Background: an optimization exercise with open tools, aiming at small area, a short achievable clock period and few clock cycles per item. Do not read the settings as production practice.
RTL that was checked went through simulation tests only; none was proved equivalent to the original.
Some runs may be left out. An edit can pass the tests and still lose a function that they never use.
For runs 14 and 15, only the layout was checked, not whether the RTL still works.

Run 1, I/O nets highlighted:
Bar = 50 um.
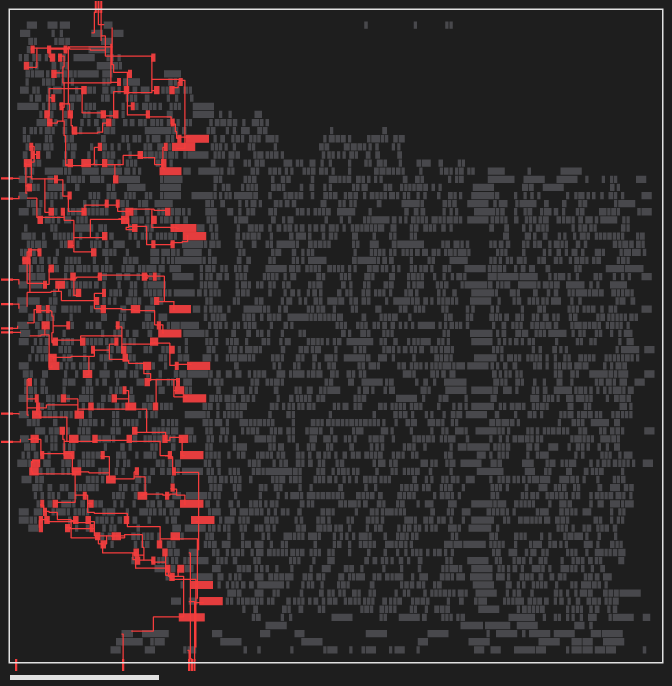
Run 1, clock nets:
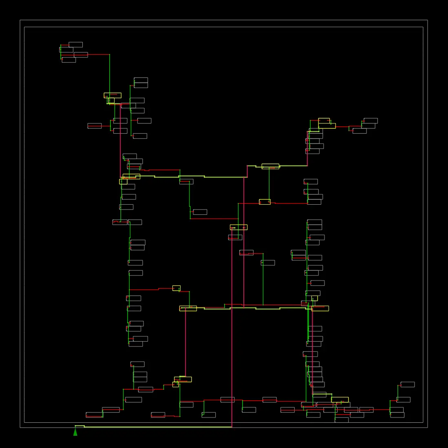
Run 1, metal 2:
Bar = 50 um. Cells faint in the background.
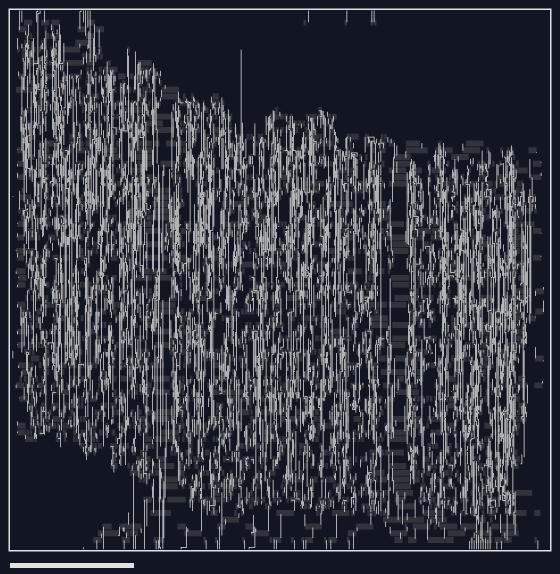
Run 1, gate-type map:
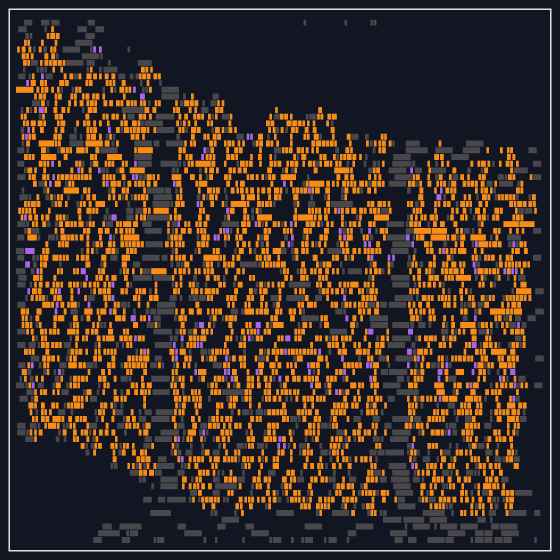
**flow/config.mk**
```make
export PLATFORM = sky130hd
export DESIGN_NAME = Divider_Modulo
export DESIGN_NICKNAME = Divider_Modulo
export VERILOG_FILES = /design/flow/design.v
export SDC_FILE = /design/flow/constraint.sdc
export NUM_CORES = 4
export LEC_CHECK = 0
export ABC_AREA = 1
export CAP_MARGIN = 20
export CORE_MARGIN = 2
export CORE_UTILIZATION = 40
export SLEW_MARGIN = 20
export SYNTH_HIERARCHICAL = 1
```
**flow/constraint.sdc**
```tcl
create_clock -name core_clock -period 25.0 [get_ports {clk}]
set_input_delay 5.0000 -clock core_clock [delete_from_list [all_inputs] [get_ports {clk}]]
set_output_delay 5.0000 -clock core_clock [all_outputs]
set_load 0.01 [all_outputs]
```
**flow/design.v**
```verilog
module Divider_Modulo (clk, reset, mode, valid_in, divisor, dividend, result, valid_out);
input wire clk, reset, mode, valid_in;
input wire [31:0] dividend;
input wire [15:0] divisor;
output reg valid_out;
output wire [31:0] result;
reg [14:0] rA, rB;    
reg [16:0] shA, shB;  
reg [14:0] dA, dB;    
reg mA, mB, vA;       
wire [14:0] r0, r1;
wire [16:0] sh0, sh1;
wire [16:0] res;
div_stage0 u_stage0 (.dividend(dividend), .d(divisor[14:0]), .r_out(r0), .sh_out(sh0));
div_stage1 u_stage1 (.r_in(rA), .sh_in(shA), .d(dA), .r_out(r1), .sh_out(sh1));
div_stage2 u_stage2 (.r_in(rB), .sh_in(shB), .d(dB), .mode(mB), .result(res));
always @(posedge clk) begin
	rA <= r0; shA <= sh0; dA <= divisor[14:0]; mA <= mode;
	rB <= r1; shB <= sh1; dB <= dA; mB <= mA;
end
always @(posedge clk or posedge reset) begin
	if (reset) begin
		vA <= 1'b0;
		valid_out <= 1'b0;
	end else begin
		vA <= valid_in;
		valid_out <= vA;
	end
end
assign result = {15'b0, res};
endmodule
module div_stage0 (dividend, d, r_out, sh_out);
input wire [31:0] dividend;
input wire [14:0] d;
output wire [14:0] r_out;
output wire [16:0] sh_out;
wire [15:0] a_0a = dividend[31:16];
wire [0:0] q_0a;
wire [14:0] r_0a;
wire s0a_1_g0 = a_0a[0] | ~d[0];
wire s0a_1_g1 = a_0a[1] & ~d[1];
wire s0a_1_p1 = a_0a[1] | ~d[1];
wire s0a_1_g2 = a_0a[2] & ~d[2];
wire s0a_1_p2 = a_0a[2] | ~d[2];
wire s0a_1_g3 = a_0a[3] & ~d[3];
wire s0a_1_p3 = a_0a[3] | ~d[3];
wire s0a_1_g4 = a_0a[4] & ~d[4];
wire s0a_1_p4 = a_0a[4] | ~d[4];
wire s0a_1_g5 = a_0a[5] & ~d[5];
wire s0a_1_p5 = a_0a[5] | ~d[5];
wire s0a_1_g6 = a_0a[6] & ~d[6];
wire s0a_1_p6 = a_0a[6] | ~d[6];
wire s0a_1_g7 = a_0a[7] & ~d[7];
wire s0a_1_p7 = a_0a[7] | ~d[7];
wire s0a_1_g8 = a_0a[8] & ~d[8];
wire s0a_1_p8 = a_0a[8] | ~d[8];
wire s0a_1_g9 = a_0a[9] & ~d[9];
wire s0a_1_p9 = a_0a[9] | ~d[9];
wire s0a_1_g10 = a_0a[10] & ~d[10];
wire s0a_1_p10 = a_0a[10] | ~d[10];
wire s0a_1_g11 = a_0a[11] & ~d[11];
wire s0a_1_p11 = a_0a[11] | ~d[11];
wire s0a_1_g12 = a_0a[12] & ~d[12];
wire s0a_1_p12 = a_0a[12] | ~d[12];
wire s0a_1_g13 = a_0a[13] & ~d[13];
wire s0a_1_p13 = a_0a[13] | ~d[13];
wire s0a_1_g14 = a_0a[14] & ~d[14];
wire s0a_1_p14 = a_0a[14] | ~d[14];
wire s0a_1_g15 = a_0a[15] & ~1'b0;
wire s0a_1_p15 = a_0a[15] | ~1'b0;
wire s0a_1_G0_1 = s0a_1_g1 | (s0a_1_p1 & s0a_1_g0);
wire s0a_1_G0_3 = s0a_1_g3 | (s0a_1_p3 & s0a_1_g2);
wire s0a_1_P0_3 = s0a_1_p3 & s0a_1_p2;
wire s0a_1_G0_5 = s0a_1_g5 | (s0a_1_p5 & s0a_1_g4);
wire s0a_1_P0_5 = s0a_1_p5 & s0a_1_p4;
wire s0a_1_G0_7 = s0a_1_g7 | (s0a_1_p7 & s0a_1_g6);
wire s0a_1_P0_7 = s0a_1_p7 & s0a_1_p6;
wire s0a_1_G0_9 = s0a_1_g9 | (s0a_1_p9 & s0a_1_g8);
wire s0a_1_P0_9 = s0a_1_p9 & s0a_1_p8;
wire s0a_1_G0_11 = s0a_1_g11 | (s0a_1_p11 & s0a_1_g10);
wire s0a_1_P0_11 = s0a_1_p11 & s0a_1_p10;
wire s0a_1_G0_13 = s0a_1_g13 | (s0a_1_p13 & s0a_1_g12);
wire s0a_1_P0_13 = s0a_1_p13 & s0a_1_p12;
wire s0a_1_G0_15 = s0a_1_g15 | (s0a_1_p15 & s0a_1_g14);
wire s0a_1_P0_15 = s0a_1_p15 & s0a_1_p14;
wire s0a_1_G1_3 = s0a_1_G0_3 | (s0a_1_P0_3 & s0a_1_G0_1);
wire s0a_1_G1_7 = s0a_1_G0_7 | (s0a_1_P0_7 & s0a_1_G0_5);
wire s0a_1_P1_7 = s0a_1_P0_7 & s0a_1_P0_5;
wire s0a_1_G1_11 = s0a_1_G0_11 | (s0a_1_P0_11 & s0a_1_G0_9);
wire s0a_1_P1_11 = s0a_1_P0_11 & s0a_1_P0_9;
wire s0a_1_G1_15 = s0a_1_G0_15 | (s0a_1_P0_15 & s0a_1_G0_13);
wire s0a_1_P1_15 = s0a_1_P0_15 & s0a_1_P0_13;
wire s0a_1_G2_7 = s0a_1_G1_7 | (s0a_1_P1_7 & s0a_1_G1_3);
wire s0a_1_G2_15 = s0a_1_G1_15 | (s0a_1_P1_15 & s0a_1_G1_11);
wire s0a_1_P2_15 = s0a_1_P1_15 & s0a_1_P1_11;
wire s0a_1_G3_15 = s0a_1_G2_15 | (s0a_1_P2_15 & s0a_1_G2_7);
wire s0a_1_G4_11 = s0a_1_G1_11 | (s0a_1_P1_11 & s0a_1_G2_7);
wire s0a_1_G5_5 = s0a_1_G0_5 | (s0a_1_P0_5 & s0a_1_G1_3);
wire s0a_1_G5_9 = s0a_1_G0_9 | (s0a_1_P0_9 & s0a_1_G2_7);
wire s0a_1_G5_13 = s0a_1_G0_13 | (s0a_1_P0_13 & s0a_1_G4_11);
wire s0a_1_G6_2 = s0a_1_g2 | (s0a_1_p2 & s0a_1_G0_1);
wire s0a_1_G6_4 = s0a_1_g4 | (s0a_1_p4 & s0a_1_G1_3);
wire s0a_1_G6_6 = s0a_1_g6 | (s0a_1_p6 & s0a_1_G5_5);
wire s0a_1_G6_8 = s0a_1_g8 | (s0a_1_p8 & s0a_1_G2_7);
wire s0a_1_G6_10 = s0a_1_g10 | (s0a_1_p10 & s0a_1_G5_9);
wire s0a_1_G6_12 = s0a_1_g12 | (s0a_1_p12 & s0a_1_G4_11);
wire s0a_1_G6_14 = s0a_1_g14 | (s0a_1_p14 & s0a_1_G5_13);
wire ge0a_1 = s0a_1_G3_15;
wire h0a_1 = ge0a_1;
assign q_0a[0] = h0a_1;
assign r_0a[0] = a_0a[0] ^ ((h0a_1 & ~(d[0] ^ 1'b1)));
assign r_0a[1] = a_0a[1] ^ ((h0a_1 & ~(d[1] ^ s0a_1_g0)));
assign r_0a[2] = a_0a[2] ^ ((h0a_1 & ~(d[2] ^ s0a_1_G0_1)));
assign r_0a[3] = a_0a[3] ^ ((h0a_1 & ~(d[3] ^ s0a_1_G6_2)));
assign r_0a[4] = a_0a[4] ^ ((h0a_1 & ~(d[4] ^ s0a_1_G1_3)));
assign r_0a[5] = a_0a[5] ^ ((h0a_1 & ~(d[5] ^ s0a_1_G6_4)));
assign r_0a[6] = a_0a[6] ^ ((h0a_1 & ~(d[6] ^ s0a_1_G5_5)));
assign r_0a[7] = a_0a[7] ^ ((h0a_1 & ~(d[7] ^ s0a_1_G6_6)));
assign r_0a[8] = a_0a[8] ^ ((h0a_1 & ~(d[8] ^ s0a_1_G2_7)));
assign r_0a[9] = a_0a[9] ^ ((h0a_1 & ~(d[9] ^ s0a_1_G6_8)));
assign r_0a[10] = a_0a[10] ^ ((h0a_1 & ~(d[10] ^ s0a_1_G5_9)));
assign r_0a[11] = a_0a[11] ^ ((h0a_1 & ~(d[11] ^ s0a_1_G6_10)));
assign r_0a[12] = a_0a[12] ^ ((h0a_1 & ~(d[12] ^ s0a_1_G4_11)));
assign r_0a[13] = a_0a[13] ^ ((h0a_1 & ~(d[13] ^ s0a_1_G6_12)));
assign r_0a[14] = a_0a[14] ^ ((h0a_1 & ~(d[14] ^ s0a_1_G5_13)));
wire [16:0] sh_0a = {dividend[15:0], q_0a};
wire [15:0] a_0b = {r_0a, sh_0a[16:16]};
wire [0:0] q_0b;
wire [14:0] r_0b;
wire s0b_1_g0 = a_0b[0] | ~d[0];
wire s0b_1_g1 = a_0b[1] & ~d[1];
wire s0b_1_p1 = a_0b[1] | ~d[1];
wire s0b_1_g2 = a_0b[2] & ~d[2];
wire s0b_1_p2 = a_0b[2] | ~d[2];
wire s0b_1_g3 = a_0b[3] & ~d[3];
wire s0b_1_p3 = a_0b[3] | ~d[3];
wire s0b_1_g4 = a_0b[4] & ~d[4];
wire s0b_1_p4 = a_0b[4] | ~d[4];
wire s0b_1_g5 = a_0b[5] & ~d[5];
wire s0b_1_p5 = a_0b[5] | ~d[5];
wire s0b_1_g6 = a_0b[6] & ~d[6];
wire s0b_1_p6 = a_0b[6] | ~d[6];
wire s0b_1_g7 = a_0b[7] & ~d[7];
wire s0b_1_p7 = a_0b[7] | ~d[7];
wire s0b_1_g8 = a_0b[8] & ~d[8];
wire s0b_1_p8 = a_0b[8] | ~d[8];
wire s0b_1_g9 = a_0b[9] & ~d[9];
wire s0b_1_p9 = a_0b[9] | ~d[9];
wire s0b_1_g10 = a_0b[10] & ~d[10];
wire s0b_1_p10 = a_0b[10] | ~d[10];
wire s0b_1_g11 = a_0b[11] & ~d[11];
wire s0b_1_p11 = a_0b[11] | ~d[11];
wire s0b_1_g12 = a_0b[12] & ~d[12];
wire s0b_1_p12 = a_0b[12] | ~d[12];
wire s0b_1_g13 = a_0b[13] & ~d[13];
wire s0b_1_p13 = a_0b[13] | ~d[13];
wire s0b_1_g14 = a_0b[14] & ~d[14];
wire s0b_1_p14 = a_0b[14] | ~d[14];
wire s0b_1_g15 = a_0b[15] & ~1'b0;
wire s0b_1_p15 = a_0b[15] | ~1'b0;
wire s0b_1_G0_1 = s0b_1_g1 | (s0b_1_p1 & s0b_1_g0);
wire s0b_1_G0_3 = s0b_1_g3 | (s0b_1_p3 & s0b_1_g2);
wire s0b_1_P0_3 = s0b_1_p3 & s0b_1_p2;
wire s0b_1_G0_5 = s0b_1_g5 | (s0b_1_p5 & s0b_1_g4);
wire s0b_1_P0_5 = s0b_1_p5 & s0b_1_p4;
wire s0b_1_G0_7 = s0b_1_g7 | (s0b_1_p7 & s0b_1_g6);
wire s0b_1_P0_7 = s0b_1_p7 & s0b_1_p6;
wire s0b_1_G0_9 = s0b_1_g9 | (s0b_1_p9 & s0b_1_g8);
wire s0b_1_P0_9 = s0b_1_p9 & s0b_1_p8;
wire s0b_1_G0_11 = s0b_1_g11 | (s0b_1_p11 & s0b_1_g10);
wire s0b_1_P0_11 = s0b_1_p11 & s0b_1_p10;
wire s0b_1_G0_13 = s0b_1_g13 | (s0b_1_p13 & s0b_1_g12);
wire s0b_1_P0_13 = s0b_1_p13 & s0b_1_p12;
wire s0b_1_G0_15 = s0b_1_g15 | (s0b_1_p15 & s0b_1_g14);
wire s0b_1_P0_15 = s0b_1_p15 & s0b_1_p14;
wire s0b_1_G1_3 = s0b_1_G0_3 | (s0b_1_P0_3 & s0b_1_G0_1);
wire s0b_1_G1_7 = s0b_1_G0_7 | (s0b_1_P0_7 & s0b_1_G0_5);
wire s0b_1_P1_7 = s0b_1_P0_7 & s0b_1_P0_5;
wire s0b_1_G1_11 = s0b_1_G0_11 | (s0b_1_P0_11 & s0b_1_G0_9);
wire s0b_1_P1_11 = s0b_1_P0_11 & s0b_1_P0_9;
wire s0b_1_G1_15 = s0b_1_G0_15 | (s0b_1_P0_15 & s0b_1_G0_13);
wire s0b_1_P1_15 = s0b_1_P0_15 & s0b_1_P0_13;
wire s0b_1_G2_7 = s0b_1_G1_7 | (s0b_1_P1_7 & s0b_1_G1_3);
wire s0b_1_G2_15 = s0b_1_G1_15 | (s0b_1_P1_15 & s0b_1_G1_11);
wire s0b_1_P2_15 = s0b_1_P1_15 & s0b_1_P1_11;
wire s0b_1_G3_15 = s0b_1_G2_15 | (s0b_1_P2_15 & s0b_1_G2_7);
wire s0b_1_G4_11 = s0b_1_G1_11 | (s0b_1_P1_11 & s0b_1_G2_7);
wire s0b_1_G5_5 = s0b_1_G0_5 | (s0b_1_P0_5 & s0b_1_G1_3);
wire s0b_1_G5_9 = s0b_1_G0_9 | (s0b_1_P0_9 & s0b_1_G2_7);
wire s0b_1_G5_13 = s0b_1_G0_13 | (s0b_1_P0_13 & s0b_1_G4_11);
wire s0b_1_G6_2 = s0b_1_g2 | (s0b_1_p2 & s0b_1_G0_1);
wire s0b_1_G6_4 = s0b_1_g4 | (s0b_1_p4 & s0b_1_G1_3);
wire s0b_1_G6_6 = s0b_1_g6 | (s0b_1_p6 & s0b_1_G5_5);
wire s0b_1_G6_8 = s0b_1_g8 | (s0b_1_p8 & s0b_1_G2_7);
wire s0b_1_G6_10 = s0b_1_g10 | (s0b_1_p10 & s0b_1_G5_9);
wire s0b_1_G6_12 = s0b_1_g12 | (s0b_1_p12 & s0b_1_G4_11);
wire s0b_1_G6_14 = s0b_1_g14 | (s0b_1_p14 & s0b_1_G5_13);
wire ge0b_1 = s0b_1_G3_15;
wire h0b_1 = ge0b_1;
assign q_0b[0] = h0b_1;
assign r_0b[0] = a_0b[0] ^ ((h0b_1 & ~(d[0] ^ 1'b1)));
assign r_0b[1] = a_0b[1] ^ ((h0b_1 & ~(d[1] ^ s0b_1_g0)));
assign r_0b[2] = a_0b[2] ^ ((h0b_1 & ~(d[2] ^ s0b_1_G0_1)));
assign r_0b[3] = a_0b[3] ^ ((h0b_1 & ~(d[3] ^ s0b_1_G6_2)));
assign r_0b[4] = a_0b[4] ^ ((h0b_1 & ~(d[4] ^ s0b_1_G1_3)));
assign r_0b[5] = a_0b[5] ^ ((h0b_1 & ~(d[5] ^ s0b_1_G6_4)));
assign r_0b[6] = a_0b[6] ^ ((h0b_1 & ~(d[6] ^ s0b_1_G5_5)));
assign r_0b[7] = a_0b[7] ^ ((h0b_1 & ~(d[7] ^ s0b_1_G6_6)));
assign r_0b[8] = a_0b[8] ^ ((h0b_1 & ~(d[8] ^ s0b_1_G2_7)));
assign r_0b[9] = a_0b[9] ^ ((h0b_1 & ~(d[9] ^ s0b_1_G6_8)));
assign r_0b[10] = a_0b[10] ^ ((h0b_1 & ~(d[10] ^ s0b_1_G5_9)));
assign r_0b[11] = a_0b[11] ^ ((h0b_1 & ~(d[11] ^ s0b_1_G6_10)));
assign r_0b[12] = a_0b[12] ^ ((h0b_1 & ~(d[12] ^ s0b_1_G4_11)));
assign r_0b[13] = a_0b[13] ^ ((h0b_1 & ~(d[13] ^ s0b_1_G6_12)));
assign r_0b[14] = a_0b[14] ^ ((h0b_1 & ~(d[14] ^ s0b_1_G5_13)));
wire [16:0] sh_0b = {sh_0a[15:0], q_0b};
wire [15:0] a_0c = {r_0b, sh_0b[16:16]};
wire [0:0] q_0c;
wire [14:0] r_0c;
wire s0c_1_g0 = a_0c[0] | ~d[0];
wire s0c_1_g1 = a_0c[1] & ~d[1];
wire s0c_1_p1 = a_0c[1] | ~d[1];
wire s0c_1_g2 = a_0c[2] & ~d[2];
wire s0c_1_p2 = a_0c[2] | ~d[2];
wire s0c_1_g3 = a_0c[3] & ~d[3];
wire s0c_1_p3 = a_0c[3] | ~d[3];
wire s0c_1_g4 = a_0c[4] & ~d[4];
wire s0c_1_p4 = a_0c[4] | ~d[4];
wire s0c_1_g5 = a_0c[5] & ~d[5];
wire s0c_1_p5 = a_0c[5] | ~d[5];
wire s0c_1_g6 = a_0c[6] & ~d[6];
wire s0c_1_p6 = a_0c[6] | ~d[6];
wire s0c_1_g7 = a_0c[7] & ~d[7];
wire s0c_1_p7 = a_0c[7] | ~d[7];
wire s0c_1_g8 = a_0c[8] & ~d[8];
wire s0c_1_p8 = a_0c[8] | ~d[8];
wire s0c_1_g9 = a_0c[9] & ~d[9];
wire s0c_1_p9 = a_0c[9] | ~d[9];
wire s0c_1_g10 = a_0c[10] & ~d[10];
wire s0c_1_p10 = a_0c[10] | ~d[10];
wire s0c_1_g11 = a_0c[11] & ~d[11];
wire s0c_1_p11 = a_0c[11] | ~d[11];
wire s0c_1_g12 = a_0c[12] & ~d[12];
wire s0c_1_p12 = a_0c[12] | ~d[12];
wire s0c_1_g13 = a_0c[13] & ~d[13];
wire s0c_1_p13 = a_0c[13] | ~d[13];
wire s0c_1_g14 = a_0c[14] & ~d[14];
wire s0c_1_p14 = a_0c[14] | ~d[14];
wire s0c_1_g15 = a_0c[15] & ~1'b0;
wire s0c_1_p15 = a_0c[15] | ~1'b0;
wire s0c_1_G0_1 = s0c_1_g1 | (s0c_1_p1 & s0c_1_g0);
wire s0c_1_G0_3 = s0c_1_g3 | (s0c_1_p3 & s0c_1_g2);
wire s0c_1_P0_3 = s0c_1_p3 & s0c_1_p2;
wire s0c_1_G0_5 = s0c_1_g5 | (s0c_1_p5 & s0c_1_g4);
wire s0c_1_P0_5 = s0c_1_p5 & s0c_1_p4;
wire s0c_1_G0_7 = s0c_1_g7 | (s0c_1_p7 & s0c_1_g6);
wire s0c_1_P0_7 = s0c_1_p7 & s0c_1_p6;
wire s0c_1_G0_9 = s0c_1_g9 | (s0c_1_p9 & s0c_1_g8);
wire s0c_1_P0_9 = s0c_1_p9 & s0c_1_p8;
wire s0c_1_G0_11 = s0c_1_g11 | (s0c_1_p11 & s0c_1_g10);
wire s0c_1_P0_11 = s0c_1_p11 & s0c_1_p10;
wire s0c_1_G0_13 = s0c_1_g13 | (s0c_1_p13 & s0c_1_g12);
wire s0c_1_P0_13 = s0c_1_p13 & s0c_1_p12;
wire s0c_1_G0_15 = s0c_1_g15 | (s0c_1_p15 & s0c_1_g14);
wire s0c_1_P0_15 = s0c_1_p15 & s0c_1_p14;
wire s0c_1_G1_3 = s0c_1_G0_3 | (s0c_1_P0_3 & s0c_1_G0_1);
wire s0c_1_G1_7 = s0c_1_G0_7 | (s0c_1_P0_7 & s0c_1_G0_5);
wire s0c_1_P1_7 = s0c_1_P0_7 & s0c_1_P0_5;
wire s0c_1_G1_11 = s0c_1_G0_11 | (s0c_1_P0_11 & s0c_1_G0_9);
wire s0c_1_P1_11 = s0c_1_P0_11 & s0c_1_P0_9;
wire s0c_1_G1_15 = s0c_1_G0_15 | (s0c_1_P0_15 & s0c_1_G0_13);
wire s0c_1_P1_15 = s0c_1_P0_15 & s0c_1_P0_13;
wire s0c_1_G2_7 = s0c_1_G1_7 | (s0c_1_P1_7 & s0c_1_G1_3);
wire s0c_1_G2_15 = s0c_1_G1_15 | (s0c_1_P1_15 & s0c_1_G1_11);
wire s0c_1_P2_15 = s0c_1_P1_15 & s0c_1_P1_11;
wire s0c_1_G3_15 = s0c_1_G2_15 | (s0c_1_P2_15 & s0c_1_G2_7);
wire s0c_1_G4_11 = s0c_1_G1_11 | (s0c_1_P1_11 & s0c_1_G2_7);
wire s0c_1_G5_5 = s0c_1_G0_5 | (s0c_1_P0_5 & s0c_1_G1_3);
wire s0c_1_G5_9 = s0c_1_G0_9 | (s0c_1_P0_9 & s0c_1_G2_7);
wire s0c_1_G5_13 = s0c_1_G0_13 | (s0c_1_P0_13 & s0c_1_G4_11);
wire s0c_1_G6_2 = s0c_1_g2 | (s0c_1_p2 & s0c_1_G0_1);
wire s0c_1_G6_4 = s0c_1_g4 | (s0c_1_p4 & s0c_1_G1_3);
wire s0c_1_G6_6 = s0c_1_g6 | (s0c_1_p6 & s0c_1_G5_5);
wire s0c_1_G6_8 = s0c_1_g8 | (s0c_1_p8 & s0c_1_G2_7);
wire s0c_1_G6_10 = s0c_1_g10 | (s0c_1_p10 & s0c_1_G5_9);
wire s0c_1_G6_12 = s0c_1_g12 | (s0c_1_p12 & s0c_1_G4_11);
wire s0c_1_G6_14 = s0c_1_g14 | (s0c_1_p14 & s0c_1_G5_13);
wire ge0c_1 = s0c_1_G3_15;
wire h0c_1 = ge0c_1;
assign q_0c[0] = h0c_1;
assign r_0c[0] = a_0c[0] ^ ((h0c_1 & ~(d[0] ^ 1'b1)));
assign r_0c[1] = a_0c[1] ^ ((h0c_1 & ~(d[1] ^ s0c_1_g0)));
assign r_0c[2] = a_0c[2] ^ ((h0c_1 & ~(d[2] ^ s0c_1_G0_1)));
assign r_0c[3] = a_0c[3] ^ ((h0c_1 & ~(d[3] ^ s0c_1_G6_2)));
assign r_0c[4] = a_0c[4] ^ ((h0c_1 & ~(d[4] ^ s0c_1_G1_3)));
assign r_0c[5] = a_0c[5] ^ ((h0c_1 & ~(d[5] ^ s0c_1_G6_4)));
assign r_0c[6] = a_0c[6] ^ ((h0c_1 & ~(d[6] ^ s0c_1_G5_5)));
assign r_0c[7] = a_0c[7] ^ ((h0c_1 & ~(d[7] ^ s0c_1_G6_6)));
assign r_0c[8] = a_0c[8] ^ ((h0c_1 & ~(d[8] ^ s0c_1_G2_7)));
assign r_0c[9] = a_0c[9] ^ ((h0c_1 & ~(d[9] ^ s0c_1_G6_8)));
assign r_0c[10] = a_0c[10] ^ ((h0c_1 & ~(d[10] ^ s0c_1_G5_9)));
assign r_0c[11] = a_0c[11] ^ ((h0c_1 & ~(d[11] ^ s0c_1_G6_10)));
assign r_0c[12] = a_0c[12] ^ ((h0c_1 & ~(d[12] ^ s0c_1_G4_11)));
assign r_0c[13] = a_0c[13] ^ ((h0c_1 & ~(d[13] ^ s0c_1_G6_12)));
assign r_0c[14] = a_0c[14] ^ ((h0c_1 & ~(d[14] ^ s0c_1_G5_13)));
wire [16:0] sh_0c = {sh_0b[15:0], q_0c};
wire [15:0] a_0d = {r_0c, sh_0c[16:16]};
wire [0:0] q_0d;
wire [14:0] r_0d;
wire s0d_1_g0 = a_0d[0] | ~d[0];
wire s0d_1_g1 = a_0d[1] & ~d[1];
wire s0d_1_p1 = a_0d[1] | ~d[1];
wire s0d_1_g2 = a_0d[2] & ~d[2];
wire s0d_1_p2 = a_0d[2] | ~d[2];
wire s0d_1_g3 = a_0d[3] & ~d[3];
wire s0d_1_p3 = a_0d[3] | ~d[3];
wire s0d_1_g4 = a_0d[4] & ~d[4];
wire s0d_1_p4 = a_0d[4] | ~d[4];
wire s0d_1_g5 = a_0d[5] & ~d[5];
wire s0d_1_p5 = a_0d[5] | ~d[5];
wire s0d_1_g6 = a_0d[6] & ~d[6];
wire s0d_1_p6 = a_0d[6] | ~d[6];
wire s0d_1_g7 = a_0d[7] & ~d[7];
wire s0d_1_p7 = a_0d[7] | ~d[7];
wire s0d_1_g8 = a_0d[8] & ~d[8];
wire s0d_1_p8 = a_0d[8] | ~d[8];
wire s0d_1_g9 = a_0d[9] & ~d[9];
wire s0d_1_p9 = a_0d[9] | ~d[9];
wire s0d_1_g10 = a_0d[10] & ~d[10];
wire s0d_1_p10 = a_0d[10] | ~d[10];
wire s0d_1_g11 = a_0d[11] & ~d[11];
wire s0d_1_p11 = a_0d[11] | ~d[11];
wire s0d_1_g12 = a_0d[12] & ~d[12];
wire s0d_1_p12 = a_0d[12] | ~d[12];
wire s0d_1_g13 = a_0d[13] & ~d[13];
wire s0d_1_p13 = a_0d[13] | ~d[13];
wire s0d_1_g14 = a_0d[14] & ~d[14];
wire s0d_1_p14 = a_0d[14] | ~d[14];
wire s0d_1_g15 = a_0d[15] & ~1'b0;
wire s0d_1_p15 = a_0d[15] | ~1'b0;
wire s0d_1_G0_1 = s0d_1_g1 | (s0d_1_p1 & s0d_1_g0);
wire s0d_1_G0_3 = s0d_1_g3 | (s0d_1_p3 & s0d_1_g2);
wire s0d_1_P0_3 = s0d_1_p3 & s0d_1_p2;
wire s0d_1_G0_5 = s0d_1_g5 | (s0d_1_p5 & s0d_1_g4);
wire s0d_1_P0_5 = s0d_1_p5 & s0d_1_p4;
wire s0d_1_G0_7 = s0d_1_g7 | (s0d_1_p7 & s0d_1_g6);
wire s0d_1_P0_7 = s0d_1_p7 & s0d_1_p6;
wire s0d_1_G0_9 = s0d_1_g9 | (s0d_1_p9 & s0d_1_g8);
wire s0d_1_P0_9 = s0d_1_p9 & s0d_1_p8;
wire s0d_1_G0_11 = s0d_1_g11 | (s0d_1_p11 & s0d_1_g10);
wire s0d_1_P0_11 = s0d_1_p11 & s0d_1_p10;
wire s0d_1_G0_13 = s0d_1_g13 | (s0d_1_p13 & s0d_1_g12);
wire s0d_1_P0_13 = s0d_1_p13 & s0d_1_p12;
wire s0d_1_G0_15 = s0d_1_g15 | (s0d_1_p15 & s0d_1_g14);
wire s0d_1_P0_15 = s0d_1_p15 & s0d_1_p14;
wire s0d_1_G1_3 = s0d_1_G0_3 | (s0d_1_P0_3 & s0d_1_G0_1);
wire s0d_1_G1_7 = s0d_1_G0_7 | (s0d_1_P0_7 & s0d_1_G0_5);
wire s0d_1_P1_7 = s0d_1_P0_7 & s0d_1_P0_5;
wire s0d_1_G1_11 = s0d_1_G0_11 | (s0d_1_P0_11 & s0d_1_G0_9);
wire s0d_1_P1_11 = s0d_1_P0_11 & s0d_1_P0_9;
wire s0d_1_G1_15 = s0d_1_G0_15 | (s0d_1_P0_15 & s0d_1_G0_13);
wire s0d_1_P1_15 = s0d_1_P0_15 & s0d_1_P0_13;
wire s0d_1_G2_7 = s0d_1_G1_7 | (s0d_1_P1_7 & s0d_1_G1_3);
wire s0d_1_G2_15 = s0d_1_G1_15 | (s0d_1_P1_15 & s0d_1_G1_11);
wire s0d_1_P2_15 = s0d_1_P1_15 & s0d_1_P1_11;
wire s0d_1_G3_15 = s0d_1_G2_15 | (s0d_1_P2_15 & s0d_1_G2_7);
wire s0d_1_G4_11 = s0d_1_G1_11 | (s0d_1_P1_11 & s0d_1_G2_7);
wire s0d_1_G5_5 = s0d_1_G0_5 | (s0d_1_P0_5 & s0d_1_G1_3);
wire s0d_1_G5_9 = s0d_1_G0_9 | (s0d_1_P0_9 & s0d_1_G2_7);
wire s0d_1_G5_13 = s0d_1_G0_13 | (s0d_1_P0_13 & s0d_1_G4_11);
wire s0d_1_G6_2 = s0d_1_g2 | (s0d_1_p2 & s0d_1_G0_1);
wire s0d_1_G6_4 = s0d_1_g4 | (s0d_1_p4 & s0d_1_G1_3);
wire s0d_1_G6_6 = s0d_1_g6 | (s0d_1_p6 & s0d_1_G5_5);
wire s0d_1_G6_8 = s0d_1_g8 | (s0d_1_p8 & s0d_1_G2_7);
wire s0d_1_G6_10 = s0d_1_g10 | (s0d_1_p10 & s0d_1_G5_9);
wire s0d_1_G6_12 = s0d_1_g12 | (s0d_1_p12 & s0d_1_G4_11);
wire s0d_1_G6_14 = s0d_1_g14 | (s0d_1_p14 & s0d_1_G5_13);
wire ge0d_1 = s0d_1_G3_15;
wire h0d_1 = ge0d_1;
assign q_0d[0] = h0d_1;
assign r_0d[0] = a_0d[0] ^ ((h0d_1 & ~(d[0] ^ 1'b1)));
assign r_0d[1] = a_0d[1] ^ ((h0d_1 & ~(d[1] ^ s0d_1_g0)));
assign r_0d[2] = a_0d[2] ^ ((h0d_1 & ~(d[2] ^ s0d_1_G0_1)));
assign r_0d[3] = a_0d[3] ^ ((h0d_1 & ~(d[3] ^ s0d_1_G6_2)));
assign r_0d[4] = a_0d[4] ^ ((h0d_1 & ~(d[4] ^ s0d_1_G1_3)));
assign r_0d[5] = a_0d[5] ^ ((h0d_1 & ~(d[5] ^ s0d_1_G6_4)));
assign r_0d[6] = a_0d[6] ^ ((h0d_1 & ~(d[6] ^ s0d_1_G5_5)));
assign r_0d[7] = a_0d[7] ^ ((h0d_1 & ~(d[7] ^ s0d_1_G6_6)));
assign r_0d[8] = a_0d[8] ^ ((h0d_1 & ~(d[8] ^ s0d_1_G2_7)));
assign r_0d[9] = a_0d[9] ^ ((h0d_1 & ~(d[9] ^ s0d_1_G6_8)));
assign r_0d[10] = a_0d[10] ^ ((h0d_1 & ~(d[10] ^ s0d_1_G5_9)));
assign r_0d[11] = a_0d[11] ^ ((h0d_1 & ~(d[11] ^ s0d_1_G6_10)));
assign r_0d[12] = a_0d[12] ^ ((h0d_1 & ~(d[12] ^ s0d_1_G4_11)));
assign r_0d[13] = a_0d[13] ^ ((h0d_1 & ~(d[13] ^ s0d_1_G6_12)));
assign r_0d[14] = a_0d[14] ^ ((h0d_1 & ~(d[14] ^ s0d_1_G5_13)));
wire [16:0] sh_0d = {sh_0c[15:0], q_0d};
wire [15:0] a_0e = {r_0d, sh_0d[16:16]};
wire [0:0] q_0e;
wire [14:0] r_0e;
wire s0e_1_g0 = a_0e[0] | ~d[0];
wire s0e_1_g1 = a_0e[1] & ~d[1];
wire s0e_1_p1 = a_0e[1] | ~d[1];
wire s0e_1_g2 = a_0e[2] & ~d[2];
wire s0e_1_p2 = a_0e[2] | ~d[2];
wire s0e_1_g3 = a_0e[3] & ~d[3];
wire s0e_1_p3 = a_0e[3] | ~d[3];
wire s0e_1_g4 = a_0e[4] & ~d[4];
wire s0e_1_p4 = a_0e[4] | ~d[4];
wire s0e_1_g5 = a_0e[5] & ~d[5];
wire s0e_1_p5 = a_0e[5] | ~d[5];
wire s0e_1_g6 = a_0e[6] & ~d[6];
wire s0e_1_p6 = a_0e[6] | ~d[6];
wire s0e_1_g7 = a_0e[7] & ~d[7];
wire s0e_1_p7 = a_0e[7] | ~d[7];
wire s0e_1_g8 = a_0e[8] & ~d[8];
wire s0e_1_p8 = a_0e[8] | ~d[8];
wire s0e_1_g9 = a_0e[9] & ~d[9];
wire s0e_1_p9 = a_0e[9] | ~d[9];
wire s0e_1_g10 = a_0e[10] & ~d[10];
wire s0e_1_p10 = a_0e[10] | ~d[10];
wire s0e_1_g11 = a_0e[11] & ~d[11];
wire s0e_1_p11 = a_0e[11] | ~d[11];
wire s0e_1_g12 = a_0e[12] & ~d[12];
wire s0e_1_p12 = a_0e[12] | ~d[12];
wire s0e_1_g13 = a_0e[13] & ~d[13];
wire s0e_1_p13 = a_0e[13] | ~d[13];
wire s0e_1_g14 = a_0e[14] & ~d[14];
wire s0e_1_p14 = a_0e[14] | ~d[14];
wire s0e_1_g15 = a_0e[15] & ~1'b0;
wire s0e_1_p15 = a_0e[15] | ~1'b0;
wire s0e_1_G0_1 = s0e_1_g1 | (s0e_1_p1 & s0e_1_g0);
wire s0e_1_G0_3 = s0e_1_g3 | (s0e_1_p3 & s0e_1_g2);
wire s0e_1_P0_3 = s0e_1_p3 & s0e_1_p2;
wire s0e_1_G0_5 = s0e_1_g5 | (s0e_1_p5 & s0e_1_g4);
wire s0e_1_P0_5 = s0e_1_p5 & s0e_1_p4;
wire s0e_1_G0_7 = s0e_1_g7 | (s0e_1_p7 & s0e_1_g6);
wire s0e_1_P0_7 = s0e_1_p7 & s0e_1_p6;
wire s0e_1_G0_9 = s0e_1_g9 | (s0e_1_p9 & s0e_1_g8);
wire s0e_1_P0_9 = s0e_1_p9 & s0e_1_p8;
wire s0e_1_G0_11 = s0e_1_g11 | (s0e_1_p11 & s0e_1_g10);
wire s0e_1_P0_11 = s0e_1_p11 & s0e_1_p10;
wire s0e_1_G0_13 = s0e_1_g13 | (s0e_1_p13 & s0e_1_g12);
wire s0e_1_P0_13 = s0e_1_p13 & s0e_1_p12;
wire s0e_1_G0_15 = s0e_1_g15 | (s0e_1_p15 & s0e_1_g14);
wire s0e_1_P0_15 = s0e_1_p15 & s0e_1_p14;
wire s0e_1_G1_3 = s0e_1_G0_3 | (s0e_1_P0_3 & s0e_1_G0_1);
wire s0e_1_G1_7 = s0e_1_G0_7 | (s0e_1_P0_7 & s0e_1_G0_5);
wire s0e_1_P1_7 = s0e_1_P0_7 & s0e_1_P0_5;
wire s0e_1_G1_11 = s0e_1_G0_11 | (s0e_1_P0_11 & s0e_1_G0_9);
wire s0e_1_P1_11 = s0e_1_P0_11 & s0e_1_P0_9;
wire s0e_1_G1_15 = s0e_1_G0_15 | (s0e_1_P0_15 & s0e_1_G0_13);
wire s0e_1_P1_15 = s0e_1_P0_15 & s0e_1_P0_13;
wire s0e_1_G2_7 = s0e_1_G1_7 | (s0e_1_P1_7 & s0e_1_G1_3);
wire s0e_1_G2_15 = s0e_1_G1_15 | (s0e_1_P1_15 & s0e_1_G1_11);
wire s0e_1_P2_15 = s0e_1_P1_15 & s0e_1_P1_11;
wire s0e_1_G3_15 = s0e_1_G2_15 | (s0e_1_P2_15 & s0e_1_G2_7);
wire s0e_1_G4_11 = s0e_1_G1_11 | (s0e_1_P1_11 & s0e_1_G2_7);
wire s0e_1_G5_5 = s0e_1_G0_5 | (s0e_1_P0_5 & s0e_1_G1_3);
wire s0e_1_G5_9 = s0e_1_G0_9 | (s0e_1_P0_9 & s0e_1_G2_7);
wire s0e_1_G5_13 = s0e_1_G0_13 | (s0e_1_P0_13 & s0e_1_G4_11);
wire s0e_1_G6_2 = s0e_1_g2 | (s0e_1_p2 & s0e_1_G0_1);
wire s0e_1_G6_4 = s0e_1_g4 | (s0e_1_p4 & s0e_1_G1_3);
wire s0e_1_G6_6 = s0e_1_g6 | (s0e_1_p6 & s0e_1_G5_5);
wire s0e_1_G6_8 = s0e_1_g8 | (s0e_1_p8 & s0e_1_G2_7);
wire s0e_1_G6_10 = s0e_1_g10 | (s0e_1_p10 & s0e_1_G5_9);
wire s0e_1_G6_12 = s0e_1_g12 | (s0e_1_p12 & s0e_1_G4_11);
wire s0e_1_G6_14 = s0e_1_g14 | (s0e_1_p14 & s0e_1_G5_13);
wire ge0e_1 = s0e_1_G3_15;
wire h0e_1 = ge0e_1;
assign q_0e[0] = h0e_1;
assign r_0e[0] = a_0e[0] ^ ((h0e_1 & ~(d[0] ^ 1'b1)));
assign r_0e[1] = a_0e[1] ^ ((h0e_1 & ~(d[1] ^ s0e_1_g0)));
assign r_0e[2] = a_0e[2] ^ ((h0e_1 & ~(d[2] ^ s0e_1_G0_1)));
assign r_0e[3] = a_0e[3] ^ ((h0e_1 & ~(d[3] ^ s0e_1_G6_2)));
assign r_0e[4] = a_0e[4] ^ ((h0e_1 & ~(d[4] ^ s0e_1_G1_3)));
assign r_0e[5] = a_0e[5] ^ ((h0e_1 & ~(d[5] ^ s0e_1_G6_4)));
assign r_0e[6] = a_0e[6] ^ ((h0e_1 & ~(d[6] ^ s0e_1_G5_5)));
assign r_0e[7] = a_0e[7] ^ ((h0e_1 & ~(d[7] ^ s0e_1_G6_6)));
assign r_0e[8] = a_0e[8] ^ ((h0e_1 & ~(d[8] ^ s0e_1_G2_7)));
assign r_0e[9] = a_0e[9] ^ ((h0e_1 & ~(d[9] ^ s0e_1_G6_8)));
assign r_0e[10] = a_0e[10] ^ ((h0e_1 & ~(d[10] ^ s0e_1_G5_9)));
assign r_0e[11] = a_0e[11] ^ ((h0e_1 & ~(d[11] ^ s0e_1_G6_10)));
assign r_0e[12] = a_0e[12] ^ ((h0e_1 & ~(d[12] ^ s0e_1_G4_11)));
assign r_0e[13] = a_0e[13] ^ ((h0e_1 & ~(d[13] ^ s0e_1_G6_12)));
assign r_0e[14] = a_0e[14] ^ ((h0e_1 & ~(d[14] ^ s0e_1_G5_13)));
wire [16:0] sh_0e = {sh_0d[15:0], q_0e};
assign r_out = r_0e;
assign sh_out = sh_0e[16:0];
endmodule
module div_stage1 (r_in, sh_in, d, r_out, sh_out);
input wire [14:0] r_in;
input wire [16:0] sh_in;
input wire [14:0] d;
output wire [14:0] r_out;
output wire [16:0] sh_out;
wire [15:0] a_1a = {r_in, sh_in[16:16]};
wire [0:0] q_1a;
wire [14:0] r_1a;
wire s1a_1_g0 = a_1a[0] | ~d[0];
wire s1a_1_g1 = a_1a[1] & ~d[1];
wire s1a_1_p1 = a_1a[1] | ~d[1];
wire s1a_1_g2 = a_1a[2] & ~d[2];
wire s1a_1_p2 = a_1a[2] | ~d[2];
wire s1a_1_g3 = a_1a[3] & ~d[3];
wire s1a_1_p3 = a_1a[3] | ~d[3];
wire s1a_1_g4 = a_1a[4] & ~d[4];
wire s1a_1_p4 = a_1a[4] | ~d[4];
wire s1a_1_g5 = a_1a[5] & ~d[5];
wire s1a_1_p5 = a_1a[5] | ~d[5];
wire s1a_1_g6 = a_1a[6] & ~d[6];
wire s1a_1_p6 = a_1a[6] | ~d[6];
wire s1a_1_g7 = a_1a[7] & ~d[7];
wire s1a_1_p7 = a_1a[7] | ~d[7];
wire s1a_1_g8 = a_1a[8] & ~d[8];
wire s1a_1_p8 = a_1a[8] | ~d[8];
wire s1a_1_g9 = a_1a[9] & ~d[9];
wire s1a_1_p9 = a_1a[9] | ~d[9];
wire s1a_1_g10 = a_1a[10] & ~d[10];
wire s1a_1_p10 = a_1a[10] | ~d[10];
wire s1a_1_g11 = a_1a[11] & ~d[11];
wire s1a_1_p11 = a_1a[11] | ~d[11];
wire s1a_1_g12 = a_1a[12] & ~d[12];
wire s1a_1_p12 = a_1a[12] | ~d[12];
wire s1a_1_g13 = a_1a[13] & ~d[13];
wire s1a_1_p13 = a_1a[13] | ~d[13];
wire s1a_1_g14 = a_1a[14] & ~d[14];
wire s1a_1_p14 = a_1a[14] | ~d[14];
wire s1a_1_g15 = a_1a[15] & ~1'b0;
wire s1a_1_p15 = a_1a[15] | ~1'b0;
wire s1a_1_G0_1 = s1a_1_g1 | (s1a_1_p1 & s1a_1_g0);
wire s1a_1_G0_3 = s1a_1_g3 | (s1a_1_p3 & s1a_1_g2);
wire s1a_1_P0_3 = s1a_1_p3 & s1a_1_p2;
wire s1a_1_G0_5 = s1a_1_g5 | (s1a_1_p5 & s1a_1_g4);
wire s1a_1_P0_5 = s1a_1_p5 & s1a_1_p4;
wire s1a_1_G0_7 = s1a_1_g7 | (s1a_1_p7 & s1a_1_g6);
wire s1a_1_P0_7 = s1a_1_p7 & s1a_1_p6;
wire s1a_1_G0_9 = s1a_1_g9 | (s1a_1_p9 & s1a_1_g8);
wire s1a_1_P0_9 = s1a_1_p9 & s1a_1_p8;
wire s1a_1_G0_11 = s1a_1_g11 | (s1a_1_p11 & s1a_1_g10);
wire s1a_1_P0_11 = s1a_1_p11 & s1a_1_p10;
wire s1a_1_G0_13 = s1a_1_g13 | (s1a_1_p13 & s1a_1_g12);
wire s1a_1_P0_13 = s1a_1_p13 & s1a_1_p12;
wire s1a_1_G0_15 = s1a_1_g15 | (s1a_1_p15 & s1a_1_g14);
wire s1a_1_P0_15 = s1a_1_p15 & s1a_1_p14;
wire s1a_1_G1_3 = s1a_1_G0_3 | (s1a_1_P0_3 & s1a_1_G0_1);
wire s1a_1_G1_7 = s1a_1_G0_7 | (s1a_1_P0_7 & s1a_1_G0_5);
wire s1a_1_P1_7 = s1a_1_P0_7 & s1a_1_P0_5;
wire s1a_1_G1_11 = s1a_1_G0_11 | (s1a_1_P0_11 & s1a_1_G0_9);
wire s1a_1_P1_11 = s1a_1_P0_11 & s1a_1_P0_9;
wire s1a_1_G1_15 = s1a_1_G0_15 | (s1a_1_P0_15 & s1a_1_G0_13);
wire s1a_1_P1_15 = s1a_1_P0_15 & s1a_1_P0_13;
wire s1a_1_G2_7 = s1a_1_G1_7 | (s1a_1_P1_7 & s1a_1_G1_3);
wire s1a_1_G2_15 = s1a_1_G1_15 | (s1a_1_P1_15 & s1a_1_G1_11);
wire s1a_1_P2_15 = s1a_1_P1_15 & s1a_1_P1_11;
wire s1a_1_G3_15 = s1a_1_G2_15 | (s1a_1_P2_15 & s1a_1_G2_7);
wire s1a_1_G4_11 = s1a_1_G1_11 | (s1a_1_P1_11 & s1a_1_G2_7);
wire s1a_1_G5_5 = s1a_1_G0_5 | (s1a_1_P0_5 & s1a_1_G1_3);
wire s1a_1_G5_9 = s1a_1_G0_9 | (s1a_1_P0_9 & s1a_1_G2_7);
wire s1a_1_G5_13 = s1a_1_G0_13 | (s1a_1_P0_13 & s1a_1_G4_11);
wire s1a_1_G6_2 = s1a_1_g2 | (s1a_1_p2 & s1a_1_G0_1);
wire s1a_1_G6_4 = s1a_1_g4 | (s1a_1_p4 & s1a_1_G1_3);
wire s1a_1_G6_6 = s1a_1_g6 | (s1a_1_p6 & s1a_1_G5_5);
wire s1a_1_G6_8 = s1a_1_g8 | (s1a_1_p8 & s1a_1_G2_7);
wire s1a_1_G6_10 = s1a_1_g10 | (s1a_1_p10 & s1a_1_G5_9);
wire s1a_1_G6_12 = s1a_1_g12 | (s1a_1_p12 & s1a_1_G4_11);
wire s1a_1_G6_14 = s1a_1_g14 | (s1a_1_p14 & s1a_1_G5_13);
wire ge1a_1 = s1a_1_G3_15;
wire h1a_1 = ge1a_1;
assign q_1a[0] = h1a_1;
assign r_1a[0] = a_1a[0] ^ ((h1a_1 & ~(d[0] ^ 1'b1)));
assign r_1a[1] = a_1a[1] ^ ((h1a_1 & ~(d[1] ^ s1a_1_g0)));
assign r_1a[2] = a_1a[2] ^ ((h1a_1 & ~(d[2] ^ s1a_1_G0_1)));
assign r_1a[3] = a_1a[3] ^ ((h1a_1 & ~(d[3] ^ s1a_1_G6_2)));
assign r_1a[4] = a_1a[4] ^ ((h1a_1 & ~(d[4] ^ s1a_1_G1_3)));
assign r_1a[5] = a_1a[5] ^ ((h1a_1 & ~(d[5] ^ s1a_1_G6_4)));
assign r_1a[6] = a_1a[6] ^ ((h1a_1 & ~(d[6] ^ s1a_1_G5_5)));
assign r_1a[7] = a_1a[7] ^ ((h1a_1 & ~(d[7] ^ s1a_1_G6_6)));
assign r_1a[8] = a_1a[8] ^ ((h1a_1 & ~(d[8] ^ s1a_1_G2_7)));
assign r_1a[9] = a_1a[9] ^ ((h1a_1 & ~(d[9] ^ s1a_1_G6_8)));
assign r_1a[10] = a_1a[10] ^ ((h1a_1 & ~(d[10] ^ s1a_1_G5_9)));
assign r_1a[11] = a_1a[11] ^ ((h1a_1 & ~(d[11] ^ s1a_1_G6_10)));
assign r_1a[12] = a_1a[12] ^ ((h1a_1 & ~(d[12] ^ s1a_1_G4_11)));
assign r_1a[13] = a_1a[13] ^ ((h1a_1 & ~(d[13] ^ s1a_1_G6_12)));
assign r_1a[14] = a_1a[14] ^ ((h1a_1 & ~(d[14] ^ s1a_1_G5_13)));
wire [16:0] sh_1a = {sh_in[15:0], q_1a};
wire [15:0] a_1b = {r_1a, sh_1a[16:16]};
wire [0:0] q_1b;
wire [14:0] r_1b;
wire s1b_1_g0 = a_1b[0] | ~d[0];
wire s1b_1_g1 = a_1b[1] & ~d[1];
wire s1b_1_p1 = a_1b[1] | ~d[1];
wire s1b_1_g2 = a_1b[2] & ~d[2];
wire s1b_1_p2 = a_1b[2] | ~d[2];
wire s1b_1_g3 = a_1b[3] & ~d[3];
wire s1b_1_p3 = a_1b[3] | ~d[3];
wire s1b_1_g4 = a_1b[4] & ~d[4];
wire s1b_1_p4 = a_1b[4] | ~d[4];
wire s1b_1_g5 = a_1b[5] & ~d[5];
wire s1b_1_p5 = a_1b[5] | ~d[5];
wire s1b_1_g6 = a_1b[6] & ~d[6];
wire s1b_1_p6 = a_1b[6] | ~d[6];
wire s1b_1_g7 = a_1b[7] & ~d[7];
wire s1b_1_p7 = a_1b[7] | ~d[7];
wire s1b_1_g8 = a_1b[8] & ~d[8];
wire s1b_1_p8 = a_1b[8] | ~d[8];
wire s1b_1_g9 = a_1b[9] & ~d[9];
wire s1b_1_p9 = a_1b[9] | ~d[9];
wire s1b_1_g10 = a_1b[10] & ~d[10];
wire s1b_1_p10 = a_1b[10] | ~d[10];
wire s1b_1_g11 = a_1b[11] & ~d[11];
wire s1b_1_p11 = a_1b[11] | ~d[11];
wire s1b_1_g12 = a_1b[12] & ~d[12];
wire s1b_1_p12 = a_1b[12] | ~d[12];
wire s1b_1_g13 = a_1b[13] & ~d[13];
wire s1b_1_p13 = a_1b[13] | ~d[13];
wire s1b_1_g14 = a_1b[14] & ~d[14];
wire s1b_1_p14 = a_1b[14] | ~d[14];
wire s1b_1_g15 = a_1b[15] & ~1'b0;
wire s1b_1_p15 = a_1b[15] | ~1'b0;
wire s1b_1_G0_1 = s1b_1_g1 | (s1b_1_p1 & s1b_1_g0);
wire s1b_1_G0_3 = s1b_1_g3 | (s1b_1_p3 & s1b_1_g2);
wire s1b_1_P0_3 = s1b_1_p3 & s1b_1_p2;
wire s1b_1_G0_5 = s1b_1_g5 | (s1b_1_p5 & s1b_1_g4);
wire s1b_1_P0_5 = s1b_1_p5 & s1b_1_p4;
wire s1b_1_G0_7 = s1b_1_g7 | (s1b_1_p7 & s1b_1_g6);
wire s1b_1_P0_7 = s1b_1_p7 & s1b_1_p6;
wire s1b_1_G0_9 = s1b_1_g9 | (s1b_1_p9 & s1b_1_g8);
wire s1b_1_P0_9 = s1b_1_p9 & s1b_1_p8;
wire s1b_1_G0_11 = s1b_1_g11 | (s1b_1_p11 & s1b_1_g10);
wire s1b_1_P0_11 = s1b_1_p11 & s1b_1_p10;
wire s1b_1_G0_13 = s1b_1_g13 | (s1b_1_p13 & s1b_1_g12);
wire s1b_1_P0_13 = s1b_1_p13 & s1b_1_p12;
wire s1b_1_G0_15 = s1b_1_g15 | (s1b_1_p15 & s1b_1_g14);
wire s1b_1_P0_15 = s1b_1_p15 & s1b_1_p14;
wire s1b_1_G1_3 = s1b_1_G0_3 | (s1b_1_P0_3 & s1b_1_G0_1);
wire s1b_1_G1_7 = s1b_1_G0_7 | (s1b_1_P0_7 & s1b_1_G0_5);
wire s1b_1_P1_7 = s1b_1_P0_7 & s1b_1_P0_5;
wire s1b_1_G1_11 = s1b_1_G0_11 | (s1b_1_P0_11 & s1b_1_G0_9);
wire s1b_1_P1_11 = s1b_1_P0_11 & s1b_1_P0_9;
wire s1b_1_G1_15 = s1b_1_G0_15 | (s1b_1_P0_15 & s1b_1_G0_13);
wire s1b_1_P1_15 = s1b_1_P0_15 & s1b_1_P0_13;
wire s1b_1_G2_7 = s1b_1_G1_7 | (s1b_1_P1_7 & s1b_1_G1_3);
wire s1b_1_G2_15 = s1b_1_G1_15 | (s1b_1_P1_15 & s1b_1_G1_11);
wire s1b_1_P2_15 = s1b_1_P1_15 & s1b_1_P1_11;
wire s1b_1_G3_15 = s1b_1_G2_15 | (s1b_1_P2_15 & s1b_1_G2_7);
wire s1b_1_G4_11 = s1b_1_G1_11 | (s1b_1_P1_11 & s1b_1_G2_7);
wire s1b_1_G5_5 = s1b_1_G0_5 | (s1b_1_P0_5 & s1b_1_G1_3);
wire s1b_1_G5_9 = s1b_1_G0_9 | (s1b_1_P0_9 & s1b_1_G2_7);
wire s1b_1_G5_13 = s1b_1_G0_13 | (s1b_1_P0_13 & s1b_1_G4_11);
wire s1b_1_G6_2 = s1b_1_g2 | (s1b_1_p2 & s1b_1_G0_1);
wire s1b_1_G6_4 = s1b_1_g4 | (s1b_1_p4 & s1b_1_G1_3);
wire s1b_1_G6_6 = s1b_1_g6 | (s1b_1_p6 & s1b_1_G5_5);
wire s1b_1_G6_8 = s1b_1_g8 | (s1b_1_p8 & s1b_1_G2_7);
wire s1b_1_G6_10 = s1b_1_g10 | (s1b_1_p10 & s1b_1_G5_9);
wire s1b_1_G6_12 = s1b_1_g12 | (s1b_1_p12 & s1b_1_G4_11);
wire s1b_1_G6_14 = s1b_1_g14 | (s1b_1_p14 & s1b_1_G5_13);
wire ge1b_1 = s1b_1_G3_15;
wire h1b_1 = ge1b_1;
assign q_1b[0] = h1b_1;
assign r_1b[0] = a_1b[0] ^ ((h1b_1 & ~(d[0] ^ 1'b1)));
assign r_1b[1] = a_1b[1] ^ ((h1b_1 & ~(d[1] ^ s1b_1_g0)));
assign r_1b[2] = a_1b[2] ^ ((h1b_1 & ~(d[2] ^ s1b_1_G0_1)));
assign r_1b[3] = a_1b[3] ^ ((h1b_1 & ~(d[3] ^ s1b_1_G6_2)));
assign r_1b[4] = a_1b[4] ^ ((h1b_1 & ~(d[4] ^ s1b_1_G1_3)));
assign r_1b[5] = a_1b[5] ^ ((h1b_1 & ~(d[5] ^ s1b_1_G6_4)));
assign r_1b[6] = a_1b[6] ^ ((h1b_1 & ~(d[6] ^ s1b_1_G5_5)));
assign r_1b[7] = a_1b[7] ^ ((h1b_1 & ~(d[7] ^ s1b_1_G6_6)));
assign r_1b[8] = a_1b[8] ^ ((h1b_1 & ~(d[8] ^ s1b_1_G2_7)));
assign r_1b[9] = a_1b[9] ^ ((h1b_1 & ~(d[9] ^ s1b_1_G6_8)));
assign r_1b[10] = a_1b[10] ^ ((h1b_1 & ~(d[10] ^ s1b_1_G5_9)));
assign r_1b[11] = a_1b[11] ^ ((h1b_1 & ~(d[11] ^ s1b_1_G6_10)));
assign r_1b[12] = a_1b[12] ^ ((h1b_1 & ~(d[12] ^ s1b_1_G4_11)));
assign r_1b[13] = a_1b[13] ^ ((h1b_1 & ~(d[13] ^ s1b_1_G6_12)));
assign r_1b[14] = a_1b[14] ^ ((h1b_1 & ~(d[14] ^ s1b_1_G5_13)));
wire [16:0] sh_1b = {sh_1a[15:0], q_1b};
wire [15:0] a_1c = {r_1b, sh_1b[16:16]};
wire [0:0] q_1c;
wire [14:0] r_1c;
wire s1c_1_g0 = a_1c[0] | ~d[0];
wire s1c_1_g1 = a_1c[1] & ~d[1];
wire s1c_1_p1 = a_1c[1] | ~d[1];
wire s1c_1_g2 = a_1c[2] & ~d[2];
wire s1c_1_p2 = a_1c[2] | ~d[2];
wire s1c_1_g3 = a_1c[3] & ~d[3];
wire s1c_1_p3 = a_1c[3] | ~d[3];
wire s1c_1_g4 = a_1c[4] & ~d[4];
wire s1c_1_p4 = a_1c[4] | ~d[4];
wire s1c_1_g5 = a_1c[5] & ~d[5];
wire s1c_1_p5 = a_1c[5] | ~d[5];
wire s1c_1_g6 = a_1c[6] & ~d[6];
wire s1c_1_p6 = a_1c[6] | ~d[6];
wire s1c_1_g7 = a_1c[7] & ~d[7];
wire s1c_1_p7 = a_1c[7] | ~d[7];
wire s1c_1_g8 = a_1c[8] & ~d[8];
wire s1c_1_p8 = a_1c[8] | ~d[8];
wire s1c_1_g9 = a_1c[9] & ~d[9];
wire s1c_1_p9 = a_1c[9] | ~d[9];
wire s1c_1_g10 = a_1c[10] & ~d[10];
wire s1c_1_p10 = a_1c[10] | ~d[10];
wire s1c_1_g11 = a_1c[11] & ~d[11];
wire s1c_1_p11 = a_1c[11] | ~d[11];
wire s1c_1_g12 = a_1c[12] & ~d[12];
wire s1c_1_p12 = a_1c[12] | ~d[12];
wire s1c_1_g13 = a_1c[13] & ~d[13];
wire s1c_1_p13 = a_1c[13] | ~d[13];
wire s1c_1_g14 = a_1c[14] & ~d[14];
wire s1c_1_p14 = a_1c[14] | ~d[14];
wire s1c_1_g15 = a_1c[15] & ~1'b0;
wire s1c_1_p15 = a_1c[15] | ~1'b0;
wire s1c_1_G0_1 = s1c_1_g1 | (s1c_1_p1 & s1c_1_g0);
wire s1c_1_G0_3 = s1c_1_g3 | (s1c_1_p3 & s1c_1_g2);
wire s1c_1_P0_3 = s1c_1_p3 & s1c_1_p2;
wire s1c_1_G0_5 = s1c_1_g5 | (s1c_1_p5 & s1c_1_g4);
wire s1c_1_P0_5 = s1c_1_p5 & s1c_1_p4;
wire s1c_1_G0_7 = s1c_1_g7 | (s1c_1_p7 & s1c_1_g6);
wire s1c_1_P0_7 = s1c_1_p7 & s1c_1_p6;
wire s1c_1_G0_9 = s1c_1_g9 | (s1c_1_p9 & s1c_1_g8);
wire s1c_1_P0_9 = s1c_1_p9 & s1c_1_p8;
wire s1c_1_G0_11 = s1c_1_g11 | (s1c_1_p11 & s1c_1_g10);
wire s1c_1_P0_11 = s1c_1_p11 & s1c_1_p10;
wire s1c_1_G0_13 = s1c_1_g13 | (s1c_1_p13 & s1c_1_g12);
wire s1c_1_P0_13 = s1c_1_p13 & s1c_1_p12;
wire s1c_1_G0_15 = s1c_1_g15 | (s1c_1_p15 & s1c_1_g14);
wire s1c_1_P0_15 = s1c_1_p15 & s1c_1_p14;
wire s1c_1_G1_3 = s1c_1_G0_3 | (s1c_1_P0_3 & s1c_1_G0_1);
wire s1c_1_G1_7 = s1c_1_G0_7 | (s1c_1_P0_7 & s1c_1_G0_5);
wire s1c_1_P1_7 = s1c_1_P0_7 & s1c_1_P0_5;
wire s1c_1_G1_11 = s1c_1_G0_11 | (s1c_1_P0_11 & s1c_1_G0_9);
wire s1c_1_P1_11 = s1c_1_P0_11 & s1c_1_P0_9;
wire s1c_1_G1_15 = s1c_1_G0_15 | (s1c_1_P0_15 & s1c_1_G0_13);
wire s1c_1_P1_15 = s1c_1_P0_15 & s1c_1_P0_13;
wire s1c_1_G2_7 = s1c_1_G1_7 | (s1c_1_P1_7 & s1c_1_G1_3);
wire s1c_1_G2_15 = s1c_1_G1_15 | (s1c_1_P1_15 & s1c_1_G1_11);
wire s1c_1_P2_15 = s1c_1_P1_15 & s1c_1_P1_11;
wire s1c_1_G3_15 = s1c_1_G2_15 | (s1c_1_P2_15 & s1c_1_G2_7);
wire s1c_1_G4_11 = s1c_1_G1_11 | (s1c_1_P1_11 & s1c_1_G2_7);
wire s1c_1_G5_5 = s1c_1_G0_5 | (s1c_1_P0_5 & s1c_1_G1_3);
wire s1c_1_G5_9 = s1c_1_G0_9 | (s1c_1_P0_9 & s1c_1_G2_7);
wire s1c_1_G5_13 = s1c_1_G0_13 | (s1c_1_P0_13 & s1c_1_G4_11);
wire s1c_1_G6_2 = s1c_1_g2 | (s1c_1_p2 & s1c_1_G0_1);
wire s1c_1_G6_4 = s1c_1_g4 | (s1c_1_p4 & s1c_1_G1_3);
wire s1c_1_G6_6 = s1c_1_g6 | (s1c_1_p6 & s1c_1_G5_5);
wire s1c_1_G6_8 = s1c_1_g8 | (s1c_1_p8 & s1c_1_G2_7);
wire s1c_1_G6_10 = s1c_1_g10 | (s1c_1_p10 & s1c_1_G5_9);
wire s1c_1_G6_12 = s1c_1_g12 | (s1c_1_p12 & s1c_1_G4_11);
wire s1c_1_G6_14 = s1c_1_g14 | (s1c_1_p14 & s1c_1_G5_13);
wire ge1c_1 = s1c_1_G3_15;
wire h1c_1 = ge1c_1;
assign q_1c[0] = h1c_1;
assign r_1c[0] = a_1c[0] ^ ((h1c_1 & ~(d[0] ^ 1'b1)));
assign r_1c[1] = a_1c[1] ^ ((h1c_1 & ~(d[1] ^ s1c_1_g0)));
assign r_1c[2] = a_1c[2] ^ ((h1c_1 & ~(d[2] ^ s1c_1_G0_1)));
assign r_1c[3] = a_1c[3] ^ ((h1c_1 & ~(d[3] ^ s1c_1_G6_2)));
assign r_1c[4] = a_1c[4] ^ ((h1c_1 & ~(d[4] ^ s1c_1_G1_3)));
assign r_1c[5] = a_1c[5] ^ ((h1c_1 & ~(d[5] ^ s1c_1_G6_4)));
assign r_1c[6] = a_1c[6] ^ ((h1c_1 & ~(d[6] ^ s1c_1_G5_5)));
assign r_1c[7] = a_1c[7] ^ ((h1c_1 & ~(d[7] ^ s1c_1_G6_6)));
assign r_1c[8] = a_1c[8] ^ ((h1c_1 & ~(d[8] ^ s1c_1_G2_7)));
assign r_1c[9] = a_1c[9] ^ ((h1c_1 & ~(d[9] ^ s1c_1_G6_8)));
assign r_1c[10] = a_1c[10] ^ ((h1c_1 & ~(d[10] ^ s1c_1_G5_9)));
assign r_1c[11] = a_1c[11] ^ ((h1c_1 & ~(d[11] ^ s1c_1_G6_10)));
assign r_1c[12] = a_1c[12] ^ ((h1c_1 & ~(d[12] ^ s1c_1_G4_11)));
assign r_1c[13] = a_1c[13] ^ ((h1c_1 & ~(d[13] ^ s1c_1_G6_12)));
assign r_1c[14] = a_1c[14] ^ ((h1c_1 & ~(d[14] ^ s1c_1_G5_13)));
wire [16:0] sh_1c = {sh_1b[15:0], q_1c};
wire [15:0] a_1d = {r_1c, sh_1c[16:16]};
wire [0:0] q_1d;
wire [14:0] r_1d;
wire s1d_1_g0 = a_1d[0] | ~d[0];
wire s1d_1_g1 = a_1d[1] & ~d[1];
wire s1d_1_p1 = a_1d[1] | ~d[1];
wire s1d_1_g2 = a_1d[2] & ~d[2];
wire s1d_1_p2 = a_1d[2] | ~d[2];
wire s1d_1_g3 = a_1d[3] & ~d[3];
wire s1d_1_p3 = a_1d[3] | ~d[3];
wire s1d_1_g4 = a_1d[4] & ~d[4];
wire s1d_1_p4 = a_1d[4] | ~d[4];
wire s1d_1_g5 = a_1d[5] & ~d[5];
wire s1d_1_p5 = a_1d[5] | ~d[5];
wire s1d_1_g6 = a_1d[6] & ~d[6];
wire s1d_1_p6 = a_1d[6] | ~d[6];
wire s1d_1_g7 = a_1d[7] & ~d[7];
wire s1d_1_p7 = a_1d[7] | ~d[7];
wire s1d_1_g8 = a_1d[8] & ~d[8];
wire s1d_1_p8 = a_1d[8] | ~d[8];
wire s1d_1_g9 = a_1d[9] & ~d[9];
wire s1d_1_p9 = a_1d[9] | ~d[9];
wire s1d_1_g10 = a_1d[10] & ~d[10];
wire s1d_1_p10 = a_1d[10] | ~d[10];
wire s1d_1_g11 = a_1d[11] & ~d[11];
wire s1d_1_p11 = a_1d[11] | ~d[11];
wire s1d_1_g12 = a_1d[12] & ~d[12];
wire s1d_1_p12 = a_1d[12] | ~d[12];
wire s1d_1_g13 = a_1d[13] & ~d[13];
wire s1d_1_p13 = a_1d[13] | ~d[13];
wire s1d_1_g14 = a_1d[14] & ~d[14];
wire s1d_1_p14 = a_1d[14] | ~d[14];
wire s1d_1_g15 = a_1d[15] & ~1'b0;
wire s1d_1_p15 = a_1d[15] | ~1'b0;
wire s1d_1_G0_1 = s1d_1_g1 | (s1d_1_p1 & s1d_1_g0);
wire s1d_1_G0_3 = s1d_1_g3 | (s1d_1_p3 & s1d_1_g2);
wire s1d_1_P0_3 = s1d_1_p3 & s1d_1_p2;
wire s1d_1_G0_5 = s1d_1_g5 | (s1d_1_p5 & s1d_1_g4);
wire s1d_1_P0_5 = s1d_1_p5 & s1d_1_p4;
wire s1d_1_G0_7 = s1d_1_g7 | (s1d_1_p7 & s1d_1_g6);
wire s1d_1_P0_7 = s1d_1_p7 & s1d_1_p6;
wire s1d_1_G0_9 = s1d_1_g9 | (s1d_1_p9 & s1d_1_g8);
wire s1d_1_P0_9 = s1d_1_p9 & s1d_1_p8;
wire s1d_1_G0_11 = s1d_1_g11 | (s1d_1_p11 & s1d_1_g10);
wire s1d_1_P0_11 = s1d_1_p11 & s1d_1_p10;
wire s1d_1_G0_13 = s1d_1_g13 | (s1d_1_p13 & s1d_1_g12);
wire s1d_1_P0_13 = s1d_1_p13 & s1d_1_p12;
wire s1d_1_G0_15 = s1d_1_g15 | (s1d_1_p15 & s1d_1_g14);
wire s1d_1_P0_15 = s1d_1_p15 & s1d_1_p14;
wire s1d_1_G1_3 = s1d_1_G0_3 | (s1d_1_P0_3 & s1d_1_G0_1);
wire s1d_1_G1_7 = s1d_1_G0_7 | (s1d_1_P0_7 & s1d_1_G0_5);
wire s1d_1_P1_7 = s1d_1_P0_7 & s1d_1_P0_5;
wire s1d_1_G1_11 = s1d_1_G0_11 | (s1d_1_P0_11 & s1d_1_G0_9);
wire s1d_1_P1_11 = s1d_1_P0_11 & s1d_1_P0_9;
wire s1d_1_G1_15 = s1d_1_G0_15 | (s1d_1_P0_15 & s1d_1_G0_13);
wire s1d_1_P1_15 = s1d_1_P0_15 & s1d_1_P0_13;
wire s1d_1_G2_7 = s1d_1_G1_7 | (s1d_1_P1_7 & s1d_1_G1_3);
wire s1d_1_G2_15 = s1d_1_G1_15 | (s1d_1_P1_15 & s1d_1_G1_11);
wire s1d_1_P2_15 = s1d_1_P1_15 & s1d_1_P1_11;
wire s1d_1_G3_15 = s1d_1_G2_15 | (s1d_1_P2_15 & s1d_1_G2_7);
wire s1d_1_G4_11 = s1d_1_G1_11 | (s1d_1_P1_11 & s1d_1_G2_7);
wire s1d_1_G5_5 = s1d_1_G0_5 | (s1d_1_P0_5 & s1d_1_G1_3);
wire s1d_1_G5_9 = s1d_1_G0_9 | (s1d_1_P0_9 & s1d_1_G2_7);
wire s1d_1_G5_13 = s1d_1_G0_13 | (s1d_1_P0_13 & s1d_1_G4_11);
wire s1d_1_G6_2 = s1d_1_g2 | (s1d_1_p2 & s1d_1_G0_1);
wire s1d_1_G6_4 = s1d_1_g4 | (s1d_1_p4 & s1d_1_G1_3);
wire s1d_1_G6_6 = s1d_1_g6 | (s1d_1_p6 & s1d_1_G5_5);
wire s1d_1_G6_8 = s1d_1_g8 | (s1d_1_p8 & s1d_1_G2_7);
wire s1d_1_G6_10 = s1d_1_g10 | (s1d_1_p10 & s1d_1_G5_9);
wire s1d_1_G6_12 = s1d_1_g12 | (s1d_1_p12 & s1d_1_G4_11);
wire s1d_1_G6_14 = s1d_1_g14 | (s1d_1_p14 & s1d_1_G5_13);
wire ge1d_1 = s1d_1_G3_15;
wire h1d_1 = ge1d_1;
assign q_1d[0] = h1d_1;
assign r_1d[0] = a_1d[0] ^ ((h1d_1 & ~(d[0] ^ 1'b1)));
assign r_1d[1] = a_1d[1] ^ ((h1d_1 & ~(d[1] ^ s1d_1_g0)));
assign r_1d[2] = a_1d[2] ^ ((h1d_1 & ~(d[2] ^ s1d_1_G0_1)));
assign r_1d[3] = a_1d[3] ^ ((h1d_1 & ~(d[3] ^ s1d_1_G6_2)));
assign r_1d[4] = a_1d[4] ^ ((h1d_1 & ~(d[4] ^ s1d_1_G1_3)));
assign r_1d[5] = a_1d[5] ^ ((h1d_1 & ~(d[5] ^ s1d_1_G6_4)));
assign r_1d[6] = a_1d[6] ^ ((h1d_1 & ~(d[6] ^ s1d_1_G5_5)));
assign r_1d[7] = a_1d[7] ^ ((h1d_1 & ~(d[7] ^ s1d_1_G6_6)));
assign r_1d[8] = a_1d[8] ^ ((h1d_1 & ~(d[8] ^ s1d_1_G2_7)));
assign r_1d[9] = a_1d[9] ^ ((h1d_1 & ~(d[9] ^ s1d_1_G6_8)));
assign r_1d[10] = a_1d[10] ^ ((h1d_1 & ~(d[10] ^ s1d_1_G5_9)));
assign r_1d[11] = a_1d[11] ^ ((h1d_1 & ~(d[11] ^ s1d_1_G6_10)));
assign r_1d[12] = a_1d[12] ^ ((h1d_1 & ~(d[12] ^ s1d_1_G4_11)));
assign r_1d[13] = a_1d[13] ^ ((h1d_1 & ~(d[13] ^ s1d_1_G6_12)));
assign r_1d[14] = a_1d[14] ^ ((h1d_1 & ~(d[14] ^ s1d_1_G5_13)));
wire [16:0] sh_1d = {sh_1c[15:0], q_1d};
wire [15:0] a_1e = {r_1d, sh_1d[16:16]};
wire [0:0] q_1e;
wire [14:0] r_1e;
wire s1e_1_g0 = a_1e[0] | ~d[0];
wire s1e_1_g1 = a_1e[1] & ~d[1];
wire s1e_1_p1 = a_1e[1] | ~d[1];
wire s1e_1_g2 = a_1e[2] & ~d[2];
wire s1e_1_p2 = a_1e[2] | ~d[2];
wire s1e_1_g3 = a_1e[3] & ~d[3];
wire s1e_1_p3 = a_1e[3] | ~d[3];
wire s1e_1_g4 = a_1e[4] & ~d[4];
wire s1e_1_p4 = a_1e[4] | ~d[4];
wire s1e_1_g5 = a_1e[5] & ~d[5];
wire s1e_1_p5 = a_1e[5] | ~d[5];
wire s1e_1_g6 = a_1e[6] & ~d[6];
wire s1e_1_p6 = a_1e[6] | ~d[6];
wire s1e_1_g7 = a_1e[7] & ~d[7];
wire s1e_1_p7 = a_1e[7] | ~d[7];
wire s1e_1_g8 = a_1e[8] & ~d[8];
wire s1e_1_p8 = a_1e[8] | ~d[8];
wire s1e_1_g9 = a_1e[9] & ~d[9];
wire s1e_1_p9 = a_1e[9] | ~d[9];
wire s1e_1_g10 = a_1e[10] & ~d[10];
wire s1e_1_p10 = a_1e[10] | ~d[10];
wire s1e_1_g11 = a_1e[11] & ~d[11];
wire s1e_1_p11 = a_1e[11] | ~d[11];
wire s1e_1_g12 = a_1e[12] & ~d[12];
wire s1e_1_p12 = a_1e[12] | ~d[12];
wire s1e_1_g13 = a_1e[13] & ~d[13];
wire s1e_1_p13 = a_1e[13] | ~d[13];
wire s1e_1_g14 = a_1e[14] & ~d[14];
wire s1e_1_p14 = a_1e[14] | ~d[14];
wire s1e_1_g15 = a_1e[15] & ~1'b0;
wire s1e_1_p15 = a_1e[15] | ~1'b0;
wire s1e_1_G0_1 = s1e_1_g1 | (s1e_1_p1 & s1e_1_g0);
wire s1e_1_G0_3 = s1e_1_g3 | (s1e_1_p3 & s1e_1_g2);
wire s1e_1_P0_3 = s1e_1_p3 & s1e_1_p2;
wire s1e_1_G0_5 = s1e_1_g5 | (s1e_1_p5 & s1e_1_g4);
wire s1e_1_P0_5 = s1e_1_p5 & s1e_1_p4;
wire s1e_1_G0_7 = s1e_1_g7 | (s1e_1_p7 & s1e_1_g6);
wire s1e_1_P0_7 = s1e_1_p7 & s1e_1_p6;
wire s1e_1_G0_9 = s1e_1_g9 | (s1e_1_p9 & s1e_1_g8);
wire s1e_1_P0_9 = s1e_1_p9 & s1e_1_p8;
wire s1e_1_G0_11 = s1e_1_g11 | (s1e_1_p11 & s1e_1_g10);
wire s1e_1_P0_11 = s1e_1_p11 & s1e_1_p10;
wire s1e_1_G0_13 = s1e_1_g13 | (s1e_1_p13 & s1e_1_g12);
wire s1e_1_P0_13 = s1e_1_p13 & s1e_1_p12;
wire s1e_1_G0_15 = s1e_1_g15 | (s1e_1_p15 & s1e_1_g14);
wire s1e_1_P0_15 = s1e_1_p15 & s1e_1_p14;
wire s1e_1_G1_3 = s1e_1_G0_3 | (s1e_1_P0_3 & s1e_1_G0_1);
wire s1e_1_G1_7 = s1e_1_G0_7 | (s1e_1_P0_7 & s1e_1_G0_5);
wire s1e_1_P1_7 = s1e_1_P0_7 & s1e_1_P0_5;
wire s1e_1_G1_11 = s1e_1_G0_11 | (s1e_1_P0_11 & s1e_1_G0_9);
wire s1e_1_P1_11 = s1e_1_P0_11 & s1e_1_P0_9;
wire s1e_1_G1_15 = s1e_1_G0_15 | (s1e_1_P0_15 & s1e_1_G0_13);
wire s1e_1_P1_15 = s1e_1_P0_15 & s1e_1_P0_13;
wire s1e_1_G2_7 = s1e_1_G1_7 | (s1e_1_P1_7 & s1e_1_G1_3);
wire s1e_1_G2_15 = s1e_1_G1_15 | (s1e_1_P1_15 & s1e_1_G1_11);
wire s1e_1_P2_15 = s1e_1_P1_15 & s1e_1_P1_11;
wire s1e_1_G3_15 = s1e_1_G2_15 | (s1e_1_P2_15 & s1e_1_G2_7);
wire s1e_1_G4_11 = s1e_1_G1_11 | (s1e_1_P1_11 & s1e_1_G2_7);
wire s1e_1_G5_5 = s1e_1_G0_5 | (s1e_1_P0_5 & s1e_1_G1_3);
wire s1e_1_G5_9 = s1e_1_G0_9 | (s1e_1_P0_9 & s1e_1_G2_7);
wire s1e_1_G5_13 = s1e_1_G0_13 | (s1e_1_P0_13 & s1e_1_G4_11);
wire s1e_1_G6_2 = s1e_1_g2 | (s1e_1_p2 & s1e_1_G0_1);
wire s1e_1_G6_4 = s1e_1_g4 | (s1e_1_p4 & s1e_1_G1_3);
wire s1e_1_G6_6 = s1e_1_g6 | (s1e_1_p6 & s1e_1_G5_5);
wire s1e_1_G6_8 = s1e_1_g8 | (s1e_1_p8 & s1e_1_G2_7);
wire s1e_1_G6_10 = s1e_1_g10 | (s1e_1_p10 & s1e_1_G5_9);
wire s1e_1_G6_12 = s1e_1_g12 | (s1e_1_p12 & s1e_1_G4_11);
wire s1e_1_G6_14 = s1e_1_g14 | (s1e_1_p14 & s1e_1_G5_13);
wire ge1e_1 = s1e_1_G3_15;
wire h1e_1 = ge1e_1;
assign q_1e[0] = h1e_1;
assign r_1e[0] = a_1e[0] ^ ((h1e_1 & ~(d[0] ^ 1'b1)));
assign r_1e[1] = a_1e[1] ^ ((h1e_1 & ~(d[1] ^ s1e_1_g0)));
assign r_1e[2] = a_1e[2] ^ ((h1e_1 & ~(d[2] ^ s1e_1_G0_1)));
assign r_1e[3] = a_1e[3] ^ ((h1e_1 & ~(d[3] ^ s1e_1_G6_2)));
assign r_1e[4] = a_1e[4] ^ ((h1e_1 & ~(d[4] ^ s1e_1_G1_3)));
assign r_1e[5] = a_1e[5] ^ ((h1e_1 & ~(d[5] ^ s1e_1_G6_4)));
assign r_1e[6] = a_1e[6] ^ ((h1e_1 & ~(d[6] ^ s1e_1_G5_5)));
assign r_1e[7] = a_1e[7] ^ ((h1e_1 & ~(d[7] ^ s1e_1_G6_6)));
assign r_1e[8] = a_1e[8] ^ ((h1e_1 & ~(d[8] ^ s1e_1_G2_7)));
assign r_1e[9] = a_1e[9] ^ ((h1e_1 & ~(d[9] ^ s1e_1_G6_8)));
assign r_1e[10] = a_1e[10] ^ ((h1e_1 & ~(d[10] ^ s1e_1_G5_9)));
assign r_1e[11] = a_1e[11] ^ ((h1e_1 & ~(d[11] ^ s1e_1_G6_10)));
assign r_1e[12] = a_1e[12] ^ ((h1e_1 & ~(d[12] ^ s1e_1_G4_11)));
assign r_1e[13] = a_1e[13] ^ ((h1e_1 & ~(d[13] ^ s1e_1_G6_12)));
assign r_1e[14] = a_1e[14] ^ ((h1e_1 & ~(d[14] ^ s1e_1_G5_13)));
wire [16:0] sh_1e = {sh_1d[15:0], q_1e};
wire [15:0] a_1f = {r_1e, sh_1e[16:16]};
wire [0:0] q_1f;
wire [14:0] r_1f;
wire s1f_1_g0 = a_1f[0] | ~d[0];
wire s1f_1_g1 = a_1f[1] & ~d[1];
wire s1f_1_p1 = a_1f[1] | ~d[1];
wire s1f_1_g2 = a_1f[2] & ~d[2];
wire s1f_1_p2 = a_1f[2] | ~d[2];
wire s1f_1_g3 = a_1f[3] & ~d[3];
wire s1f_1_p3 = a_1f[3] | ~d[3];
wire s1f_1_g4 = a_1f[4] & ~d[4];
wire s1f_1_p4 = a_1f[4] | ~d[4];
wire s1f_1_g5 = a_1f[5] & ~d[5];
wire s1f_1_p5 = a_1f[5] | ~d[5];
wire s1f_1_g6 = a_1f[6] & ~d[6];
wire s1f_1_p6 = a_1f[6] | ~d[6];
wire s1f_1_g7 = a_1f[7] & ~d[7];
wire s1f_1_p7 = a_1f[7] | ~d[7];
wire s1f_1_g8 = a_1f[8] & ~d[8];
wire s1f_1_p8 = a_1f[8] | ~d[8];
wire s1f_1_g9 = a_1f[9] & ~d[9];
wire s1f_1_p9 = a_1f[9] | ~d[9];
wire s1f_1_g10 = a_1f[10] & ~d[10];
wire s1f_1_p10 = a_1f[10] | ~d[10];
wire s1f_1_g11 = a_1f[11] & ~d[11];
wire s1f_1_p11 = a_1f[11] | ~d[11];
wire s1f_1_g12 = a_1f[12] & ~d[12];
wire s1f_1_p12 = a_1f[12] | ~d[12];
wire s1f_1_g13 = a_1f[13] & ~d[13];
wire s1f_1_p13 = a_1f[13] | ~d[13];
wire s1f_1_g14 = a_1f[14] & ~d[14];
wire s1f_1_p14 = a_1f[14] | ~d[14];
wire s1f_1_g15 = a_1f[15] & ~1'b0;
wire s1f_1_p15 = a_1f[15] | ~1'b0;
wire s1f_1_G0_1 = s1f_1_g1 | (s1f_1_p1 & s1f_1_g0);
wire s1f_1_G0_3 = s1f_1_g3 | (s1f_1_p3 & s1f_1_g2);
wire s1f_1_P0_3 = s1f_1_p3 & s1f_1_p2;
wire s1f_1_G0_5 = s1f_1_g5 | (s1f_1_p5 & s1f_1_g4);
wire s1f_1_P0_5 = s1f_1_p5 & s1f_1_p4;
wire s1f_1_G0_7 = s1f_1_g7 | (s1f_1_p7 & s1f_1_g6);
wire s1f_1_P0_7 = s1f_1_p7 & s1f_1_p6;
wire s1f_1_G0_9 = s1f_1_g9 | (s1f_1_p9 & s1f_1_g8);
wire s1f_1_P0_9 = s1f_1_p9 & s1f_1_p8;
wire s1f_1_G0_11 = s1f_1_g11 | (s1f_1_p11 & s1f_1_g10);
wire s1f_1_P0_11 = s1f_1_p11 & s1f_1_p10;
wire s1f_1_G0_13 = s1f_1_g13 | (s1f_1_p13 & s1f_1_g12);
wire s1f_1_P0_13 = s1f_1_p13 & s1f_1_p12;
wire s1f_1_G0_15 = s1f_1_g15 | (s1f_1_p15 & s1f_1_g14);
wire s1f_1_P0_15 = s1f_1_p15 & s1f_1_p14;
wire s1f_1_G1_3 = s1f_1_G0_3 | (s1f_1_P0_3 & s1f_1_G0_1);
wire s1f_1_G1_7 = s1f_1_G0_7 | (s1f_1_P0_7 & s1f_1_G0_5);
wire s1f_1_P1_7 = s1f_1_P0_7 & s1f_1_P0_5;
wire s1f_1_G1_11 = s1f_1_G0_11 | (s1f_1_P0_11 & s1f_1_G0_9);
wire s1f_1_P1_11 = s1f_1_P0_11 & s1f_1_P0_9;
wire s1f_1_G1_15 = s1f_1_G0_15 | (s1f_1_P0_15 & s1f_1_G0_13);
wire s1f_1_P1_15 = s1f_1_P0_15 & s1f_1_P0_13;
wire s1f_1_G2_7 = s1f_1_G1_7 | (s1f_1_P1_7 & s1f_1_G1_3);
wire s1f_1_G2_15 = s1f_1_G1_15 | (s1f_1_P1_15 & s1f_1_G1_11);
wire s1f_1_P2_15 = s1f_1_P1_15 & s1f_1_P1_11;
wire s1f_1_G3_15 = s1f_1_G2_15 | (s1f_1_P2_15 & s1f_1_G2_7);
wire s1f_1_G4_11 = s1f_1_G1_11 | (s1f_1_P1_11 & s1f_1_G2_7);
wire s1f_1_G5_5 = s1f_1_G0_5 | (s1f_1_P0_5 & s1f_1_G1_3);
wire s1f_1_G5_9 = s1f_1_G0_9 | (s1f_1_P0_9 & s1f_1_G2_7);
wire s1f_1_G5_13 = s1f_1_G0_13 | (s1f_1_P0_13 & s1f_1_G4_11);
wire s1f_1_G6_2 = s1f_1_g2 | (s1f_1_p2 & s1f_1_G0_1);
wire s1f_1_G6_4 = s1f_1_g4 | (s1f_1_p4 & s1f_1_G1_3);
wire s1f_1_G6_6 = s1f_1_g6 | (s1f_1_p6 & s1f_1_G5_5);
wire s1f_1_G6_8 = s1f_1_g8 | (s1f_1_p8 & s1f_1_G2_7);
wire s1f_1_G6_10 = s1f_1_g10 | (s1f_1_p10 & s1f_1_G5_9);
wire s1f_1_G6_12 = s1f_1_g12 | (s1f_1_p12 & s1f_1_G4_11);
wire s1f_1_G6_14 = s1f_1_g14 | (s1f_1_p14 & s1f_1_G5_13);
wire ge1f_1 = s1f_1_G3_15;
wire h1f_1 = ge1f_1;
assign q_1f[0] = h1f_1;
assign r_1f[0] = a_1f[0] ^ ((h1f_1 & ~(d[0] ^ 1'b1)));
assign r_1f[1] = a_1f[1] ^ ((h1f_1 & ~(d[1] ^ s1f_1_g0)));
assign r_1f[2] = a_1f[2] ^ ((h1f_1 & ~(d[2] ^ s1f_1_G0_1)));
assign r_1f[3] = a_1f[3] ^ ((h1f_1 & ~(d[3] ^ s1f_1_G6_2)));
assign r_1f[4] = a_1f[4] ^ ((h1f_1 & ~(d[4] ^ s1f_1_G1_3)));
assign r_1f[5] = a_1f[5] ^ ((h1f_1 & ~(d[5] ^ s1f_1_G6_4)));
assign r_1f[6] = a_1f[6] ^ ((h1f_1 & ~(d[6] ^ s1f_1_G5_5)));
assign r_1f[7] = a_1f[7] ^ ((h1f_1 & ~(d[7] ^ s1f_1_G6_6)));
assign r_1f[8] = a_1f[8] ^ ((h1f_1 & ~(d[8] ^ s1f_1_G2_7)));
assign r_1f[9] = a_1f[9] ^ ((h1f_1 & ~(d[9] ^ s1f_1_G6_8)));
assign r_1f[10] = a_1f[10] ^ ((h1f_1 & ~(d[10] ^ s1f_1_G5_9)));
assign r_1f[11] = a_1f[11] ^ ((h1f_1 & ~(d[11] ^ s1f_1_G6_10)));
assign r_1f[12] = a_1f[12] ^ ((h1f_1 & ~(d[12] ^ s1f_1_G4_11)));
assign r_1f[13] = a_1f[13] ^ ((h1f_1 & ~(d[13] ^ s1f_1_G6_12)));
assign r_1f[14] = a_1f[14] ^ ((h1f_1 & ~(d[14] ^ s1f_1_G5_13)));
wire [16:0] sh_1f = {sh_1e[15:0], q_1f};
wire [15:0] a_1g = {r_1f, sh_1f[16:16]};
wire [0:0] q_1g;
wire [14:0] r_1g;
wire s1g_1_g0 = a_1g[0] | ~d[0];
wire s1g_1_g1 = a_1g[1] & ~d[1];
wire s1g_1_p1 = a_1g[1] | ~d[1];
wire s1g_1_g2 = a_1g[2] & ~d[2];
wire s1g_1_p2 = a_1g[2] | ~d[2];
wire s1g_1_g3 = a_1g[3] & ~d[3];
wire s1g_1_p3 = a_1g[3] | ~d[3];
wire s1g_1_g4 = a_1g[4] & ~d[4];
wire s1g_1_p4 = a_1g[4] | ~d[4];
wire s1g_1_g5 = a_1g[5] & ~d[5];
wire s1g_1_p5 = a_1g[5] | ~d[5];
wire s1g_1_g6 = a_1g[6] & ~d[6];
wire s1g_1_p6 = a_1g[6] | ~d[6];
wire s1g_1_g7 = a_1g[7] & ~d[7];
wire s1g_1_p7 = a_1g[7] | ~d[7];
wire s1g_1_g8 = a_1g[8] & ~d[8];
wire s1g_1_p8 = a_1g[8] | ~d[8];
wire s1g_1_g9 = a_1g[9] & ~d[9];
wire s1g_1_p9 = a_1g[9] | ~d[9];
wire s1g_1_g10 = a_1g[10] & ~d[10];
wire s1g_1_p10 = a_1g[10] | ~d[10];
wire s1g_1_g11 = a_1g[11] & ~d[11];
wire s1g_1_p11 = a_1g[11] | ~d[11];
wire s1g_1_g12 = a_1g[12] & ~d[12];
wire s1g_1_p12 = a_1g[12] | ~d[12];
wire s1g_1_g13 = a_1g[13] & ~d[13];
wire s1g_1_p13 = a_1g[13] | ~d[13];
wire s1g_1_g14 = a_1g[14] & ~d[14];
wire s1g_1_p14 = a_1g[14] | ~d[14];
wire s1g_1_g15 = a_1g[15] & ~1'b0;
wire s1g_1_p15 = a_1g[15] | ~1'b0;
wire s1g_1_G0_1 = s1g_1_g1 | (s1g_1_p1 & s1g_1_g0);
wire s1g_1_G0_3 = s1g_1_g3 | (s1g_1_p3 & s1g_1_g2);
wire s1g_1_P0_3 = s1g_1_p3 & s1g_1_p2;
wire s1g_1_G0_5 = s1g_1_g5 | (s1g_1_p5 & s1g_1_g4);
wire s1g_1_P0_5 = s1g_1_p5 & s1g_1_p4;
wire s1g_1_G0_7 = s1g_1_g7 | (s1g_1_p7 & s1g_1_g6);
wire s1g_1_P0_7 = s1g_1_p7 & s1g_1_p6;
wire s1g_1_G0_9 = s1g_1_g9 | (s1g_1_p9 & s1g_1_g8);
wire s1g_1_P0_9 = s1g_1_p9 & s1g_1_p8;
wire s1g_1_G0_11 = s1g_1_g11 | (s1g_1_p11 & s1g_1_g10);
wire s1g_1_P0_11 = s1g_1_p11 & s1g_1_p10;
wire s1g_1_G0_13 = s1g_1_g13 | (s1g_1_p13 & s1g_1_g12);
wire s1g_1_P0_13 = s1g_1_p13 & s1g_1_p12;
wire s1g_1_G0_15 = s1g_1_g15 | (s1g_1_p15 & s1g_1_g14);
wire s1g_1_P0_15 = s1g_1_p15 & s1g_1_p14;
wire s1g_1_G1_3 = s1g_1_G0_3 | (s1g_1_P0_3 & s1g_1_G0_1);
wire s1g_1_G1_7 = s1g_1_G0_7 | (s1g_1_P0_7 & s1g_1_G0_5);
wire s1g_1_P1_7 = s1g_1_P0_7 & s1g_1_P0_5;
wire s1g_1_G1_11 = s1g_1_G0_11 | (s1g_1_P0_11 & s1g_1_G0_9);
wire s1g_1_P1_11 = s1g_1_P0_11 & s1g_1_P0_9;
wire s1g_1_G1_15 = s1g_1_G0_15 | (s1g_1_P0_15 & s1g_1_G0_13);
wire s1g_1_P1_15 = s1g_1_P0_15 & s1g_1_P0_13;
wire s1g_1_G2_7 = s1g_1_G1_7 | (s1g_1_P1_7 & s1g_1_G1_3);
wire s1g_1_G2_15 = s1g_1_G1_15 | (s1g_1_P1_15 & s1g_1_G1_11);
wire s1g_1_P2_15 = s1g_1_P1_15 & s1g_1_P1_11;
wire s1g_1_G3_15 = s1g_1_G2_15 | (s1g_1_P2_15 & s1g_1_G2_7);
wire s1g_1_G4_11 = s1g_1_G1_11 | (s1g_1_P1_11 & s1g_1_G2_7);
wire s1g_1_G5_5 = s1g_1_G0_5 | (s1g_1_P0_5 & s1g_1_G1_3);
wire s1g_1_G5_9 = s1g_1_G0_9 | (s1g_1_P0_9 & s1g_1_G2_7);
wire s1g_1_G5_13 = s1g_1_G0_13 | (s1g_1_P0_13 & s1g_1_G4_11);
wire s1g_1_G6_2 = s1g_1_g2 | (s1g_1_p2 & s1g_1_G0_1);
wire s1g_1_G6_4 = s1g_1_g4 | (s1g_1_p4 & s1g_1_G1_3);
wire s1g_1_G6_6 = s1g_1_g6 | (s1g_1_p6 & s1g_1_G5_5);
wire s1g_1_G6_8 = s1g_1_g8 | (s1g_1_p8 & s1g_1_G2_7);
wire s1g_1_G6_10 = s1g_1_g10 | (s1g_1_p10 & s1g_1_G5_9);
wire s1g_1_G6_12 = s1g_1_g12 | (s1g_1_p12 & s1g_1_G4_11);
wire s1g_1_G6_14 = s1g_1_g14 | (s1g_1_p14 & s1g_1_G5_13);
wire ge1g_1 = s1g_1_G3_15;
wire h1g_1 = ge1g_1;
assign q_1g[0] = h1g_1;
assign r_1g[0] = a_1g[0] ^ ((h1g_1 & ~(d[0] ^ 1'b1)));
assign r_1g[1] = a_1g[1] ^ ((h1g_1 & ~(d[1] ^ s1g_1_g0)));
assign r_1g[2] = a_1g[2] ^ ((h1g_1 & ~(d[2] ^ s1g_1_G0_1)));
assign r_1g[3] = a_1g[3] ^ ((h1g_1 & ~(d[3] ^ s1g_1_G6_2)));
assign r_1g[4] = a_1g[4] ^ ((h1g_1 & ~(d[4] ^ s1g_1_G1_3)));
assign r_1g[5] = a_1g[5] ^ ((h1g_1 & ~(d[5] ^ s1g_1_G6_4)));
assign r_1g[6] = a_1g[6] ^ ((h1g_1 & ~(d[6] ^ s1g_1_G5_5)));
assign r_1g[7] = a_1g[7] ^ ((h1g_1 & ~(d[7] ^ s1g_1_G6_6)));
assign r_1g[8] = a_1g[8] ^ ((h1g_1 & ~(d[8] ^ s1g_1_G2_7)));
assign r_1g[9] = a_1g[9] ^ ((h1g_1 & ~(d[9] ^ s1g_1_G6_8)));
assign r_1g[10] = a_1g[10] ^ ((h1g_1 & ~(d[10] ^ s1g_1_G5_9)));
assign r_1g[11] = a_1g[11] ^ ((h1g_1 & ~(d[11] ^ s1g_1_G6_10)));
assign r_1g[12] = a_1g[12] ^ ((h1g_1 & ~(d[12] ^ s1g_1_G4_11)));
assign r_1g[13] = a_1g[13] ^ ((h1g_1 & ~(d[13] ^ s1g_1_G6_12)));
assign r_1g[14] = a_1g[14] ^ ((h1g_1 & ~(d[14] ^ s1g_1_G5_13)));
wire [16:0] sh_1g = {sh_1f[15:0], q_1g};
wire [15:0] a_1h = {r_1g, sh_1g[16:16]};
wire [0:0] q_1h;
wire [14:0] r_1h;
wire s1h_1_g0 = a_1h[0] | ~d[0];
wire s1h_1_g1 = a_1h[1] & ~d[1];
wire s1h_1_p1 = a_1h[1] | ~d[1];
wire s1h_1_g2 = a_1h[2] & ~d[2];
wire s1h_1_p2 = a_1h[2] | ~d[2];
wire s1h_1_g3 = a_1h[3] & ~d[3];
wire s1h_1_p3 = a_1h[3] | ~d[3];
wire s1h_1_g4 = a_1h[4] & ~d[4];
wire s1h_1_p4 = a_1h[4] | ~d[4];
wire s1h_1_g5 = a_1h[5] & ~d[5];
wire s1h_1_p5 = a_1h[5] | ~d[5];
wire s1h_1_g6 = a_1h[6] & ~d[6];
wire s1h_1_p6 = a_1h[6] | ~d[6];
wire s1h_1_g7 = a_1h[7] & ~d[7];
wire s1h_1_p7 = a_1h[7] | ~d[7];
wire s1h_1_g8 = a_1h[8] & ~d[8];
wire s1h_1_p8 = a_1h[8] | ~d[8];
wire s1h_1_g9 = a_1h[9] & ~d[9];
wire s1h_1_p9 = a_1h[9] | ~d[9];
wire s1h_1_g10 = a_1h[10] & ~d[10];
wire s1h_1_p10 = a_1h[10] | ~d[10];
wire s1h_1_g11 = a_1h[11] & ~d[11];
wire s1h_1_p11 = a_1h[11] | ~d[11];
wire s1h_1_g12 = a_1h[12] & ~d[12];
wire s1h_1_p12 = a_1h[12] | ~d[12];
wire s1h_1_g13 = a_1h[13] & ~d[13];
wire s1h_1_p13 = a_1h[13] | ~d[13];
wire s1h_1_g14 = a_1h[14] & ~d[14];
wire s1h_1_p14 = a_1h[14] | ~d[14];
wire s1h_1_g15 = a_1h[15] & ~1'b0;
wire s1h_1_p15 = a_1h[15] | ~1'b0;
wire s1h_1_G0_1 = s1h_1_g1 | (s1h_1_p1 & s1h_1_g0);
wire s1h_1_G0_3 = s1h_1_g3 | (s1h_1_p3 & s1h_1_g2);
wire s1h_1_P0_3 = s1h_1_p3 & s1h_1_p2;
wire s1h_1_G0_5 = s1h_1_g5 | (s1h_1_p5 & s1h_1_g4);
wire s1h_1_P0_5 = s1h_1_p5 & s1h_1_p4;
wire s1h_1_G0_7 = s1h_1_g7 | (s1h_1_p7 & s1h_1_g6);
wire s1h_1_P0_7 = s1h_1_p7 & s1h_1_p6;
wire s1h_1_G0_9 = s1h_1_g9 | (s1h_1_p9 & s1h_1_g8);
wire s1h_1_P0_9 = s1h_1_p9 & s1h_1_p8;
wire s1h_1_G0_11 = s1h_1_g11 | (s1h_1_p11 & s1h_1_g10);
wire s1h_1_P0_11 = s1h_1_p11 & s1h_1_p10;
wire s1h_1_G0_13 = s1h_1_g13 | (s1h_1_p13 & s1h_1_g12);
wire s1h_1_P0_13 = s1h_1_p13 & s1h_1_p12;
wire s1h_1_G0_15 = s1h_1_g15 | (s1h_1_p15 & s1h_1_g14);
wire s1h_1_P0_15 = s1h_1_p15 & s1h_1_p14;
wire s1h_1_G1_3 = s1h_1_G0_3 | (s1h_1_P0_3 & s1h_1_G0_1);
wire s1h_1_G1_7 = s1h_1_G0_7 | (s1h_1_P0_7 & s1h_1_G0_5);
wire s1h_1_P1_7 = s1h_1_P0_7 & s1h_1_P0_5;
wire s1h_1_G1_11 = s1h_1_G0_11 | (s1h_1_P0_11 & s1h_1_G0_9);
wire s1h_1_P1_11 = s1h_1_P0_11 & s1h_1_P0_9;
wire s1h_1_G1_15 = s1h_1_G0_15 | (s1h_1_P0_15 & s1h_1_G0_13);
wire s1h_1_P1_15 = s1h_1_P0_15 & s1h_1_P0_13;
wire s1h_1_G2_7 = s1h_1_G1_7 | (s1h_1_P1_7 & s1h_1_G1_3);
wire s1h_1_G2_15 = s1h_1_G1_15 | (s1h_1_P1_15 & s1h_1_G1_11);
wire s1h_1_P2_15 = s1h_1_P1_15 & s1h_1_P1_11;
wire s1h_1_G3_15 = s1h_1_G2_15 | (s1h_1_P2_15 & s1h_1_G2_7);
wire s1h_1_G4_11 = s1h_1_G1_11 | (s1h_1_P1_11 & s1h_1_G2_7);
wire s1h_1_G5_5 = s1h_1_G0_5 | (s1h_1_P0_5 & s1h_1_G1_3);
wire s1h_1_G5_9 = s1h_1_G0_9 | (s1h_1_P0_9 & s1h_1_G2_7);
wire s1h_1_G5_13 = s1h_1_G0_13 | (s1h_1_P0_13 & s1h_1_G4_11);
wire s1h_1_G6_2 = s1h_1_g2 | (s1h_1_p2 & s1h_1_G0_1);
wire s1h_1_G6_4 = s1h_1_g4 | (s1h_1_p4 & s1h_1_G1_3);
wire s1h_1_G6_6 = s1h_1_g6 | (s1h_1_p6 & s1h_1_G5_5);
wire s1h_1_G6_8 = s1h_1_g8 | (s1h_1_p8 & s1h_1_G2_7);
wire s1h_1_G6_10 = s1h_1_g10 | (s1h_1_p10 & s1h_1_G5_9);
wire s1h_1_G6_12 = s1h_1_g12 | (s1h_1_p12 & s1h_1_G4_11);
wire s1h_1_G6_14 = s1h_1_g14 | (s1h_1_p14 & s1h_1_G5_13);
wire ge1h_1 = s1h_1_G3_15;
wire h1h_1 = ge1h_1;
assign q_1h[0] = h1h_1;
assign r_1h[0] = a_1h[0] ^ ((h1h_1 & ~(d[0] ^ 1'b1)));
assign r_1h[1] = a_1h[1] ^ ((h1h_1 & ~(d[1] ^ s1h_1_g0)));
assign r_1h[2] = a_1h[2] ^ ((h1h_1 & ~(d[2] ^ s1h_1_G0_1)));
assign r_1h[3] = a_1h[3] ^ ((h1h_1 & ~(d[3] ^ s1h_1_G6_2)));
assign r_1h[4] = a_1h[4] ^ ((h1h_1 & ~(d[4] ^ s1h_1_G1_3)));
assign r_1h[5] = a_1h[5] ^ ((h1h_1 & ~(d[5] ^ s1h_1_G6_4)));
assign r_1h[6] = a_1h[6] ^ ((h1h_1 & ~(d[6] ^ s1h_1_G5_5)));
assign r_1h[7] = a_1h[7] ^ ((h1h_1 & ~(d[7] ^ s1h_1_G6_6)));
assign r_1h[8] = a_1h[8] ^ ((h1h_1 & ~(d[8] ^ s1h_1_G2_7)));
assign r_1h[9] = a_1h[9] ^ ((h1h_1 & ~(d[9] ^ s1h_1_G6_8)));
assign r_1h[10] = a_1h[10] ^ ((h1h_1 & ~(d[10] ^ s1h_1_G5_9)));
assign r_1h[11] = a_1h[11] ^ ((h1h_1 & ~(d[11] ^ s1h_1_G6_10)));
assign r_1h[12] = a_1h[12] ^ ((h1h_1 & ~(d[12] ^ s1h_1_G4_11)));
assign r_1h[13] = a_1h[13] ^ ((h1h_1 & ~(d[13] ^ s1h_1_G6_12)));
assign r_1h[14] = a_1h[14] ^ ((h1h_1 & ~(d[14] ^ s1h_1_G5_13)));
wire [16:0] sh_1h = {sh_1g[15:0], q_1h};
assign r_out = r_1h;
assign sh_out = sh_1h[16:0];
endmodule
module div_stage2 (r_in, sh_in, d, mode, result);
input wire [14:0] r_in;
input wire [16:0] sh_in;
input wire [14:0] d;
input wire mode;
output wire [16:0] result;
wire [15:0] a_2a = {r_in, sh_in[16:16]};
wire [0:0] q_2a;
wire [14:0] r_2a;
wire s2a_1_g0 = a_2a[0] | ~d[0];
wire s2a_1_g1 = a_2a[1] & ~d[1];
wire s2a_1_p1 = a_2a[1] | ~d[1];
wire s2a_1_g2 = a_2a[2] & ~d[2];
wire s2a_1_p2 = a_2a[2] | ~d[2];
wire s2a_1_g3 = a_2a[3] & ~d[3];
wire s2a_1_p3 = a_2a[3] | ~d[3];
wire s2a_1_g4 = a_2a[4] & ~d[4];
wire s2a_1_p4 = a_2a[4] | ~d[4];
wire s2a_1_g5 = a_2a[5] & ~d[5];
wire s2a_1_p5 = a_2a[5] | ~d[5];
wire s2a_1_g6 = a_2a[6] & ~d[6];
wire s2a_1_p6 = a_2a[6] | ~d[6];
wire s2a_1_g7 = a_2a[7] & ~d[7];
wire s2a_1_p7 = a_2a[7] | ~d[7];
wire s2a_1_g8 = a_2a[8] & ~d[8];
wire s2a_1_p8 = a_2a[8] | ~d[8];
wire s2a_1_g9 = a_2a[9] & ~d[9];
wire s2a_1_p9 = a_2a[9] | ~d[9];
wire s2a_1_g10 = a_2a[10] & ~d[10];
wire s2a_1_p10 = a_2a[10] | ~d[10];
wire s2a_1_g11 = a_2a[11] & ~d[11];
wire s2a_1_p11 = a_2a[11] | ~d[11];
wire s2a_1_g12 = a_2a[12] & ~d[12];
wire s2a_1_p12 = a_2a[12] | ~d[12];
wire s2a_1_g13 = a_2a[13] & ~d[13];
wire s2a_1_p13 = a_2a[13] | ~d[13];
wire s2a_1_g14 = a_2a[14] & ~d[14];
wire s2a_1_p14 = a_2a[14] | ~d[14];
wire s2a_1_g15 = a_2a[15] & ~1'b0;
wire s2a_1_p15 = a_2a[15] | ~1'b0;
wire s2a_1_G0_1 = s2a_1_g1 | (s2a_1_p1 & s2a_1_g0);
wire s2a_1_G0_3 = s2a_1_g3 | (s2a_1_p3 & s2a_1_g2);
wire s2a_1_P0_3 = s2a_1_p3 & s2a_1_p2;
wire s2a_1_G0_5 = s2a_1_g5 | (s2a_1_p5 & s2a_1_g4);
wire s2a_1_P0_5 = s2a_1_p5 & s2a_1_p4;
wire s2a_1_G0_7 = s2a_1_g7 | (s2a_1_p7 & s2a_1_g6);
wire s2a_1_P0_7 = s2a_1_p7 & s2a_1_p6;
wire s2a_1_G0_9 = s2a_1_g9 | (s2a_1_p9 & s2a_1_g8);
wire s2a_1_P0_9 = s2a_1_p9 & s2a_1_p8;
wire s2a_1_G0_11 = s2a_1_g11 | (s2a_1_p11 & s2a_1_g10);
wire s2a_1_P0_11 = s2a_1_p11 & s2a_1_p10;
wire s2a_1_G0_13 = s2a_1_g13 | (s2a_1_p13 & s2a_1_g12);
wire s2a_1_P0_13 = s2a_1_p13 & s2a_1_p12;
wire s2a_1_G0_15 = s2a_1_g15 | (s2a_1_p15 & s2a_1_g14);
wire s2a_1_P0_15 = s2a_1_p15 & s2a_1_p14;
wire s2a_1_G1_3 = s2a_1_G0_3 | (s2a_1_P0_3 & s2a_1_G0_1);
wire s2a_1_G1_7 = s2a_1_G0_7 | (s2a_1_P0_7 & s2a_1_G0_5);
wire s2a_1_P1_7 = s2a_1_P0_7 & s2a_1_P0_5;
wire s2a_1_G1_11 = s2a_1_G0_11 | (s2a_1_P0_11 & s2a_1_G0_9);
wire s2a_1_P1_11 = s2a_1_P0_11 & s2a_1_P0_9;
wire s2a_1_G1_15 = s2a_1_G0_15 | (s2a_1_P0_15 & s2a_1_G0_13);
wire s2a_1_P1_15 = s2a_1_P0_15 & s2a_1_P0_13;
wire s2a_1_G2_7 = s2a_1_G1_7 | (s2a_1_P1_7 & s2a_1_G1_3);
wire s2a_1_G2_15 = s2a_1_G1_15 | (s2a_1_P1_15 & s2a_1_G1_11);
wire s2a_1_P2_15 = s2a_1_P1_15 & s2a_1_P1_11;
wire s2a_1_G3_15 = s2a_1_G2_15 | (s2a_1_P2_15 & s2a_1_G2_7);
wire s2a_1_G4_11 = s2a_1_G1_11 | (s2a_1_P1_11 & s2a_1_G2_7);
wire s2a_1_G5_5 = s2a_1_G0_5 | (s2a_1_P0_5 & s2a_1_G1_3);
wire s2a_1_G5_9 = s2a_1_G0_9 | (s2a_1_P0_9 & s2a_1_G2_7);
wire s2a_1_G5_13 = s2a_1_G0_13 | (s2a_1_P0_13 & s2a_1_G4_11);
wire s2a_1_G6_2 = s2a_1_g2 | (s2a_1_p2 & s2a_1_G0_1);
wire s2a_1_G6_4 = s2a_1_g4 | (s2a_1_p4 & s2a_1_G1_3);
wire s2a_1_G6_6 = s2a_1_g6 | (s2a_1_p6 & s2a_1_G5_5);
wire s2a_1_G6_8 = s2a_1_g8 | (s2a_1_p8 & s2a_1_G2_7);
wire s2a_1_G6_10 = s2a_1_g10 | (s2a_1_p10 & s2a_1_G5_9);
wire s2a_1_G6_12 = s2a_1_g12 | (s2a_1_p12 & s2a_1_G4_11);
wire s2a_1_G6_14 = s2a_1_g14 | (s2a_1_p14 & s2a_1_G5_13);
wire ge2a_1 = s2a_1_G3_15;
wire h2a_1 = ge2a_1;
assign q_2a[0] = h2a_1;
assign r_2a[0] = a_2a[0] ^ ((h2a_1 & ~(d[0] ^ 1'b1)));
assign r_2a[1] = a_2a[1] ^ ((h2a_1 & ~(d[1] ^ s2a_1_g0)));
assign r_2a[2] = a_2a[2] ^ ((h2a_1 & ~(d[2] ^ s2a_1_G0_1)));
assign r_2a[3] = a_2a[3] ^ ((h2a_1 & ~(d[3] ^ s2a_1_G6_2)));
assign r_2a[4] = a_2a[4] ^ ((h2a_1 & ~(d[4] ^ s2a_1_G1_3)));
assign r_2a[5] = a_2a[5] ^ ((h2a_1 & ~(d[5] ^ s2a_1_G6_4)));
assign r_2a[6] = a_2a[6] ^ ((h2a_1 & ~(d[6] ^ s2a_1_G5_5)));
assign r_2a[7] = a_2a[7] ^ ((h2a_1 & ~(d[7] ^ s2a_1_G6_6)));
assign r_2a[8] = a_2a[8] ^ ((h2a_1 & ~(d[8] ^ s2a_1_G2_7)));
assign r_2a[9] = a_2a[9] ^ ((h2a_1 & ~(d[9] ^ s2a_1_G6_8)));
assign r_2a[10] = a_2a[10] ^ ((h2a_1 & ~(d[10] ^ s2a_1_G5_9)));
assign r_2a[11] = a_2a[11] ^ ((h2a_1 & ~(d[11] ^ s2a_1_G6_10)));
assign r_2a[12] = a_2a[12] ^ ((h2a_1 & ~(d[12] ^ s2a_1_G4_11)));
assign r_2a[13] = a_2a[13] ^ ((h2a_1 & ~(d[13] ^ s2a_1_G6_12)));
assign r_2a[14] = a_2a[14] ^ ((h2a_1 & ~(d[14] ^ s2a_1_G5_13)));
wire [16:0] sh_2a = {sh_in[15:0], q_2a};
wire [15:0] a_2b = {r_2a, sh_2a[16:16]};
wire [0:0] q_2b;
wire [14:0] r_2b;
wire s2b_1_g0 = a_2b[0] | ~d[0];
wire s2b_1_g1 = a_2b[1] & ~d[1];
wire s2b_1_p1 = a_2b[1] | ~d[1];
wire s2b_1_g2 = a_2b[2] & ~d[2];
wire s2b_1_p2 = a_2b[2] | ~d[2];
wire s2b_1_g3 = a_2b[3] & ~d[3];
wire s2b_1_p3 = a_2b[3] | ~d[3];
wire s2b_1_g4 = a_2b[4] & ~d[4];
wire s2b_1_p4 = a_2b[4] | ~d[4];
wire s2b_1_g5 = a_2b[5] & ~d[5];
wire s2b_1_p5 = a_2b[5] | ~d[5];
wire s2b_1_g6 = a_2b[6] & ~d[6];
wire s2b_1_p6 = a_2b[6] | ~d[6];
wire s2b_1_g7 = a_2b[7] & ~d[7];
wire s2b_1_p7 = a_2b[7] | ~d[7];
wire s2b_1_g8 = a_2b[8] & ~d[8];
wire s2b_1_p8 = a_2b[8] | ~d[8];
wire s2b_1_g9 = a_2b[9] & ~d[9];
wire s2b_1_p9 = a_2b[9] | ~d[9];
wire s2b_1_g10 = a_2b[10] & ~d[10];
wire s2b_1_p10 = a_2b[10] | ~d[10];
wire s2b_1_g11 = a_2b[11] & ~d[11];
wire s2b_1_p11 = a_2b[11] | ~d[11];
wire s2b_1_g12 = a_2b[12] & ~d[12];
wire s2b_1_p12 = a_2b[12] | ~d[12];
wire s2b_1_g13 = a_2b[13] & ~d[13];
wire s2b_1_p13 = a_2b[13] | ~d[13];
wire s2b_1_g14 = a_2b[14] & ~d[14];
wire s2b_1_p14 = a_2b[14] | ~d[14];
wire s2b_1_g15 = a_2b[15] & ~1'b0;
wire s2b_1_p15 = a_2b[15] | ~1'b0;
wire s2b_1_G0_1 = s2b_1_g1 | (s2b_1_p1 & s2b_1_g0);
wire s2b_1_G0_3 = s2b_1_g3 | (s2b_1_p3 & s2b_1_g2);
wire s2b_1_P0_3 = s2b_1_p3 & s2b_1_p2;
wire s2b_1_G0_5 = s2b_1_g5 | (s2b_1_p5 & s2b_1_g4);
wire s2b_1_P0_5 = s2b_1_p5 & s2b_1_p4;
wire s2b_1_G0_7 = s2b_1_g7 | (s2b_1_p7 & s2b_1_g6);
wire s2b_1_P0_7 = s2b_1_p7 & s2b_1_p6;
wire s2b_1_G0_9 = s2b_1_g9 | (s2b_1_p9 & s2b_1_g8);
wire s2b_1_P0_9 = s2b_1_p9 & s2b_1_p8;
wire s2b_1_G0_11 = s2b_1_g11 | (s2b_1_p11 & s2b_1_g10);
wire s2b_1_P0_11 = s2b_1_p11 & s2b_1_p10;
wire s2b_1_G0_13 = s2b_1_g13 | (s2b_1_p13 & s2b_1_g12);
wire s2b_1_P0_13 = s2b_1_p13 & s2b_1_p12;
wire s2b_1_G0_15 = s2b_1_g15 | (s2b_1_p15 & s2b_1_g14);
wire s2b_1_P0_15 = s2b_1_p15 & s2b_1_p14;
wire s2b_1_G1_3 = s2b_1_G0_3 | (s2b_1_P0_3 & s2b_1_G0_1);
wire s2b_1_G1_7 = s2b_1_G0_7 | (s2b_1_P0_7 & s2b_1_G0_5);
wire s2b_1_P1_7 = s2b_1_P0_7 & s2b_1_P0_5;
wire s2b_1_G1_11 = s2b_1_G0_11 | (s2b_1_P0_11 & s2b_1_G0_9);
wire s2b_1_P1_11 = s2b_1_P0_11 & s2b_1_P0_9;
wire s2b_1_G1_15 = s2b_1_G0_15 | (s2b_1_P0_15 & s2b_1_G0_13);
wire s2b_1_P1_15 = s2b_1_P0_15 & s2b_1_P0_13;
wire s2b_1_G2_7 = s2b_1_G1_7 | (s2b_1_P1_7 & s2b_1_G1_3);
wire s2b_1_G2_15 = s2b_1_G1_15 | (s2b_1_P1_15 & s2b_1_G1_11);
wire s2b_1_P2_15 = s2b_1_P1_15 & s2b_1_P1_11;
wire s2b_1_G3_15 = s2b_1_G2_15 | (s2b_1_P2_15 & s2b_1_G2_7);
wire s2b_1_G4_11 = s2b_1_G1_11 | (s2b_1_P1_11 & s2b_1_G2_7);
wire s2b_1_G5_5 = s2b_1_G0_5 | (s2b_1_P0_5 & s2b_1_G1_3);
wire s2b_1_G5_9 = s2b_1_G0_9 | (s2b_1_P0_9 & s2b_1_G2_7);
wire s2b_1_G5_13 = s2b_1_G0_13 | (s2b_1_P0_13 & s2b_1_G4_11);
wire s2b_1_G6_2 = s2b_1_g2 | (s2b_1_p2 & s2b_1_G0_1);
wire s2b_1_G6_4 = s2b_1_g4 | (s2b_1_p4 & s2b_1_G1_3);
wire s2b_1_G6_6 = s2b_1_g6 | (s2b_1_p6 & s2b_1_G5_5);
wire s2b_1_G6_8 = s2b_1_g8 | (s2b_1_p8 & s2b_1_G2_7);
wire s2b_1_G6_10 = s2b_1_g10 | (s2b_1_p10 & s2b_1_G5_9);
wire s2b_1_G6_12 = s2b_1_g12 | (s2b_1_p12 & s2b_1_G4_11);
wire s2b_1_G6_14 = s2b_1_g14 | (s2b_1_p14 & s2b_1_G5_13);
wire ge2b_1 = s2b_1_G3_15;
wire h2b_1 = ge2b_1;
assign q_2b[0] = h2b_1;
assign r_2b[0] = a_2b[0] ^ ((h2b_1 & ~(d[0] ^ 1'b1)));
assign r_2b[1] = a_2b[1] ^ ((h2b_1 & ~(d[1] ^ s2b_1_g0)));
assign r_2b[2] = a_2b[2] ^ ((h2b_1 & ~(d[2] ^ s2b_1_G0_1)));
assign r_2b[3] = a_2b[3] ^ ((h2b_1 & ~(d[3] ^ s2b_1_G6_2)));
assign r_2b[4] = a_2b[4] ^ ((h2b_1 & ~(d[4] ^ s2b_1_G1_3)));
assign r_2b[5] = a_2b[5] ^ ((h2b_1 & ~(d[5] ^ s2b_1_G6_4)));
assign r_2b[6] = a_2b[6] ^ ((h2b_1 & ~(d[6] ^ s2b_1_G5_5)));
assign r_2b[7] = a_2b[7] ^ ((h2b_1 & ~(d[7] ^ s2b_1_G6_6)));
assign r_2b[8] = a_2b[8] ^ ((h2b_1 & ~(d[8] ^ s2b_1_G2_7)));
assign r_2b[9] = a_2b[9] ^ ((h2b_1 & ~(d[9] ^ s2b_1_G6_8)));
assign r_2b[10] = a_2b[10] ^ ((h2b_1 & ~(d[10] ^ s2b_1_G5_9)));
assign r_2b[11] = a_2b[11] ^ ((h2b_1 & ~(d[11] ^ s2b_1_G6_10)));
assign r_2b[12] = a_2b[12] ^ ((h2b_1 & ~(d[12] ^ s2b_1_G4_11)));
assign r_2b[13] = a_2b[13] ^ ((h2b_1 & ~(d[13] ^ s2b_1_G6_12)));
assign r_2b[14] = a_2b[14] ^ ((h2b_1 & ~(d[14] ^ s2b_1_G5_13)));
wire [16:0] sh_2b = {sh_2a[15:0], q_2b};
wire [15:0] a_2c = {r_2b, sh_2b[16:16]};
wire [0:0] q_2c;
wire [14:0] r_2c;
wire s2c_1_g0 = a_2c[0] | ~d[0];
wire s2c_1_g1 = a_2c[1] & ~d[1];
wire s2c_1_p1 = a_2c[1] | ~d[1];
wire s2c_1_g2 = a_2c[2] & ~d[2];
wire s2c_1_p2 = a_2c[2] | ~d[2];
wire s2c_1_g3 = a_2c[3] & ~d[3];
wire s2c_1_p3 = a_2c[3] | ~d[3];
wire s2c_1_g4 = a_2c[4] & ~d[4];
wire s2c_1_p4 = a_2c[4] | ~d[4];
wire s2c_1_g5 = a_2c[5] & ~d[5];
wire s2c_1_p5 = a_2c[5] | ~d[5];
wire s2c_1_g6 = a_2c[6] & ~d[6];
wire s2c_1_p6 = a_2c[6] | ~d[6];
wire s2c_1_g7 = a_2c[7] & ~d[7];
wire s2c_1_p7 = a_2c[7] | ~d[7];
wire s2c_1_g8 = a_2c[8] & ~d[8];
wire s2c_1_p8 = a_2c[8] | ~d[8];
wire s2c_1_g9 = a_2c[9] & ~d[9];
wire s2c_1_p9 = a_2c[9] | ~d[9];
wire s2c_1_g10 = a_2c[10] & ~d[10];
wire s2c_1_p10 = a_2c[10] | ~d[10];
wire s2c_1_g11 = a_2c[11] & ~d[11];
wire s2c_1_p11 = a_2c[11] | ~d[11];
wire s2c_1_g12 = a_2c[12] & ~d[12];
wire s2c_1_p12 = a_2c[12] | ~d[12];
wire s2c_1_g13 = a_2c[13] & ~d[13];
wire s2c_1_p13 = a_2c[13] | ~d[13];
wire s2c_1_g14 = a_2c[14] & ~d[14];
wire s2c_1_p14 = a_2c[14] | ~d[14];
wire s2c_1_g15 = a_2c[15] & ~1'b0;
wire s2c_1_p15 = a_2c[15] | ~1'b0;
wire s2c_1_G0_1 = s2c_1_g1 | (s2c_1_p1 & s2c_1_g0);
wire s2c_1_G0_3 = s2c_1_g3 | (s2c_1_p3 & s2c_1_g2);
wire s2c_1_P0_3 = s2c_1_p3 & s2c_1_p2;
wire s2c_1_G0_5 = s2c_1_g5 | (s2c_1_p5 & s2c_1_g4);
wire s2c_1_P0_5 = s2c_1_p5 & s2c_1_p4;
wire s2c_1_G0_7 = s2c_1_g7 | (s2c_1_p7 & s2c_1_g6);
wire s2c_1_P0_7 = s2c_1_p7 & s2c_1_p6;
wire s2c_1_G0_9 = s2c_1_g9 | (s2c_1_p9 & s2c_1_g8);
wire s2c_1_P0_9 = s2c_1_p9 & s2c_1_p8;
wire s2c_1_G0_11 = s2c_1_g11 | (s2c_1_p11 & s2c_1_g10);
wire s2c_1_P0_11 = s2c_1_p11 & s2c_1_p10;
wire s2c_1_G0_13 = s2c_1_g13 | (s2c_1_p13 & s2c_1_g12);
wire s2c_1_P0_13 = s2c_1_p13 & s2c_1_p12;
wire s2c_1_G0_15 = s2c_1_g15 | (s2c_1_p15 & s2c_1_g14);
wire s2c_1_P0_15 = s2c_1_p15 & s2c_1_p14;
wire s2c_1_G1_3 = s2c_1_G0_3 | (s2c_1_P0_3 & s2c_1_G0_1);
wire s2c_1_G1_7 = s2c_1_G0_7 | (s2c_1_P0_7 & s2c_1_G0_5);
wire s2c_1_P1_7 = s2c_1_P0_7 & s2c_1_P0_5;
wire s2c_1_G1_11 = s2c_1_G0_11 | (s2c_1_P0_11 & s2c_1_G0_9);
wire s2c_1_P1_11 = s2c_1_P0_11 & s2c_1_P0_9;
wire s2c_1_G1_15 = s2c_1_G0_15 | (s2c_1_P0_15 & s2c_1_G0_13);
wire s2c_1_P1_15 = s2c_1_P0_15 & s2c_1_P0_13;
wire s2c_1_G2_7 = s2c_1_G1_7 | (s2c_1_P1_7 & s2c_1_G1_3);
wire s2c_1_G2_15 = s2c_1_G1_15 | (s2c_1_P1_15 & s2c_1_G1_11);
wire s2c_1_P2_15 = s2c_1_P1_15 & s2c_1_P1_11;
wire s2c_1_G3_15 = s2c_1_G2_15 | (s2c_1_P2_15 & s2c_1_G2_7);
wire s2c_1_G4_11 = s2c_1_G1_11 | (s2c_1_P1_11 & s2c_1_G2_7);
wire s2c_1_G5_5 = s2c_1_G0_5 | (s2c_1_P0_5 & s2c_1_G1_3);
wire s2c_1_G5_9 = s2c_1_G0_9 | (s2c_1_P0_9 & s2c_1_G2_7);
wire s2c_1_G5_13 = s2c_1_G0_13 | (s2c_1_P0_13 & s2c_1_G4_11);
wire s2c_1_G6_2 = s2c_1_g2 | (s2c_1_p2 & s2c_1_G0_1);
wire s2c_1_G6_4 = s2c_1_g4 | (s2c_1_p4 & s2c_1_G1_3);
wire s2c_1_G6_6 = s2c_1_g6 | (s2c_1_p6 & s2c_1_G5_5);
wire s2c_1_G6_8 = s2c_1_g8 | (s2c_1_p8 & s2c_1_G2_7);
wire s2c_1_G6_10 = s2c_1_g10 | (s2c_1_p10 & s2c_1_G5_9);
wire s2c_1_G6_12 = s2c_1_g12 | (s2c_1_p12 & s2c_1_G4_11);
wire s2c_1_G6_14 = s2c_1_g14 | (s2c_1_p14 & s2c_1_G5_13);
wire ge2c_1 = s2c_1_G3_15;
wire h2c_1 = ge2c_1;
assign q_2c[0] = h2c_1;
assign r_2c[0] = a_2c[0] ^ ((h2c_1 & ~(d[0] ^ 1'b1)));
assign r_2c[1] = a_2c[1] ^ ((h2c_1 & ~(d[1] ^ s2c_1_g0)));
assign r_2c[2] = a_2c[2] ^ ((h2c_1 & ~(d[2] ^ s2c_1_G0_1)));
assign r_2c[3] = a_2c[3] ^ ((h2c_1 & ~(d[3] ^ s2c_1_G6_2)));
assign r_2c[4] = a_2c[4] ^ ((h2c_1 & ~(d[4] ^ s2c_1_G1_3)));
assign r_2c[5] = a_2c[5] ^ ((h2c_1 & ~(d[5] ^ s2c_1_G6_4)));
assign r_2c[6] = a_2c[6] ^ ((h2c_1 & ~(d[6] ^ s2c_1_G5_5)));
assign r_2c[7] = a_2c[7] ^ ((h2c_1 & ~(d[7] ^ s2c_1_G6_6)));
assign r_2c[8] = a_2c[8] ^ ((h2c_1 & ~(d[8] ^ s2c_1_G2_7)));
assign r_2c[9] = a_2c[9] ^ ((h2c_1 & ~(d[9] ^ s2c_1_G6_8)));
assign r_2c[10] = a_2c[10] ^ ((h2c_1 & ~(d[10] ^ s2c_1_G5_9)));
assign r_2c[11] = a_2c[11] ^ ((h2c_1 & ~(d[11] ^ s2c_1_G6_10)));
assign r_2c[12] = a_2c[12] ^ ((h2c_1 & ~(d[12] ^ s2c_1_G4_11)));
assign r_2c[13] = a_2c[13] ^ ((h2c_1 & ~(d[13] ^ s2c_1_G6_12)));
assign r_2c[14] = a_2c[14] ^ ((h2c_1 & ~(d[14] ^ s2c_1_G5_13)));
wire [16:0] sh_2c = {sh_2b[15:0], q_2c};
wire [15:0] a_2d = {r_2c, sh_2c[16:16]};
wire [0:0] q_2d;
wire [14:0] r_2d;
wire s2d_1_g0 = a_2d[0] | ~d[0];
wire s2d_1_g1 = a_2d[1] & ~d[1];
wire s2d_1_p1 = a_2d[1] | ~d[1];
wire s2d_1_g2 = a_2d[2] & ~d[2];
wire s2d_1_p2 = a_2d[2] | ~d[2];
wire s2d_1_g3 = a_2d[3] & ~d[3];
wire s2d_1_p3 = a_2d[3] | ~d[3];
wire s2d_1_g4 = a_2d[4] & ~d[4];
wire s2d_1_p4 = a_2d[4] | ~d[4];
wire s2d_1_g5 = a_2d[5] & ~d[5];
wire s2d_1_p5 = a_2d[5] | ~d[5];
wire s2d_1_g6 = a_2d[6] & ~d[6];
wire s2d_1_p6 = a_2d[6] | ~d[6];
wire s2d_1_g7 = a_2d[7] & ~d[7];
wire s2d_1_p7 = a_2d[7] | ~d[7];
wire s2d_1_g8 = a_2d[8] & ~d[8];
wire s2d_1_p8 = a_2d[8] | ~d[8];
wire s2d_1_g9 = a_2d[9] & ~d[9];
wire s2d_1_p9 = a_2d[9] | ~d[9];
wire s2d_1_g10 = a_2d[10] & ~d[10];
wire s2d_1_p10 = a_2d[10] | ~d[10];
wire s2d_1_g11 = a_2d[11] & ~d[11];
wire s2d_1_p11 = a_2d[11] | ~d[11];
wire s2d_1_g12 = a_2d[12] & ~d[12];
wire s2d_1_p12 = a_2d[12] | ~d[12];
wire s2d_1_g13 = a_2d[13] & ~d[13];
wire s2d_1_p13 = a_2d[13] | ~d[13];
wire s2d_1_g14 = a_2d[14] & ~d[14];
wire s2d_1_p14 = a_2d[14] | ~d[14];
wire s2d_1_g15 = a_2d[15] & ~1'b0;
wire s2d_1_p15 = a_2d[15] | ~1'b0;
wire s2d_1_G0_1 = s2d_1_g1 | (s2d_1_p1 & s2d_1_g0);
wire s2d_1_G0_3 = s2d_1_g3 | (s2d_1_p3 & s2d_1_g2);
wire s2d_1_P0_3 = s2d_1_p3 & s2d_1_p2;
wire s2d_1_G0_5 = s2d_1_g5 | (s2d_1_p5 & s2d_1_g4);
wire s2d_1_P0_5 = s2d_1_p5 & s2d_1_p4;
wire s2d_1_G0_7 = s2d_1_g7 | (s2d_1_p7 & s2d_1_g6);
wire s2d_1_P0_7 = s2d_1_p7 & s2d_1_p6;
wire s2d_1_G0_9 = s2d_1_g9 | (s2d_1_p9 & s2d_1_g8);
wire s2d_1_P0_9 = s2d_1_p9 & s2d_1_p8;
wire s2d_1_G0_11 = s2d_1_g11 | (s2d_1_p11 & s2d_1_g10);
wire s2d_1_P0_11 = s2d_1_p11 & s2d_1_p10;
wire s2d_1_G0_13 = s2d_1_g13 | (s2d_1_p13 & s2d_1_g12);
wire s2d_1_P0_13 = s2d_1_p13 & s2d_1_p12;
wire s2d_1_G0_15 = s2d_1_g15 | (s2d_1_p15 & s2d_1_g14);
wire s2d_1_P0_15 = s2d_1_p15 & s2d_1_p14;
wire s2d_1_G1_3 = s2d_1_G0_3 | (s2d_1_P0_3 & s2d_1_G0_1);
wire s2d_1_G1_7 = s2d_1_G0_7 | (s2d_1_P0_7 & s2d_1_G0_5);
wire s2d_1_P1_7 = s2d_1_P0_7 & s2d_1_P0_5;
wire s2d_1_G1_11 = s2d_1_G0_11 | (s2d_1_P0_11 & s2d_1_G0_9);
wire s2d_1_P1_11 = s2d_1_P0_11 & s2d_1_P0_9;
wire s2d_1_G1_15 = s2d_1_G0_15 | (s2d_1_P0_15 & s2d_1_G0_13);
wire s2d_1_P1_15 = s2d_1_P0_15 & s2d_1_P0_13;
wire s2d_1_G2_7 = s2d_1_G1_7 | (s2d_1_P1_7 & s2d_1_G1_3);
wire s2d_1_G2_15 = s2d_1_G1_15 | (s2d_1_P1_15 & s2d_1_G1_11);
wire s2d_1_P2_15 = s2d_1_P1_15 & s2d_1_P1_11;
wire s2d_1_G3_15 = s2d_1_G2_15 | (s2d_1_P2_15 & s2d_1_G2_7);
wire s2d_1_G4_11 = s2d_1_G1_11 | (s2d_1_P1_11 & s2d_1_G2_7);
wire s2d_1_G5_5 = s2d_1_G0_5 | (s2d_1_P0_5 & s2d_1_G1_3);
wire s2d_1_G5_9 = s2d_1_G0_9 | (s2d_1_P0_9 & s2d_1_G2_7);
wire s2d_1_G5_13 = s2d_1_G0_13 | (s2d_1_P0_13 & s2d_1_G4_11);
wire s2d_1_G6_2 = s2d_1_g2 | (s2d_1_p2 & s2d_1_G0_1);
wire s2d_1_G6_4 = s2d_1_g4 | (s2d_1_p4 & s2d_1_G1_3);
wire s2d_1_G6_6 = s2d_1_g6 | (s2d_1_p6 & s2d_1_G5_5);
wire s2d_1_G6_8 = s2d_1_g8 | (s2d_1_p8 & s2d_1_G2_7);
wire s2d_1_G6_10 = s2d_1_g10 | (s2d_1_p10 & s2d_1_G5_9);
wire s2d_1_G6_12 = s2d_1_g12 | (s2d_1_p12 & s2d_1_G4_11);
wire s2d_1_G6_14 = s2d_1_g14 | (s2d_1_p14 & s2d_1_G5_13);
wire ge2d_1 = s2d_1_G3_15;
wire h2d_1 = ge2d_1;
assign q_2d[0] = h2d_1;
assign r_2d[0] = a_2d[0] ^ ((h2d_1 & ~(d[0] ^ 1'b1)));
assign r_2d[1] = a_2d[1] ^ ((h2d_1 & ~(d[1] ^ s2d_1_g0)));
assign r_2d[2] = a_2d[2] ^ ((h2d_1 & ~(d[2] ^ s2d_1_G0_1)));
assign r_2d[3] = a_2d[3] ^ ((h2d_1 & ~(d[3] ^ s2d_1_G6_2)));
assign r_2d[4] = a_2d[4] ^ ((h2d_1 & ~(d[4] ^ s2d_1_G1_3)));
assign r_2d[5] = a_2d[5] ^ ((h2d_1 & ~(d[5] ^ s2d_1_G6_4)));
assign r_2d[6] = a_2d[6] ^ ((h2d_1 & ~(d[6] ^ s2d_1_G5_5)));
assign r_2d[7] = a_2d[7] ^ ((h2d_1 & ~(d[7] ^ s2d_1_G6_6)));
assign r_2d[8] = a_2d[8] ^ ((h2d_1 & ~(d[8] ^ s2d_1_G2_7)));
assign r_2d[9] = a_2d[9] ^ ((h2d_1 & ~(d[9] ^ s2d_1_G6_8)));
assign r_2d[10] = a_2d[10] ^ ((h2d_1 & ~(d[10] ^ s2d_1_G5_9)));
assign r_2d[11] = a_2d[11] ^ ((h2d_1 & ~(d[11] ^ s2d_1_G6_10)));
assign r_2d[12] = a_2d[12] ^ ((h2d_1 & ~(d[12] ^ s2d_1_G4_11)));
assign r_2d[13] = a_2d[13] ^ ((h2d_1 & ~(d[13] ^ s2d_1_G6_12)));
assign r_2d[14] = a_2d[14] ^ ((h2d_1 & ~(d[14] ^ s2d_1_G5_13)));
wire [16:0] sh_2d = {sh_2c[15:0], q_2d};
assign result = mode ? {2'b0, r_2d} : sh_2d[16:0];
endmodule
```
**flow/flow/run.sh**
```bash
#!/bin/bash
set -euo pipefail
bash standard.sh synth > synth.log 2>&1
bash standard.sh SETUP_SLACK_MARGIN=14 TNS_END_PERCENT=0 SKIP_INCREMENTAL_REPAIR=1 finish > layout.log 2>&1
```
**flow/standard.sh**
```bash
#!/bin/bash
# synth_recipe.tcl (not shown) runs the flow's synth.tcl, then flattens the netlist and writes it again
# the make line also repeats each setting of config.mk as NAME=value (left out here)
make -C /OpenROAD-flow-scripts/flow DESIGN_CONFIG=/design/flow/config.mk WORK_HOME=/design/flow/orfs CLKGATE_MAP_FILE= SYNTH_SCRIPT=/design/flow/synth_recipe.tcl "${@:-finish}"
```
==> results.py, run 1 <==
metrics = {
    "sta": {
        "setup_slack_ns": 13.97,
        "relSlewSlack_pct": 60.8,
        "hold_violations": 0,
        "final.setup.tns_ns": 0,
        "worstMarginPinSlew_ns": 0.588,
        "clock.fmax_ghz": 0.0907,
        "finClkSkew_ns": 0.0218,
    },
    "layout": {
        "drive_gt1_share_pct": 7.71,
        "n_sequential_cell": 98,
        "multi_input_area_share_pct": 70.5,
        "final_common_cell": "nand2_1",
        "seq-cell-share_pct": 10.2,
        "largestRegisters": "shA: 17 flops, shB: 17 flops",
        "fill_cells": 5167,
        "clk_share_pct": 1.56,
        "buffers": 83,
        "nonClkBufAreaFrac_pct": 4.08,
    },
    "synthesis": {
        "synth_top_area_share_pct": 31.7,
        "synth_edf_count": 0,
        "synth_seq_cells": 98,
        "synth_compound_area_share_pct": 2.87,
        "yosysMostFrequentCell": "nand2_1",
        "seq_area_frac_synth_pct": 10.7,
        "synth_area_sq_um": 18400,
        "syn-instance-count": 3650,
        "synthSimpleGateAreaFrac_pct": 64.2,
        "synth.area.mux_share_pct": 0,
        "synth_flop_cell": "dfxtp_1",
        "synthAdderAreaFrac_pct": 0,
    },
    "global_route": {
        "antenna_found_initial": 0,
        "grt.met1_usage_pct": 21.8,
        "grtUsageMet3_pct": 2.03,
        "grt_max_degree": 35,
    },
    "routing": {
        "wl_met2_um": 24400,
        "antenna_left": 0,
        "post_drt_wl_per_cell_um": 11.0,
        "met1_length_um": 20100,
        "drt-initial-drc-count": 866,
        "avgViaCountPerCell": 4.94,
    },
    "worst_setup_path": {
        "max_stage_delay_ns": 0.50,
        "crit_end": "rA[12]",
        "crit_slowest_cell": "clkdlybuf4s15_1",
        "cp_num_buf_inv": 6,
        "reg2reg_depth": 84,
        "critPathTopFamily": "simple AND/OR/NAND/NOR gates",
        "crit_required_ns": 25.29,
        "crit_fanout": 17,
    },
    "place": {
        "dp.cells": 4164,
        "dpl.hpwl_um": 35900,
        "dp_slack_ns": 12.11,
        "dpl_cell_area_sq_um": 18700,
        "gp_congestion": 0.844,
    },
    "cts": {
        "path_clk_slew_ns": 0.08,
        "cts_resized": 107,
        "cts_tree": "done",
        "cts_buffer_depth": 2,
        "cts_setup_buffers": 11,
        "cts_buffers": 9,
    },
    "die": {
        "die_w_um": 219,
        "core_area_sq_um": 45400,
    },
    "min_path": {
        "hold_class": "flip-flop to flip-flop",
        "min_from": "shA[6]",
    },
    "status": {
        "status": "finished clean",
    },
    "job": {
        "maxCapViolCount": 0,
    },
}
Testbench counts for the RTL of run 1, summed over its fixed seeds: cycles 8,000, items 4,000.
About 'I/O nets highlighted':
Key: divisor = red [direction input, edge 8 left, 5 bottom, 3 top, end cells 181, buffers 15, wire 1910 um]
I/O pins: 85
I/O Buffers: 68

About 'clock nets':
Skew-Pair Late Insertion Delay: 0.40 ns
clkbuf count: 9
clk sinks: 98

About 'metal 2':
The layer holds 53% of the routed length. 2778 nets have wire on it. The layer carries 24.4 mm of wire. The longest straight run is 86.2 um. The wires run mostly vertical.
Vias: 20800
grt met2 use: 41.1%
Total Wirelength: 46300 um

About 'gate-type map':
Key: NOR gates = purple [cells 142]; NAND gates = orange [cells 2535]

Run 1, zoomed window:
Bar = 20 um. Window x 84 to 134, y 84 to 134 um. Cells in grey, sequential cells in the stronger grey; small squares are vias.
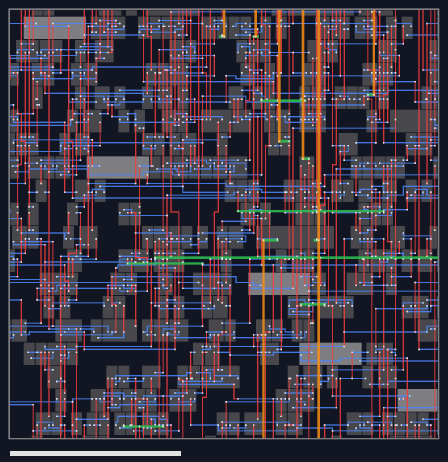

==> run 2: changes to the inputs <==
==> flow/flow/run.sh (replaced) <==
#!/bin/bash
# Own layout flow: the standard synthesis unchanged, then the standard
# layout with these changes:
#  - ports are buffered with buf_4 cells instead of the slow delay buffers the
#    default port buffering picks;
#  - repair may resize a cell to any cell of the same function;
set -euo pipefail
bash standard.sh synth > synth.log 2>&1
bash standard.sh "BUFFER_PORTS_ARGS=-buffer_cell sky130_fd_sc_hd__buf_4" MATCH_CELL_FOOTPRINT=0 \
  SETUP_SLACK_MARGIN=14 TNS_END_PERCENT=0 SKIP_INCREMENTAL_REPAIR=1 finish > layout.log 2>&1
Run 2, zoomed window:
Bar = 20 um. Window x 84 to 134, y 84 to 134 um. Cells in grey, sequential cells in the stronger grey; small squares are vias.
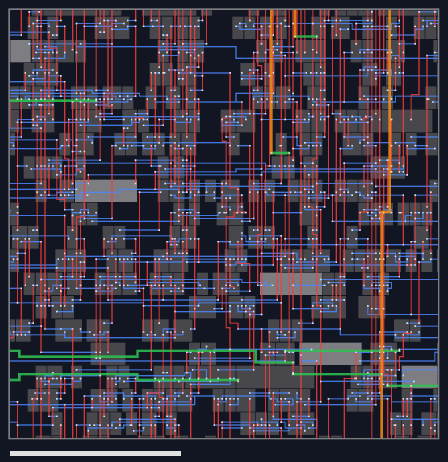
Key: metal 1 = blue; metal 4 = orange; metal 2 = red; metal 3 = green
Most frequent: nand2_1 (123), nand3_1 (53), inv_1 (32). 263 logic cells have their middle in the window. Sequential cells in the window: 4. Netlist names of flops here include shB (4).

Run 2, I/O nets highlighted:
Bar = 50 um.
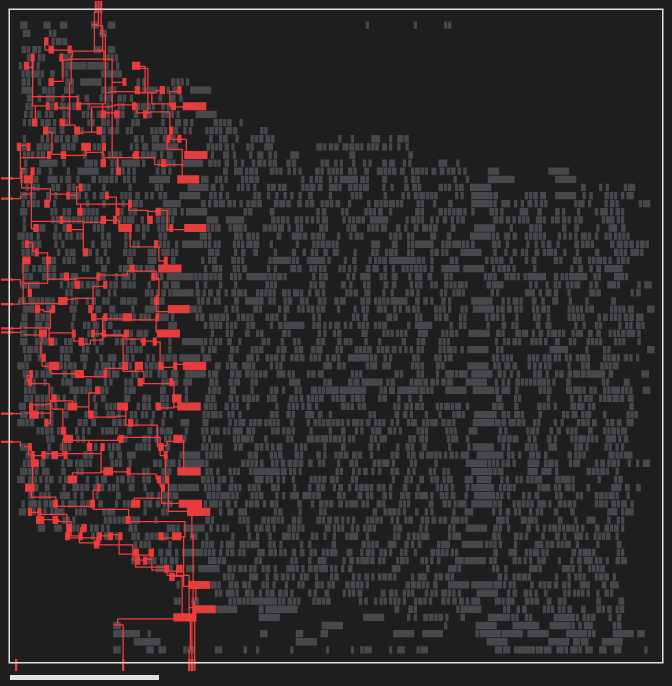
Key: divisor = red [direction input, edge 8 left, 5 bottom, 3 top, end cells 181, buffers 15, wire 1950 um]

==> run 2 against run 1 <==
Worst setup slack better by 0.097 ns; non-clock buffer count is 11 lower; sequential share of layout area is 0.23 points higher; synthesized cell count stayed put; fmax is 0.89% higher; synthesized area stayed put; largest cell class unchanged; routed wire length is 4.9% lower; hold slack worse by 0.00082 ns.
==> results.py, run 2 <==
metrics = {
    "status": {
        "status": "finished clean",
    },
    "die": {
        "core_area_sq_um": 45400,
        "ios": 85,
    },
    "synthesis": {
        "synth_edf_count": 0,
        "synthAdderAreaFrac_pct": 0,
        "yosysMostFrequentCell": "nand2_1",
        "synth.area.mux_share_pct": 0,
        "synth_top_area_share_pct": 31.7,
        "synth_flop_cell": "dfxtp_1",
        "synthSimpleGateAreaFrac_pct": 64.2,
        "synth_area_sq_um": 18400,
    },
    "place": {
        "dp.cells": 4164,
        "dp_slack_ns": 12.93,
        "io_buffers": 68,
        "dpl.hpwl_um": 35900,
        "gp_congestion": 0.845,
    },
    "cts": {
        "cts_tree": "done",
        "clkSinkCount": 98,
        "cts_setup_buffers": 0,
        "cts_buffer_depth": 2,
    },
    "layout": {
        "final_common_cell": "nand2_1",
        "fill_cells": 5235,
        "multi_input_area_share_pct": 71.0,
        "largestRegisters": "shA: 17 flops, shB: 17 flops",
        "seq-cell-share_pct": 10.5,
        "drive_gt1_share_pct": 8.09,
        "nonClkBufAreaFrac_pct": 2.84,
        "clk_share_pct": 1.69,
        "buffers": 72,
    },
    "routing": {
        "drt-initial-drc-count": 803,
        "post_drt_wl_per_cell_um": 10.5,
        "vias": 20500,
        "wl_met2_um": 22700,
        "avgViaCountPerCell": 4.89,
        "antenna_left": 0,
    },
    "sta": {
        "worstMarginPinSlew_ns": 0.569,
        "setup_slack_ns": 14.07,
        "clock.fmax_ghz": 0.0915,
        "final.setup.tns_ns": 0,
    },
    "global_route": {
        "grt_max_degree": 35,
        "grt_use_met2_pct": 38.0,
        "antenna_found_initial": 2,
        "grtUsageMet3_pct": 1.67,
    },
    "worst_setup_path": {
        "reg2reg_depth": 82,
        "crit_fanout": 30,
        "critPathTopFamily": "simple AND/OR/NAND/NOR gates",
        "crit_required_ns": 20.00,
        "max_stage_delay_ns": 0.56,
    },
    "job": {
        "maxCapViolCount": 0,
    },
    "min_path": {
        "min_from": "shA[5]",
    },
}
Run 2, gate-type map:
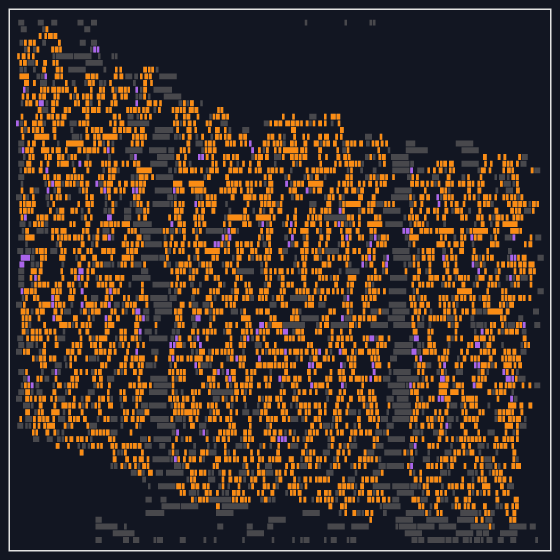
Key: NOR gates = purple [cells 142]; NAND gates = orange [cells 2523]

Run 2, clock nets:
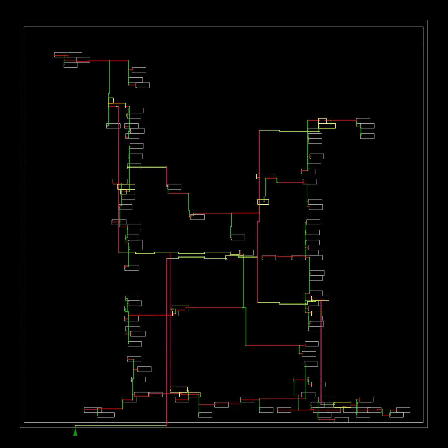
total CTS buffers: 9
clkbuf count: 10
seq_cells: 98
Layout Skew: 0.0169 ns

==> run 3: changes to the inputs <==
--- a/flow/flow/run.sh
+++ b/flow/flow/run.sh
@@ -6,5 +6,5 @@
 #  - repair may resize a cell to any cell of the same function;
 set -euo pipefail
 bash standard.sh synth > synth.log 2>&1
-bash standard.sh "BUFFER_PORTS_ARGS=-buffer_cell sky130_fd_sc_hd__buf_4" MATCH_CELL_FOOTPRINT=0 \
+bash standard.sh "BUFFER_PORTS_ARGS=-buffer_cell sky130_fd_sc_hd__buf_4" \
   SETUP_SLACK_MARGIN=14 TNS_END_PERCENT=0 SKIP_INCREMENTAL_REPAIR=1 finish > layout.log 2>&1
Run 3, metal 2:
Bar = 50 um. Cells faint in the background.
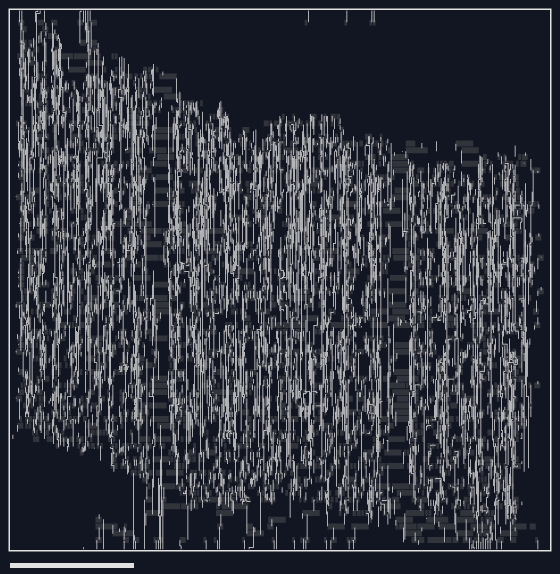
The layer holds 52% of the routed length. The layer carries 22.7 mm of wire. 2754 nets have wire on it.
grt met2 use: 38.0%
Total Wirelength: 44000 um
Vias: 20500

==> run 3 against run 2 <==
Count of clock-buffer cells in the layout stayed put; final area is the same; fmax unchanged; hold slack stayed put; register-to-register slack hardly changed; synthesized area did not move; worst setup slack is the same; die area unchanged; sequential share of layout area is the same; critical endpoint unchanged; largest cell class unchanged.
==> results.py, run 3 <==
metrics = {
    "status": {
        "status": "finished clean",
    },
    "layout": {
        "n_clock_buffer": 10,
        "drive_gt1_share_pct": 8.09,
        "fill_cells": 5235,
        "buffers": 72,
        "seq-cell-share_pct": 10.5,
        "n_sequential_cell": 98,
        "nonClkBufAreaFrac_pct": 2.84,
        "clk_share_pct": 1.69,
        "regArea_sq_um": 1990,
        "final_cell_count_no_fill": 4185,
        "final_common_cell": "nand2_1",
        "multi_input_area_share_pct": 71.0,
        "largestRegisters": "shA: 17 flops, shB: 17 flops",
        "design_area_sq_um": 19000,
        "diodes": 0,
        "num-nonclk-inverters": 511,
    },
    "synthesis": {
        "synth_compound_area_share_pct": 2.87,
        "synth.area.mux_share_pct": 0,
        "yosysMostFrequentCell": "nand2_1",
        "synth_top_area_share_pct": 31.7,
        "synthAdderAreaFrac_pct": 0,
        "yosys.area.top_type": "nand2_1",
        "synth_seq_cells": 98,
        "syn-instance-count": 3650,
        "synth_top_family_by_area": "simple AND/OR/NAND/NOR gates",
        "seq_area_frac_synth_pct": 10.7,
        "synth_flop_cell": "dfxtp_1",
        "synth_edf_count": 0,
        "synthSimpleGateAreaFrac_pct": 64.2,
        "synth_area_sq_um": 18400,
    },
    "place": {
        "gp_congestion": 0.845,
        "dp_slack_ns": 12.93,
        "dp.cells": 4164,
        "io_buffers": 68,
        "dpl_cell_area_sq_um": 18600,
        "dpl.hpwl_um": 35900,
    },
    "global_route": {
        "grt_pass1_vias": 19200,
        "grt.met1_usage_pct": 21.4,
        "grt_overflow_total": 0,
        "grtUsageMet3_pct": 1.67,
        "grt_max_degree": 35,
        "antenna_found_initial": 2,
    },
    "worst_setup_path": {
        "critPathTopFamily": "simple AND/OR/NAND/NOR gates",
        "reg2reg_depth": 82,
        "cp_num_buf_inv": 3,
        "max_stage_delay_ns": 0.56,
        "crit_fanout": 30,
        "crit_end": "result[3]",
        "crit_slowest_cell": "dfxtp_1",
        "crit_required_ns": 20.00,
    },
    "sta": {
        "finClkSkew_ns": 0.0169,
        "hold_violations": 0,
        "worstMarginPinSlew_ns": 0.569,
        "relSlewSlack_pct": 62.0,
        "slew_violations": 0,
        "final.setup.tns_ns": 0,
        "setup_slack_ns": 14.07,
        "fin_crit_ns": 10.93,
        "clock.fmax_ghz": 0.0915,
    },
    "routing": {
        "wl_met3_um": 715,
        "met1_length_um": 20000,
        "avgViaCountPerCell": 4.89,
        "post_drt_wl_per_cell_um": 10.5,
        "drt-initial-drc-count": 803,
        "antenna_left": 0,
        "wl_met2_um": 22700,
    },
    "min_path": {
        "hold_class": "flip-flop to flip-flop",
        "min_path_cells": 0,
        "min_from": "shA[5]",
    },
    "die": {
        "rows": 78,
        "num_tap_cells": 600,
        "die_w_um": 219,
        "core_area_sq_um": 45400,
        "start_util_pct": 40.6,
        "ios": 85,
    },
    "cts": {
        "cts_resized": 27,
        "cts_hold_buf": 0,
        "cts_buffers": 9,
        "cts_buffer_depth": 2,
        "cts_tree": "done",
        "path_clk_slew_ns": 0.07,
        "clkLatencyLatePin_ns": 0.40,
        "clkSinkCount": 98,
        "cts_setup_buffers": 0,
    },
    "job": {
        "maxCapViolCount": 0,
    },
}
==> run 4: changes to the inputs <==
--- a/flow/config.mk
+++ b/flow/config.mk
@@ -9,5 +9,6 @@
 export CAP_MARGIN = 20
 export CORE_MARGIN = 2
 export CORE_UTILIZATION = 40
+export GPL_TIMING_DRIVEN = 0
 export SLEW_MARGIN = 20
 export SYNTH_HIERARCHICAL = 1
Run 4, I/O nets highlighted:
Bar = 50 um.
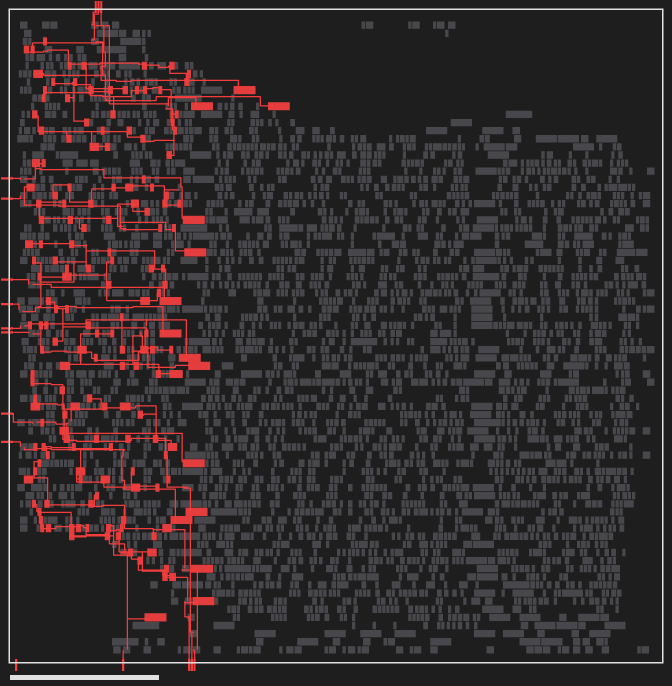
Key: divisor = red [direction input, edge 8 left, 5 bottom, 3 top, end cells 181, buffers 31, wire 2410 um]

Run 4, metal 2:
Bar = 50 um. Cells faint in the background.
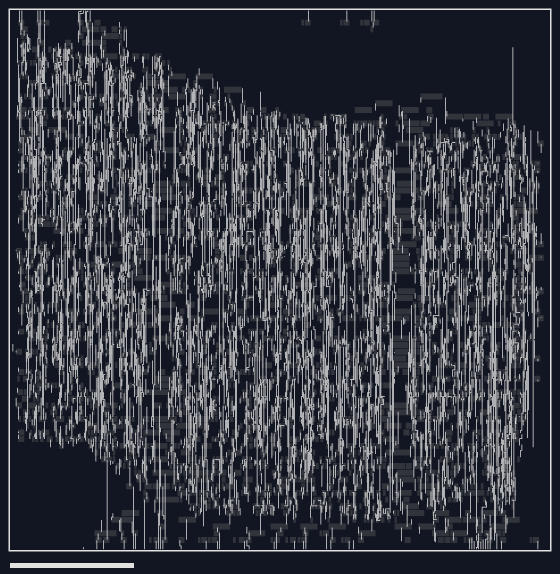
2914 nets have wire on it. The layer carries 25.2 mm of wire.

==> run 4 against run 3 <==
Cell count is 3.6% higher; largest cell class unchanged; global-route usage rose by 2.1 points; register-to-register slack improved by 0.74 ns; worst setup slack lost 0.017 ns; die area stayed put; core utilization up 2.0 points; clock skew decreased by 0.0042 ns; final area up 4.9%; routed wire length grew 12%; first-iteration DRC count rose by 13%.
==> results.py, run 4 <==
metrics = {
    "status": {
        "status": "finished clean",
    },
    "cts": {
        "cts_resized": 1,
        "cts_buffer_depth": 2,
        "cts_tree": "done",
    },
    "layout": {
        "final_common_cell": "nand2_1",
        "seq-cell-share_pct": 9.88,
        "num-nonclk-inverters": 511,
        "n_sequential_cell": 98,
        "design_area_sq_um": 20000,
        "drive_gt1_share_pct": 10.4,
        "regArea_sq_um": 1970,
    },
    "worst_setup_path": {
        "crit_end": "shA[0]",
        "crit_slowest_cell": "buf_4",
        "crit_required_ns": 25.28,
        "cp_num_buf_inv": 13,
        "reg2reg_depth": 82,
    },
    "global_route": {
        "grt_use_met2_pct": 42.0,
        "grt.met1_usage_pct": 23.3,
        "grt_overflow_total": 0,
        "antenna_found_initial": 0,
        "grtUsageMet3_pct": 1.36,
    },
    "sta": {
        "clock.fmax_ghz": 0.0913,
        "setup_slack_ns": 14.05,
        "slew_violations": 0,
    },
    "synthesis": {
        "synth_edf_count": 0,
        "synth_top_area_share_pct": 31.7,
        "seq_area_frac_synth_pct": 10.7,
        "synth_seq_cells": 98,
        "syn-instance-count": 3650,
        "synth.area.mux_share_pct": 0,
        "yosys.area.top_type": "nand2_1",
        "synth_area_sq_um": 18400,
        "synth_flop_cell": "dfxtp_1",
    },
    "die": {
        "start_util_pct": 40.6,
        "core_area_sq_um": 45400,
        "die_w_um": 219,
    },
    "routing": {
        "met1_length_um": 21500,
        "antenna_left": 0,
        "wl_met3_um": 816,
    },
    "min_path": {
        "min_from": "mA",
        "hold_class": "flip-flop to flip-flop",
    },
    "place": {
        "dp.cells": 4320,
        "dpl_cell_area_sq_um": 19600,
        "io_buffers": 56,
        "gp_congestion": 0.860,
    },
    "job": {
        "maxCapViolCount": 0,
    },
}
Run 4, clock nets:
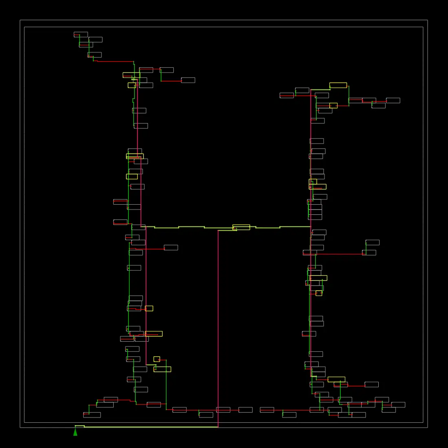
Layout Skew: 0.0127 ns
Skew-Pair Late Insertion Delay: 0.39 ns

Run 4, gate-type map:
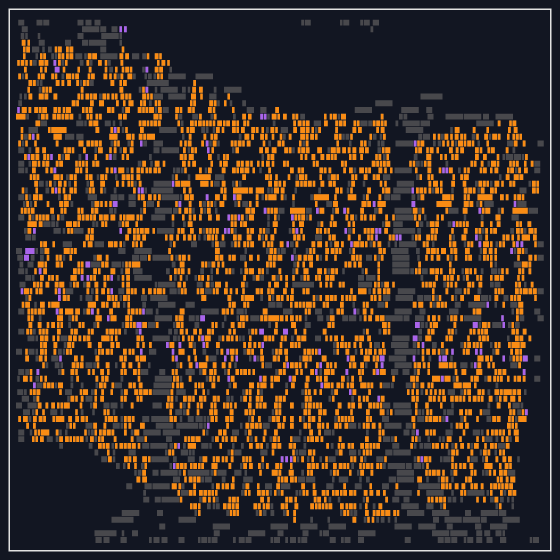
Key: NOR gates = purple [cells 142]; NAND gates = orange [cells 2518, where spread over the die]
post-route insts no fill: 4337
fraction of area in multi-input gates: 67.0%

==> run 5: changes to the inputs <==
--- a/flow/config.mk
+++ b/flow/config.mk
@@ -9,6 +9,6 @@
 export CAP_MARGIN = 20
 export CORE_MARGIN = 2
 export CORE_UTILIZATION = 40
-export GPL_TIMING_DRIVEN = 0
+export GPL_ROUTABILITY_DRIVEN = 0
 export SLEW_MARGIN = 20
 export SYNTH_HIERARCHICAL = 1
==> run 5 against run 4 <==
Flip-flop and latch count did not move; global-route usage fell by 2.1 points; register-to-register slack got worse by 0.74 ns; final area fell by 4.6%; core utilization fell by 2.0 points; clock skew rose by 0.0042 ns; first-iteration DRC count fell by 12%; fmax rose by 0.16%; cell count fell by 3.5%; via count fell by 3.2%; still clean; critical path type is now flip-flop to output pin.
==> results.py, run 5 <==
metrics = {
    "status": {
        "status": "finished clean",
    },
    "worst_setup_path": {
        "cp_num_buf_inv": 3,
        "critPathMostFrequentCell": "nand2_1",
        "crit_required_ns": 20.00,
        "regToRegStartpoint": "dA[0]",
        "critPathTopFamily": "simple AND/OR/NAND/NOR gates",
        "crit_end": "result[3]",
        "reg2reg_depth": 82,
        "crit_fanout": 30,
        "crit_slowest_cell": "dfxtp_1",
        "r2r-end": "rB[0]",
        "max_stage_delay_ns": 0.56,
    },
    "layout": {
        "regArea_sq_um": 1990,
        "drive_gt1_share_pct": 8.09,
        "n_sequential_cell": 98,
        "n_clock_buffer": 10,
        "design_area_sq_um": 19000,
        "nonClkBufAreaFrac_pct": 2.84,
        "buffers": 72,
        "fill_cells": 5235,
        "num-nonclk-inverters": 511,
        "largestRegisters": "shA: 17 flops, shB: 17 flops",
        "diodes": 0,
        "multi_input_area_share_pct": 71.0,
        "final_cell_count_no_fill": 4185,
        "final_common_cell": "nand2_1",
        "clk_share_pct": 1.69,
        "seq-cell-share_pct": 10.5,
    },
    "cts": {
        "cts_buffer_depth": 2,
        "cts_buffers": 9,
        "clkLatencyLatePin_ns": 0.40,
        "cts_tree": "done",
        "cts_hold_buf": 0,
        "cts_setup_buffers": 0,
        "path_clk_slew_ns": 0.07,
        "clkSinkCount": 98,
        "root_buffer": "clkbuf_16",
        "cts_resized": 27,
    },
    "die": {
        "die_w_um": 219,
        "rows": 78,
        "dieArea_sq_um": 47800,
        "num_tap_cells": 600,
        "ios": 85,
        "start_util_pct": 40.6,
        "core_area_sq_um": 45400,
    },
    "routing": {
        "avgViaCountPerCell": 4.89,
        "wl_met3_um": 715,
        "wl_met2_um": 22700,
        "post_drt_wl_per_cell_um": 10.5,
        "drt-initial-drc-count": 803,
        "antenna_left": 0,
        "wl_um": 44000,
        "vias": 20500,
        "met1_length_um": 20000,
    },
    "synthesis": {
        "synth_compound_area_share_pct": 2.87,
        "synth.area.mux_share_pct": 0,
        "netlist-cell-type-count": 39,
        "yosys.area.top_type": "nand2_1",
        "synthAdderAreaFrac_pct": 0,
        "synth_edf_count": 0,
        "synth_flop_cell": "dfxtp_1",
        "synth_area_sq_um": 18400,
        "synth_top_area_share_pct": 31.7,
        "synth_top_family_by_area": "simple AND/OR/NAND/NOR gates",
        "syn-instance-count": 3650,
        "synthSimpleGateAreaFrac_pct": 64.2,
        "seq_area_frac_synth_pct": 10.7,
        "yosysMostFrequentCell": "nand2_1",
        "synth_seq_cells": 98,
    },
    "place": {
        "io_buffers": 68,
        "dpl.hpwl_um": 35900,
        "dp_slack_ns": 12.93,
        "dp.cells": 4164,
        "dpl_cell_area_sq_um": 18600,
    },
    "sta": {
        "relSlewSlack_pct": 62.0,
        "clock.fmax_ghz": 0.0915,
        "fin_crit_ns": 10.93,
        "final.setup.tns_ns": 0,
        "worstMarginPinSlew_ns": 0.569,
        "finClkSkew_ns": 0.0169,
        "hold_violations": 0,
        "setup_slack_ns": 14.07,
        "slew_violations": 0,
    },
    "min_path": {
        "min_path_cells": 0,
        "hold_class": "flip-flop to flip-flop",
        "min_from": "shA[5]",
    },
    "global_route": {
        "grt_pass1_wl_um": 79300,
        "grt_overflow_total": 0,
        "grt.met1_usage_pct": 21.4,
        "grtUsageMet3_pct": 1.67,
        "grt_max_degree": 35,
        "grt_pass1_vias": 19200,
        "antenna_found_initial": 2,
    },
    "job": {
        "maxCapViolCount": 0,
    },
}
==> run 6: changes to the inputs <==
--- a/flow/config.mk
+++ b/flow/config.mk
@@ -8,7 +8,7 @@
 export ABC_AREA = 1
 export CAP_MARGIN = 20
 export CORE_MARGIN = 2
-export CORE_UTILIZATION = 40
-export GPL_ROUTABILITY_DRIVEN = 0
+export CORE_UTILIZATION = 60
+export PLACE_DENSITY = 0.75
 export SLEW_MARGIN = 20
 export SYNTH_HIERARCHICAL = 1
Run 6, I/O nets highlighted:
Bar = 50 um.
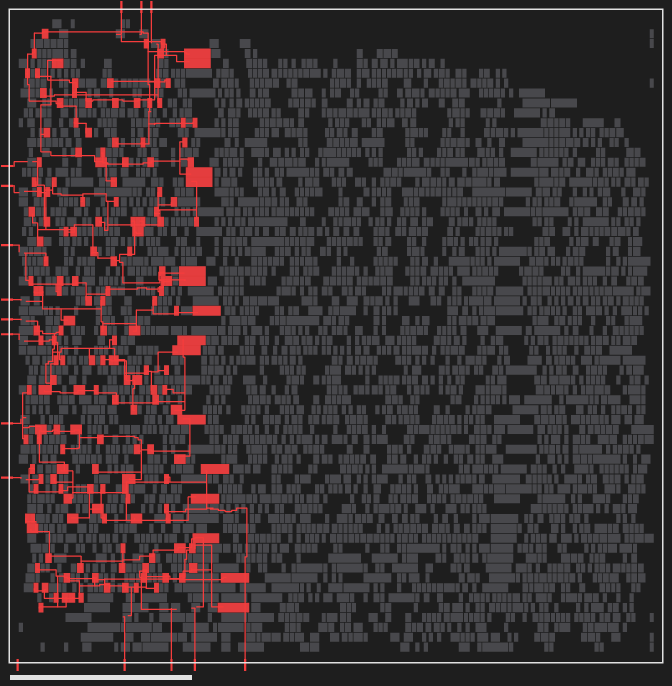
Key: divisor = red [direction input, edge 8 left, 5 bottom, 3 top, end cells 181, buffers 15, wire 1810 um]

Run 6, zoomed window:
Bar = 20 um. Window x 65 to 115, y 65 to 115 um. Cells in grey, sequential cells in the stronger grey; small squares are vias.
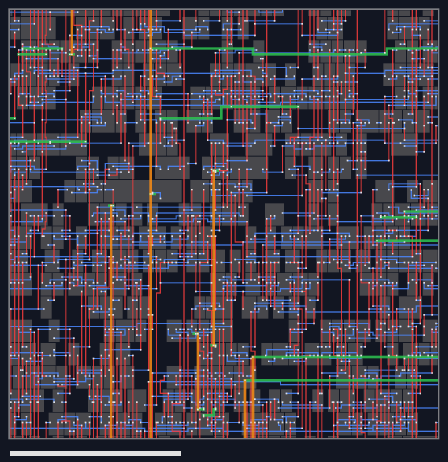
Key: metal 3 = green; metal 4 = orange; metal 1 = blue; metal 2 = red
351 logic cells have their middle in the window. Sequential cells in the window: 0. Most frequent: nand2_1 (171), nand3_1 (85), inv_1 (35).

Run 6, clock nets:
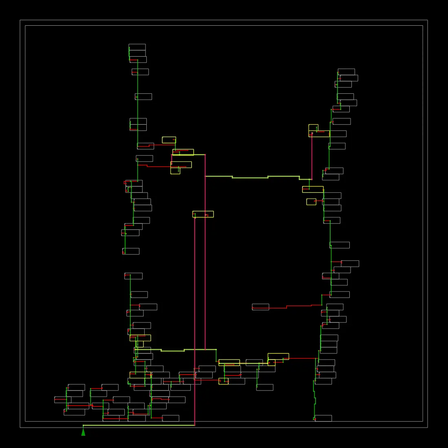
Skew-Pair Late Insertion Delay: 0.36 ns
clkbuf count: 9
Layout Skew: 0.00813 ns

Run 6, metal 2:
Bar = 50 um. Cells faint in the background.
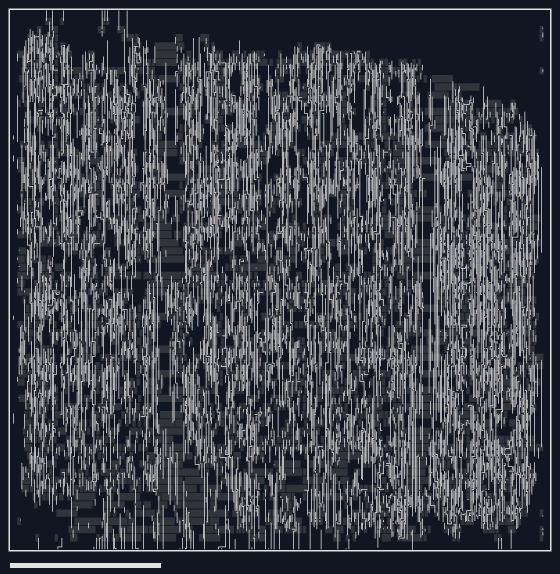
The longest straight run is 70.3 um. The wires run mostly vertical.
grt met2 use: 60.7%
Vias: 21900

==> run 6 against run 5 <==
Sequential share of layout area rose by 0.058 points; non-clock buffer count rose by 15; highest routed layer unchanged; die area decreased by 33%; synthesized area unchanged; clock skew is 0.0088 ns lower; final area is 0.45% higher; still clean on timing, DRC and antenna; critical path depth down 3; core utilization increased by 21 points.
==> results.py, run 6 <==
metrics = {
    "die": {
        "start_util_pct": 60.5,
        "ios": 85,
        "core_area_sq_um": 30400,
        "num_tap_cells": 396,
        "rows": 64,
    },
    "cts": {
        "clkSinkCount": 98,
        "root_buffer": "clkbuf_16",
        "cts_buffer_depth": 2,
        "cts_resized": 62,
        "cts_hold_buf": 0,
        "cts_setup_buffers": 12,
        "cts_buffers": 9,
    },
    "layout": {
        "design_area_sq_um": 19100,
        "fill_cells": 2993,
        "final_common_cell": "nand2_1",
        "num-nonclk-inverters": 511,
        "diodes": 1,
        "clk_share_pct": 1.59,
        "drive_gt1_share_pct": 9.12,
        "multi_input_area_share_pct": 71.7,
        "nonClkBufAreaFrac_pct": 3.55,
        "final_cell_count_no_fill": 4003,
        "seq-cell-share_pct": 10.5,
    },
    "synthesis": {
        "synthAdderAreaFrac_pct": 0,
        "synth_top_family_by_area": "simple AND/OR/NAND/NOR gates",
        "synth_top_area_share_pct": 31.7,
        "synth_flop_cell": "dfxtp_1",
        "synth_seq_cells": 98,
        "seq_area_frac_synth_pct": 10.7,
        "synth.area.mux_share_pct": 0,
        "yosys.area.top_type": "nand2_1",
        "yosysMostFrequentCell": "nand2_1",
        "syn-instance-count": 3650,
        "synthSimpleGateAreaFrac_pct": 64.2,
        "synth_edf_count": 0,
        "netlist-cell-type-count": 39,
    },
    "sta": {
        "clock.fmax_ghz": 0.0888,
        "worstMarginPinSlew_ns": 0.589,
        "slew_violations": 0,
        "relSlewSlack_pct": 60.7,
        "setup_slack_ns": 13.74,
        "hold_violations": 0,
        "fin_crit_ns": 11.26,
    },
    "place": {
        "gp_congestion": 0.890,
        "dpl.hpwl_um": 37100,
        "dp_slack_ns": 13.05,
        "dpl_cell_area_sq_um": 18300,
    },
    "worst_setup_path": {
        "max_stage_delay_ns": 0.45,
        "crit_fanout": 8,
        "cp_num_buf_inv": 4,
        "crit_end": "result[8]",
        "regToRegStartpoint": "dA[2]",
        "crit_required_ns": 20.00,
        "critPathMostFrequentCell": "nand2_1",
    },
    "global_route": {
        "grtUsageMet3_pct": 4.39,
        "grt_max_degree": 36,
        "grt.met1_usage_pct": 33.1,
        "grt_pass1_vias": 20600,
        "grt_pass1_wl_um": 85400,
        "antenna_found_initial": 0,
    },
    "routing": {
        "wl_um": 48300,
        "wl_met2_um": 24800,
        "antenna_left": 0,
        "wl_met3_um": 2460,
        "avgViaCountPerCell": 5.48,
        "drt-initial-drc-count": 1171,
    },
    "min_path": {
        "min_from": "shA[4]",
        "hold_class": "flip-flop to flip-flop",
    },
    "status": {
        "status": "finished clean",
    },
}
Run 6, gate-type map:
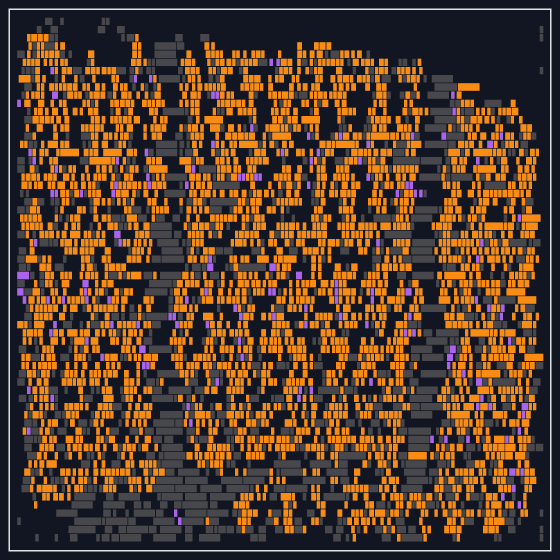

==> run 7: changes to the inputs <==
--- a/flow/config.mk
+++ b/flow/config.mk
@@ -8,7 +8,7 @@
 export ABC_AREA = 1
 export CAP_MARGIN = 20
 export CORE_MARGIN = 2
-export CORE_UTILIZATION = 60
-export PLACE_DENSITY = 0.75
+export CORE_UTILIZATION = 40
+export CTS_BUF_LIST = sky130_fd_sc_hd__clkbuf_4 sky130_fd_sc_hd__clkbuf_8
 export SLEW_MARGIN = 20
 export SYNTH_HIERARCHICAL = 1
Run 7, gate-type map:
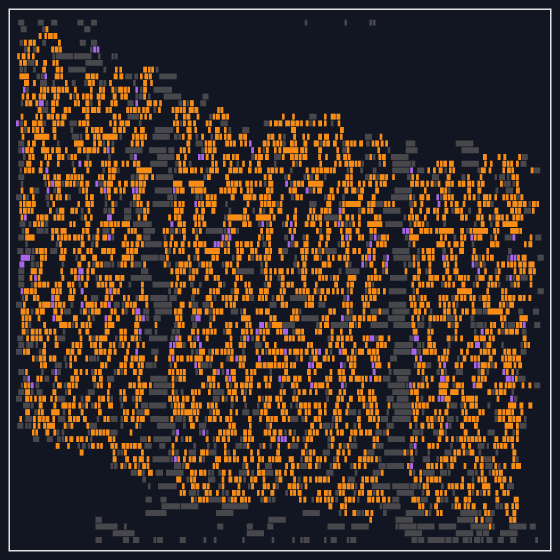
Key: NOR gates = purple [cells 142]; NAND gates = orange [cells 2522]

Run 7, I/O nets highlighted:
Bar = 50 um.
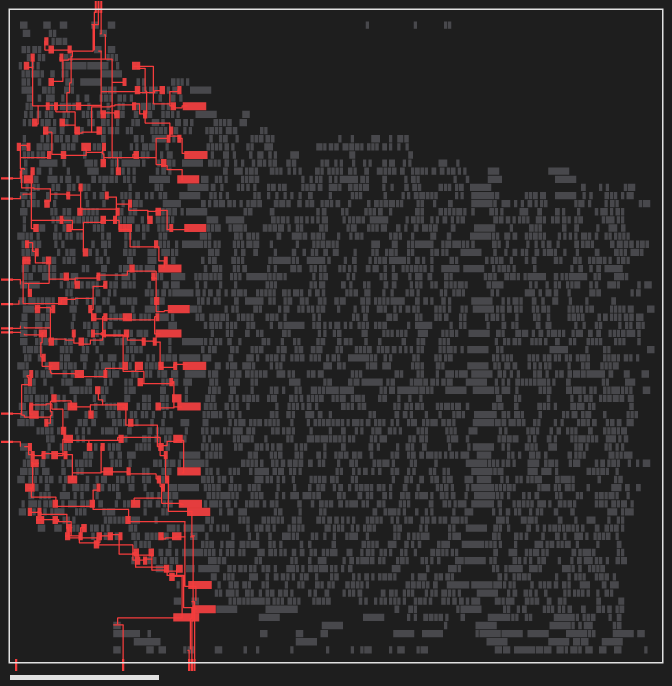
Key: divisor = red [direction input, edge 8 left, 5 bottom, 3 top, end cells 181, buffers 15, wire 1940 um]

==> run 7 against run 6 <==
Count of clock-buffer cells in the layout rose by 1; core utilization is 21 points lower; routed wire length fell by 9.3%; critical endpoint is now rA[8]; synthesized cell count did not move; hold slack improved by 0.0084 ns; non-clock buffer count fell by 14.
==> results.py, run 7 <==
metrics = {
    "min_path": {
        "min_from": "shA[4]",
        "min_path_cells": 0,
        "hold_class": "flip-flop to flip-flop",
    },
    "layout": {
        "num-nonclk-inverters": 511,
        "regArea_sq_um": 2000,
        "n_sequential_cell": 98,
        "fill_cells": 5244,
        "clk_share_pct": 1.16,
        "seq-cell-share_pct": 10.6,
        "largestRegisters": "shA: 17 flops, shB: 17 flops",
        "final_common_cell": "nand2_1",
        "multi_input_area_share_pct": 71.2,
        "drive_gt1_share_pct": 8.26,
        "nonClkBufAreaFrac_pct": 2.89,
        "design_area_sq_um": 18900,
        "diodes": 0,
        "buffers": 73,
        "final_cell_count_no_fill": 4185,
    },
    "sta": {
        "fin_crit_ns": 10.98,
        "setup_slack_ns": 14.02,
        "hold_violations": 0,
        "clock.fmax_ghz": 0.0911,
        "finClkSkew_ns": 0.0270,
        "final.setup.tns_ns": 0,
        "slew_violations": 0,
    },
    "place": {
        "dp_slack_ns": 12.93,
        "dp.cells": 4164,
        "gp_congestion": 0.845,
        "dpl_cell_area_sq_um": 18600,
        "io_buffers": 68,
    },
    "die": {
        "num_tap_cells": 600,
        "ios": 85,
        "dieArea_sq_um": 47800,
        "start_util_pct": 40.6,
        "die_w_um": 219,
        "core_area_sq_um": 45400,
        "rows": 78,
    },
    "global_route": {
        "antenna_found_initial": 2,
        "grt_pass1_vias": 19200,
        "grt_overflow_total": 0,
        "grtUsageMet3_pct": 1.99,
        "grt_max_degree": 36,
        "grt_use_met2_pct": 37.9,
        "grt.met1_usage_pct": 21.3,
    },
    "cts": {
        "clkSinkCount": 98,
        "cts_tree": "done",
        "cts_buffer_depth": 2,
        "clkLatencyLatePin_ns": 0.45,
        "path_clk_slew_ns": 0.10,
        "root_buffer": "clkbuf_8",
        "cts_hold_buf": 0,
    },
    "worst_setup_path": {
        "r2r-end": "rB[4]",
        "critPathTopFamily": "simple AND/OR/NAND/NOR gates",
        "crit_required_ns": 25.33,
        "regToRegStartpoint": "dA[5]",
        "max_stage_delay_ns": 0.29,
        "crit_slowest_cell": "nand3_4",
        "crit_end": "rA[8]",
        "crit_fanout": 34,
    },
    "routing": {
        "wl_met2_um": 22600,
        "antenna_left": 0,
        "wl_met3_um": 901,
        "avgViaCountPerCell": 4.89,
        "met1_length_um": 19800,
        "post_drt_wl_per_cell_um": 10.5,
    },
    "synthesis": {
        "yosys.area.top_type": "nand2_1",
        "synth_top_area_share_pct": 31.7,
        "synth_flop_cell": "dfxtp_1",
        "synth_compound_area_share_pct": 2.87,
        "synth_seq_cells": 98,
        "synthAdderAreaFrac_pct": 0,
        "synth_area_sq_um": 18400,
        "synth.area.mux_share_pct": 0,
        "syn-instance-count": 3650,
    },
    "status": {
        "status": "finished clean",
    },
}
Run 7, metal 2:
Bar = 50 um. Cells faint in the background.
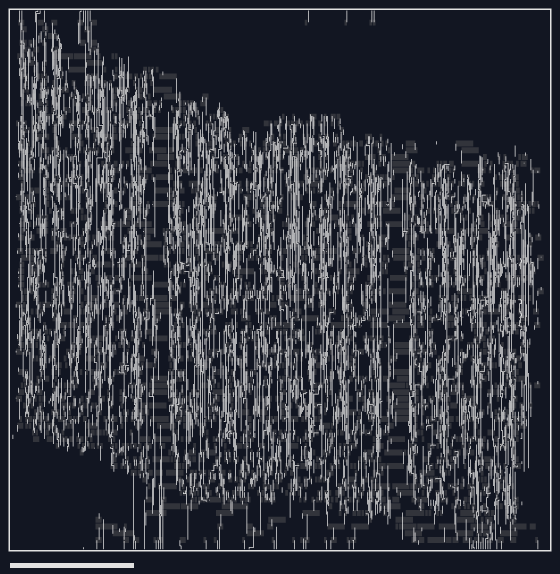
The layer holds 51% of the routed length. The wires run mostly vertical. 2755 nets have wire on it.
Vias: 20500
Total Wirelength: 43800 um

Run 7, zoomed window:
Bar = 20 um. Window x 84 to 134, y 84 to 134 um. Cells in grey, sequential cells in the stronger grey; small squares are vias.
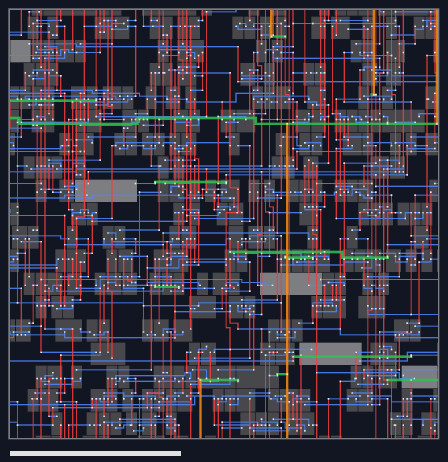
Key: metal 3 = green; metal 1 = blue; metal 4 = orange; metal 2 = red
Sequential cells in the window: 4. Netlist names of flops here include shB (4). 262 logic cells have their middle in the window. Most frequent: nand2_1 (123), nand3_1 (53), inv_1 (32).

Run 7, clock nets:
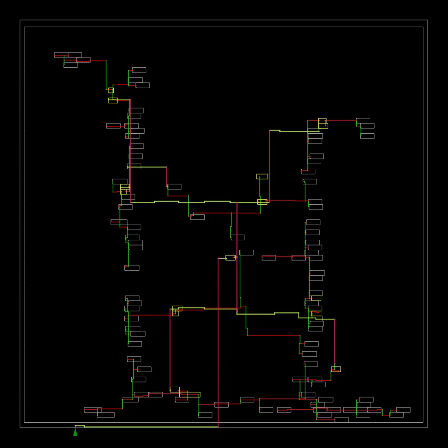

==> run 8: changes to the inputs <==
--- a/flow/config.mk
+++ b/flow/config.mk
@@ -8,7 +8,7 @@
 export ABC_AREA = 1
 export CAP_MARGIN = 20
 export CORE_MARGIN = 2
-export CORE_UTILIZATION = 40
-export CTS_BUF_LIST = sky130_fd_sc_hd__clkbuf_4 sky130_fd_sc_hd__clkbuf_8
+export CORE_UTILIZATION = 50
+export PLACE_DENSITY = 0.65
 export SLEW_MARGIN = 20
 export SYNTH_HIERARCHICAL = 1
Run 8, clock nets:
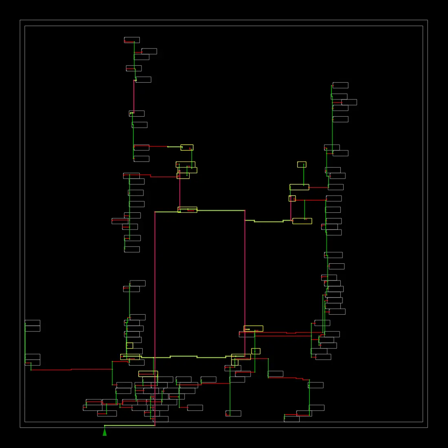
Layout Skew: 0.0133 ns

Run 8, I/O nets highlighted:
Bar = 50 um.
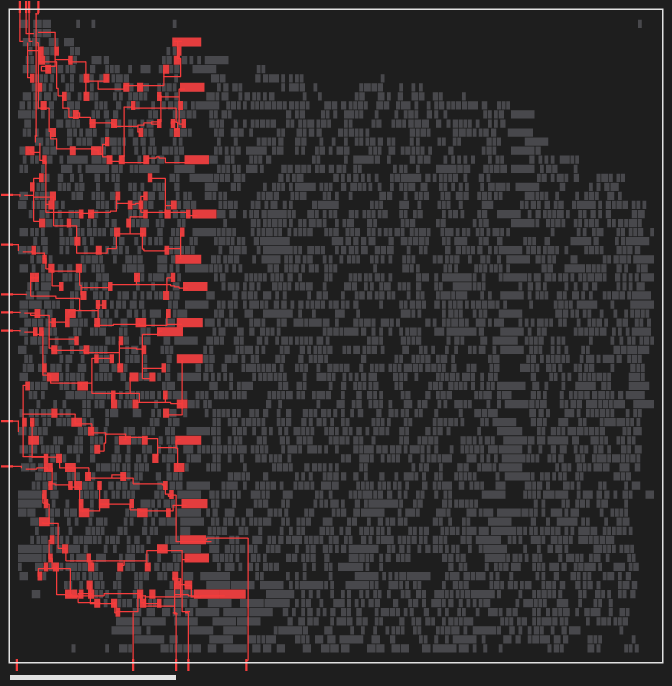
Key: divisor = red [direction input, edge 7 left, 5 bottom, 4 top, end cells 181, buffers 15, wire 1700 um]

Run 8, metal 2:
Bar = 50 um. Cells faint in the background.
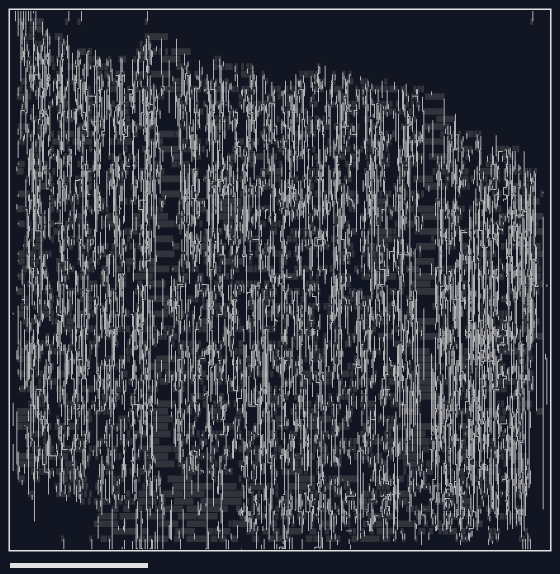
2769 nets have wire on it. The wires run mostly vertical.
Vias: 20800
grt met2 use: 47.5%
Total Wirelength: 45500 um

Run 8, zoomed window:
Bar = 20 um. Window x 73 to 123, y 73 to 123 um. Cells in grey, sequential cells in the stronger grey; small squares are vias.
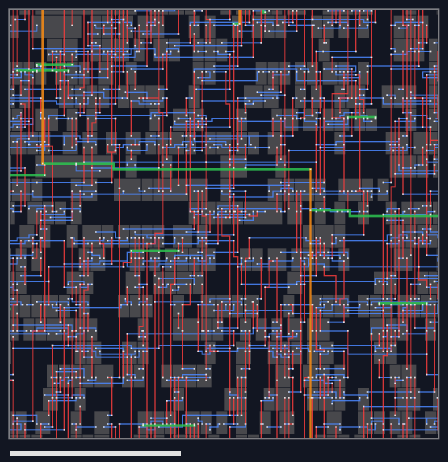
Key: metal 4 = orange; metal 2 = red; metal 3 = green; metal 1 = blue
Sequential cells in the window: 0. 301 logic cells have their middle in the window. Most frequent: nand2_1 (143), nand3_1 (69), inv_1 (36).

==> run 8 against run 7 <==
Cell count fell by 2.9%; synthesized area is the same; clock skew is 0.014 ns lower; register-to-register slack lost 0.17 ns; hold slack got worse by 0.0070 ns; global-route usage rose by 5.2 points; highest routed layer unchanged.
==> results.py, run 8 <==
metrics = {
    "synthesis": {
        "synthAdderAreaFrac_pct": 0,
        "synth_area_sq_um": 18400,
        "ys_top_cells_by_count": "nand2_1 (1555), nand3_1 (725), inv_1 (438)",
        "synth_top_family_by_area": "simple AND/OR/NAND/NOR gates",
        "syn-instance-count": 3650,
        "synth.area.mux_share_pct": 0,
        "netlist-cell-type-count": 39,
        "yosysWarningCount": 7,
        "synthSimpleGateAreaFrac_pct": 64.2,
        "synth_top_area_share_pct": 31.7,
        "synth_flop_cell": "dfxtp_1",
        "synth_compound_area_share_pct": 2.87,
    },
    "global_route": {
        "grtUsageMet3_pct": 1.72,
        "grt_pass1_vias": 18900,
        "antenna_found_initial": 0,
        "grt_pass1_wl_um": 81100,
        "grt_max_degree": 36,
        "grt.met1_usage_pct": 28.5,
        "grt_overflow_total": 0,
    },
    "routing": {
        "top_layer": "met4",
        "antenna_left": 0,
        "drt-initial-drc-count": 948,
        "wl_met2_um": 23200,
        "wl_met3_um": 1370,
        "avgViaCountPerCell": 5.13,
        "met1_length_um": 20000,
    },
    "die": {
        "die_w_um": 196,
        "dieArea_sq_um": 38400,
        "num_tap_cells": 468,
        "core_area_sq_um": 36400,
        "rows": 70,
        "ios": 85,
        "die_height_um": 196,
        "start_util_pct": 50.6,
    },
    "job": {
        "maxCapViolCount": 0,
    },
    "cts": {
        "root_buffer": "clkbuf_16",
        "clkLatencyLatePin_ns": 0.36,
        "cts_buffer_depth": 2,
        "path_clk_slew_ns": 0.07,
        "clkSinkCount": 98,
        "cts_tree": "done",
        "cts_hold_buf": 0,
        "cts_resized": 50,
        "cts_setup_buffers": 5,
    },
    "min_path": {
        "min_from": "shA[0]",
        "hold_class": "flip-flop to flip-flop",
        "min_path_cells": 0,
    },
    "sta": {
        "fin_crit_ns": 11.11,
        "final.setup.tns_ns": 0,
        "slew_violations": 0,
        "clock.fmax_ghz": 0.0900,
        "setup_slack_ns": 13.89,
        "worstMarginPinSlew_ns": 0.583,
        "relSlewSlack_pct": 61.0,
    },
    "worst_setup_path": {
        "crit_slowest_cell": "dfxtp_1",
        "cp_num_buf_inv": 4,
        "crit_fanout": 30,
        "regToRegStartpoint": "dA[4]",
        "critPathMostFrequentCell": "nand2_1",
        "crit_required_ns": 20.00,
        "crit_end": "result[6]",
        "reg2reg_depth": 86,
    },
    "status": {
        "status": "finished clean",
    },
    "layout": {
        "fill_cells": 4097,
        "num-nonclk-inverters": 511,
        "regArea_sq_um": 2000,
        "final_common_cell": "nand2_1",
        "largestRegisters": "shA: 17 flops, shB: 17 flops",
        "nonClkBufAreaFrac_pct": 3.24,
        "seq-cell-share_pct": 10.5,
        "n_sequential_cell": 98,
        "final_cell_count_no_fill": 4063,
        "multi_input_area_share_pct": 71.5,
        "diodes": 0,
        "n_clock_buffer": 9,
        "buffers": 79,
    },
    "place": {
        "dpl.hpwl_um": 36700,
        "dpl_cell_area_sq_um": 18400,
        "dp.cells": 4034,
        "io_buffers": 68,
        "dp_slack_ns": 12.96,
        "gp_congestion": 0.855,
    },
}
Run 8, gate-type map:
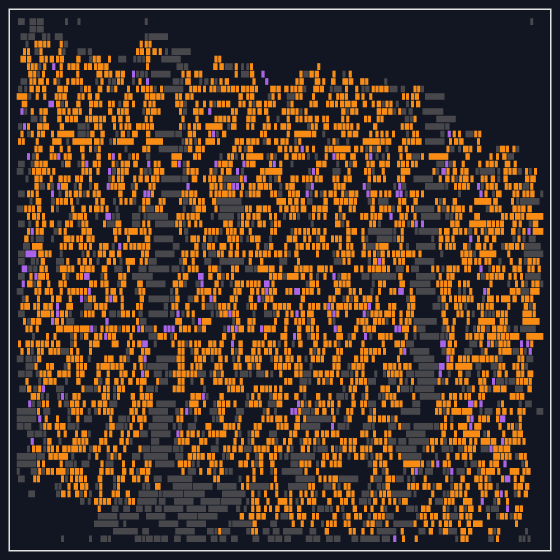

==> run 9: changes to the inputs <==
--- a/flow/flow/run.sh
+++ b/flow/flow/run.sh
@@ -7,4 +7,4 @@
 set -euo pipefail
 bash standard.sh synth > synth.log 2>&1
 bash standard.sh "BUFFER_PORTS_ARGS=-buffer_cell sky130_fd_sc_hd__buf_4" \
-  SETUP_SLACK_MARGIN=14 TNS_END_PERCENT=0 SKIP_INCREMENTAL_REPAIR=1 finish > layout.log 2>&1
+  SETUP_SLACK_MARGIN=14.5 TNS_END_PERCENT=0 SKIP_INCREMENTAL_REPAIR=1 finish > layout.log 2>&1
--- a/flow/config.mk
+++ b/flow/config.mk
@@ -8,7 +8,6 @@
 export ABC_AREA = 1
 export CAP_MARGIN = 20
 export CORE_MARGIN = 2
-export CORE_UTILIZATION = 50
-export PLACE_DENSITY = 0.65
+export CORE_UTILIZATION = 40
 export SLEW_MARGIN = 20
 export SYNTH_HIERARCHICAL = 1
Run 9, gate-type map:
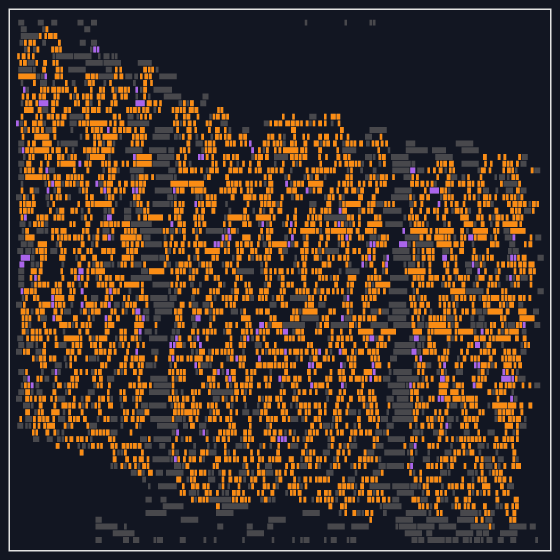
Key: NOR gates = purple [cells 142]; NAND gates = orange [cells 2549]
commonest non-fill, non-tap cell in the layout: nand2_1
fraction of area in multi-input gates: 70.8%

Run 9, zoomed window:
Bar = 20 um. Window x 84 to 134, y 84 to 134 um. Cells in grey, sequential cells in the stronger grey; small squares are vias.
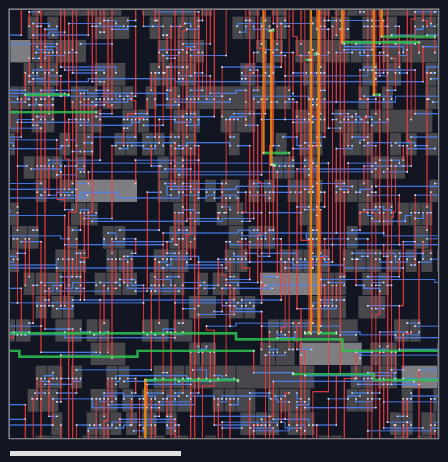
Key: metal 4 = orange; metal 2 = red; metal 3 = green; metal 1 = blue
Netlist names of flops here include shB (4). Most frequent: nand2_1 (124), nand3_1 (53), inv_1 (32). Sequential cells in the window: 4. 268 logic cells have their middle in the window.

==> run 9 against run 8 <==
Critical path depth increased by 6; still clean; critical endpoint is now rA[8]; critical path type is now primary input to flip-flop; synthesized area unchanged; count of clock-buffer cells in the layout grew 1.
==> results.py, run 9 <==
metrics = {
    "status": {
        "status": "finished clean",
    },
    "worst_setup_path": {
        "critPathTopFamily": "simple AND/OR/NAND/NOR gates",
        "crit_slowest_cell": "a21oi_4",
        "r2r-end": "rB[1]",
        "cp_num_buf_inv": 5,
        "critPathMostFrequentCell": "nand2_1",
        "crit_required_ns": 25.31,
    },
    "die": {
        "rows": 78,
        "die_height_um": 219,
        "start_util_pct": 40.6,
        "num_tap_cells": 600,
        "dieArea_sq_um": 47800,
    },
    "global_route": {
        "grt.met1_usage_pct": 22.1,
        "grt_max_degree": 33,
        "antenna_found_initial": 1,
        "grtUsageMet3_pct": 2.00,
        "grt_pass1_wl_um": 86600,
        "grt_overflow_total": 0,
    },
    "layout": {
        "fill_cells": 5091,
        "seq-cell-share_pct": 10.1,
        "clk_share_pct": 1.60,
        "design_area_sq_um": 20100,
        "buffers": 97,
    },
    "min_path": {
        "min_path_cells": 0,
        "hold_class": "flip-flop to flip-flop",
        "min_from": "shA[5]",
    },
    "cts": {
        "cts_setup_buffers": 25,
        "clkSinkCount": 98,
        "cts_hold_buf": 0,
        "cts_tree": "done",
        "clkLatencyLatePin_ns": 0.40,
        "cts_resized": 146,
        "cts_buffer_depth": 2,
    },
    "sta": {
        "hold_violations": 0,
        "clock.fmax_ghz": 0.0949,
        "relSlewSlack_pct": 65.3,
        "final.setup.tns_ns": 0,
        "worstMarginPinSlew_ns": 0.520,
        "fin_crit_ns": 10.54,
        "slew_violations": 0,
        "setup_slack_ns": 14.46,
    },
    "synthesis": {
        "synth_seq_cells": 98,
        "yosysWarningCount": 7,
        "netlist-cell-type-count": 39,
        "yosys.area.top_type": "nand2_1",
        "synthAdderAreaFrac_pct": 0,
        "synth_flop_cell": "dfxtp_1",
        "syn-instance-count": 3650,
        "seq_area_frac_synth_pct": 10.7,
        "ys_top_cells_by_count": "nand2_1 (1555), nand3_1 (725), inv_1 (438)",
        "synth.area.mux_share_pct": 0,
        "synth_area_sq_um": 18400,
    },
    "routing": {
        "top_layer": "met4",
        "drt-initial-drc-count": 878,
        "met1_length_um": 20300,
        "avgViaCountPerCell": 5.00,
        "wl_met3_um": 1080,
    },
    "place": {
        "dp_slack_ns": 12.93,
        "io_buffers": 68,
        "dpl_cell_area_sq_um": 18600,
        "dpl.hpwl_um": 35900,
        "dp.cells": 4164,
    },
}
Run 9, clock nets:
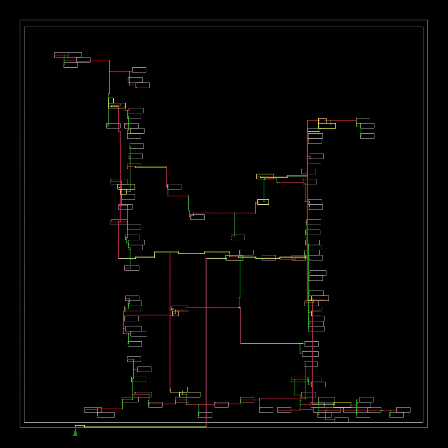
Layout Skew: 0.0175 ns
clkbuf count: 10

Run 9, metal 2:
Bar = 50 um. Cells faint in the background.
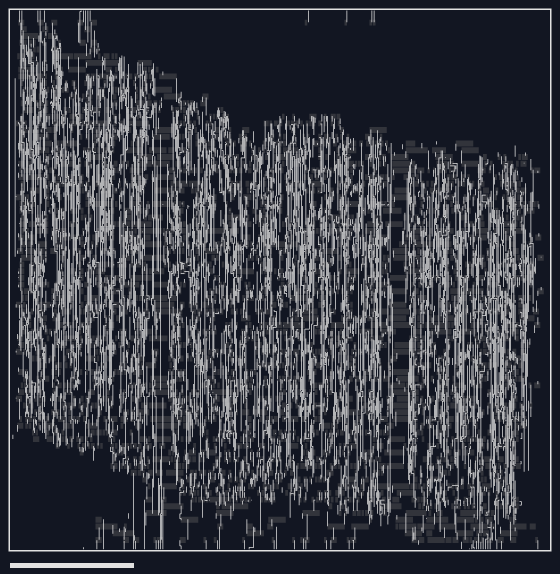
The longest straight run is 103 um. 2815 nets have wire on it. The layer holds 54% of the routed length. The wires run mostly vertical. The layer carries 26.6 mm of wire.
Total Wirelength: 49600 um
grt met2 use: 43.6%
Vias: 21200

==> run 10: changes to the inputs <==
==> flow/flow/run.sh (replaced) <==
#!/bin/bash
# Own layout flow: the standard synthesis unchanged, then the standard
# layout with these changes:
#  - ports are buffered with buf_4 cells instead of the slow delay buffers the
#    default port buffering picks;
#  - timing repair works to a setup slack margin of 14 ns (worst endpoint
#    only), so that after clock tree synthesis it speeds up the critical paths
#    although every path already meets the 25 ns clock;
set -euo pipefail
bash standard.sh synth > synth.log 2>&1
bash standard.sh "BUFFER_PORTS_ARGS=-buffer_cell sky130_fd_sc_hd__buf_4" \
  SETUP_SLACK_MARGIN=14 TNS_END_PERCENT=0 SKIP_INCREMENTAL_REPAIR=1 finish > layout.log 2>&1
==> run 10 against run 9 <==
Still clean on timing, DRC and antenna; final area shrank 5.5%; via count shrank 3.3%; critical path depth shrank 3; synthesized cell count is the same; cell count shrank 1.2%; register-to-register slack lost 0.45 ns; sequential share of layout area grew 0.33 points; flip-flop and latch count is the same; fmax shrank 3.6%; global-route usage shrank 2.4 points; synthesized area is the same; critical path type is now flip-flop to output pin; critical endpoint is now result[3].
==> results.py, run 10 <==
metrics = {
    "cts": {
        "cts_buffer_depth": 2,
        "cts_tree": "done",
        "clkLatencyLatePin_ns": 0.40,
        "root_buffer": "clkbuf_16",
        "cts_resized": 27,
    },
    "routing": {
        "met1_length_um": 20000,
        "antenna_left": 0,
        "avgViaCountPerCell": 4.89,
        "drt-initial-drc-count": 803,
        "post_drt_wl_per_cell_um": 10.5,
    },
    "sta": {
        "hold_violations": 0,
        "clock.fmax_ghz": 0.0915,
        "finClkSkew_ns": 0.0169,
        "final.setup.tns_ns": 0,
        "setup_slack_ns": 14.07,
    },
    "die": {
        "rows": 78,
        "core_area_sq_um": 45400,
    },
    "layout": {
        "final_common_cell": "nand2_1",
        "final_cell_count_no_fill": 4185,
        "diodes": 0,
        "buffers": 72,
    },
    "global_route": {
        "grt_max_degree": 35,
        "grtUsageMet3_pct": 1.67,
        "grt.met1_usage_pct": 21.4,
    },
    "synthesis": {
        "synth_top_family_by_area": "simple AND/OR/NAND/NOR gates",
        "synth_flop_cell": "dfxtp_1",
        "yosysWarningCount": 7,
        "synth.area.mux_share_pct": 0,
        "ys_top_cells_by_count": "nand2_1 (1555), nand3_1 (725), inv_1 (438)",
        "synth_compound_area_share_pct": 2.87,
        "synth_seq_cells": 98,
    },
    "worst_setup_path": {
        "max_stage_delay_ns": 0.56,
        "reg2reg_depth": 82,
        "critPathMostFrequentCell": "nand2_1",
        "regToRegStartpoint": "dA[0]",
        "crit_slowest_cell": "dfxtp_1",
    },
    "place": {
        "dp_slack_ns": 12.93,
    },
    "status": {
        "status": "finished clean",
    },
    "min_path": {
        "min_from": "shA[5]",
    },
}
==> run 11: changes to the inputs <==
==> flow/flow/run.sh (replaced) <==
#!/bin/bash
# Own layout flow: the standard synthesis unchanged, then the standard
# layout with these changes:
#  - ports are buffered with buf_2 cells instead of the slow delay buffers the
#    default port buffering picks;
#  - timing repair works to a setup slack margin of 14 ns (worst endpoint
#    only), so that after clock tree synthesis it speeds up the critical paths
#    although every path already meets the 25 ns clock;
set -euo pipefail
bash standard.sh synth > synth.log 2>&1
bash standard.sh "BUFFER_PORTS_ARGS=-buffer_cell sky130_fd_sc_hd__buf_2" \
  SETUP_SLACK_MARGIN=14 TNS_END_PERCENT=0 SKIP_INCREMENTAL_REPAIR=1 finish > layout.log 2>&1
Run 11, I/O nets highlighted:
Bar = 50 um.
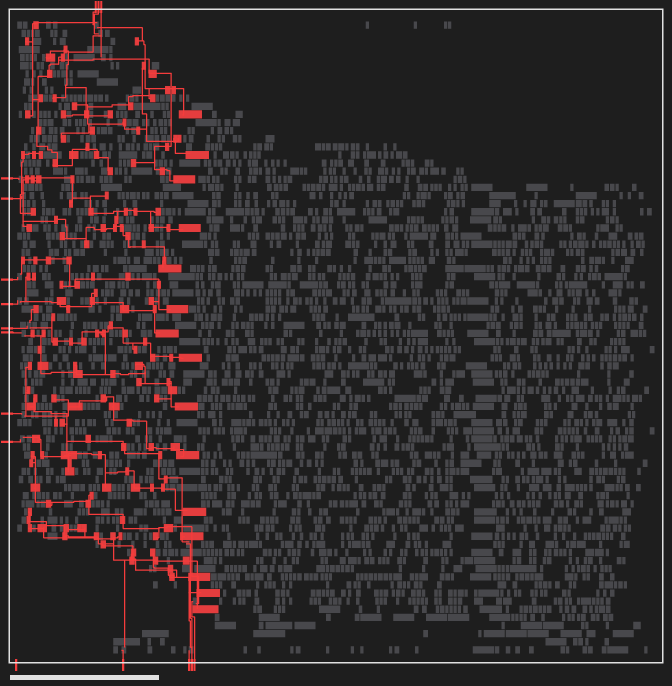
Key: divisor = red [direction input, edge 8 left, 5 bottom, 3 top, end cells 181, buffers 15, wire 1940 um]

Run 11, metal 2:
Bar = 50 um. Cells faint in the background.
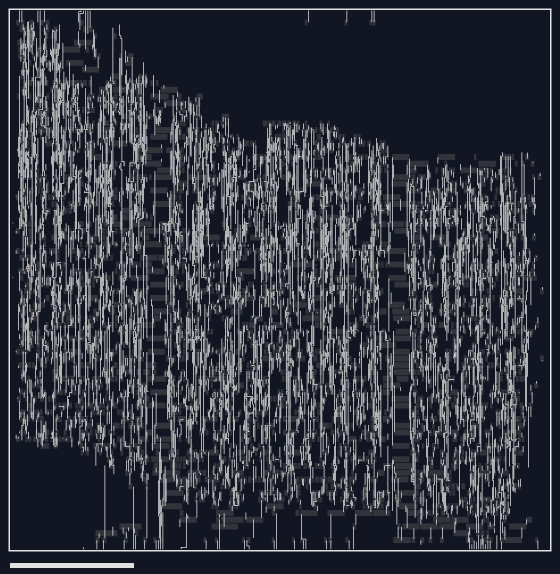
2775 nets have wire on it. The layer carries 21.7 mm of wire. The longest straight run is 64.8 um. The wires run mostly vertical.

Run 11, zoomed window:
Bar = 20 um. Window x 84 to 134, y 84 to 134 um. Cells in grey, sequential cells in the stronger grey; small squares are vias.
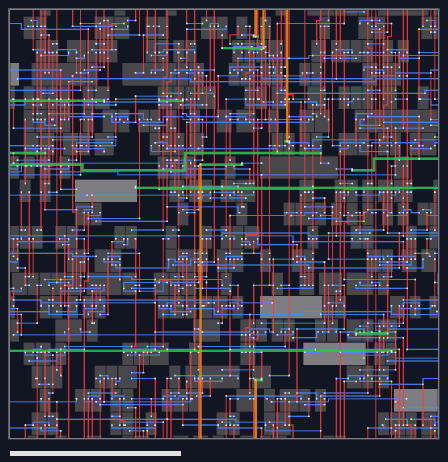
Key: metal 4 = orange; metal 1 = blue; metal 2 = red; metal 3 = green
Sequential cells in the window: 4. 269 logic cells have their middle in the window. Netlist names of flops here include shB (4). Most frequent: nand2_1 (127), nand3_1 (57), inv_1 (32).

Run 11, gate-type map:
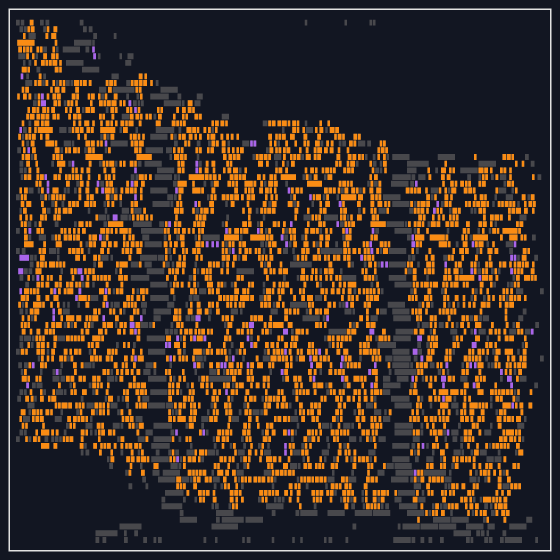
Key: NOR gates = purple [cells 142]; NAND gates = orange [cells 2521]

==> run 11 against run 10 <==
Still clean on timing, DRC and antenna; count of clock-buffer cells in the layout did not move; via count rose by 0.17%; fmax fell by 0.24%; worst setup slack got worse by 0.026 ns; cell count barely moved; critical path depth did not move; synthesized cell count did not move; final area fell by 0.81%; synthesized area did not move; core utilization fell by 0.34 points; highest routed layer unchanged.
==> results.py, run 11 <==
metrics = {
    "layout": {
        "fill_cells": 5197,
        "num-nonclk-inverters": 511,
        "diodes": 1,
        "nonClkBufAreaFrac_pct": 2.04,
        "buffers": 74,
        "n_clock_buffer": 10,
        "design_area_sq_um": 18900,
        "multi_input_area_share_pct": 71.5,
        "clk_share_pct": 1.71,
        "final_common_cell": "nand2_1",
        "drive_gt1_share_pct": 8.23,
    },
    "sta": {
        "relSlewSlack_pct": 63.2,
        "fin_crit_ns": 10.96,
        "worstMarginPinSlew_ns": 0.551,
        "final.setup.tns_ns": 0,
        "clock.fmax_ghz": 0.0913,
    },
    "cts": {
        "path_clk_slew_ns": 0.07,
        "root_buffer": "clkbuf_16",
        "cts_hold_buf": 0,
        "clkSinkCount": 98,
        "cts_tree": "done",
        "cts_setup_buffers": 2,
    },
    "place": {
        "gp_congestion": 0.841,
        "dp_slack_ns": 12.77,
        "dpl.hpwl_um": 35700,
        "io_buffers": 68,
    },
    "synthesis": {
        "synth_seq_cells": 98,
        "synth.area.mux_share_pct": 0,
        "syn-instance-count": 3650,
        "yosysWarningCount": 7,
        "synthSimpleGateAreaFrac_pct": 64.2,
        "ys_top_cells_by_count": "nand2_1 (1555), nand3_1 (725), inv_1 (438)",
    },
    "routing": {
        "wl_met3_um": 913,
        "wl_met2_um": 21700,
        "post_drt_wl_per_cell_um": 10.3,
        "top_layer": "met4",
        "met1_length_um": 19800,
        "drt-initial-drc-count": 859,
    },
    "worst_setup_path": {
        "critPathMostFrequentCell": "nand2_1",
        "cp_num_buf_inv": 3,
        "reg2reg_depth": 82,
        "crit_fanout": 33,
        "crit_end": "result[3]",
    },
    "global_route": {
        "grt_max_degree": 36,
        "grt_use_met2_pct": 37.2,
        "grt.met1_usage_pct": 21.4,
        "antenna_found_initial": 0,
        "grt_overflow_total": 0,
    },
    "die": {
        "ios": 85,
        "die_w_um": 219,
        "num_tap_cells": 600,
        "rows": 78,
    },
    "status": {
        "status": "finished clean",
    },
    "min_path": {
        "min_from": "shA[4]",
        "min_path_cells": 0,
    },
}
Run 11, clock nets:
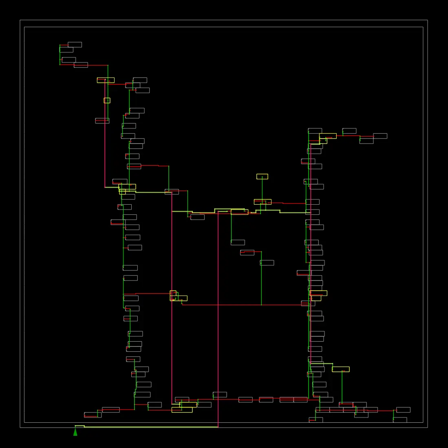

==> run 12: changes to the inputs <==
==> flow/flow/run.sh (replaced) <==
#!/bin/bash
# Own layout flow: the standard synthesis unchanged, then the standard
# layout with these changes:
#  - ports are buffered with buf_2 cells instead of the slow delay buffers the
#    default port buffering picks;
#  - timing repair works to a setup slack margin of 14.3 ns (worst endpoint
#    only), so that after clock tree synthesis it speeds up the critical paths
#    although every path already meets the 25 ns clock;
set -euo pipefail
bash standard.sh synth > synth.log 2>&1
bash standard.sh "BUFFER_PORTS_ARGS=-buffer_cell sky130_fd_sc_hd__buf_2" \
  SETUP_SLACK_MARGIN=14.3 TNS_END_PERCENT=0 SKIP_INCREMENTAL_REPAIR=1 finish > layout.log 2>&1
Run 12, clock nets:
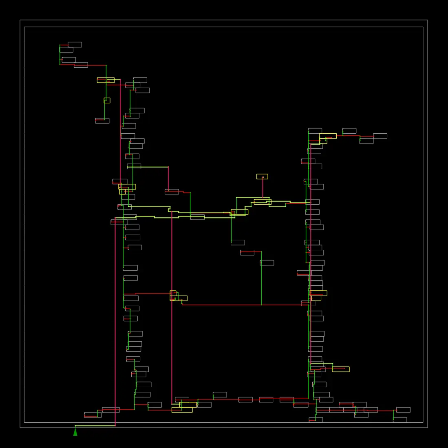
Skew-Pair Late Insertion Delay: 0.39 ns
Layout Skew: 0.0165 ns

Run 12, metal 2:
Bar = 50 um. Cells faint in the background.
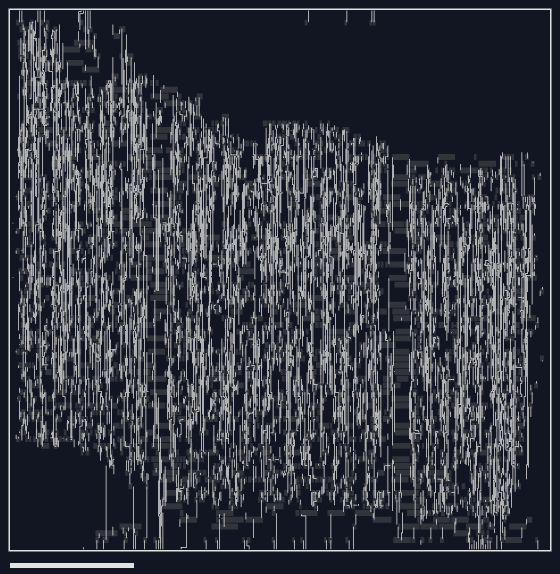
The wires run mostly vertical. The layer holds 52% of the routed length. 2808 nets have wire on it. The longest straight run is 89.8 um. The layer carries 24.4 mm of wire.
Vias: 20800
grt met2 use: 41.1%
Total Wirelength: 47000 um

Run 12, I/O nets highlighted:
Bar = 50 um.
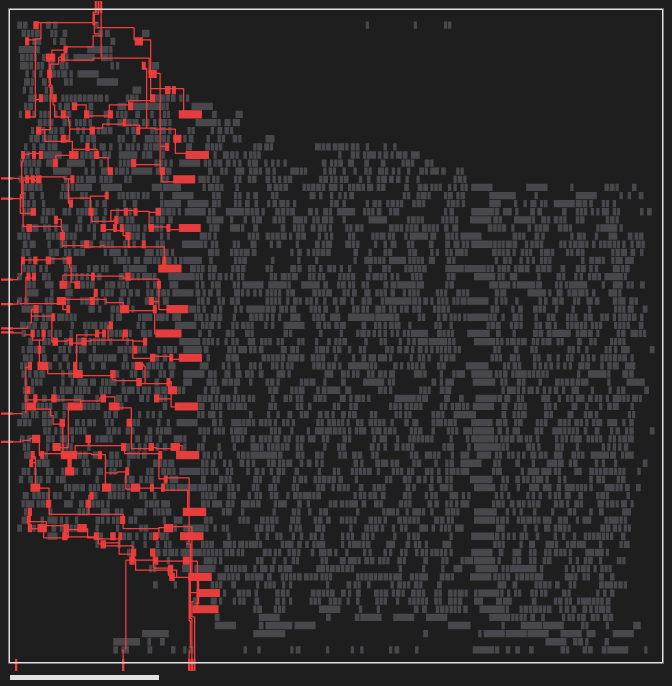
Key: divisor = red [direction input, edge 8 left, 5 bottom, 3 top, end cells 181, buffers 15, wire 1930 um]

Run 12, gate-type map:
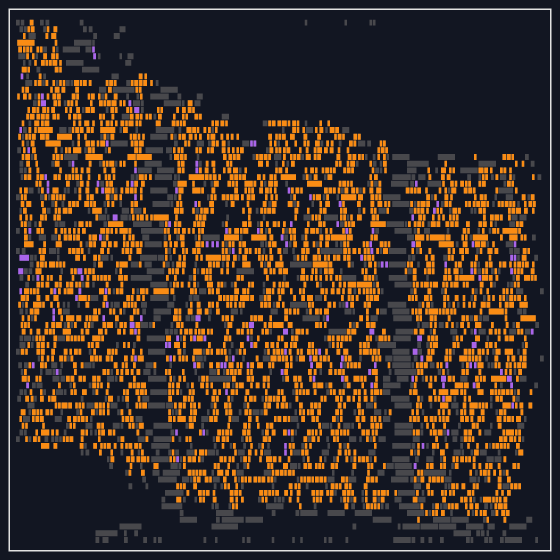
Key: NAND gates = orange [cells 2538]; NOR gates = purple [cells 142]

==> run 12 against run 11 <==
Critical path depth grew 10; hold slack worse by 0.00058 ns; fmax is 2.3% higher; non-clock buffer count is 7 higher; clock skew barely moved.
==> results.py, run 12 <==
metrics = {
    "status": {
        "status": "finished clean",
    },
    "synthesis": {
        "yosysMostFrequentCell": "nand2_1",
        "synthAdderAreaFrac_pct": 0,
        "synth_top_area_share_pct": 31.7,
        "ys_top_cells_by_count": "nand2_1 (1555), nand3_1 (725), inv_1 (438)",
        "synth_edf_count": 0,
        "synth_top_family_by_area": "simple AND/OR/NAND/NOR gates",
        "seq_area_frac_synth_pct": 10.7,
        "yosysWarningCount": 7,
        "yosys.area.top_type": "nand2_1",
        "netlist-cell-type-count": 39,
        "synth_area_sq_um": 18400,
        "syn-instance-count": 3650,
    },
    "layout": {
        "buffers": 81,
        "n_clock_buffer": 10,
        "seq-cell-share_pct": 10.4,
        "largestRegisters": "shA: 17 flops, shB: 17 flops",
        "final_cell_count_no_fill": 4209,
        "n_sequential_cell": 98,
        "fill_cells": 5159,
    },
    "worst_setup_path": {
        "regToRegStartpoint": "dA[5]",
        "crit_fanout": 17,
        "critPathTopFamily": "simple AND/OR/NAND/NOR gates",
        "max_stage_delay_ns": 0.31,
        "crit_slowest_cell": "a21oi_2",
        "critPathMostFrequentCell": "nand2_1",
        "crit_end": "rA[12]",
        "crit_required_ns": 25.28,
        "r2r-end": "rB[4]",
        "reg2reg_depth": 84,
    },
    "routing": {
        "met1_length_um": 20300,
        "wl_met3_um": 945,
        "post_drt_wl_per_cell_um": 11.2,
        "top_layer": "met4",
        "avgViaCountPerCell": 4.95,
        "antenna_left": 0,
    },
    "global_route": {
        "grt_overflow_total": 0,
        "grt_pass1_wl_um": 84100,
        "grtUsageMet3_pct": 1.95,
        "grt_pass1_vias": 19700,
        "antenna_found_initial": 0,
        "grt.met1_usage_pct": 22.0,
        "grt_max_degree": 35,
    },
    "sta": {
        "worstMarginPinSlew_ns": 0.553,
        "final.setup.tns_ns": 0,
        "clock.fmax_ghz": 0.0934,
        "slew_violations": 0,
        "setup_slack_ns": 14.29,
    },
    "die": {
        "dieArea_sq_um": 47800,
        "ios": 85,
        "core_area_sq_um": 45400,
        "start_util_pct": 40.6,
        "rows": 78,
        "num_tap_cells": 600,
        "die_w_um": 219,
    },
    "cts": {
        "cts_buffers": 9,
        "cts_setup_buffers": 9,
        "root_buffer": "clkbuf_16",
        "cts_hold_buf": 0,
        "cts_tree": "done",
        "clkSinkCount": 98,
        "cts_buffer_depth": 2,
        "path_clk_slew_ns": 0.07,
    },
    "place": {
        "gp_congestion": 0.841,
        "dpl.hpwl_um": 35700,
        "io_buffers": 68,
        "dp.cells": 4164,
        "dp_slack_ns": 12.77,
    },
    "min_path": {
        "hold_class": "flip-flop to flip-flop",
        "min_from": "shA[4]",
    },
    "job": {
        "maxCapViolCount": 0,
    },
}
Run 12, zoomed window:
Bar = 20 um. Window x 84 to 134, y 84 to 134 um. Cells in grey, sequential cells in the stronger grey; small squares are vias.
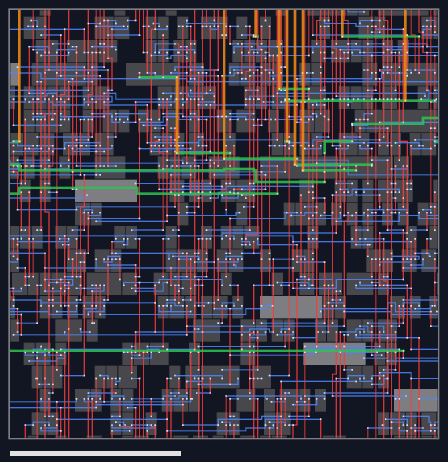

==> run 13: changes to the inputs <==
==> flow/flow/run.sh (replaced) <==
#!/bin/bash
# Own layout flow: the standard synthesis unchanged, then the standard
# layout with these changes:
#  - ports are buffered with buf_2 cells instead of the slow delay buffers the
#    default port buffering picks;
#  - timing repair works to a setup slack margin of 13.7 ns (worst endpoint
#    only), so that after clock tree synthesis it speeds up the critical paths
#    although every path already meets the 25 ns clock;
set -euo pipefail
bash standard.sh synth > synth.log 2>&1
bash standard.sh "BUFFER_PORTS_ARGS=-buffer_cell sky130_fd_sc_hd__buf_2" \
  SETUP_SLACK_MARGIN=13.7 TNS_END_PERCENT=0 SKIP_INCREMENTAL_REPAIR=1 finish > layout.log 2>&1
Run 13, zoomed window:
Bar = 20 um. Window x 84 to 134, y 84 to 134 um. Cells in grey, sequential cells in the stronger grey; small squares are vias.
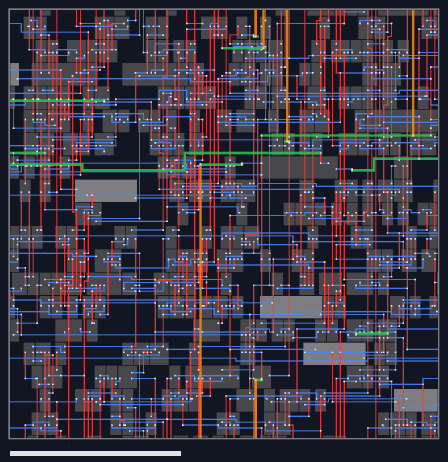
Key: metal 3 = green; metal 1 = blue; metal 2 = red; metal 4 = orange
Netlist names of flops here include shB (4). 269 logic cells have their middle in the window. Sequential cells in the window: 4. Most frequent: nand2_1 (127), nand3_1 (57), inv_1 (32).

Run 13, I/O nets highlighted:
Bar = 50 um.
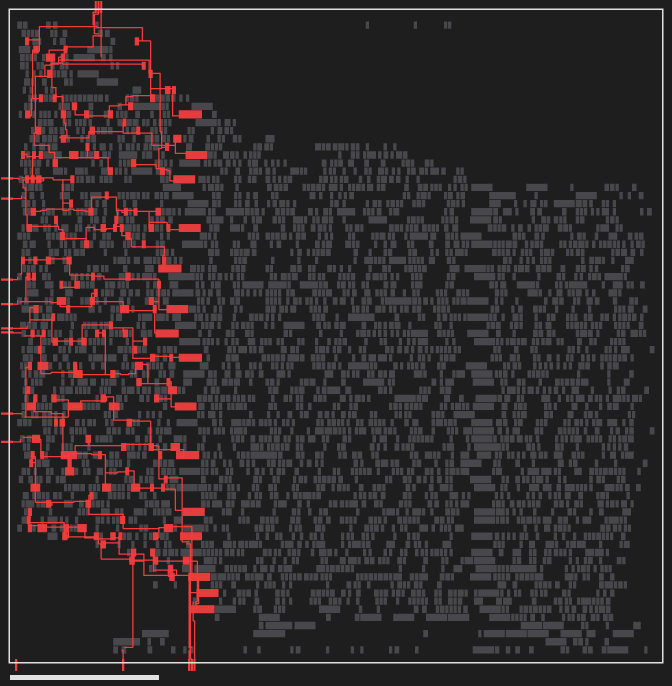
Key: divisor = red [direction input, edge 8 left, 5 bottom, 3 top, end cells 181, buffers 15, wire 1940 um]

==> run 13 against run 12 <==
Critical path depth is 10 lower; still clean on timing, DRC and antenna; routed wire length is 9.2% lower; non-clock buffer count is 9 lower; global-route usage is 1.8 points lower.
==> results.py, run 13 <==
metrics = {
    "global_route": {
        "grt_pass1_wl_um": 78300,
        "grt.met1_usage_pct": 21.4,
        "grt_overflow_total": 0,
        "grt_max_degree": 36,
        "grtUsageMet3_pct": 1.52,
        "grt_use_met2_pct": 36.7,
    },
    "cts": {
        "path_clk_slew_ns": 0.07,
        "clkLatencyLatePin_ns": 0.39,
        "cts_buffer_depth": 2,
        "cts_buffers": 9,
        "cts_setup_buffers": 0,
        "cts_tree": "done",
        "clkSinkCount": 98,
    },
    "sta": {
        "relSlewSlack_pct": 43.4,
        "slew_violations": 0,
        "worstMarginPinSlew_ns": 0.847,
        "final.setup.tns_ns": 0,
    },
    "synthesis": {
        "yosys.area.top_type": "nand2_1",
        "netlist-cell-type-count": 39,
        "yosysMostFrequentCell": "nand2_1",
        "ys_top_cells_by_count": "nand2_1 (1555), nand3_1 (725), inv_1 (438)",
        "yosysWarningCount": 7,
        "synth_flop_cell": "dfxtp_1",
        "synthSimpleGateAreaFrac_pct": 64.2,
    },
    "layout": {
        "drive_gt1_share_pct": 7.68,
        "n_sequential_cell": 98,
        "seq-cell-share_pct": 10.6,
        "diodes": 0,
        "clk_share_pct": 1.72,
        "n_clock_buffer": 10,
        "buffers": 72,
        "design_area_sq_um": 18800,
        "nonClkBufAreaFrac_pct": 1.98,
        "num-nonclk-inverters": 511,
        "regArea_sq_um": 1980,
    },
    "die": {
        "start_util_pct": 40.6,
        "die_w_um": 219,
        "dieArea_sq_um": 47800,
        "rows": 78,
        "num_tap_cells": 600,
    },
    "job": {
        "maxCapViolCount": 0,
    },
    "routing": {
        "met1_length_um": 19900,
        "top_layer": "met4",
        "antenna_left": 0,
        "wl_met2_um": 21300,
        "wl_um": 42600,
        "vias": 20500,
        "wl_met3_um": 728,
        "avgViaCountPerCell": 4.90,
    },
    "worst_setup_path": {
        "regToRegStartpoint": "dA[4]",
        "critPathTopFamily": "simple AND/OR/NAND/NOR gates",
        "cp_num_buf_inv": 2,
        "crit_required_ns": 20.00,
        "crit_fanout": 34,
        "crit_slowest_cell": "dfxtp_1",
    },
    "min_path": {
        "min_path_cells": 0,
        "hold_class": "flip-flop to flip-flop",
    },
    "place": {
        "dpl_cell_area_sq_um": 18400,
        "dpl.hpwl_um": 35700,
        "gp_congestion": 0.841,
    },
    "status": {
        "status": "finished clean",
    },
}
Run 13, clock nets:
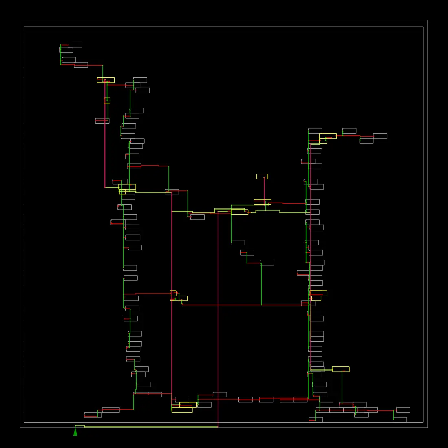
Layout Skew: 0.0162 ns

Run 13, gate-type map:
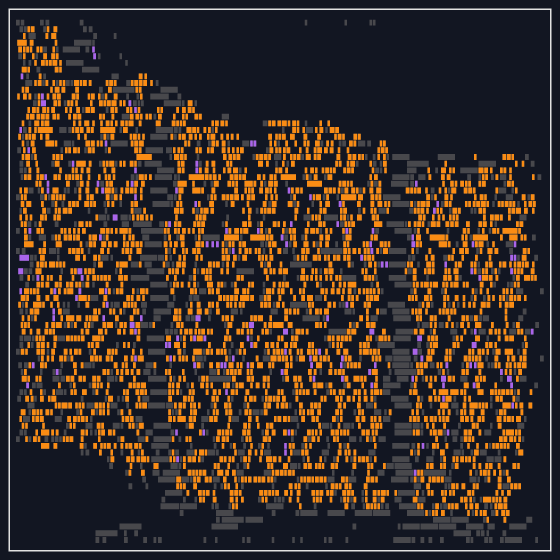
Key: NAND gates = orange [cells 2518]; NOR gates = purple [cells 142]
fraction of area in multi-input gates: 71.5%
post-route insts no fill: 4180

Run 13, metal 2:
Bar = 50 um. Cells faint in the background.
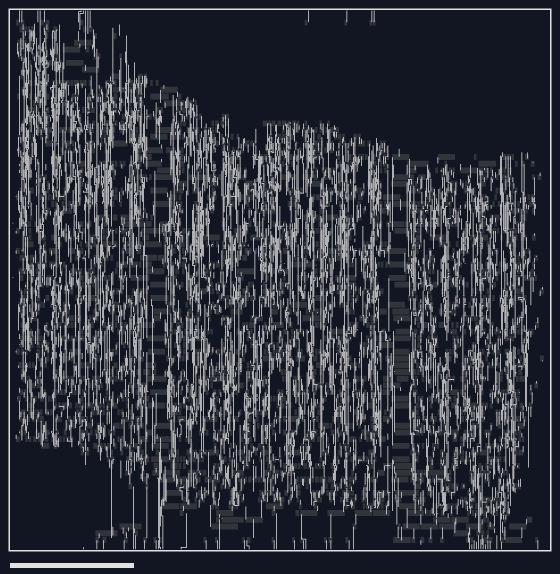

==> run 14: changes to the inputs <==
--- a/flow/design.v
+++ b/flow/design.v
@@ -6,17 +6,18 @@
 output wire [31:0] result;
 reg [14:0] rA, rB;    
 reg [16:0] shA, shB;  
-reg [14:0] dA, dB;    
+reg [14:0] ndA, ndB;  
 reg mA, mB, vA;       
 wire [14:0] r0, r1;
 wire [16:0] sh0, sh1;
 wire [16:0] res;
-div_stage0 u_stage0 (.dividend(dividend), .d(divisor[14:0]), .r_out(r0), .sh_out(sh0));
-div_stage1 u_stage1 (.r_in(rA), .sh_in(shA), .d(dA), .r_out(r1), .sh_out(sh1));
-div_stage2 u_stage2 (.r_in(rB), .sh_in(shB), .d(dB), .mode(mB), .result(res));
+wire [14:0] nd0;
+div_stage0 u_stage0 (.dividend(dividend), .d(divisor[14:0]), .r_out(r0), .sh_out(sh0), .nd_out(nd0));
+div_stage1 u_stage1 (.r_in(rA), .sh_in(shA), .nd(ndA), .r_out(r1), .sh_out(sh1));
+div_stage2 u_stage2 (.r_in(rB), .sh_in(shB), .nd(ndB), .mode(mB), .result(res));
 always @(posedge clk) begin
-	rA <= r0; shA <= sh0; dA <= divisor[14:0]; mA <= mode;
-	rB <= r1; shB <= sh1; dB <= dA; mB <= mA;
+	rA <= r0; shA <= sh0; ndA <= nd0; mA <= mode;
+	rB <= r1; shB <= sh1; ndB <= ndA; mB <= mA;
 end
 always @(posedge clk or posedge reset) begin
 	if (reset) begin
@@ -29,9 +30,11 @@
 end
 assign result = {15'b0, res};
 endmodule
-module div_stage0 (dividend, d, r_out, sh_out);
+module div_stage0 (dividend, d, r_out, sh_out, nd_out);
 input wire [31:0] dividend;
 input wire [14:0] d;
+output wire [14:0] nd_out;   
+assign nd_out = ~d;
 output wire [14:0] r_out;
 output wire [16:0] sh_out;
 wire [15:0] a_0a = dividend[31:16];
@@ -487,10 +490,11 @@
 assign r_out = r_0e;
 assign sh_out = sh_0e[16:0];
 endmodule
-module div_stage1 (r_in, sh_in, d, r_out, sh_out);
+module div_stage1 (r_in, sh_in, nd, r_out, sh_out);
 input wire [14:0] r_in;
 input wire [16:0] sh_in;
-input wire [14:0] d;
+input wire [14:0] nd;    
+wire [14:0] d = ~nd;
 output wire [14:0] r_out;
 output wire [16:0] sh_out;
 wire [15:0] a_1a = {r_in, sh_in[16:16]};
@@ -1216,10 +1220,11 @@
 assign r_out = r_1h;
 assign sh_out = sh_1h[16:0];
 endmodule
-module div_stage2 (r_in, sh_in, d, mode, result);
+module div_stage2 (r_in, sh_in, nd, mode, result);
 input wire [14:0] r_in;
 input wire [16:0] sh_in;
-input wire [14:0] d;
+input wire [14:0] nd;    
+wire [14:0] d = ~nd;
 input wire mode;
 output wire [16:0] result;
 wire [15:0] a_2a = {r_in, sh_in[16:16]};
==> flow/flow/run.sh (replaced) <==
#!/bin/bash
# Own layout flow: the standard synthesis unchanged, then the standard
# layout with these changes:
#  - ports are buffered with buf_4 cells instead of the slow delay buffers the
#    default port buffering picks;
#  - timing repair works to a setup slack margin of 14 ns (worst endpoint
#    only), so that after clock tree synthesis it speeds up the critical paths
#    although every path already meets the 25 ns clock;
set -euo pipefail
bash standard.sh synth > synth.log 2>&1
bash standard.sh "BUFFER_PORTS_ARGS=-buffer_cell sky130_fd_sc_hd__buf_4" \
  SETUP_SLACK_MARGIN=14 TNS_END_PERCENT=0 SKIP_INCREMENTAL_REPAIR=1 finish > layout.log 2>&1
Run 14, metal 2:
Bar = 50 um. Cells faint in the background.
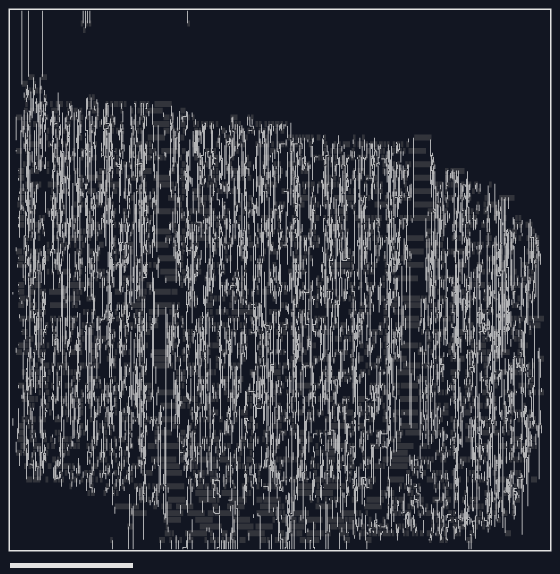
The layer holds 50% of the routed length. The wires run mostly vertical. The longest straight run is 71.7 um. The layer carries 22.6 mm of wire. 2773 nets have wire on it.
Total Wirelength: 44900 um
Vias: 20700

Run 14, clock nets:
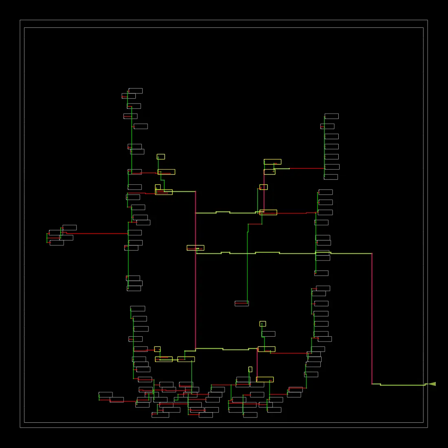
Skew-Pair Late Insertion Delay: 0.36 ns
Layout Skew: 0.0125 ns
clkbuf count: 9

==> run 14 against run 13 <==
Clock skew shrank 0.0037 ns; count of clock-buffer cells in the layout down 1; routed wire length rose by 5.3%; non-clock buffer count grew 4; hold slack improved by 0.0026 ns; synthesized area rose by 0.33%; first-iteration DRC count grew 14%; final area grew 2.0%; sequential share of layout area shrank 0.17 points; fmax rose by 1.5%; global-route usage rose by 0.71 points; critical endpoint is now result[10].
==> results.py, run 14 <==
metrics = {
    "layout": {
        "buffers": 76,
        "nonClkBufAreaFrac_pct": 2.98,
        "drive_gt1_share_pct": 7.79,
        "fill_cells": 5224,
        "diodes": 0,
        "final_common_cell": "nand2_1",
        "n_sequential_cell": 98,
        "design_area_sq_um": 19100,
        "regArea_sq_um": 1990,
        "seq-cell-share_pct": 10.4,
        "clk_share_pct": 1.54,
    },
    "cts": {
        "path_clk_slew_ns": 0.08,
        "cts_hold_buf": 0,
        "cts_tree": "done",
        "cts_resized": 31,
        "cts_buffer_depth": 2,
        "clkSinkCount": 98,
        "root_buffer": "clkbuf_16",
    },
    "routing": {
        "top_layer": "met4",
        "wl_met3_um": 773,
        "wl_met2_um": 22600,
        "antenna_left": 0,
        "avgViaCountPerCell": 4.93,
        "post_drt_wl_per_cell_um": 10.7,
    },
    "place": {
        "dp_slack_ns": 12.64,
        "io_buffers": 68,
        "gp_congestion": 0.827,
        "dpl_cell_area_sq_um": 18700,
        "dp.cells": 4189,
        "dpl.hpwl_um": 37100,
    },
    "synthesis": {
        "synthAdderAreaFrac_pct": 0,
        "synth_top_area_share_pct": 31.4,
        "synth_compound_area_share_pct": 2.66,
        "yosysWarningCount": 7,
        "synth.area.mux_share_pct": 0,
        "synth.area.top_cells": "nand2_1 (31%), nand3_1 (19%), dfxtp_1 (10%)",
        "synth_top_family_by_area": "simple AND/OR/NAND/NOR gates",
        "seq_area_frac_synth_pct": 10.7,
        "syn-instance-count": 3669,
        "synth_seq_cells": 98,
        "ys_top_cells_by_count": "nand2_1 (1548), nand3_1 (699), inv_1 (447)",
        "yosysMostFrequentCell": "nand2_1",
        "synth_area_sq_um": 18500,
        "synth_flop_cell": "dfxtp_1",
        "yosys.area.top_type": "nand2_1",
    },
    "worst_setup_path": {
        "crit_slowest_cell": "dfxtp_1",
        "r2r-end": "rB[0]",
        "crit_end": "result[10]",
        "critPathMostFrequentCell": "nand2_1",
        "reg2reg_depth": 82,
        "max_stage_delay_ns": 0.48,
        "regToRegStartpoint": "ndA[6]",
        "crit_fanout": 34,
        "crit_required_ns": 20.00,
        "cp_num_buf_inv": 3,
    },
    "die": {
        "dieArea_sq_um": 47900,
        "die_w_um": 219,
        "ios": 85,
        "rows": 78,
        "num_tap_cells": 600,
        "die_height_um": 219,
        "core_area_sq_um": 45500,
    },
    "sta": {
        "relSlewSlack_pct": 53.8,
        "final.setup.tns_ns": 0,
        "hold_violations": 0,
        "setup_slack_ns": 13.91,
        "clock.fmax_ghz": 0.0901,
    },
    "global_route": {
        "grt_overflow_total": 0,
        "grt.met1_usage_pct": 22.8,
        "grt_use_met2_pct": 38.5,
        "grt_pass1_wl_um": 81300,
        "antenna_found_initial": 0,
        "grtUsageMet3_pct": 1.59,
        "grt_max_degree": 35,
    },
    "status": {
        "status": "finished clean",
    },
    "job": {
        "maxCapViolCount": 0,
    },
    "min_path": {
        "hold_class": "flip-flop to flip-flop",
    },
}
Run 14, zoomed window:
Bar = 20 um. Window x 84 to 134, y 84 to 134 um. Cells in grey, sequential cells in the stronger grey; small squares are vias.
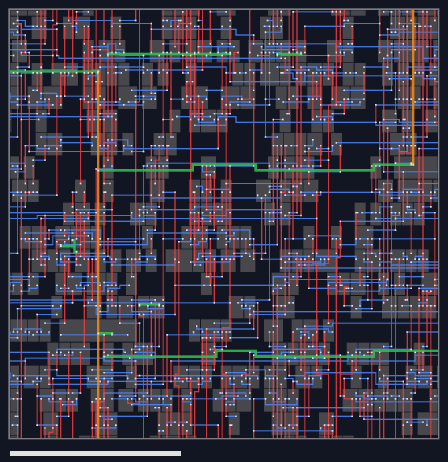
Key: metal 1 = blue; metal 2 = red; metal 4 = orange; metal 3 = green
291 logic cells have their middle in the window. Most frequent: nand2_1 (138), nand3_1 (69), inv_1 (37). Sequential cells in the window: 0.

Run 14, gate-type map:
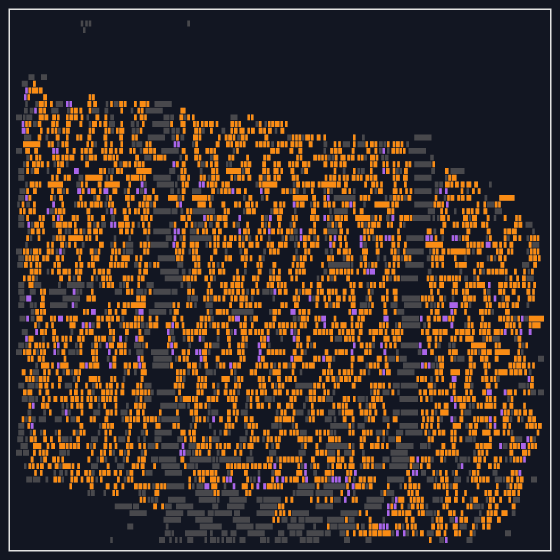
Key: NOR gates = purple [cells 193]; NAND gates = orange [cells 2514]
post-route insts no fill: 4209
fraction of area in multi-input gates: 71.3%

Run 14, I/O nets highlighted:
Bar = 50 um.
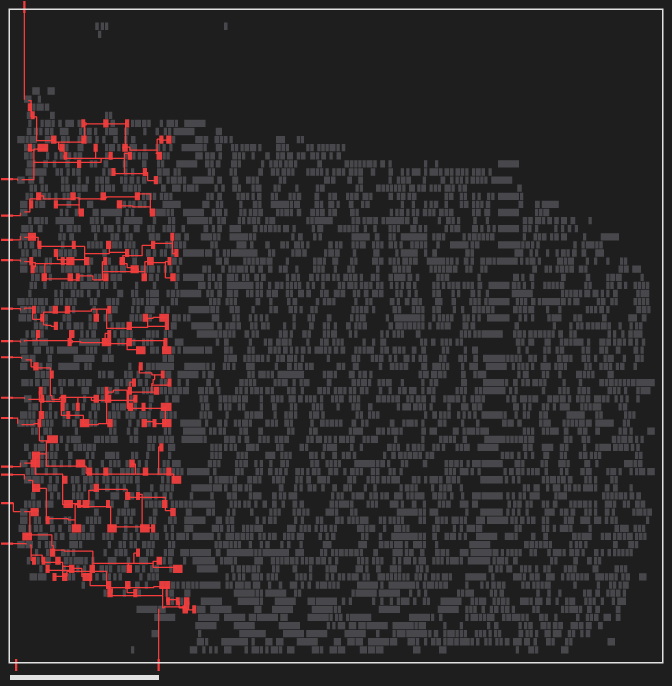

==> run 15: changes to the inputs <==
--- a/flow/design.v
+++ b/flow/design.v
@@ -6,18 +6,17 @@
 output wire [31:0] result;
 reg [14:0] rA, rB;    
 reg [16:0] shA, shB;  
-reg [14:0] ndA, ndB;  
+reg [14:0] dA, dB;    
 reg mA, mB, vA;       
 wire [14:0] r0, r1;
 wire [16:0] sh0, sh1;
 wire [16:0] res;
-wire [14:0] nd0;
-div_stage0 u_stage0 (.dividend(dividend), .d(divisor[14:0]), .r_out(r0), .sh_out(sh0), .nd_out(nd0));
-div_stage1 u_stage1 (.r_in(rA), .sh_in(shA), .nd(ndA), .r_out(r1), .sh_out(sh1));
-div_stage2 u_stage2 (.r_in(rB), .sh_in(shB), .nd(ndB), .mode(mB), .result(res));
+div_stage0 u_stage0 (.dividend(dividend), .d(divisor[14:0]), .r_out(r0), .sh_out(sh0));
+div_stage1 u_stage1 (.r_in(rA), .sh_in(shA), .d(dA), .r_out(r1), .sh_out(sh1));
+div_stage2 u_stage2 (.r_in(rB), .sh_in(shB), .d(dB), .mode(mB), .result(res));
 always @(posedge clk) begin
-	rA <= r0; shA <= sh0; ndA <= nd0; mA <= mode;
-	rB <= r1; shB <= sh1; ndB <= ndA; mB <= mA;
+	rA <= r0; shA <= sh0; dA <= divisor[14:0]; mA <= mode;
+	rB <= r1; shB <= sh1; dB <= dA; mB <= mA;
 end
 always @(posedge clk or posedge reset) begin
 	if (reset) begin
@@ -30,11 +29,9 @@
 end
 assign result = {15'b0, res};
 endmodule
-module div_stage0 (dividend, d, r_out, sh_out, nd_out);
+module div_stage0 (dividend, d, r_out, sh_out);
 input wire [31:0] dividend;
 input wire [14:0] d;
-output wire [14:0] nd_out;   
-assign nd_out = ~d;
 output wire [14:0] r_out;
 output wire [16:0] sh_out;
 wire [15:0] a_0a = dividend[31:16];
@@ -487,14 +484,103 @@
 assign r_0e[13] = a_0e[13] ^ ((h0e_1 & ~(d[13] ^ s0e_1_G6_12)));
 assign r_0e[14] = a_0e[14] ^ ((h0e_1 & ~(d[14] ^ s0e_1_G5_13)));
 wire [16:0] sh_0e = {sh_0d[15:0], q_0e};
-assign r_out = r_0e;
-assign sh_out = sh_0e[16:0];
+wire [15:0] a_0f = {r_0e, sh_0e[16:16]};
+wire [0:0] q_0f;
+wire [14:0] r_0f;
+wire s0f_1_g0 = a_0f[0] | ~d[0];
+wire s0f_1_g1 = a_0f[1] & ~d[1];
+wire s0f_1_p1 = a_0f[1] | ~d[1];
+wire s0f_1_g2 = a_0f[2] & ~d[2];
+wire s0f_1_p2 = a_0f[2] | ~d[2];
+wire s0f_1_g3 = a_0f[3] & ~d[3];
+wire s0f_1_p3 = a_0f[3] | ~d[3];
+wire s0f_1_g4 = a_0f[4] & ~d[4];
+wire s0f_1_p4 = a_0f[4] | ~d[4];
+wire s0f_1_g5 = a_0f[5] & ~d[5];
+wire s0f_1_p5 = a_0f[5] | ~d[5];
+wire s0f_1_g6 = a_0f[6] & ~d[6];
+wire s0f_1_p6 = a_0f[6] | ~d[6];
+wire s0f_1_g7 = a_0f[7] & ~d[7];
+wire s0f_1_p7 = a_0f[7] | ~d[7];
+wire s0f_1_g8 = a_0f[8] & ~d[8];
+wire s0f_1_p8 = a_0f[8] | ~d[8];
+wire s0f_1_g9 = a_0f[9] & ~d[9];
+wire s0f_1_p9 = a_0f[9] | ~d[9];
+wire s0f_1_g10 = a_0f[10] & ~d[10];
+wire s0f_1_p10 = a_0f[10] | ~d[10];
+wire s0f_1_g11 = a_0f[11] & ~d[11];
+wire s0f_1_p11 = a_0f[11] | ~d[11];
+wire s0f_1_g12 = a_0f[12] & ~d[12];
+wire s0f_1_p12 = a_0f[12] | ~d[12];
+wire s0f_1_g13 = a_0f[13] & ~d[13];
+wire s0f_1_p13 = a_0f[13] | ~d[13];
+wire s0f_1_g14 = a_0f[14] & ~d[14];
+wire s0f_1_p14 = a_0f[14] | ~d[14];
+wire s0f_1_g15 = a_0f[15] & ~1'b0;
+wire s0f_1_p15 = a_0f[15] | ~1'b0;
+wire s0f_1_G0_1 = s0f_1_g1 | (s0f_1_p1 & s0f_1_g0);
+wire s0f_1_G0_3 = s0f_1_g3 | (s0f_1_p3 & s0f_1_g2);
+wire s0f_1_P0_3 = s0f_1_p3 & s0f_1_p2;
+wire s0f_1_G0_5 = s0f_1_g5 | (s0f_1_p5 & s0f_1_g4);
+wire s0f_1_P0_5 = s0f_1_p5 & s0f_1_p4;
+wire s0f_1_G0_7 = s0f_1_g7 | (s0f_1_p7 & s0f_1_g6);
+wire s0f_1_P0_7 = s0f_1_p7 & s0f_1_p6;
+wire s0f_1_G0_9 = s0f_1_g9 | (s0f_1_p9 & s0f_1_g8);
+wire s0f_1_P0_9 = s0f_1_p9 & s0f_1_p8;
+wire s0f_1_G0_11 = s0f_1_g11 | (s0f_1_p11 & s0f_1_g10);
+wire s0f_1_P0_11 = s0f_1_p11 & s0f_1_p10;
+wire s0f_1_G0_13 = s0f_1_g13 | (s0f_1_p13 & s0f_1_g12);
+wire s0f_1_P0_13 = s0f_1_p13 & s0f_1_p12;
+wire s0f_1_G0_15 = s0f_1_g15 | (s0f_1_p15 & s0f_1_g14);
+wire s0f_1_P0_15 = s0f_1_p15 & s0f_1_p14;
+wire s0f_1_G1_3 = s0f_1_G0_3 | (s0f_1_P0_3 & s0f_1_G0_1);
+wire s0f_1_G1_7 = s0f_1_G0_7 | (s0f_1_P0_7 & s0f_1_G0_5);
+wire s0f_1_P1_7 = s0f_1_P0_7 & s0f_1_P0_5;
+wire s0f_1_G1_11 = s0f_1_G0_11 | (s0f_1_P0_11 & s0f_1_G0_9);
+wire s0f_1_P1_11 = s0f_1_P0_11 & s0f_1_P0_9;
+wire s0f_1_G1_15 = s0f_1_G0_15 | (s0f_1_P0_15 & s0f_1_G0_13);
+wire s0f_1_P1_15 = s0f_1_P0_15 & s0f_1_P0_13;
+wire s0f_1_G2_7 = s0f_1_G1_7 | (s0f_1_P1_7 & s0f_1_G1_3);
+wire s0f_1_G2_15 = s0f_1_G1_15 | (s0f_1_P1_15 & s0f_1_G1_11);
+wire s0f_1_P2_15 = s0f_1_P1_15 & s0f_1_P1_11;
+wire s0f_1_G3_15 = s0f_1_G2_15 | (s0f_1_P2_15 & s0f_1_G2_7);
+wire s0f_1_G4_11 = s0f_1_G1_11 | (s0f_1_P1_11 & s0f_1_G2_7);
+wire s0f_1_G5_5 = s0f_1_G0_5 | (s0f_1_P0_5 & s0f_1_G1_3);
+wire s0f_1_G5_9 = s0f_1_G0_9 | (s0f_1_P0_9 & s0f_1_G2_7);
+wire s0f_1_G5_13 = s0f_1_G0_13 | (s0f_1_P0_13 & s0f_1_G4_11);
+wire s0f_1_G6_2 = s0f_1_g2 | (s0f_1_p2 & s0f_1_G0_1);
+wire s0f_1_G6_4 = s0f_1_g4 | (s0f_1_p4 & s0f_1_G1_3);
+wire s0f_1_G6_6 = s0f_1_g6 | (s0f_1_p6 & s0f_1_G5_5);
+wire s0f_1_G6_8 = s0f_1_g8 | (s0f_1_p8 & s0f_1_G2_7);
+wire s0f_1_G6_10 = s0f_1_g10 | (s0f_1_p10 & s0f_1_G5_9);
+wire s0f_1_G6_12 = s0f_1_g12 | (s0f_1_p12 & s0f_1_G4_11);
+wire s0f_1_G6_14 = s0f_1_g14 | (s0f_1_p14 & s0f_1_G5_13);
+wire ge0f_1 = s0f_1_G3_15;
+wire h0f_1 = ge0f_1;
+assign q_0f[0] = h0f_1;
+assign r_0f[0] = a_0f[0] ^ ((h0f_1 & ~(d[0] ^ 1'b1)));
+assign r_0f[1] = a_0f[1] ^ ((h0f_1 & ~(d[1] ^ s0f_1_g0)));
+assign r_0f[2] = a_0f[2] ^ ((h0f_1 & ~(d[2] ^ s0f_1_G0_1)));
+assign r_0f[3] = a_0f[3] ^ ((h0f_1 & ~(d[3] ^ s0f_1_G6_2)));
+assign r_0f[4] = a_0f[4] ^ ((h0f_1 & ~(d[4] ^ s0f_1_G1_3)));
+assign r_0f[5] = a_0f[5] ^ ((h0f_1 & ~(d[5] ^ s0f_1_G6_4)));
+assign r_0f[6] = a_0f[6] ^ ((h0f_1 & ~(d[6] ^ s0f_1_G5_5)));
+assign r_0f[7] = a_0f[7] ^ ((h0f_1 & ~(d[7] ^ s0f_1_G6_6)));
+assign r_0f[8] = a_0f[8] ^ ((h0f_1 & ~(d[8] ^ s0f_1_G2_7)));
+assign r_0f[9] = a_0f[9] ^ ((h0f_1 & ~(d[9] ^ s0f_1_G6_8)));
+assign r_0f[10] = a_0f[10] ^ ((h0f_1 & ~(d[10] ^ s0f_1_G5_9)));
+assign r_0f[11] = a_0f[11] ^ ((h0f_1 & ~(d[11] ^ s0f_1_G6_10)));
+assign r_0f[12] = a_0f[12] ^ ((h0f_1 & ~(d[12] ^ s0f_1_G4_11)));
+assign r_0f[13] = a_0f[13] ^ ((h0f_1 & ~(d[13] ^ s0f_1_G6_12)));
+assign r_0f[14] = a_0f[14] ^ ((h0f_1 & ~(d[14] ^ s0f_1_G5_13)));
+wire [16:0] sh_0f = {sh_0e[15:0], q_0f};
+assign r_out = r_0f;
+assign sh_out = sh_0f[16:0];
 endmodule
-module div_stage1 (r_in, sh_in, nd, r_out, sh_out);
+module div_stage1 (r_in, sh_in, d, r_out, sh_out);
 input wire [14:0] r_in;
 input wire [16:0] sh_in;
-input wire [14:0] nd;    
-wire [14:0] d = ~nd;
+input wire [14:0] d;
 output wire [14:0] r_out;
 output wire [16:0] sh_out;
 wire [15:0] a_1a = {r_in, sh_in[16:16]};
@@ -1127,104 +1213,13 @@
 assign r_1g[13] = a_1g[13] ^ ((h1g_1 & ~(d[13] ^ s1g_1_G6_12)));
 assign r_1g[14] = a_1g[14] ^ ((h1g_1 & ~(d[14] ^ s1g_1_G5_13)));
 wire [16:0] sh_1g = {sh_1f[15:0], q_1g};
-wire [15:0] a_1h = {r_1g, sh_1g[16:16]};
-wire [0:0] q_1h;
-wire [14:0] r_1h;
-wire s1h_1_g0 = a_1h[0] | ~d[0];
-wire s1h_1_g1 = a_1h[1] & ~d[1];
-wire s1h_1_p1 = a_1h[1] | ~d[1];
-wire s1h_1_g2 = a_1h[2] & ~d[2];
-wire s1h_1_p2 = a_1h[2] | ~d[2];
-wire s1h_1_g3 = a_1h[3] & ~d[3];
-wire s1h_1_p3 = a_1h[3] | ~d[3];
-wire s1h_1_g4 = a_1h[4] & ~d[4];
-wire s1h_1_p4 = a_1h[4] | ~d[4];
-wire s1h_1_g5 = a_1h[5] & ~d[5];
-wire s1h_1_p5 = a_1h[5] | ~d[5];
-wire s1h_1_g6 = a_1h[6] & ~d[6];
-wire s1h_1_p6 = a_1h[6] | ~d[6];
-wire s1h_1_g7 = a_1h[7] & ~d[7];
-wire s1h_1_p7 = a_1h[7] | ~d[7];
-wire s1h_1_g8 = a_1h[8] & ~d[8];
-wire s1h_1_p8 = a_1h[8] | ~d[8];
-wire s1h_1_g9 = a_1h[9] & ~d[9];
-wire s1h_1_p9 = a_1h[9] | ~d[9];
-wire s1h_1_g10 = a_1h[10] & ~d[10];
-wire s1h_1_p10 = a_1h[10] | ~d[10];
-wire s1h_1_g11 = a_1h[11] & ~d[11];
-wire s1h_1_p11 = a_1h[11] | ~d[11];
-wire s1h_1_g12 = a_1h[12] & ~d[12];
-wire s1h_1_p12 = a_1h[12] | ~d[12];
-wire s1h_1_g13 = a_1h[13] & ~d[13];
-wire s1h_1_p13 = a_1h[13] | ~d[13];
-wire s1h_1_g14 = a_1h[14] & ~d[14];
-wire s1h_1_p14 = a_1h[14] | ~d[14];
-wire s1h_1_g15 = a_1h[15] & ~1'b0;
-wire s1h_1_p15 = a_1h[15] | ~1'b0;
-wire s1h_1_G0_1 = s1h_1_g1 | (s1h_1_p1 & s1h_1_g0);
-wire s1h_1_G0_3 = s1h_1_g3 | (s1h_1_p3 & s1h_1_g2);
-wire s1h_1_P0_3 = s1h_1_p3 & s1h_1_p2;
-wire s1h_1_G0_5 = s1h_1_g5 | (s1h_1_p5 & s1h_1_g4);
-wire s1h_1_P0_5 = s1h_1_p5 & s1h_1_p4;
-wire s1h_1_G0_7 = s1h_1_g7 | (s1h_1_p7 & s1h_1_g6);
-wire s1h_1_P0_7 = s1h_1_p7 & s1h_1_p6;
-wire s1h_1_G0_9 = s1h_1_g9 | (s1h_1_p9 & s1h_1_g8);
-wire s1h_1_P0_9 = s1h_1_p9 & s1h_1_p8;
-wire s1h_1_G0_11 = s1h_1_g11 | (s1h_1_p11 & s1h_1_g10);
-wire s1h_1_P0_11 = s1h_1_p11 & s1h_1_p10;
-wire s1h_1_G0_13 = s1h_1_g13 | (s1h_1_p13 & s1h_1_g12);
-wire s1h_1_P0_13 = s1h_1_p13 & s1h_1_p12;
-wire s1h_1_G0_15 = s1h_1_g15 | (s1h_1_p15 & s1h_1_g14);
-wire s1h_1_P0_15 = s1h_1_p15 & s1h_1_p14;
-wire s1h_1_G1_3 = s1h_1_G0_3 | (s1h_1_P0_3 & s1h_1_G0_1);
-wire s1h_1_G1_7 = s1h_1_G0_7 | (s1h_1_P0_7 & s1h_1_G0_5);
-wire s1h_1_P1_7 = s1h_1_P0_7 & s1h_1_P0_5;
-wire s1h_1_G1_11 = s1h_1_G0_11 | (s1h_1_P0_11 & s1h_1_G0_9);
-wire s1h_1_P1_11 = s1h_1_P0_11 & s1h_1_P0_9;
-wire s1h_1_G1_15 = s1h_1_G0_15 | (s1h_1_P0_15 & s1h_1_G0_13);
-wire s1h_1_P1_15 = s1h_1_P0_15 & s1h_1_P0_13;
-wire s1h_1_G2_7 = s1h_1_G1_7 | (s1h_1_P1_7 & s1h_1_G1_3);
-wire s1h_1_G2_15 = s1h_1_G1_15 | (s1h_1_P1_15 & s1h_1_G1_11);
-wire s1h_1_P2_15 = s1h_1_P1_15 & s1h_1_P1_11;
-wire s1h_1_G3_15 = s1h_1_G2_15 | (s1h_1_P2_15 & s1h_1_G2_7);
-wire s1h_1_G4_11 = s1h_1_G1_11 | (s1h_1_P1_11 & s1h_1_G2_7);
-wire s1h_1_G5_5 = s1h_1_G0_5 | (s1h_1_P0_5 & s1h_1_G1_3);
-wire s1h_1_G5_9 = s1h_1_G0_9 | (s1h_1_P0_9 & s1h_1_G2_7);
-wire s1h_1_G5_13 = s1h_1_G0_13 | (s1h_1_P0_13 & s1h_1_G4_11);
-wire s1h_1_G6_2 = s1h_1_g2 | (s1h_1_p2 & s1h_1_G0_1);
-wire s1h_1_G6_4 = s1h_1_g4 | (s1h_1_p4 & s1h_1_G1_3);
-wire s1h_1_G6_6 = s1h_1_g6 | (s1h_1_p6 & s1h_1_G5_5);
-wire s1h_1_G6_8 = s1h_1_g8 | (s1h_1_p8 & s1h_1_G2_7);
-wire s1h_1_G6_10 = s1h_1_g10 | (s1h_1_p10 & s1h_1_G5_9);
-wire s1h_1_G6_12 = s1h_1_g12 | (s1h_1_p12 & s1h_1_G4_11);
-wire s1h_1_G6_14 = s1h_1_g14 | (s1h_1_p14 & s1h_1_G5_13);
-wire ge1h_1 = s1h_1_G3_15;
-wire h1h_1 = ge1h_1;
-assign q_1h[0] = h1h_1;
-assign r_1h[0] = a_1h[0] ^ ((h1h_1 & ~(d[0] ^ 1'b1)));
-assign r_1h[1] = a_1h[1] ^ ((h1h_1 & ~(d[1] ^ s1h_1_g0)));
-assign r_1h[2] = a_1h[2] ^ ((h1h_1 & ~(d[2] ^ s1h_1_G0_1)));
-assign r_1h[3] = a_1h[3] ^ ((h1h_1 & ~(d[3] ^ s1h_1_G6_2)));
-assign r_1h[4] = a_1h[4] ^ ((h1h_1 & ~(d[4] ^ s1h_1_G1_3)));
-assign r_1h[5] = a_1h[5] ^ ((h1h_1 & ~(d[5] ^ s1h_1_G6_4)));
-assign r_1h[6] = a_1h[6] ^ ((h1h_1 & ~(d[6] ^ s1h_1_G5_5)));
-assign r_1h[7] = a_1h[7] ^ ((h1h_1 & ~(d[7] ^ s1h_1_G6_6)));
-assign r_1h[8] = a_1h[8] ^ ((h1h_1 & ~(d[8] ^ s1h_1_G2_7)));
-assign r_1h[9] = a_1h[9] ^ ((h1h_1 & ~(d[9] ^ s1h_1_G6_8)));
-assign r_1h[10] = a_1h[10] ^ ((h1h_1 & ~(d[10] ^ s1h_1_G5_9)));
-assign r_1h[11] = a_1h[11] ^ ((h1h_1 & ~(d[11] ^ s1h_1_G6_10)));
-assign r_1h[12] = a_1h[12] ^ ((h1h_1 & ~(d[12] ^ s1h_1_G4_11)));
-assign r_1h[13] = a_1h[13] ^ ((h1h_1 & ~(d[13] ^ s1h_1_G6_12)));
-assign r_1h[14] = a_1h[14] ^ ((h1h_1 & ~(d[14] ^ s1h_1_G5_13)));
-wire [16:0] sh_1h = {sh_1g[15:0], q_1h};
-assign r_out = r_1h;
-assign sh_out = sh_1h[16:0];
+assign r_out = r_1g;
+assign sh_out = sh_1g[16:0];
 endmodule
-module div_stage2 (r_in, sh_in, nd, mode, result);
+module div_stage2 (r_in, sh_in, d, mode, result);
 input wire [14:0] r_in;
 input wire [16:0] sh_in;
-input wire [14:0] nd;    
-wire [14:0] d = ~nd;
+input wire [14:0] d;
 input wire mode;
 output wire [16:0] result;
 wire [15:0] a_2a = {r_in, sh_in[16:16]};
==> flow/flow/run.sh (replaced) <==
#!/bin/bash
# Own layout flow: the standard synthesis unchanged, then the standard
# layout with these changes:
#  - ports are buffered with buf_4 cells instead of the slow delay buffers the
#    default port buffering picks;
#  - repair may resize a cell to any cell of the same function;
set -euo pipefail
bash standard.sh synth > synth.log 2>&1
bash standard.sh "BUFFER_PORTS_ARGS=-buffer_cell sky130_fd_sc_hd__buf_4" \
  SETUP_SLACK_MARGIN=14 TNS_END_PERCENT=0 SKIP_INCREMENTAL_REPAIR=1 finish > layout.log 2>&1
Run 15, I/O nets highlighted:
Bar = 50 um.
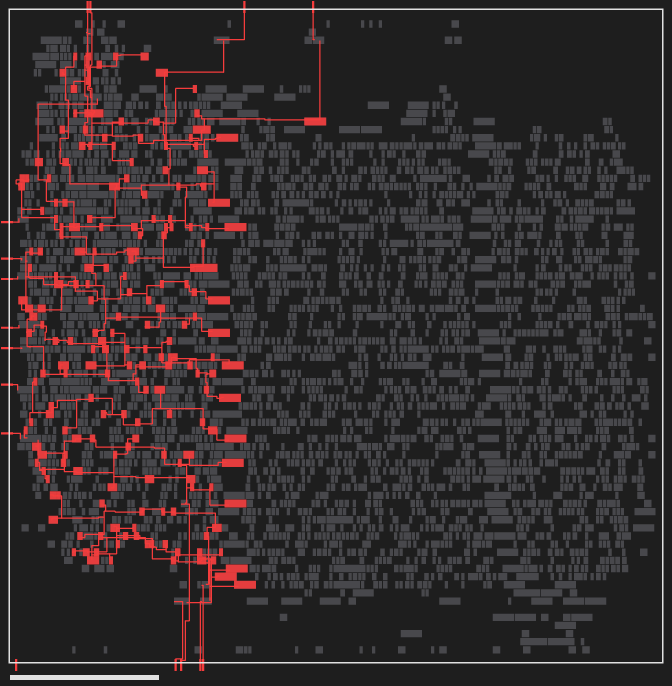
Key: divisor = red [direction input, edge 7 left, 5 bottom, 4 top, end cells 208, buffers 15, wire 2330 um]

Run 15, zoomed window:
Bar = 20 um. Window x 84 to 134, y 84 to 134 um. Cells in grey, sequential cells in the stronger grey; small squares are vias.
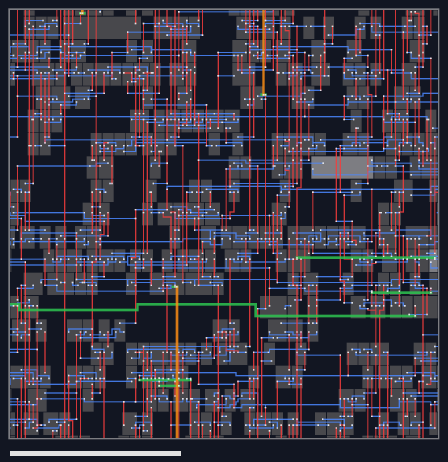
Key: metal 2 = red; metal 1 = blue; metal 3 = green; metal 4 = orange
Most frequent: nand2_1 (134), nand3_1 (63), inv_1 (34). Sequential cells in the window: 1. 279 logic cells have their middle in the window. Netlist names of flops here include shB (1).

==> run 15 against run 14 <==
Sequential share of layout area decreased by 0.76 points; first-iteration DRC count shrank 7.5%; hold slack lost 0.0025 ns; via count grew 2.4%; register-to-register slack better by 0.44 ns; flip-flop and latch count did not move; critical endpoint is now rA[9]; cell count grew 1.3%; synthesized cell count fell by 0.55%; still clean.
==> results.py, run 15 <==
metrics = {
    "sta": {
        "hold_violations": 0,
        "fin_crit_ns": 11.50,
        "slew_violations": 0,
        "finClkSkew_ns": 0.0114,
        "setup_slack_ns": 13.50,
        "final.setup.tns_ns": 0,
        "worstMarginPinSlew_ns": 0.781,
        "relSlewSlack_pct": 47.9,
        "clock.fmax_ghz": 0.0869,
    },
    "synthesis": {
        "yosys.area.top_type": "nand2_1",
        "synth_top_family_by_area": "simple AND/OR/NAND/NOR gates",
        "synth_flop_cell": "dfxtp_1",
        "syn-instance-count": 3649,
        "synth_compound_area_share_pct": 2.90,
        "synth_edf_count": 0,
        "yosysWarningCount": 7,
        "netlist-cell-type-count": 43,
        "synth_top_area_share_pct": 32.2,
        "synth_area_sq_um": 18400,
        "ys_top_cells_by_count": "nand2_1 (1576), nand3_1 (707), inv_1 (460)",
        "yosysMostFrequentCell": "nand2_1",
        "synth.area.top_cells": "nand2_1 (32%), nand3_1 (19%), dfxtp_1 (10%)",
        "synthAdderAreaFrac_pct": 0,
        "synth.area.mux_share_pct": 0,
        "synth_seq_cells": 98,
        "synthSimpleGateAreaFrac_pct": 64.2,
        "seq_area_frac_synth_pct": 10.7,
        "synth_xor_xnor_area_share_pct": 5.10,
    },
    "global_route": {
        "grt_overflow_total": 0,
        "grt_pass1_wl_um": 87400,
        "antenna_found_initial": 0,
        "grt.met1_usage_pct": 23.1,
        "track_usage_pct": 21.4,
        "grtUsageMet3_pct": 1.34,
        "grt_max_degree": 35,
        "grt_use_met2_pct": 42.7,
    },
    "place": {
        "dpl.hpwl_um": 36700,
        "dp.cells": 4167,
        "io_buffers": 68,
        "dp_slack_ns": 11.30,
        "gp_congestion": 0.840,
        "dpl_cell_area_sq_um": 18500,
    },
    "die": {
        "dieArea_sq_um": 47600,
        "num_tap_cells": 600,
        "start_util_pct": 40.4,
        "ios": 85,
        "core_area_sq_um": 45400,
        "die_height_um": 218,
        "rows": 78,
        "die_w_um": 218,
    },
    "worst_setup_path": {
        "critPathTopFamily": "simple AND/OR/NAND/NOR gates",
        "crit_required_ns": 25.26,
        "crit_fanout": 14,
        "cp_num_buf_inv": 10,
        "regToRegStartpoint": "dA[4]",
        "crit_slowest_cell": "buf_6",
        "r2r-end": "rB[11]",
        "max_stage_delay_ns": 0.20,
        "crit_end": "rA[9]",
    },
    "layout": {
        "fill_cells": 5018,
        "num-nonclk-inverters": 516,
        "largestRegisters": "shA: 17 flops, shB: 17 flops",
        "clk_share_pct": 1.56,
        "design_area_sq_um": 20500,
        "diodes": 0,
        "n_clock_buffer": 10,
        "nonClkBufAreaFrac_pct": 6.18,
        "regArea_sq_um": 1970,
        "syn2layout_area_growth_pct": 11.7,
        "drive_gt1_share_pct": 13.2,
        "seq-cell-share_pct": 9.62,
        "final_common_cell": "nand2_1",
        "multi_input_cells": 2895,
        "buffers": 140,
    },
    "routing": {
        "antenna_left": 0,
        "vias": 21200,
        "drt-initial-drc-count": 924,
        "wl_met3_um": 836,
        "wl_met2_um": 25100,
        "avgViaCountPerCell": 4.98,
        "top_layer": "met4",
        "met1_length_um": 20800,
        "wl_um": 48500,
        "post_drt_wl_per_cell_um": 11.4,
    },
    "status": {
        "status": "finished clean",
    },
    "min_path": {
        "min_from": "shA[8]",
        "hold_class": "flip-flop to flip-flop",
        "min_path_cells": 0,
    },
    "cts": {
        "cts_resized": 234,
        "cts_setup_buffers": 68,
        "cts_buffer_depth": 2,
        "cts_hold_buf": 0,
        "cts_tree": "done",
        "clkLatencyLatePin_ns": 0.37,
        "cts_buffers": 9,
        "clkSinkCount": 98,
        "root_buffer": "clkbuf_16",
        "path_clk_slew_ns": 0.07,
    },
    "job": {
        "maxCapViolCount": 0,
    },
}
Run 15, metal 2:
Bar = 50 um. Cells faint in the background.
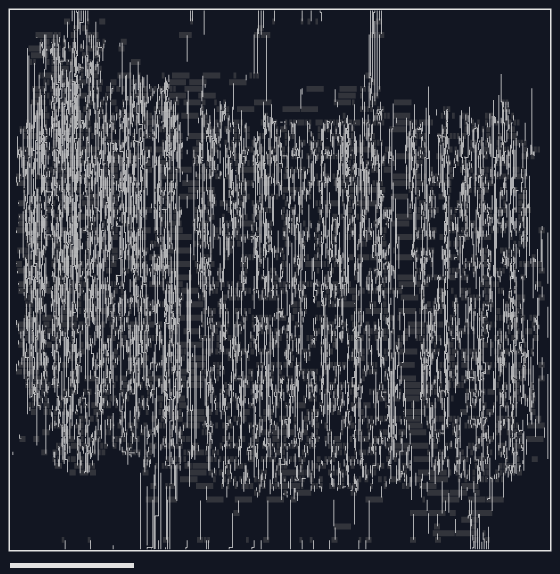
The wires run mostly vertical. The longest straight run is 122 um.

Run 15, gate-type map:
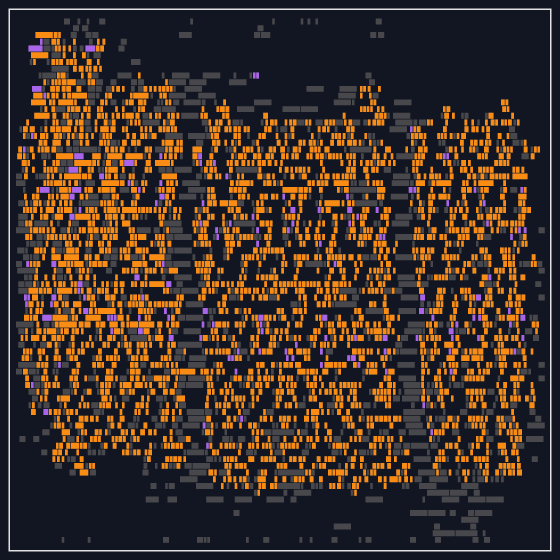
Key: NAND gates = orange [cells 2530]; NOR gates = purple [cells 142]
post-route insts no fill: 4265
fraction of area in multi-input gates: 69.3%

[afterwards: timing with drivers on the ports]
In the flow no input, the clock included, has a driving cell. The finished layouts below were timed again as built, in two steps. Step 1 sets driving cells, clkbuf_16 on the clock port and buf_2 on the other inputs (assumed; they add their load-dependent delay and slew). Step 2 adds t to the input delays and takes it off the output delays; t is the mean of the earliest and latest rising clock arrival at the registers after step 1. Input paths then give back, and output paths get back, about the clock's delay inside the block. Slacks: ideal ports / drivers / drivers and shift; pairs: ideal ports / drivers.
run	t (ns)	setup WS [ns]	clock arrival spread, ns
run 1	0.439	13.973 / 13.987 / 13.564	0.023 / 0.023
run 2	0.439	14.070 / 14.019 / 13.672	0.017 / 0.017
run 3	0.439	14.070 / 14.019 / 13.672	0.017 / 0.017
run 4	0.433	14.052 / 14.082 / 13.648	0.013 / 0.013
run 5	0.439	14.070 / 14.019 / 13.672	0.017 / 0.017
run 6	0.407	13.735 / 13.687 / 13.532	0.010 / 0.009
run 7	0.483	14.024 / 14.025 / 13.563	0.028 / 0.028
run 8	0.404	13.892 / 13.846 / 13.629	0.014 / 0.014
run 9	0.436	14.464 / 14.437 / 14.046	0.018 / 0.018
run 10	0.439	14.070 / 14.019 / 13.672	0.017 / 0.017
run 11	0.435	14.043 / 13.992 / 13.672	0.018 / 0.018
run 12	0.442	14.293 / 14.260 / 13.858	0.018 / 0.018
run 13	0.435	13.740 / 13.688 / 13.402	0.017 / 0.018
run 14	0.415	13.906 / 13.849 / 13.576	0.013 / 0.013
run 15	0.416	13.498 / 13.506 / 13.090	0.012 / 0.011
After both steps setup and hold are still met in every run listed. For run 7, which loses most, drivers alone change the setup slack by +0.001 ns; drivers and shift together by -0.461 ns.
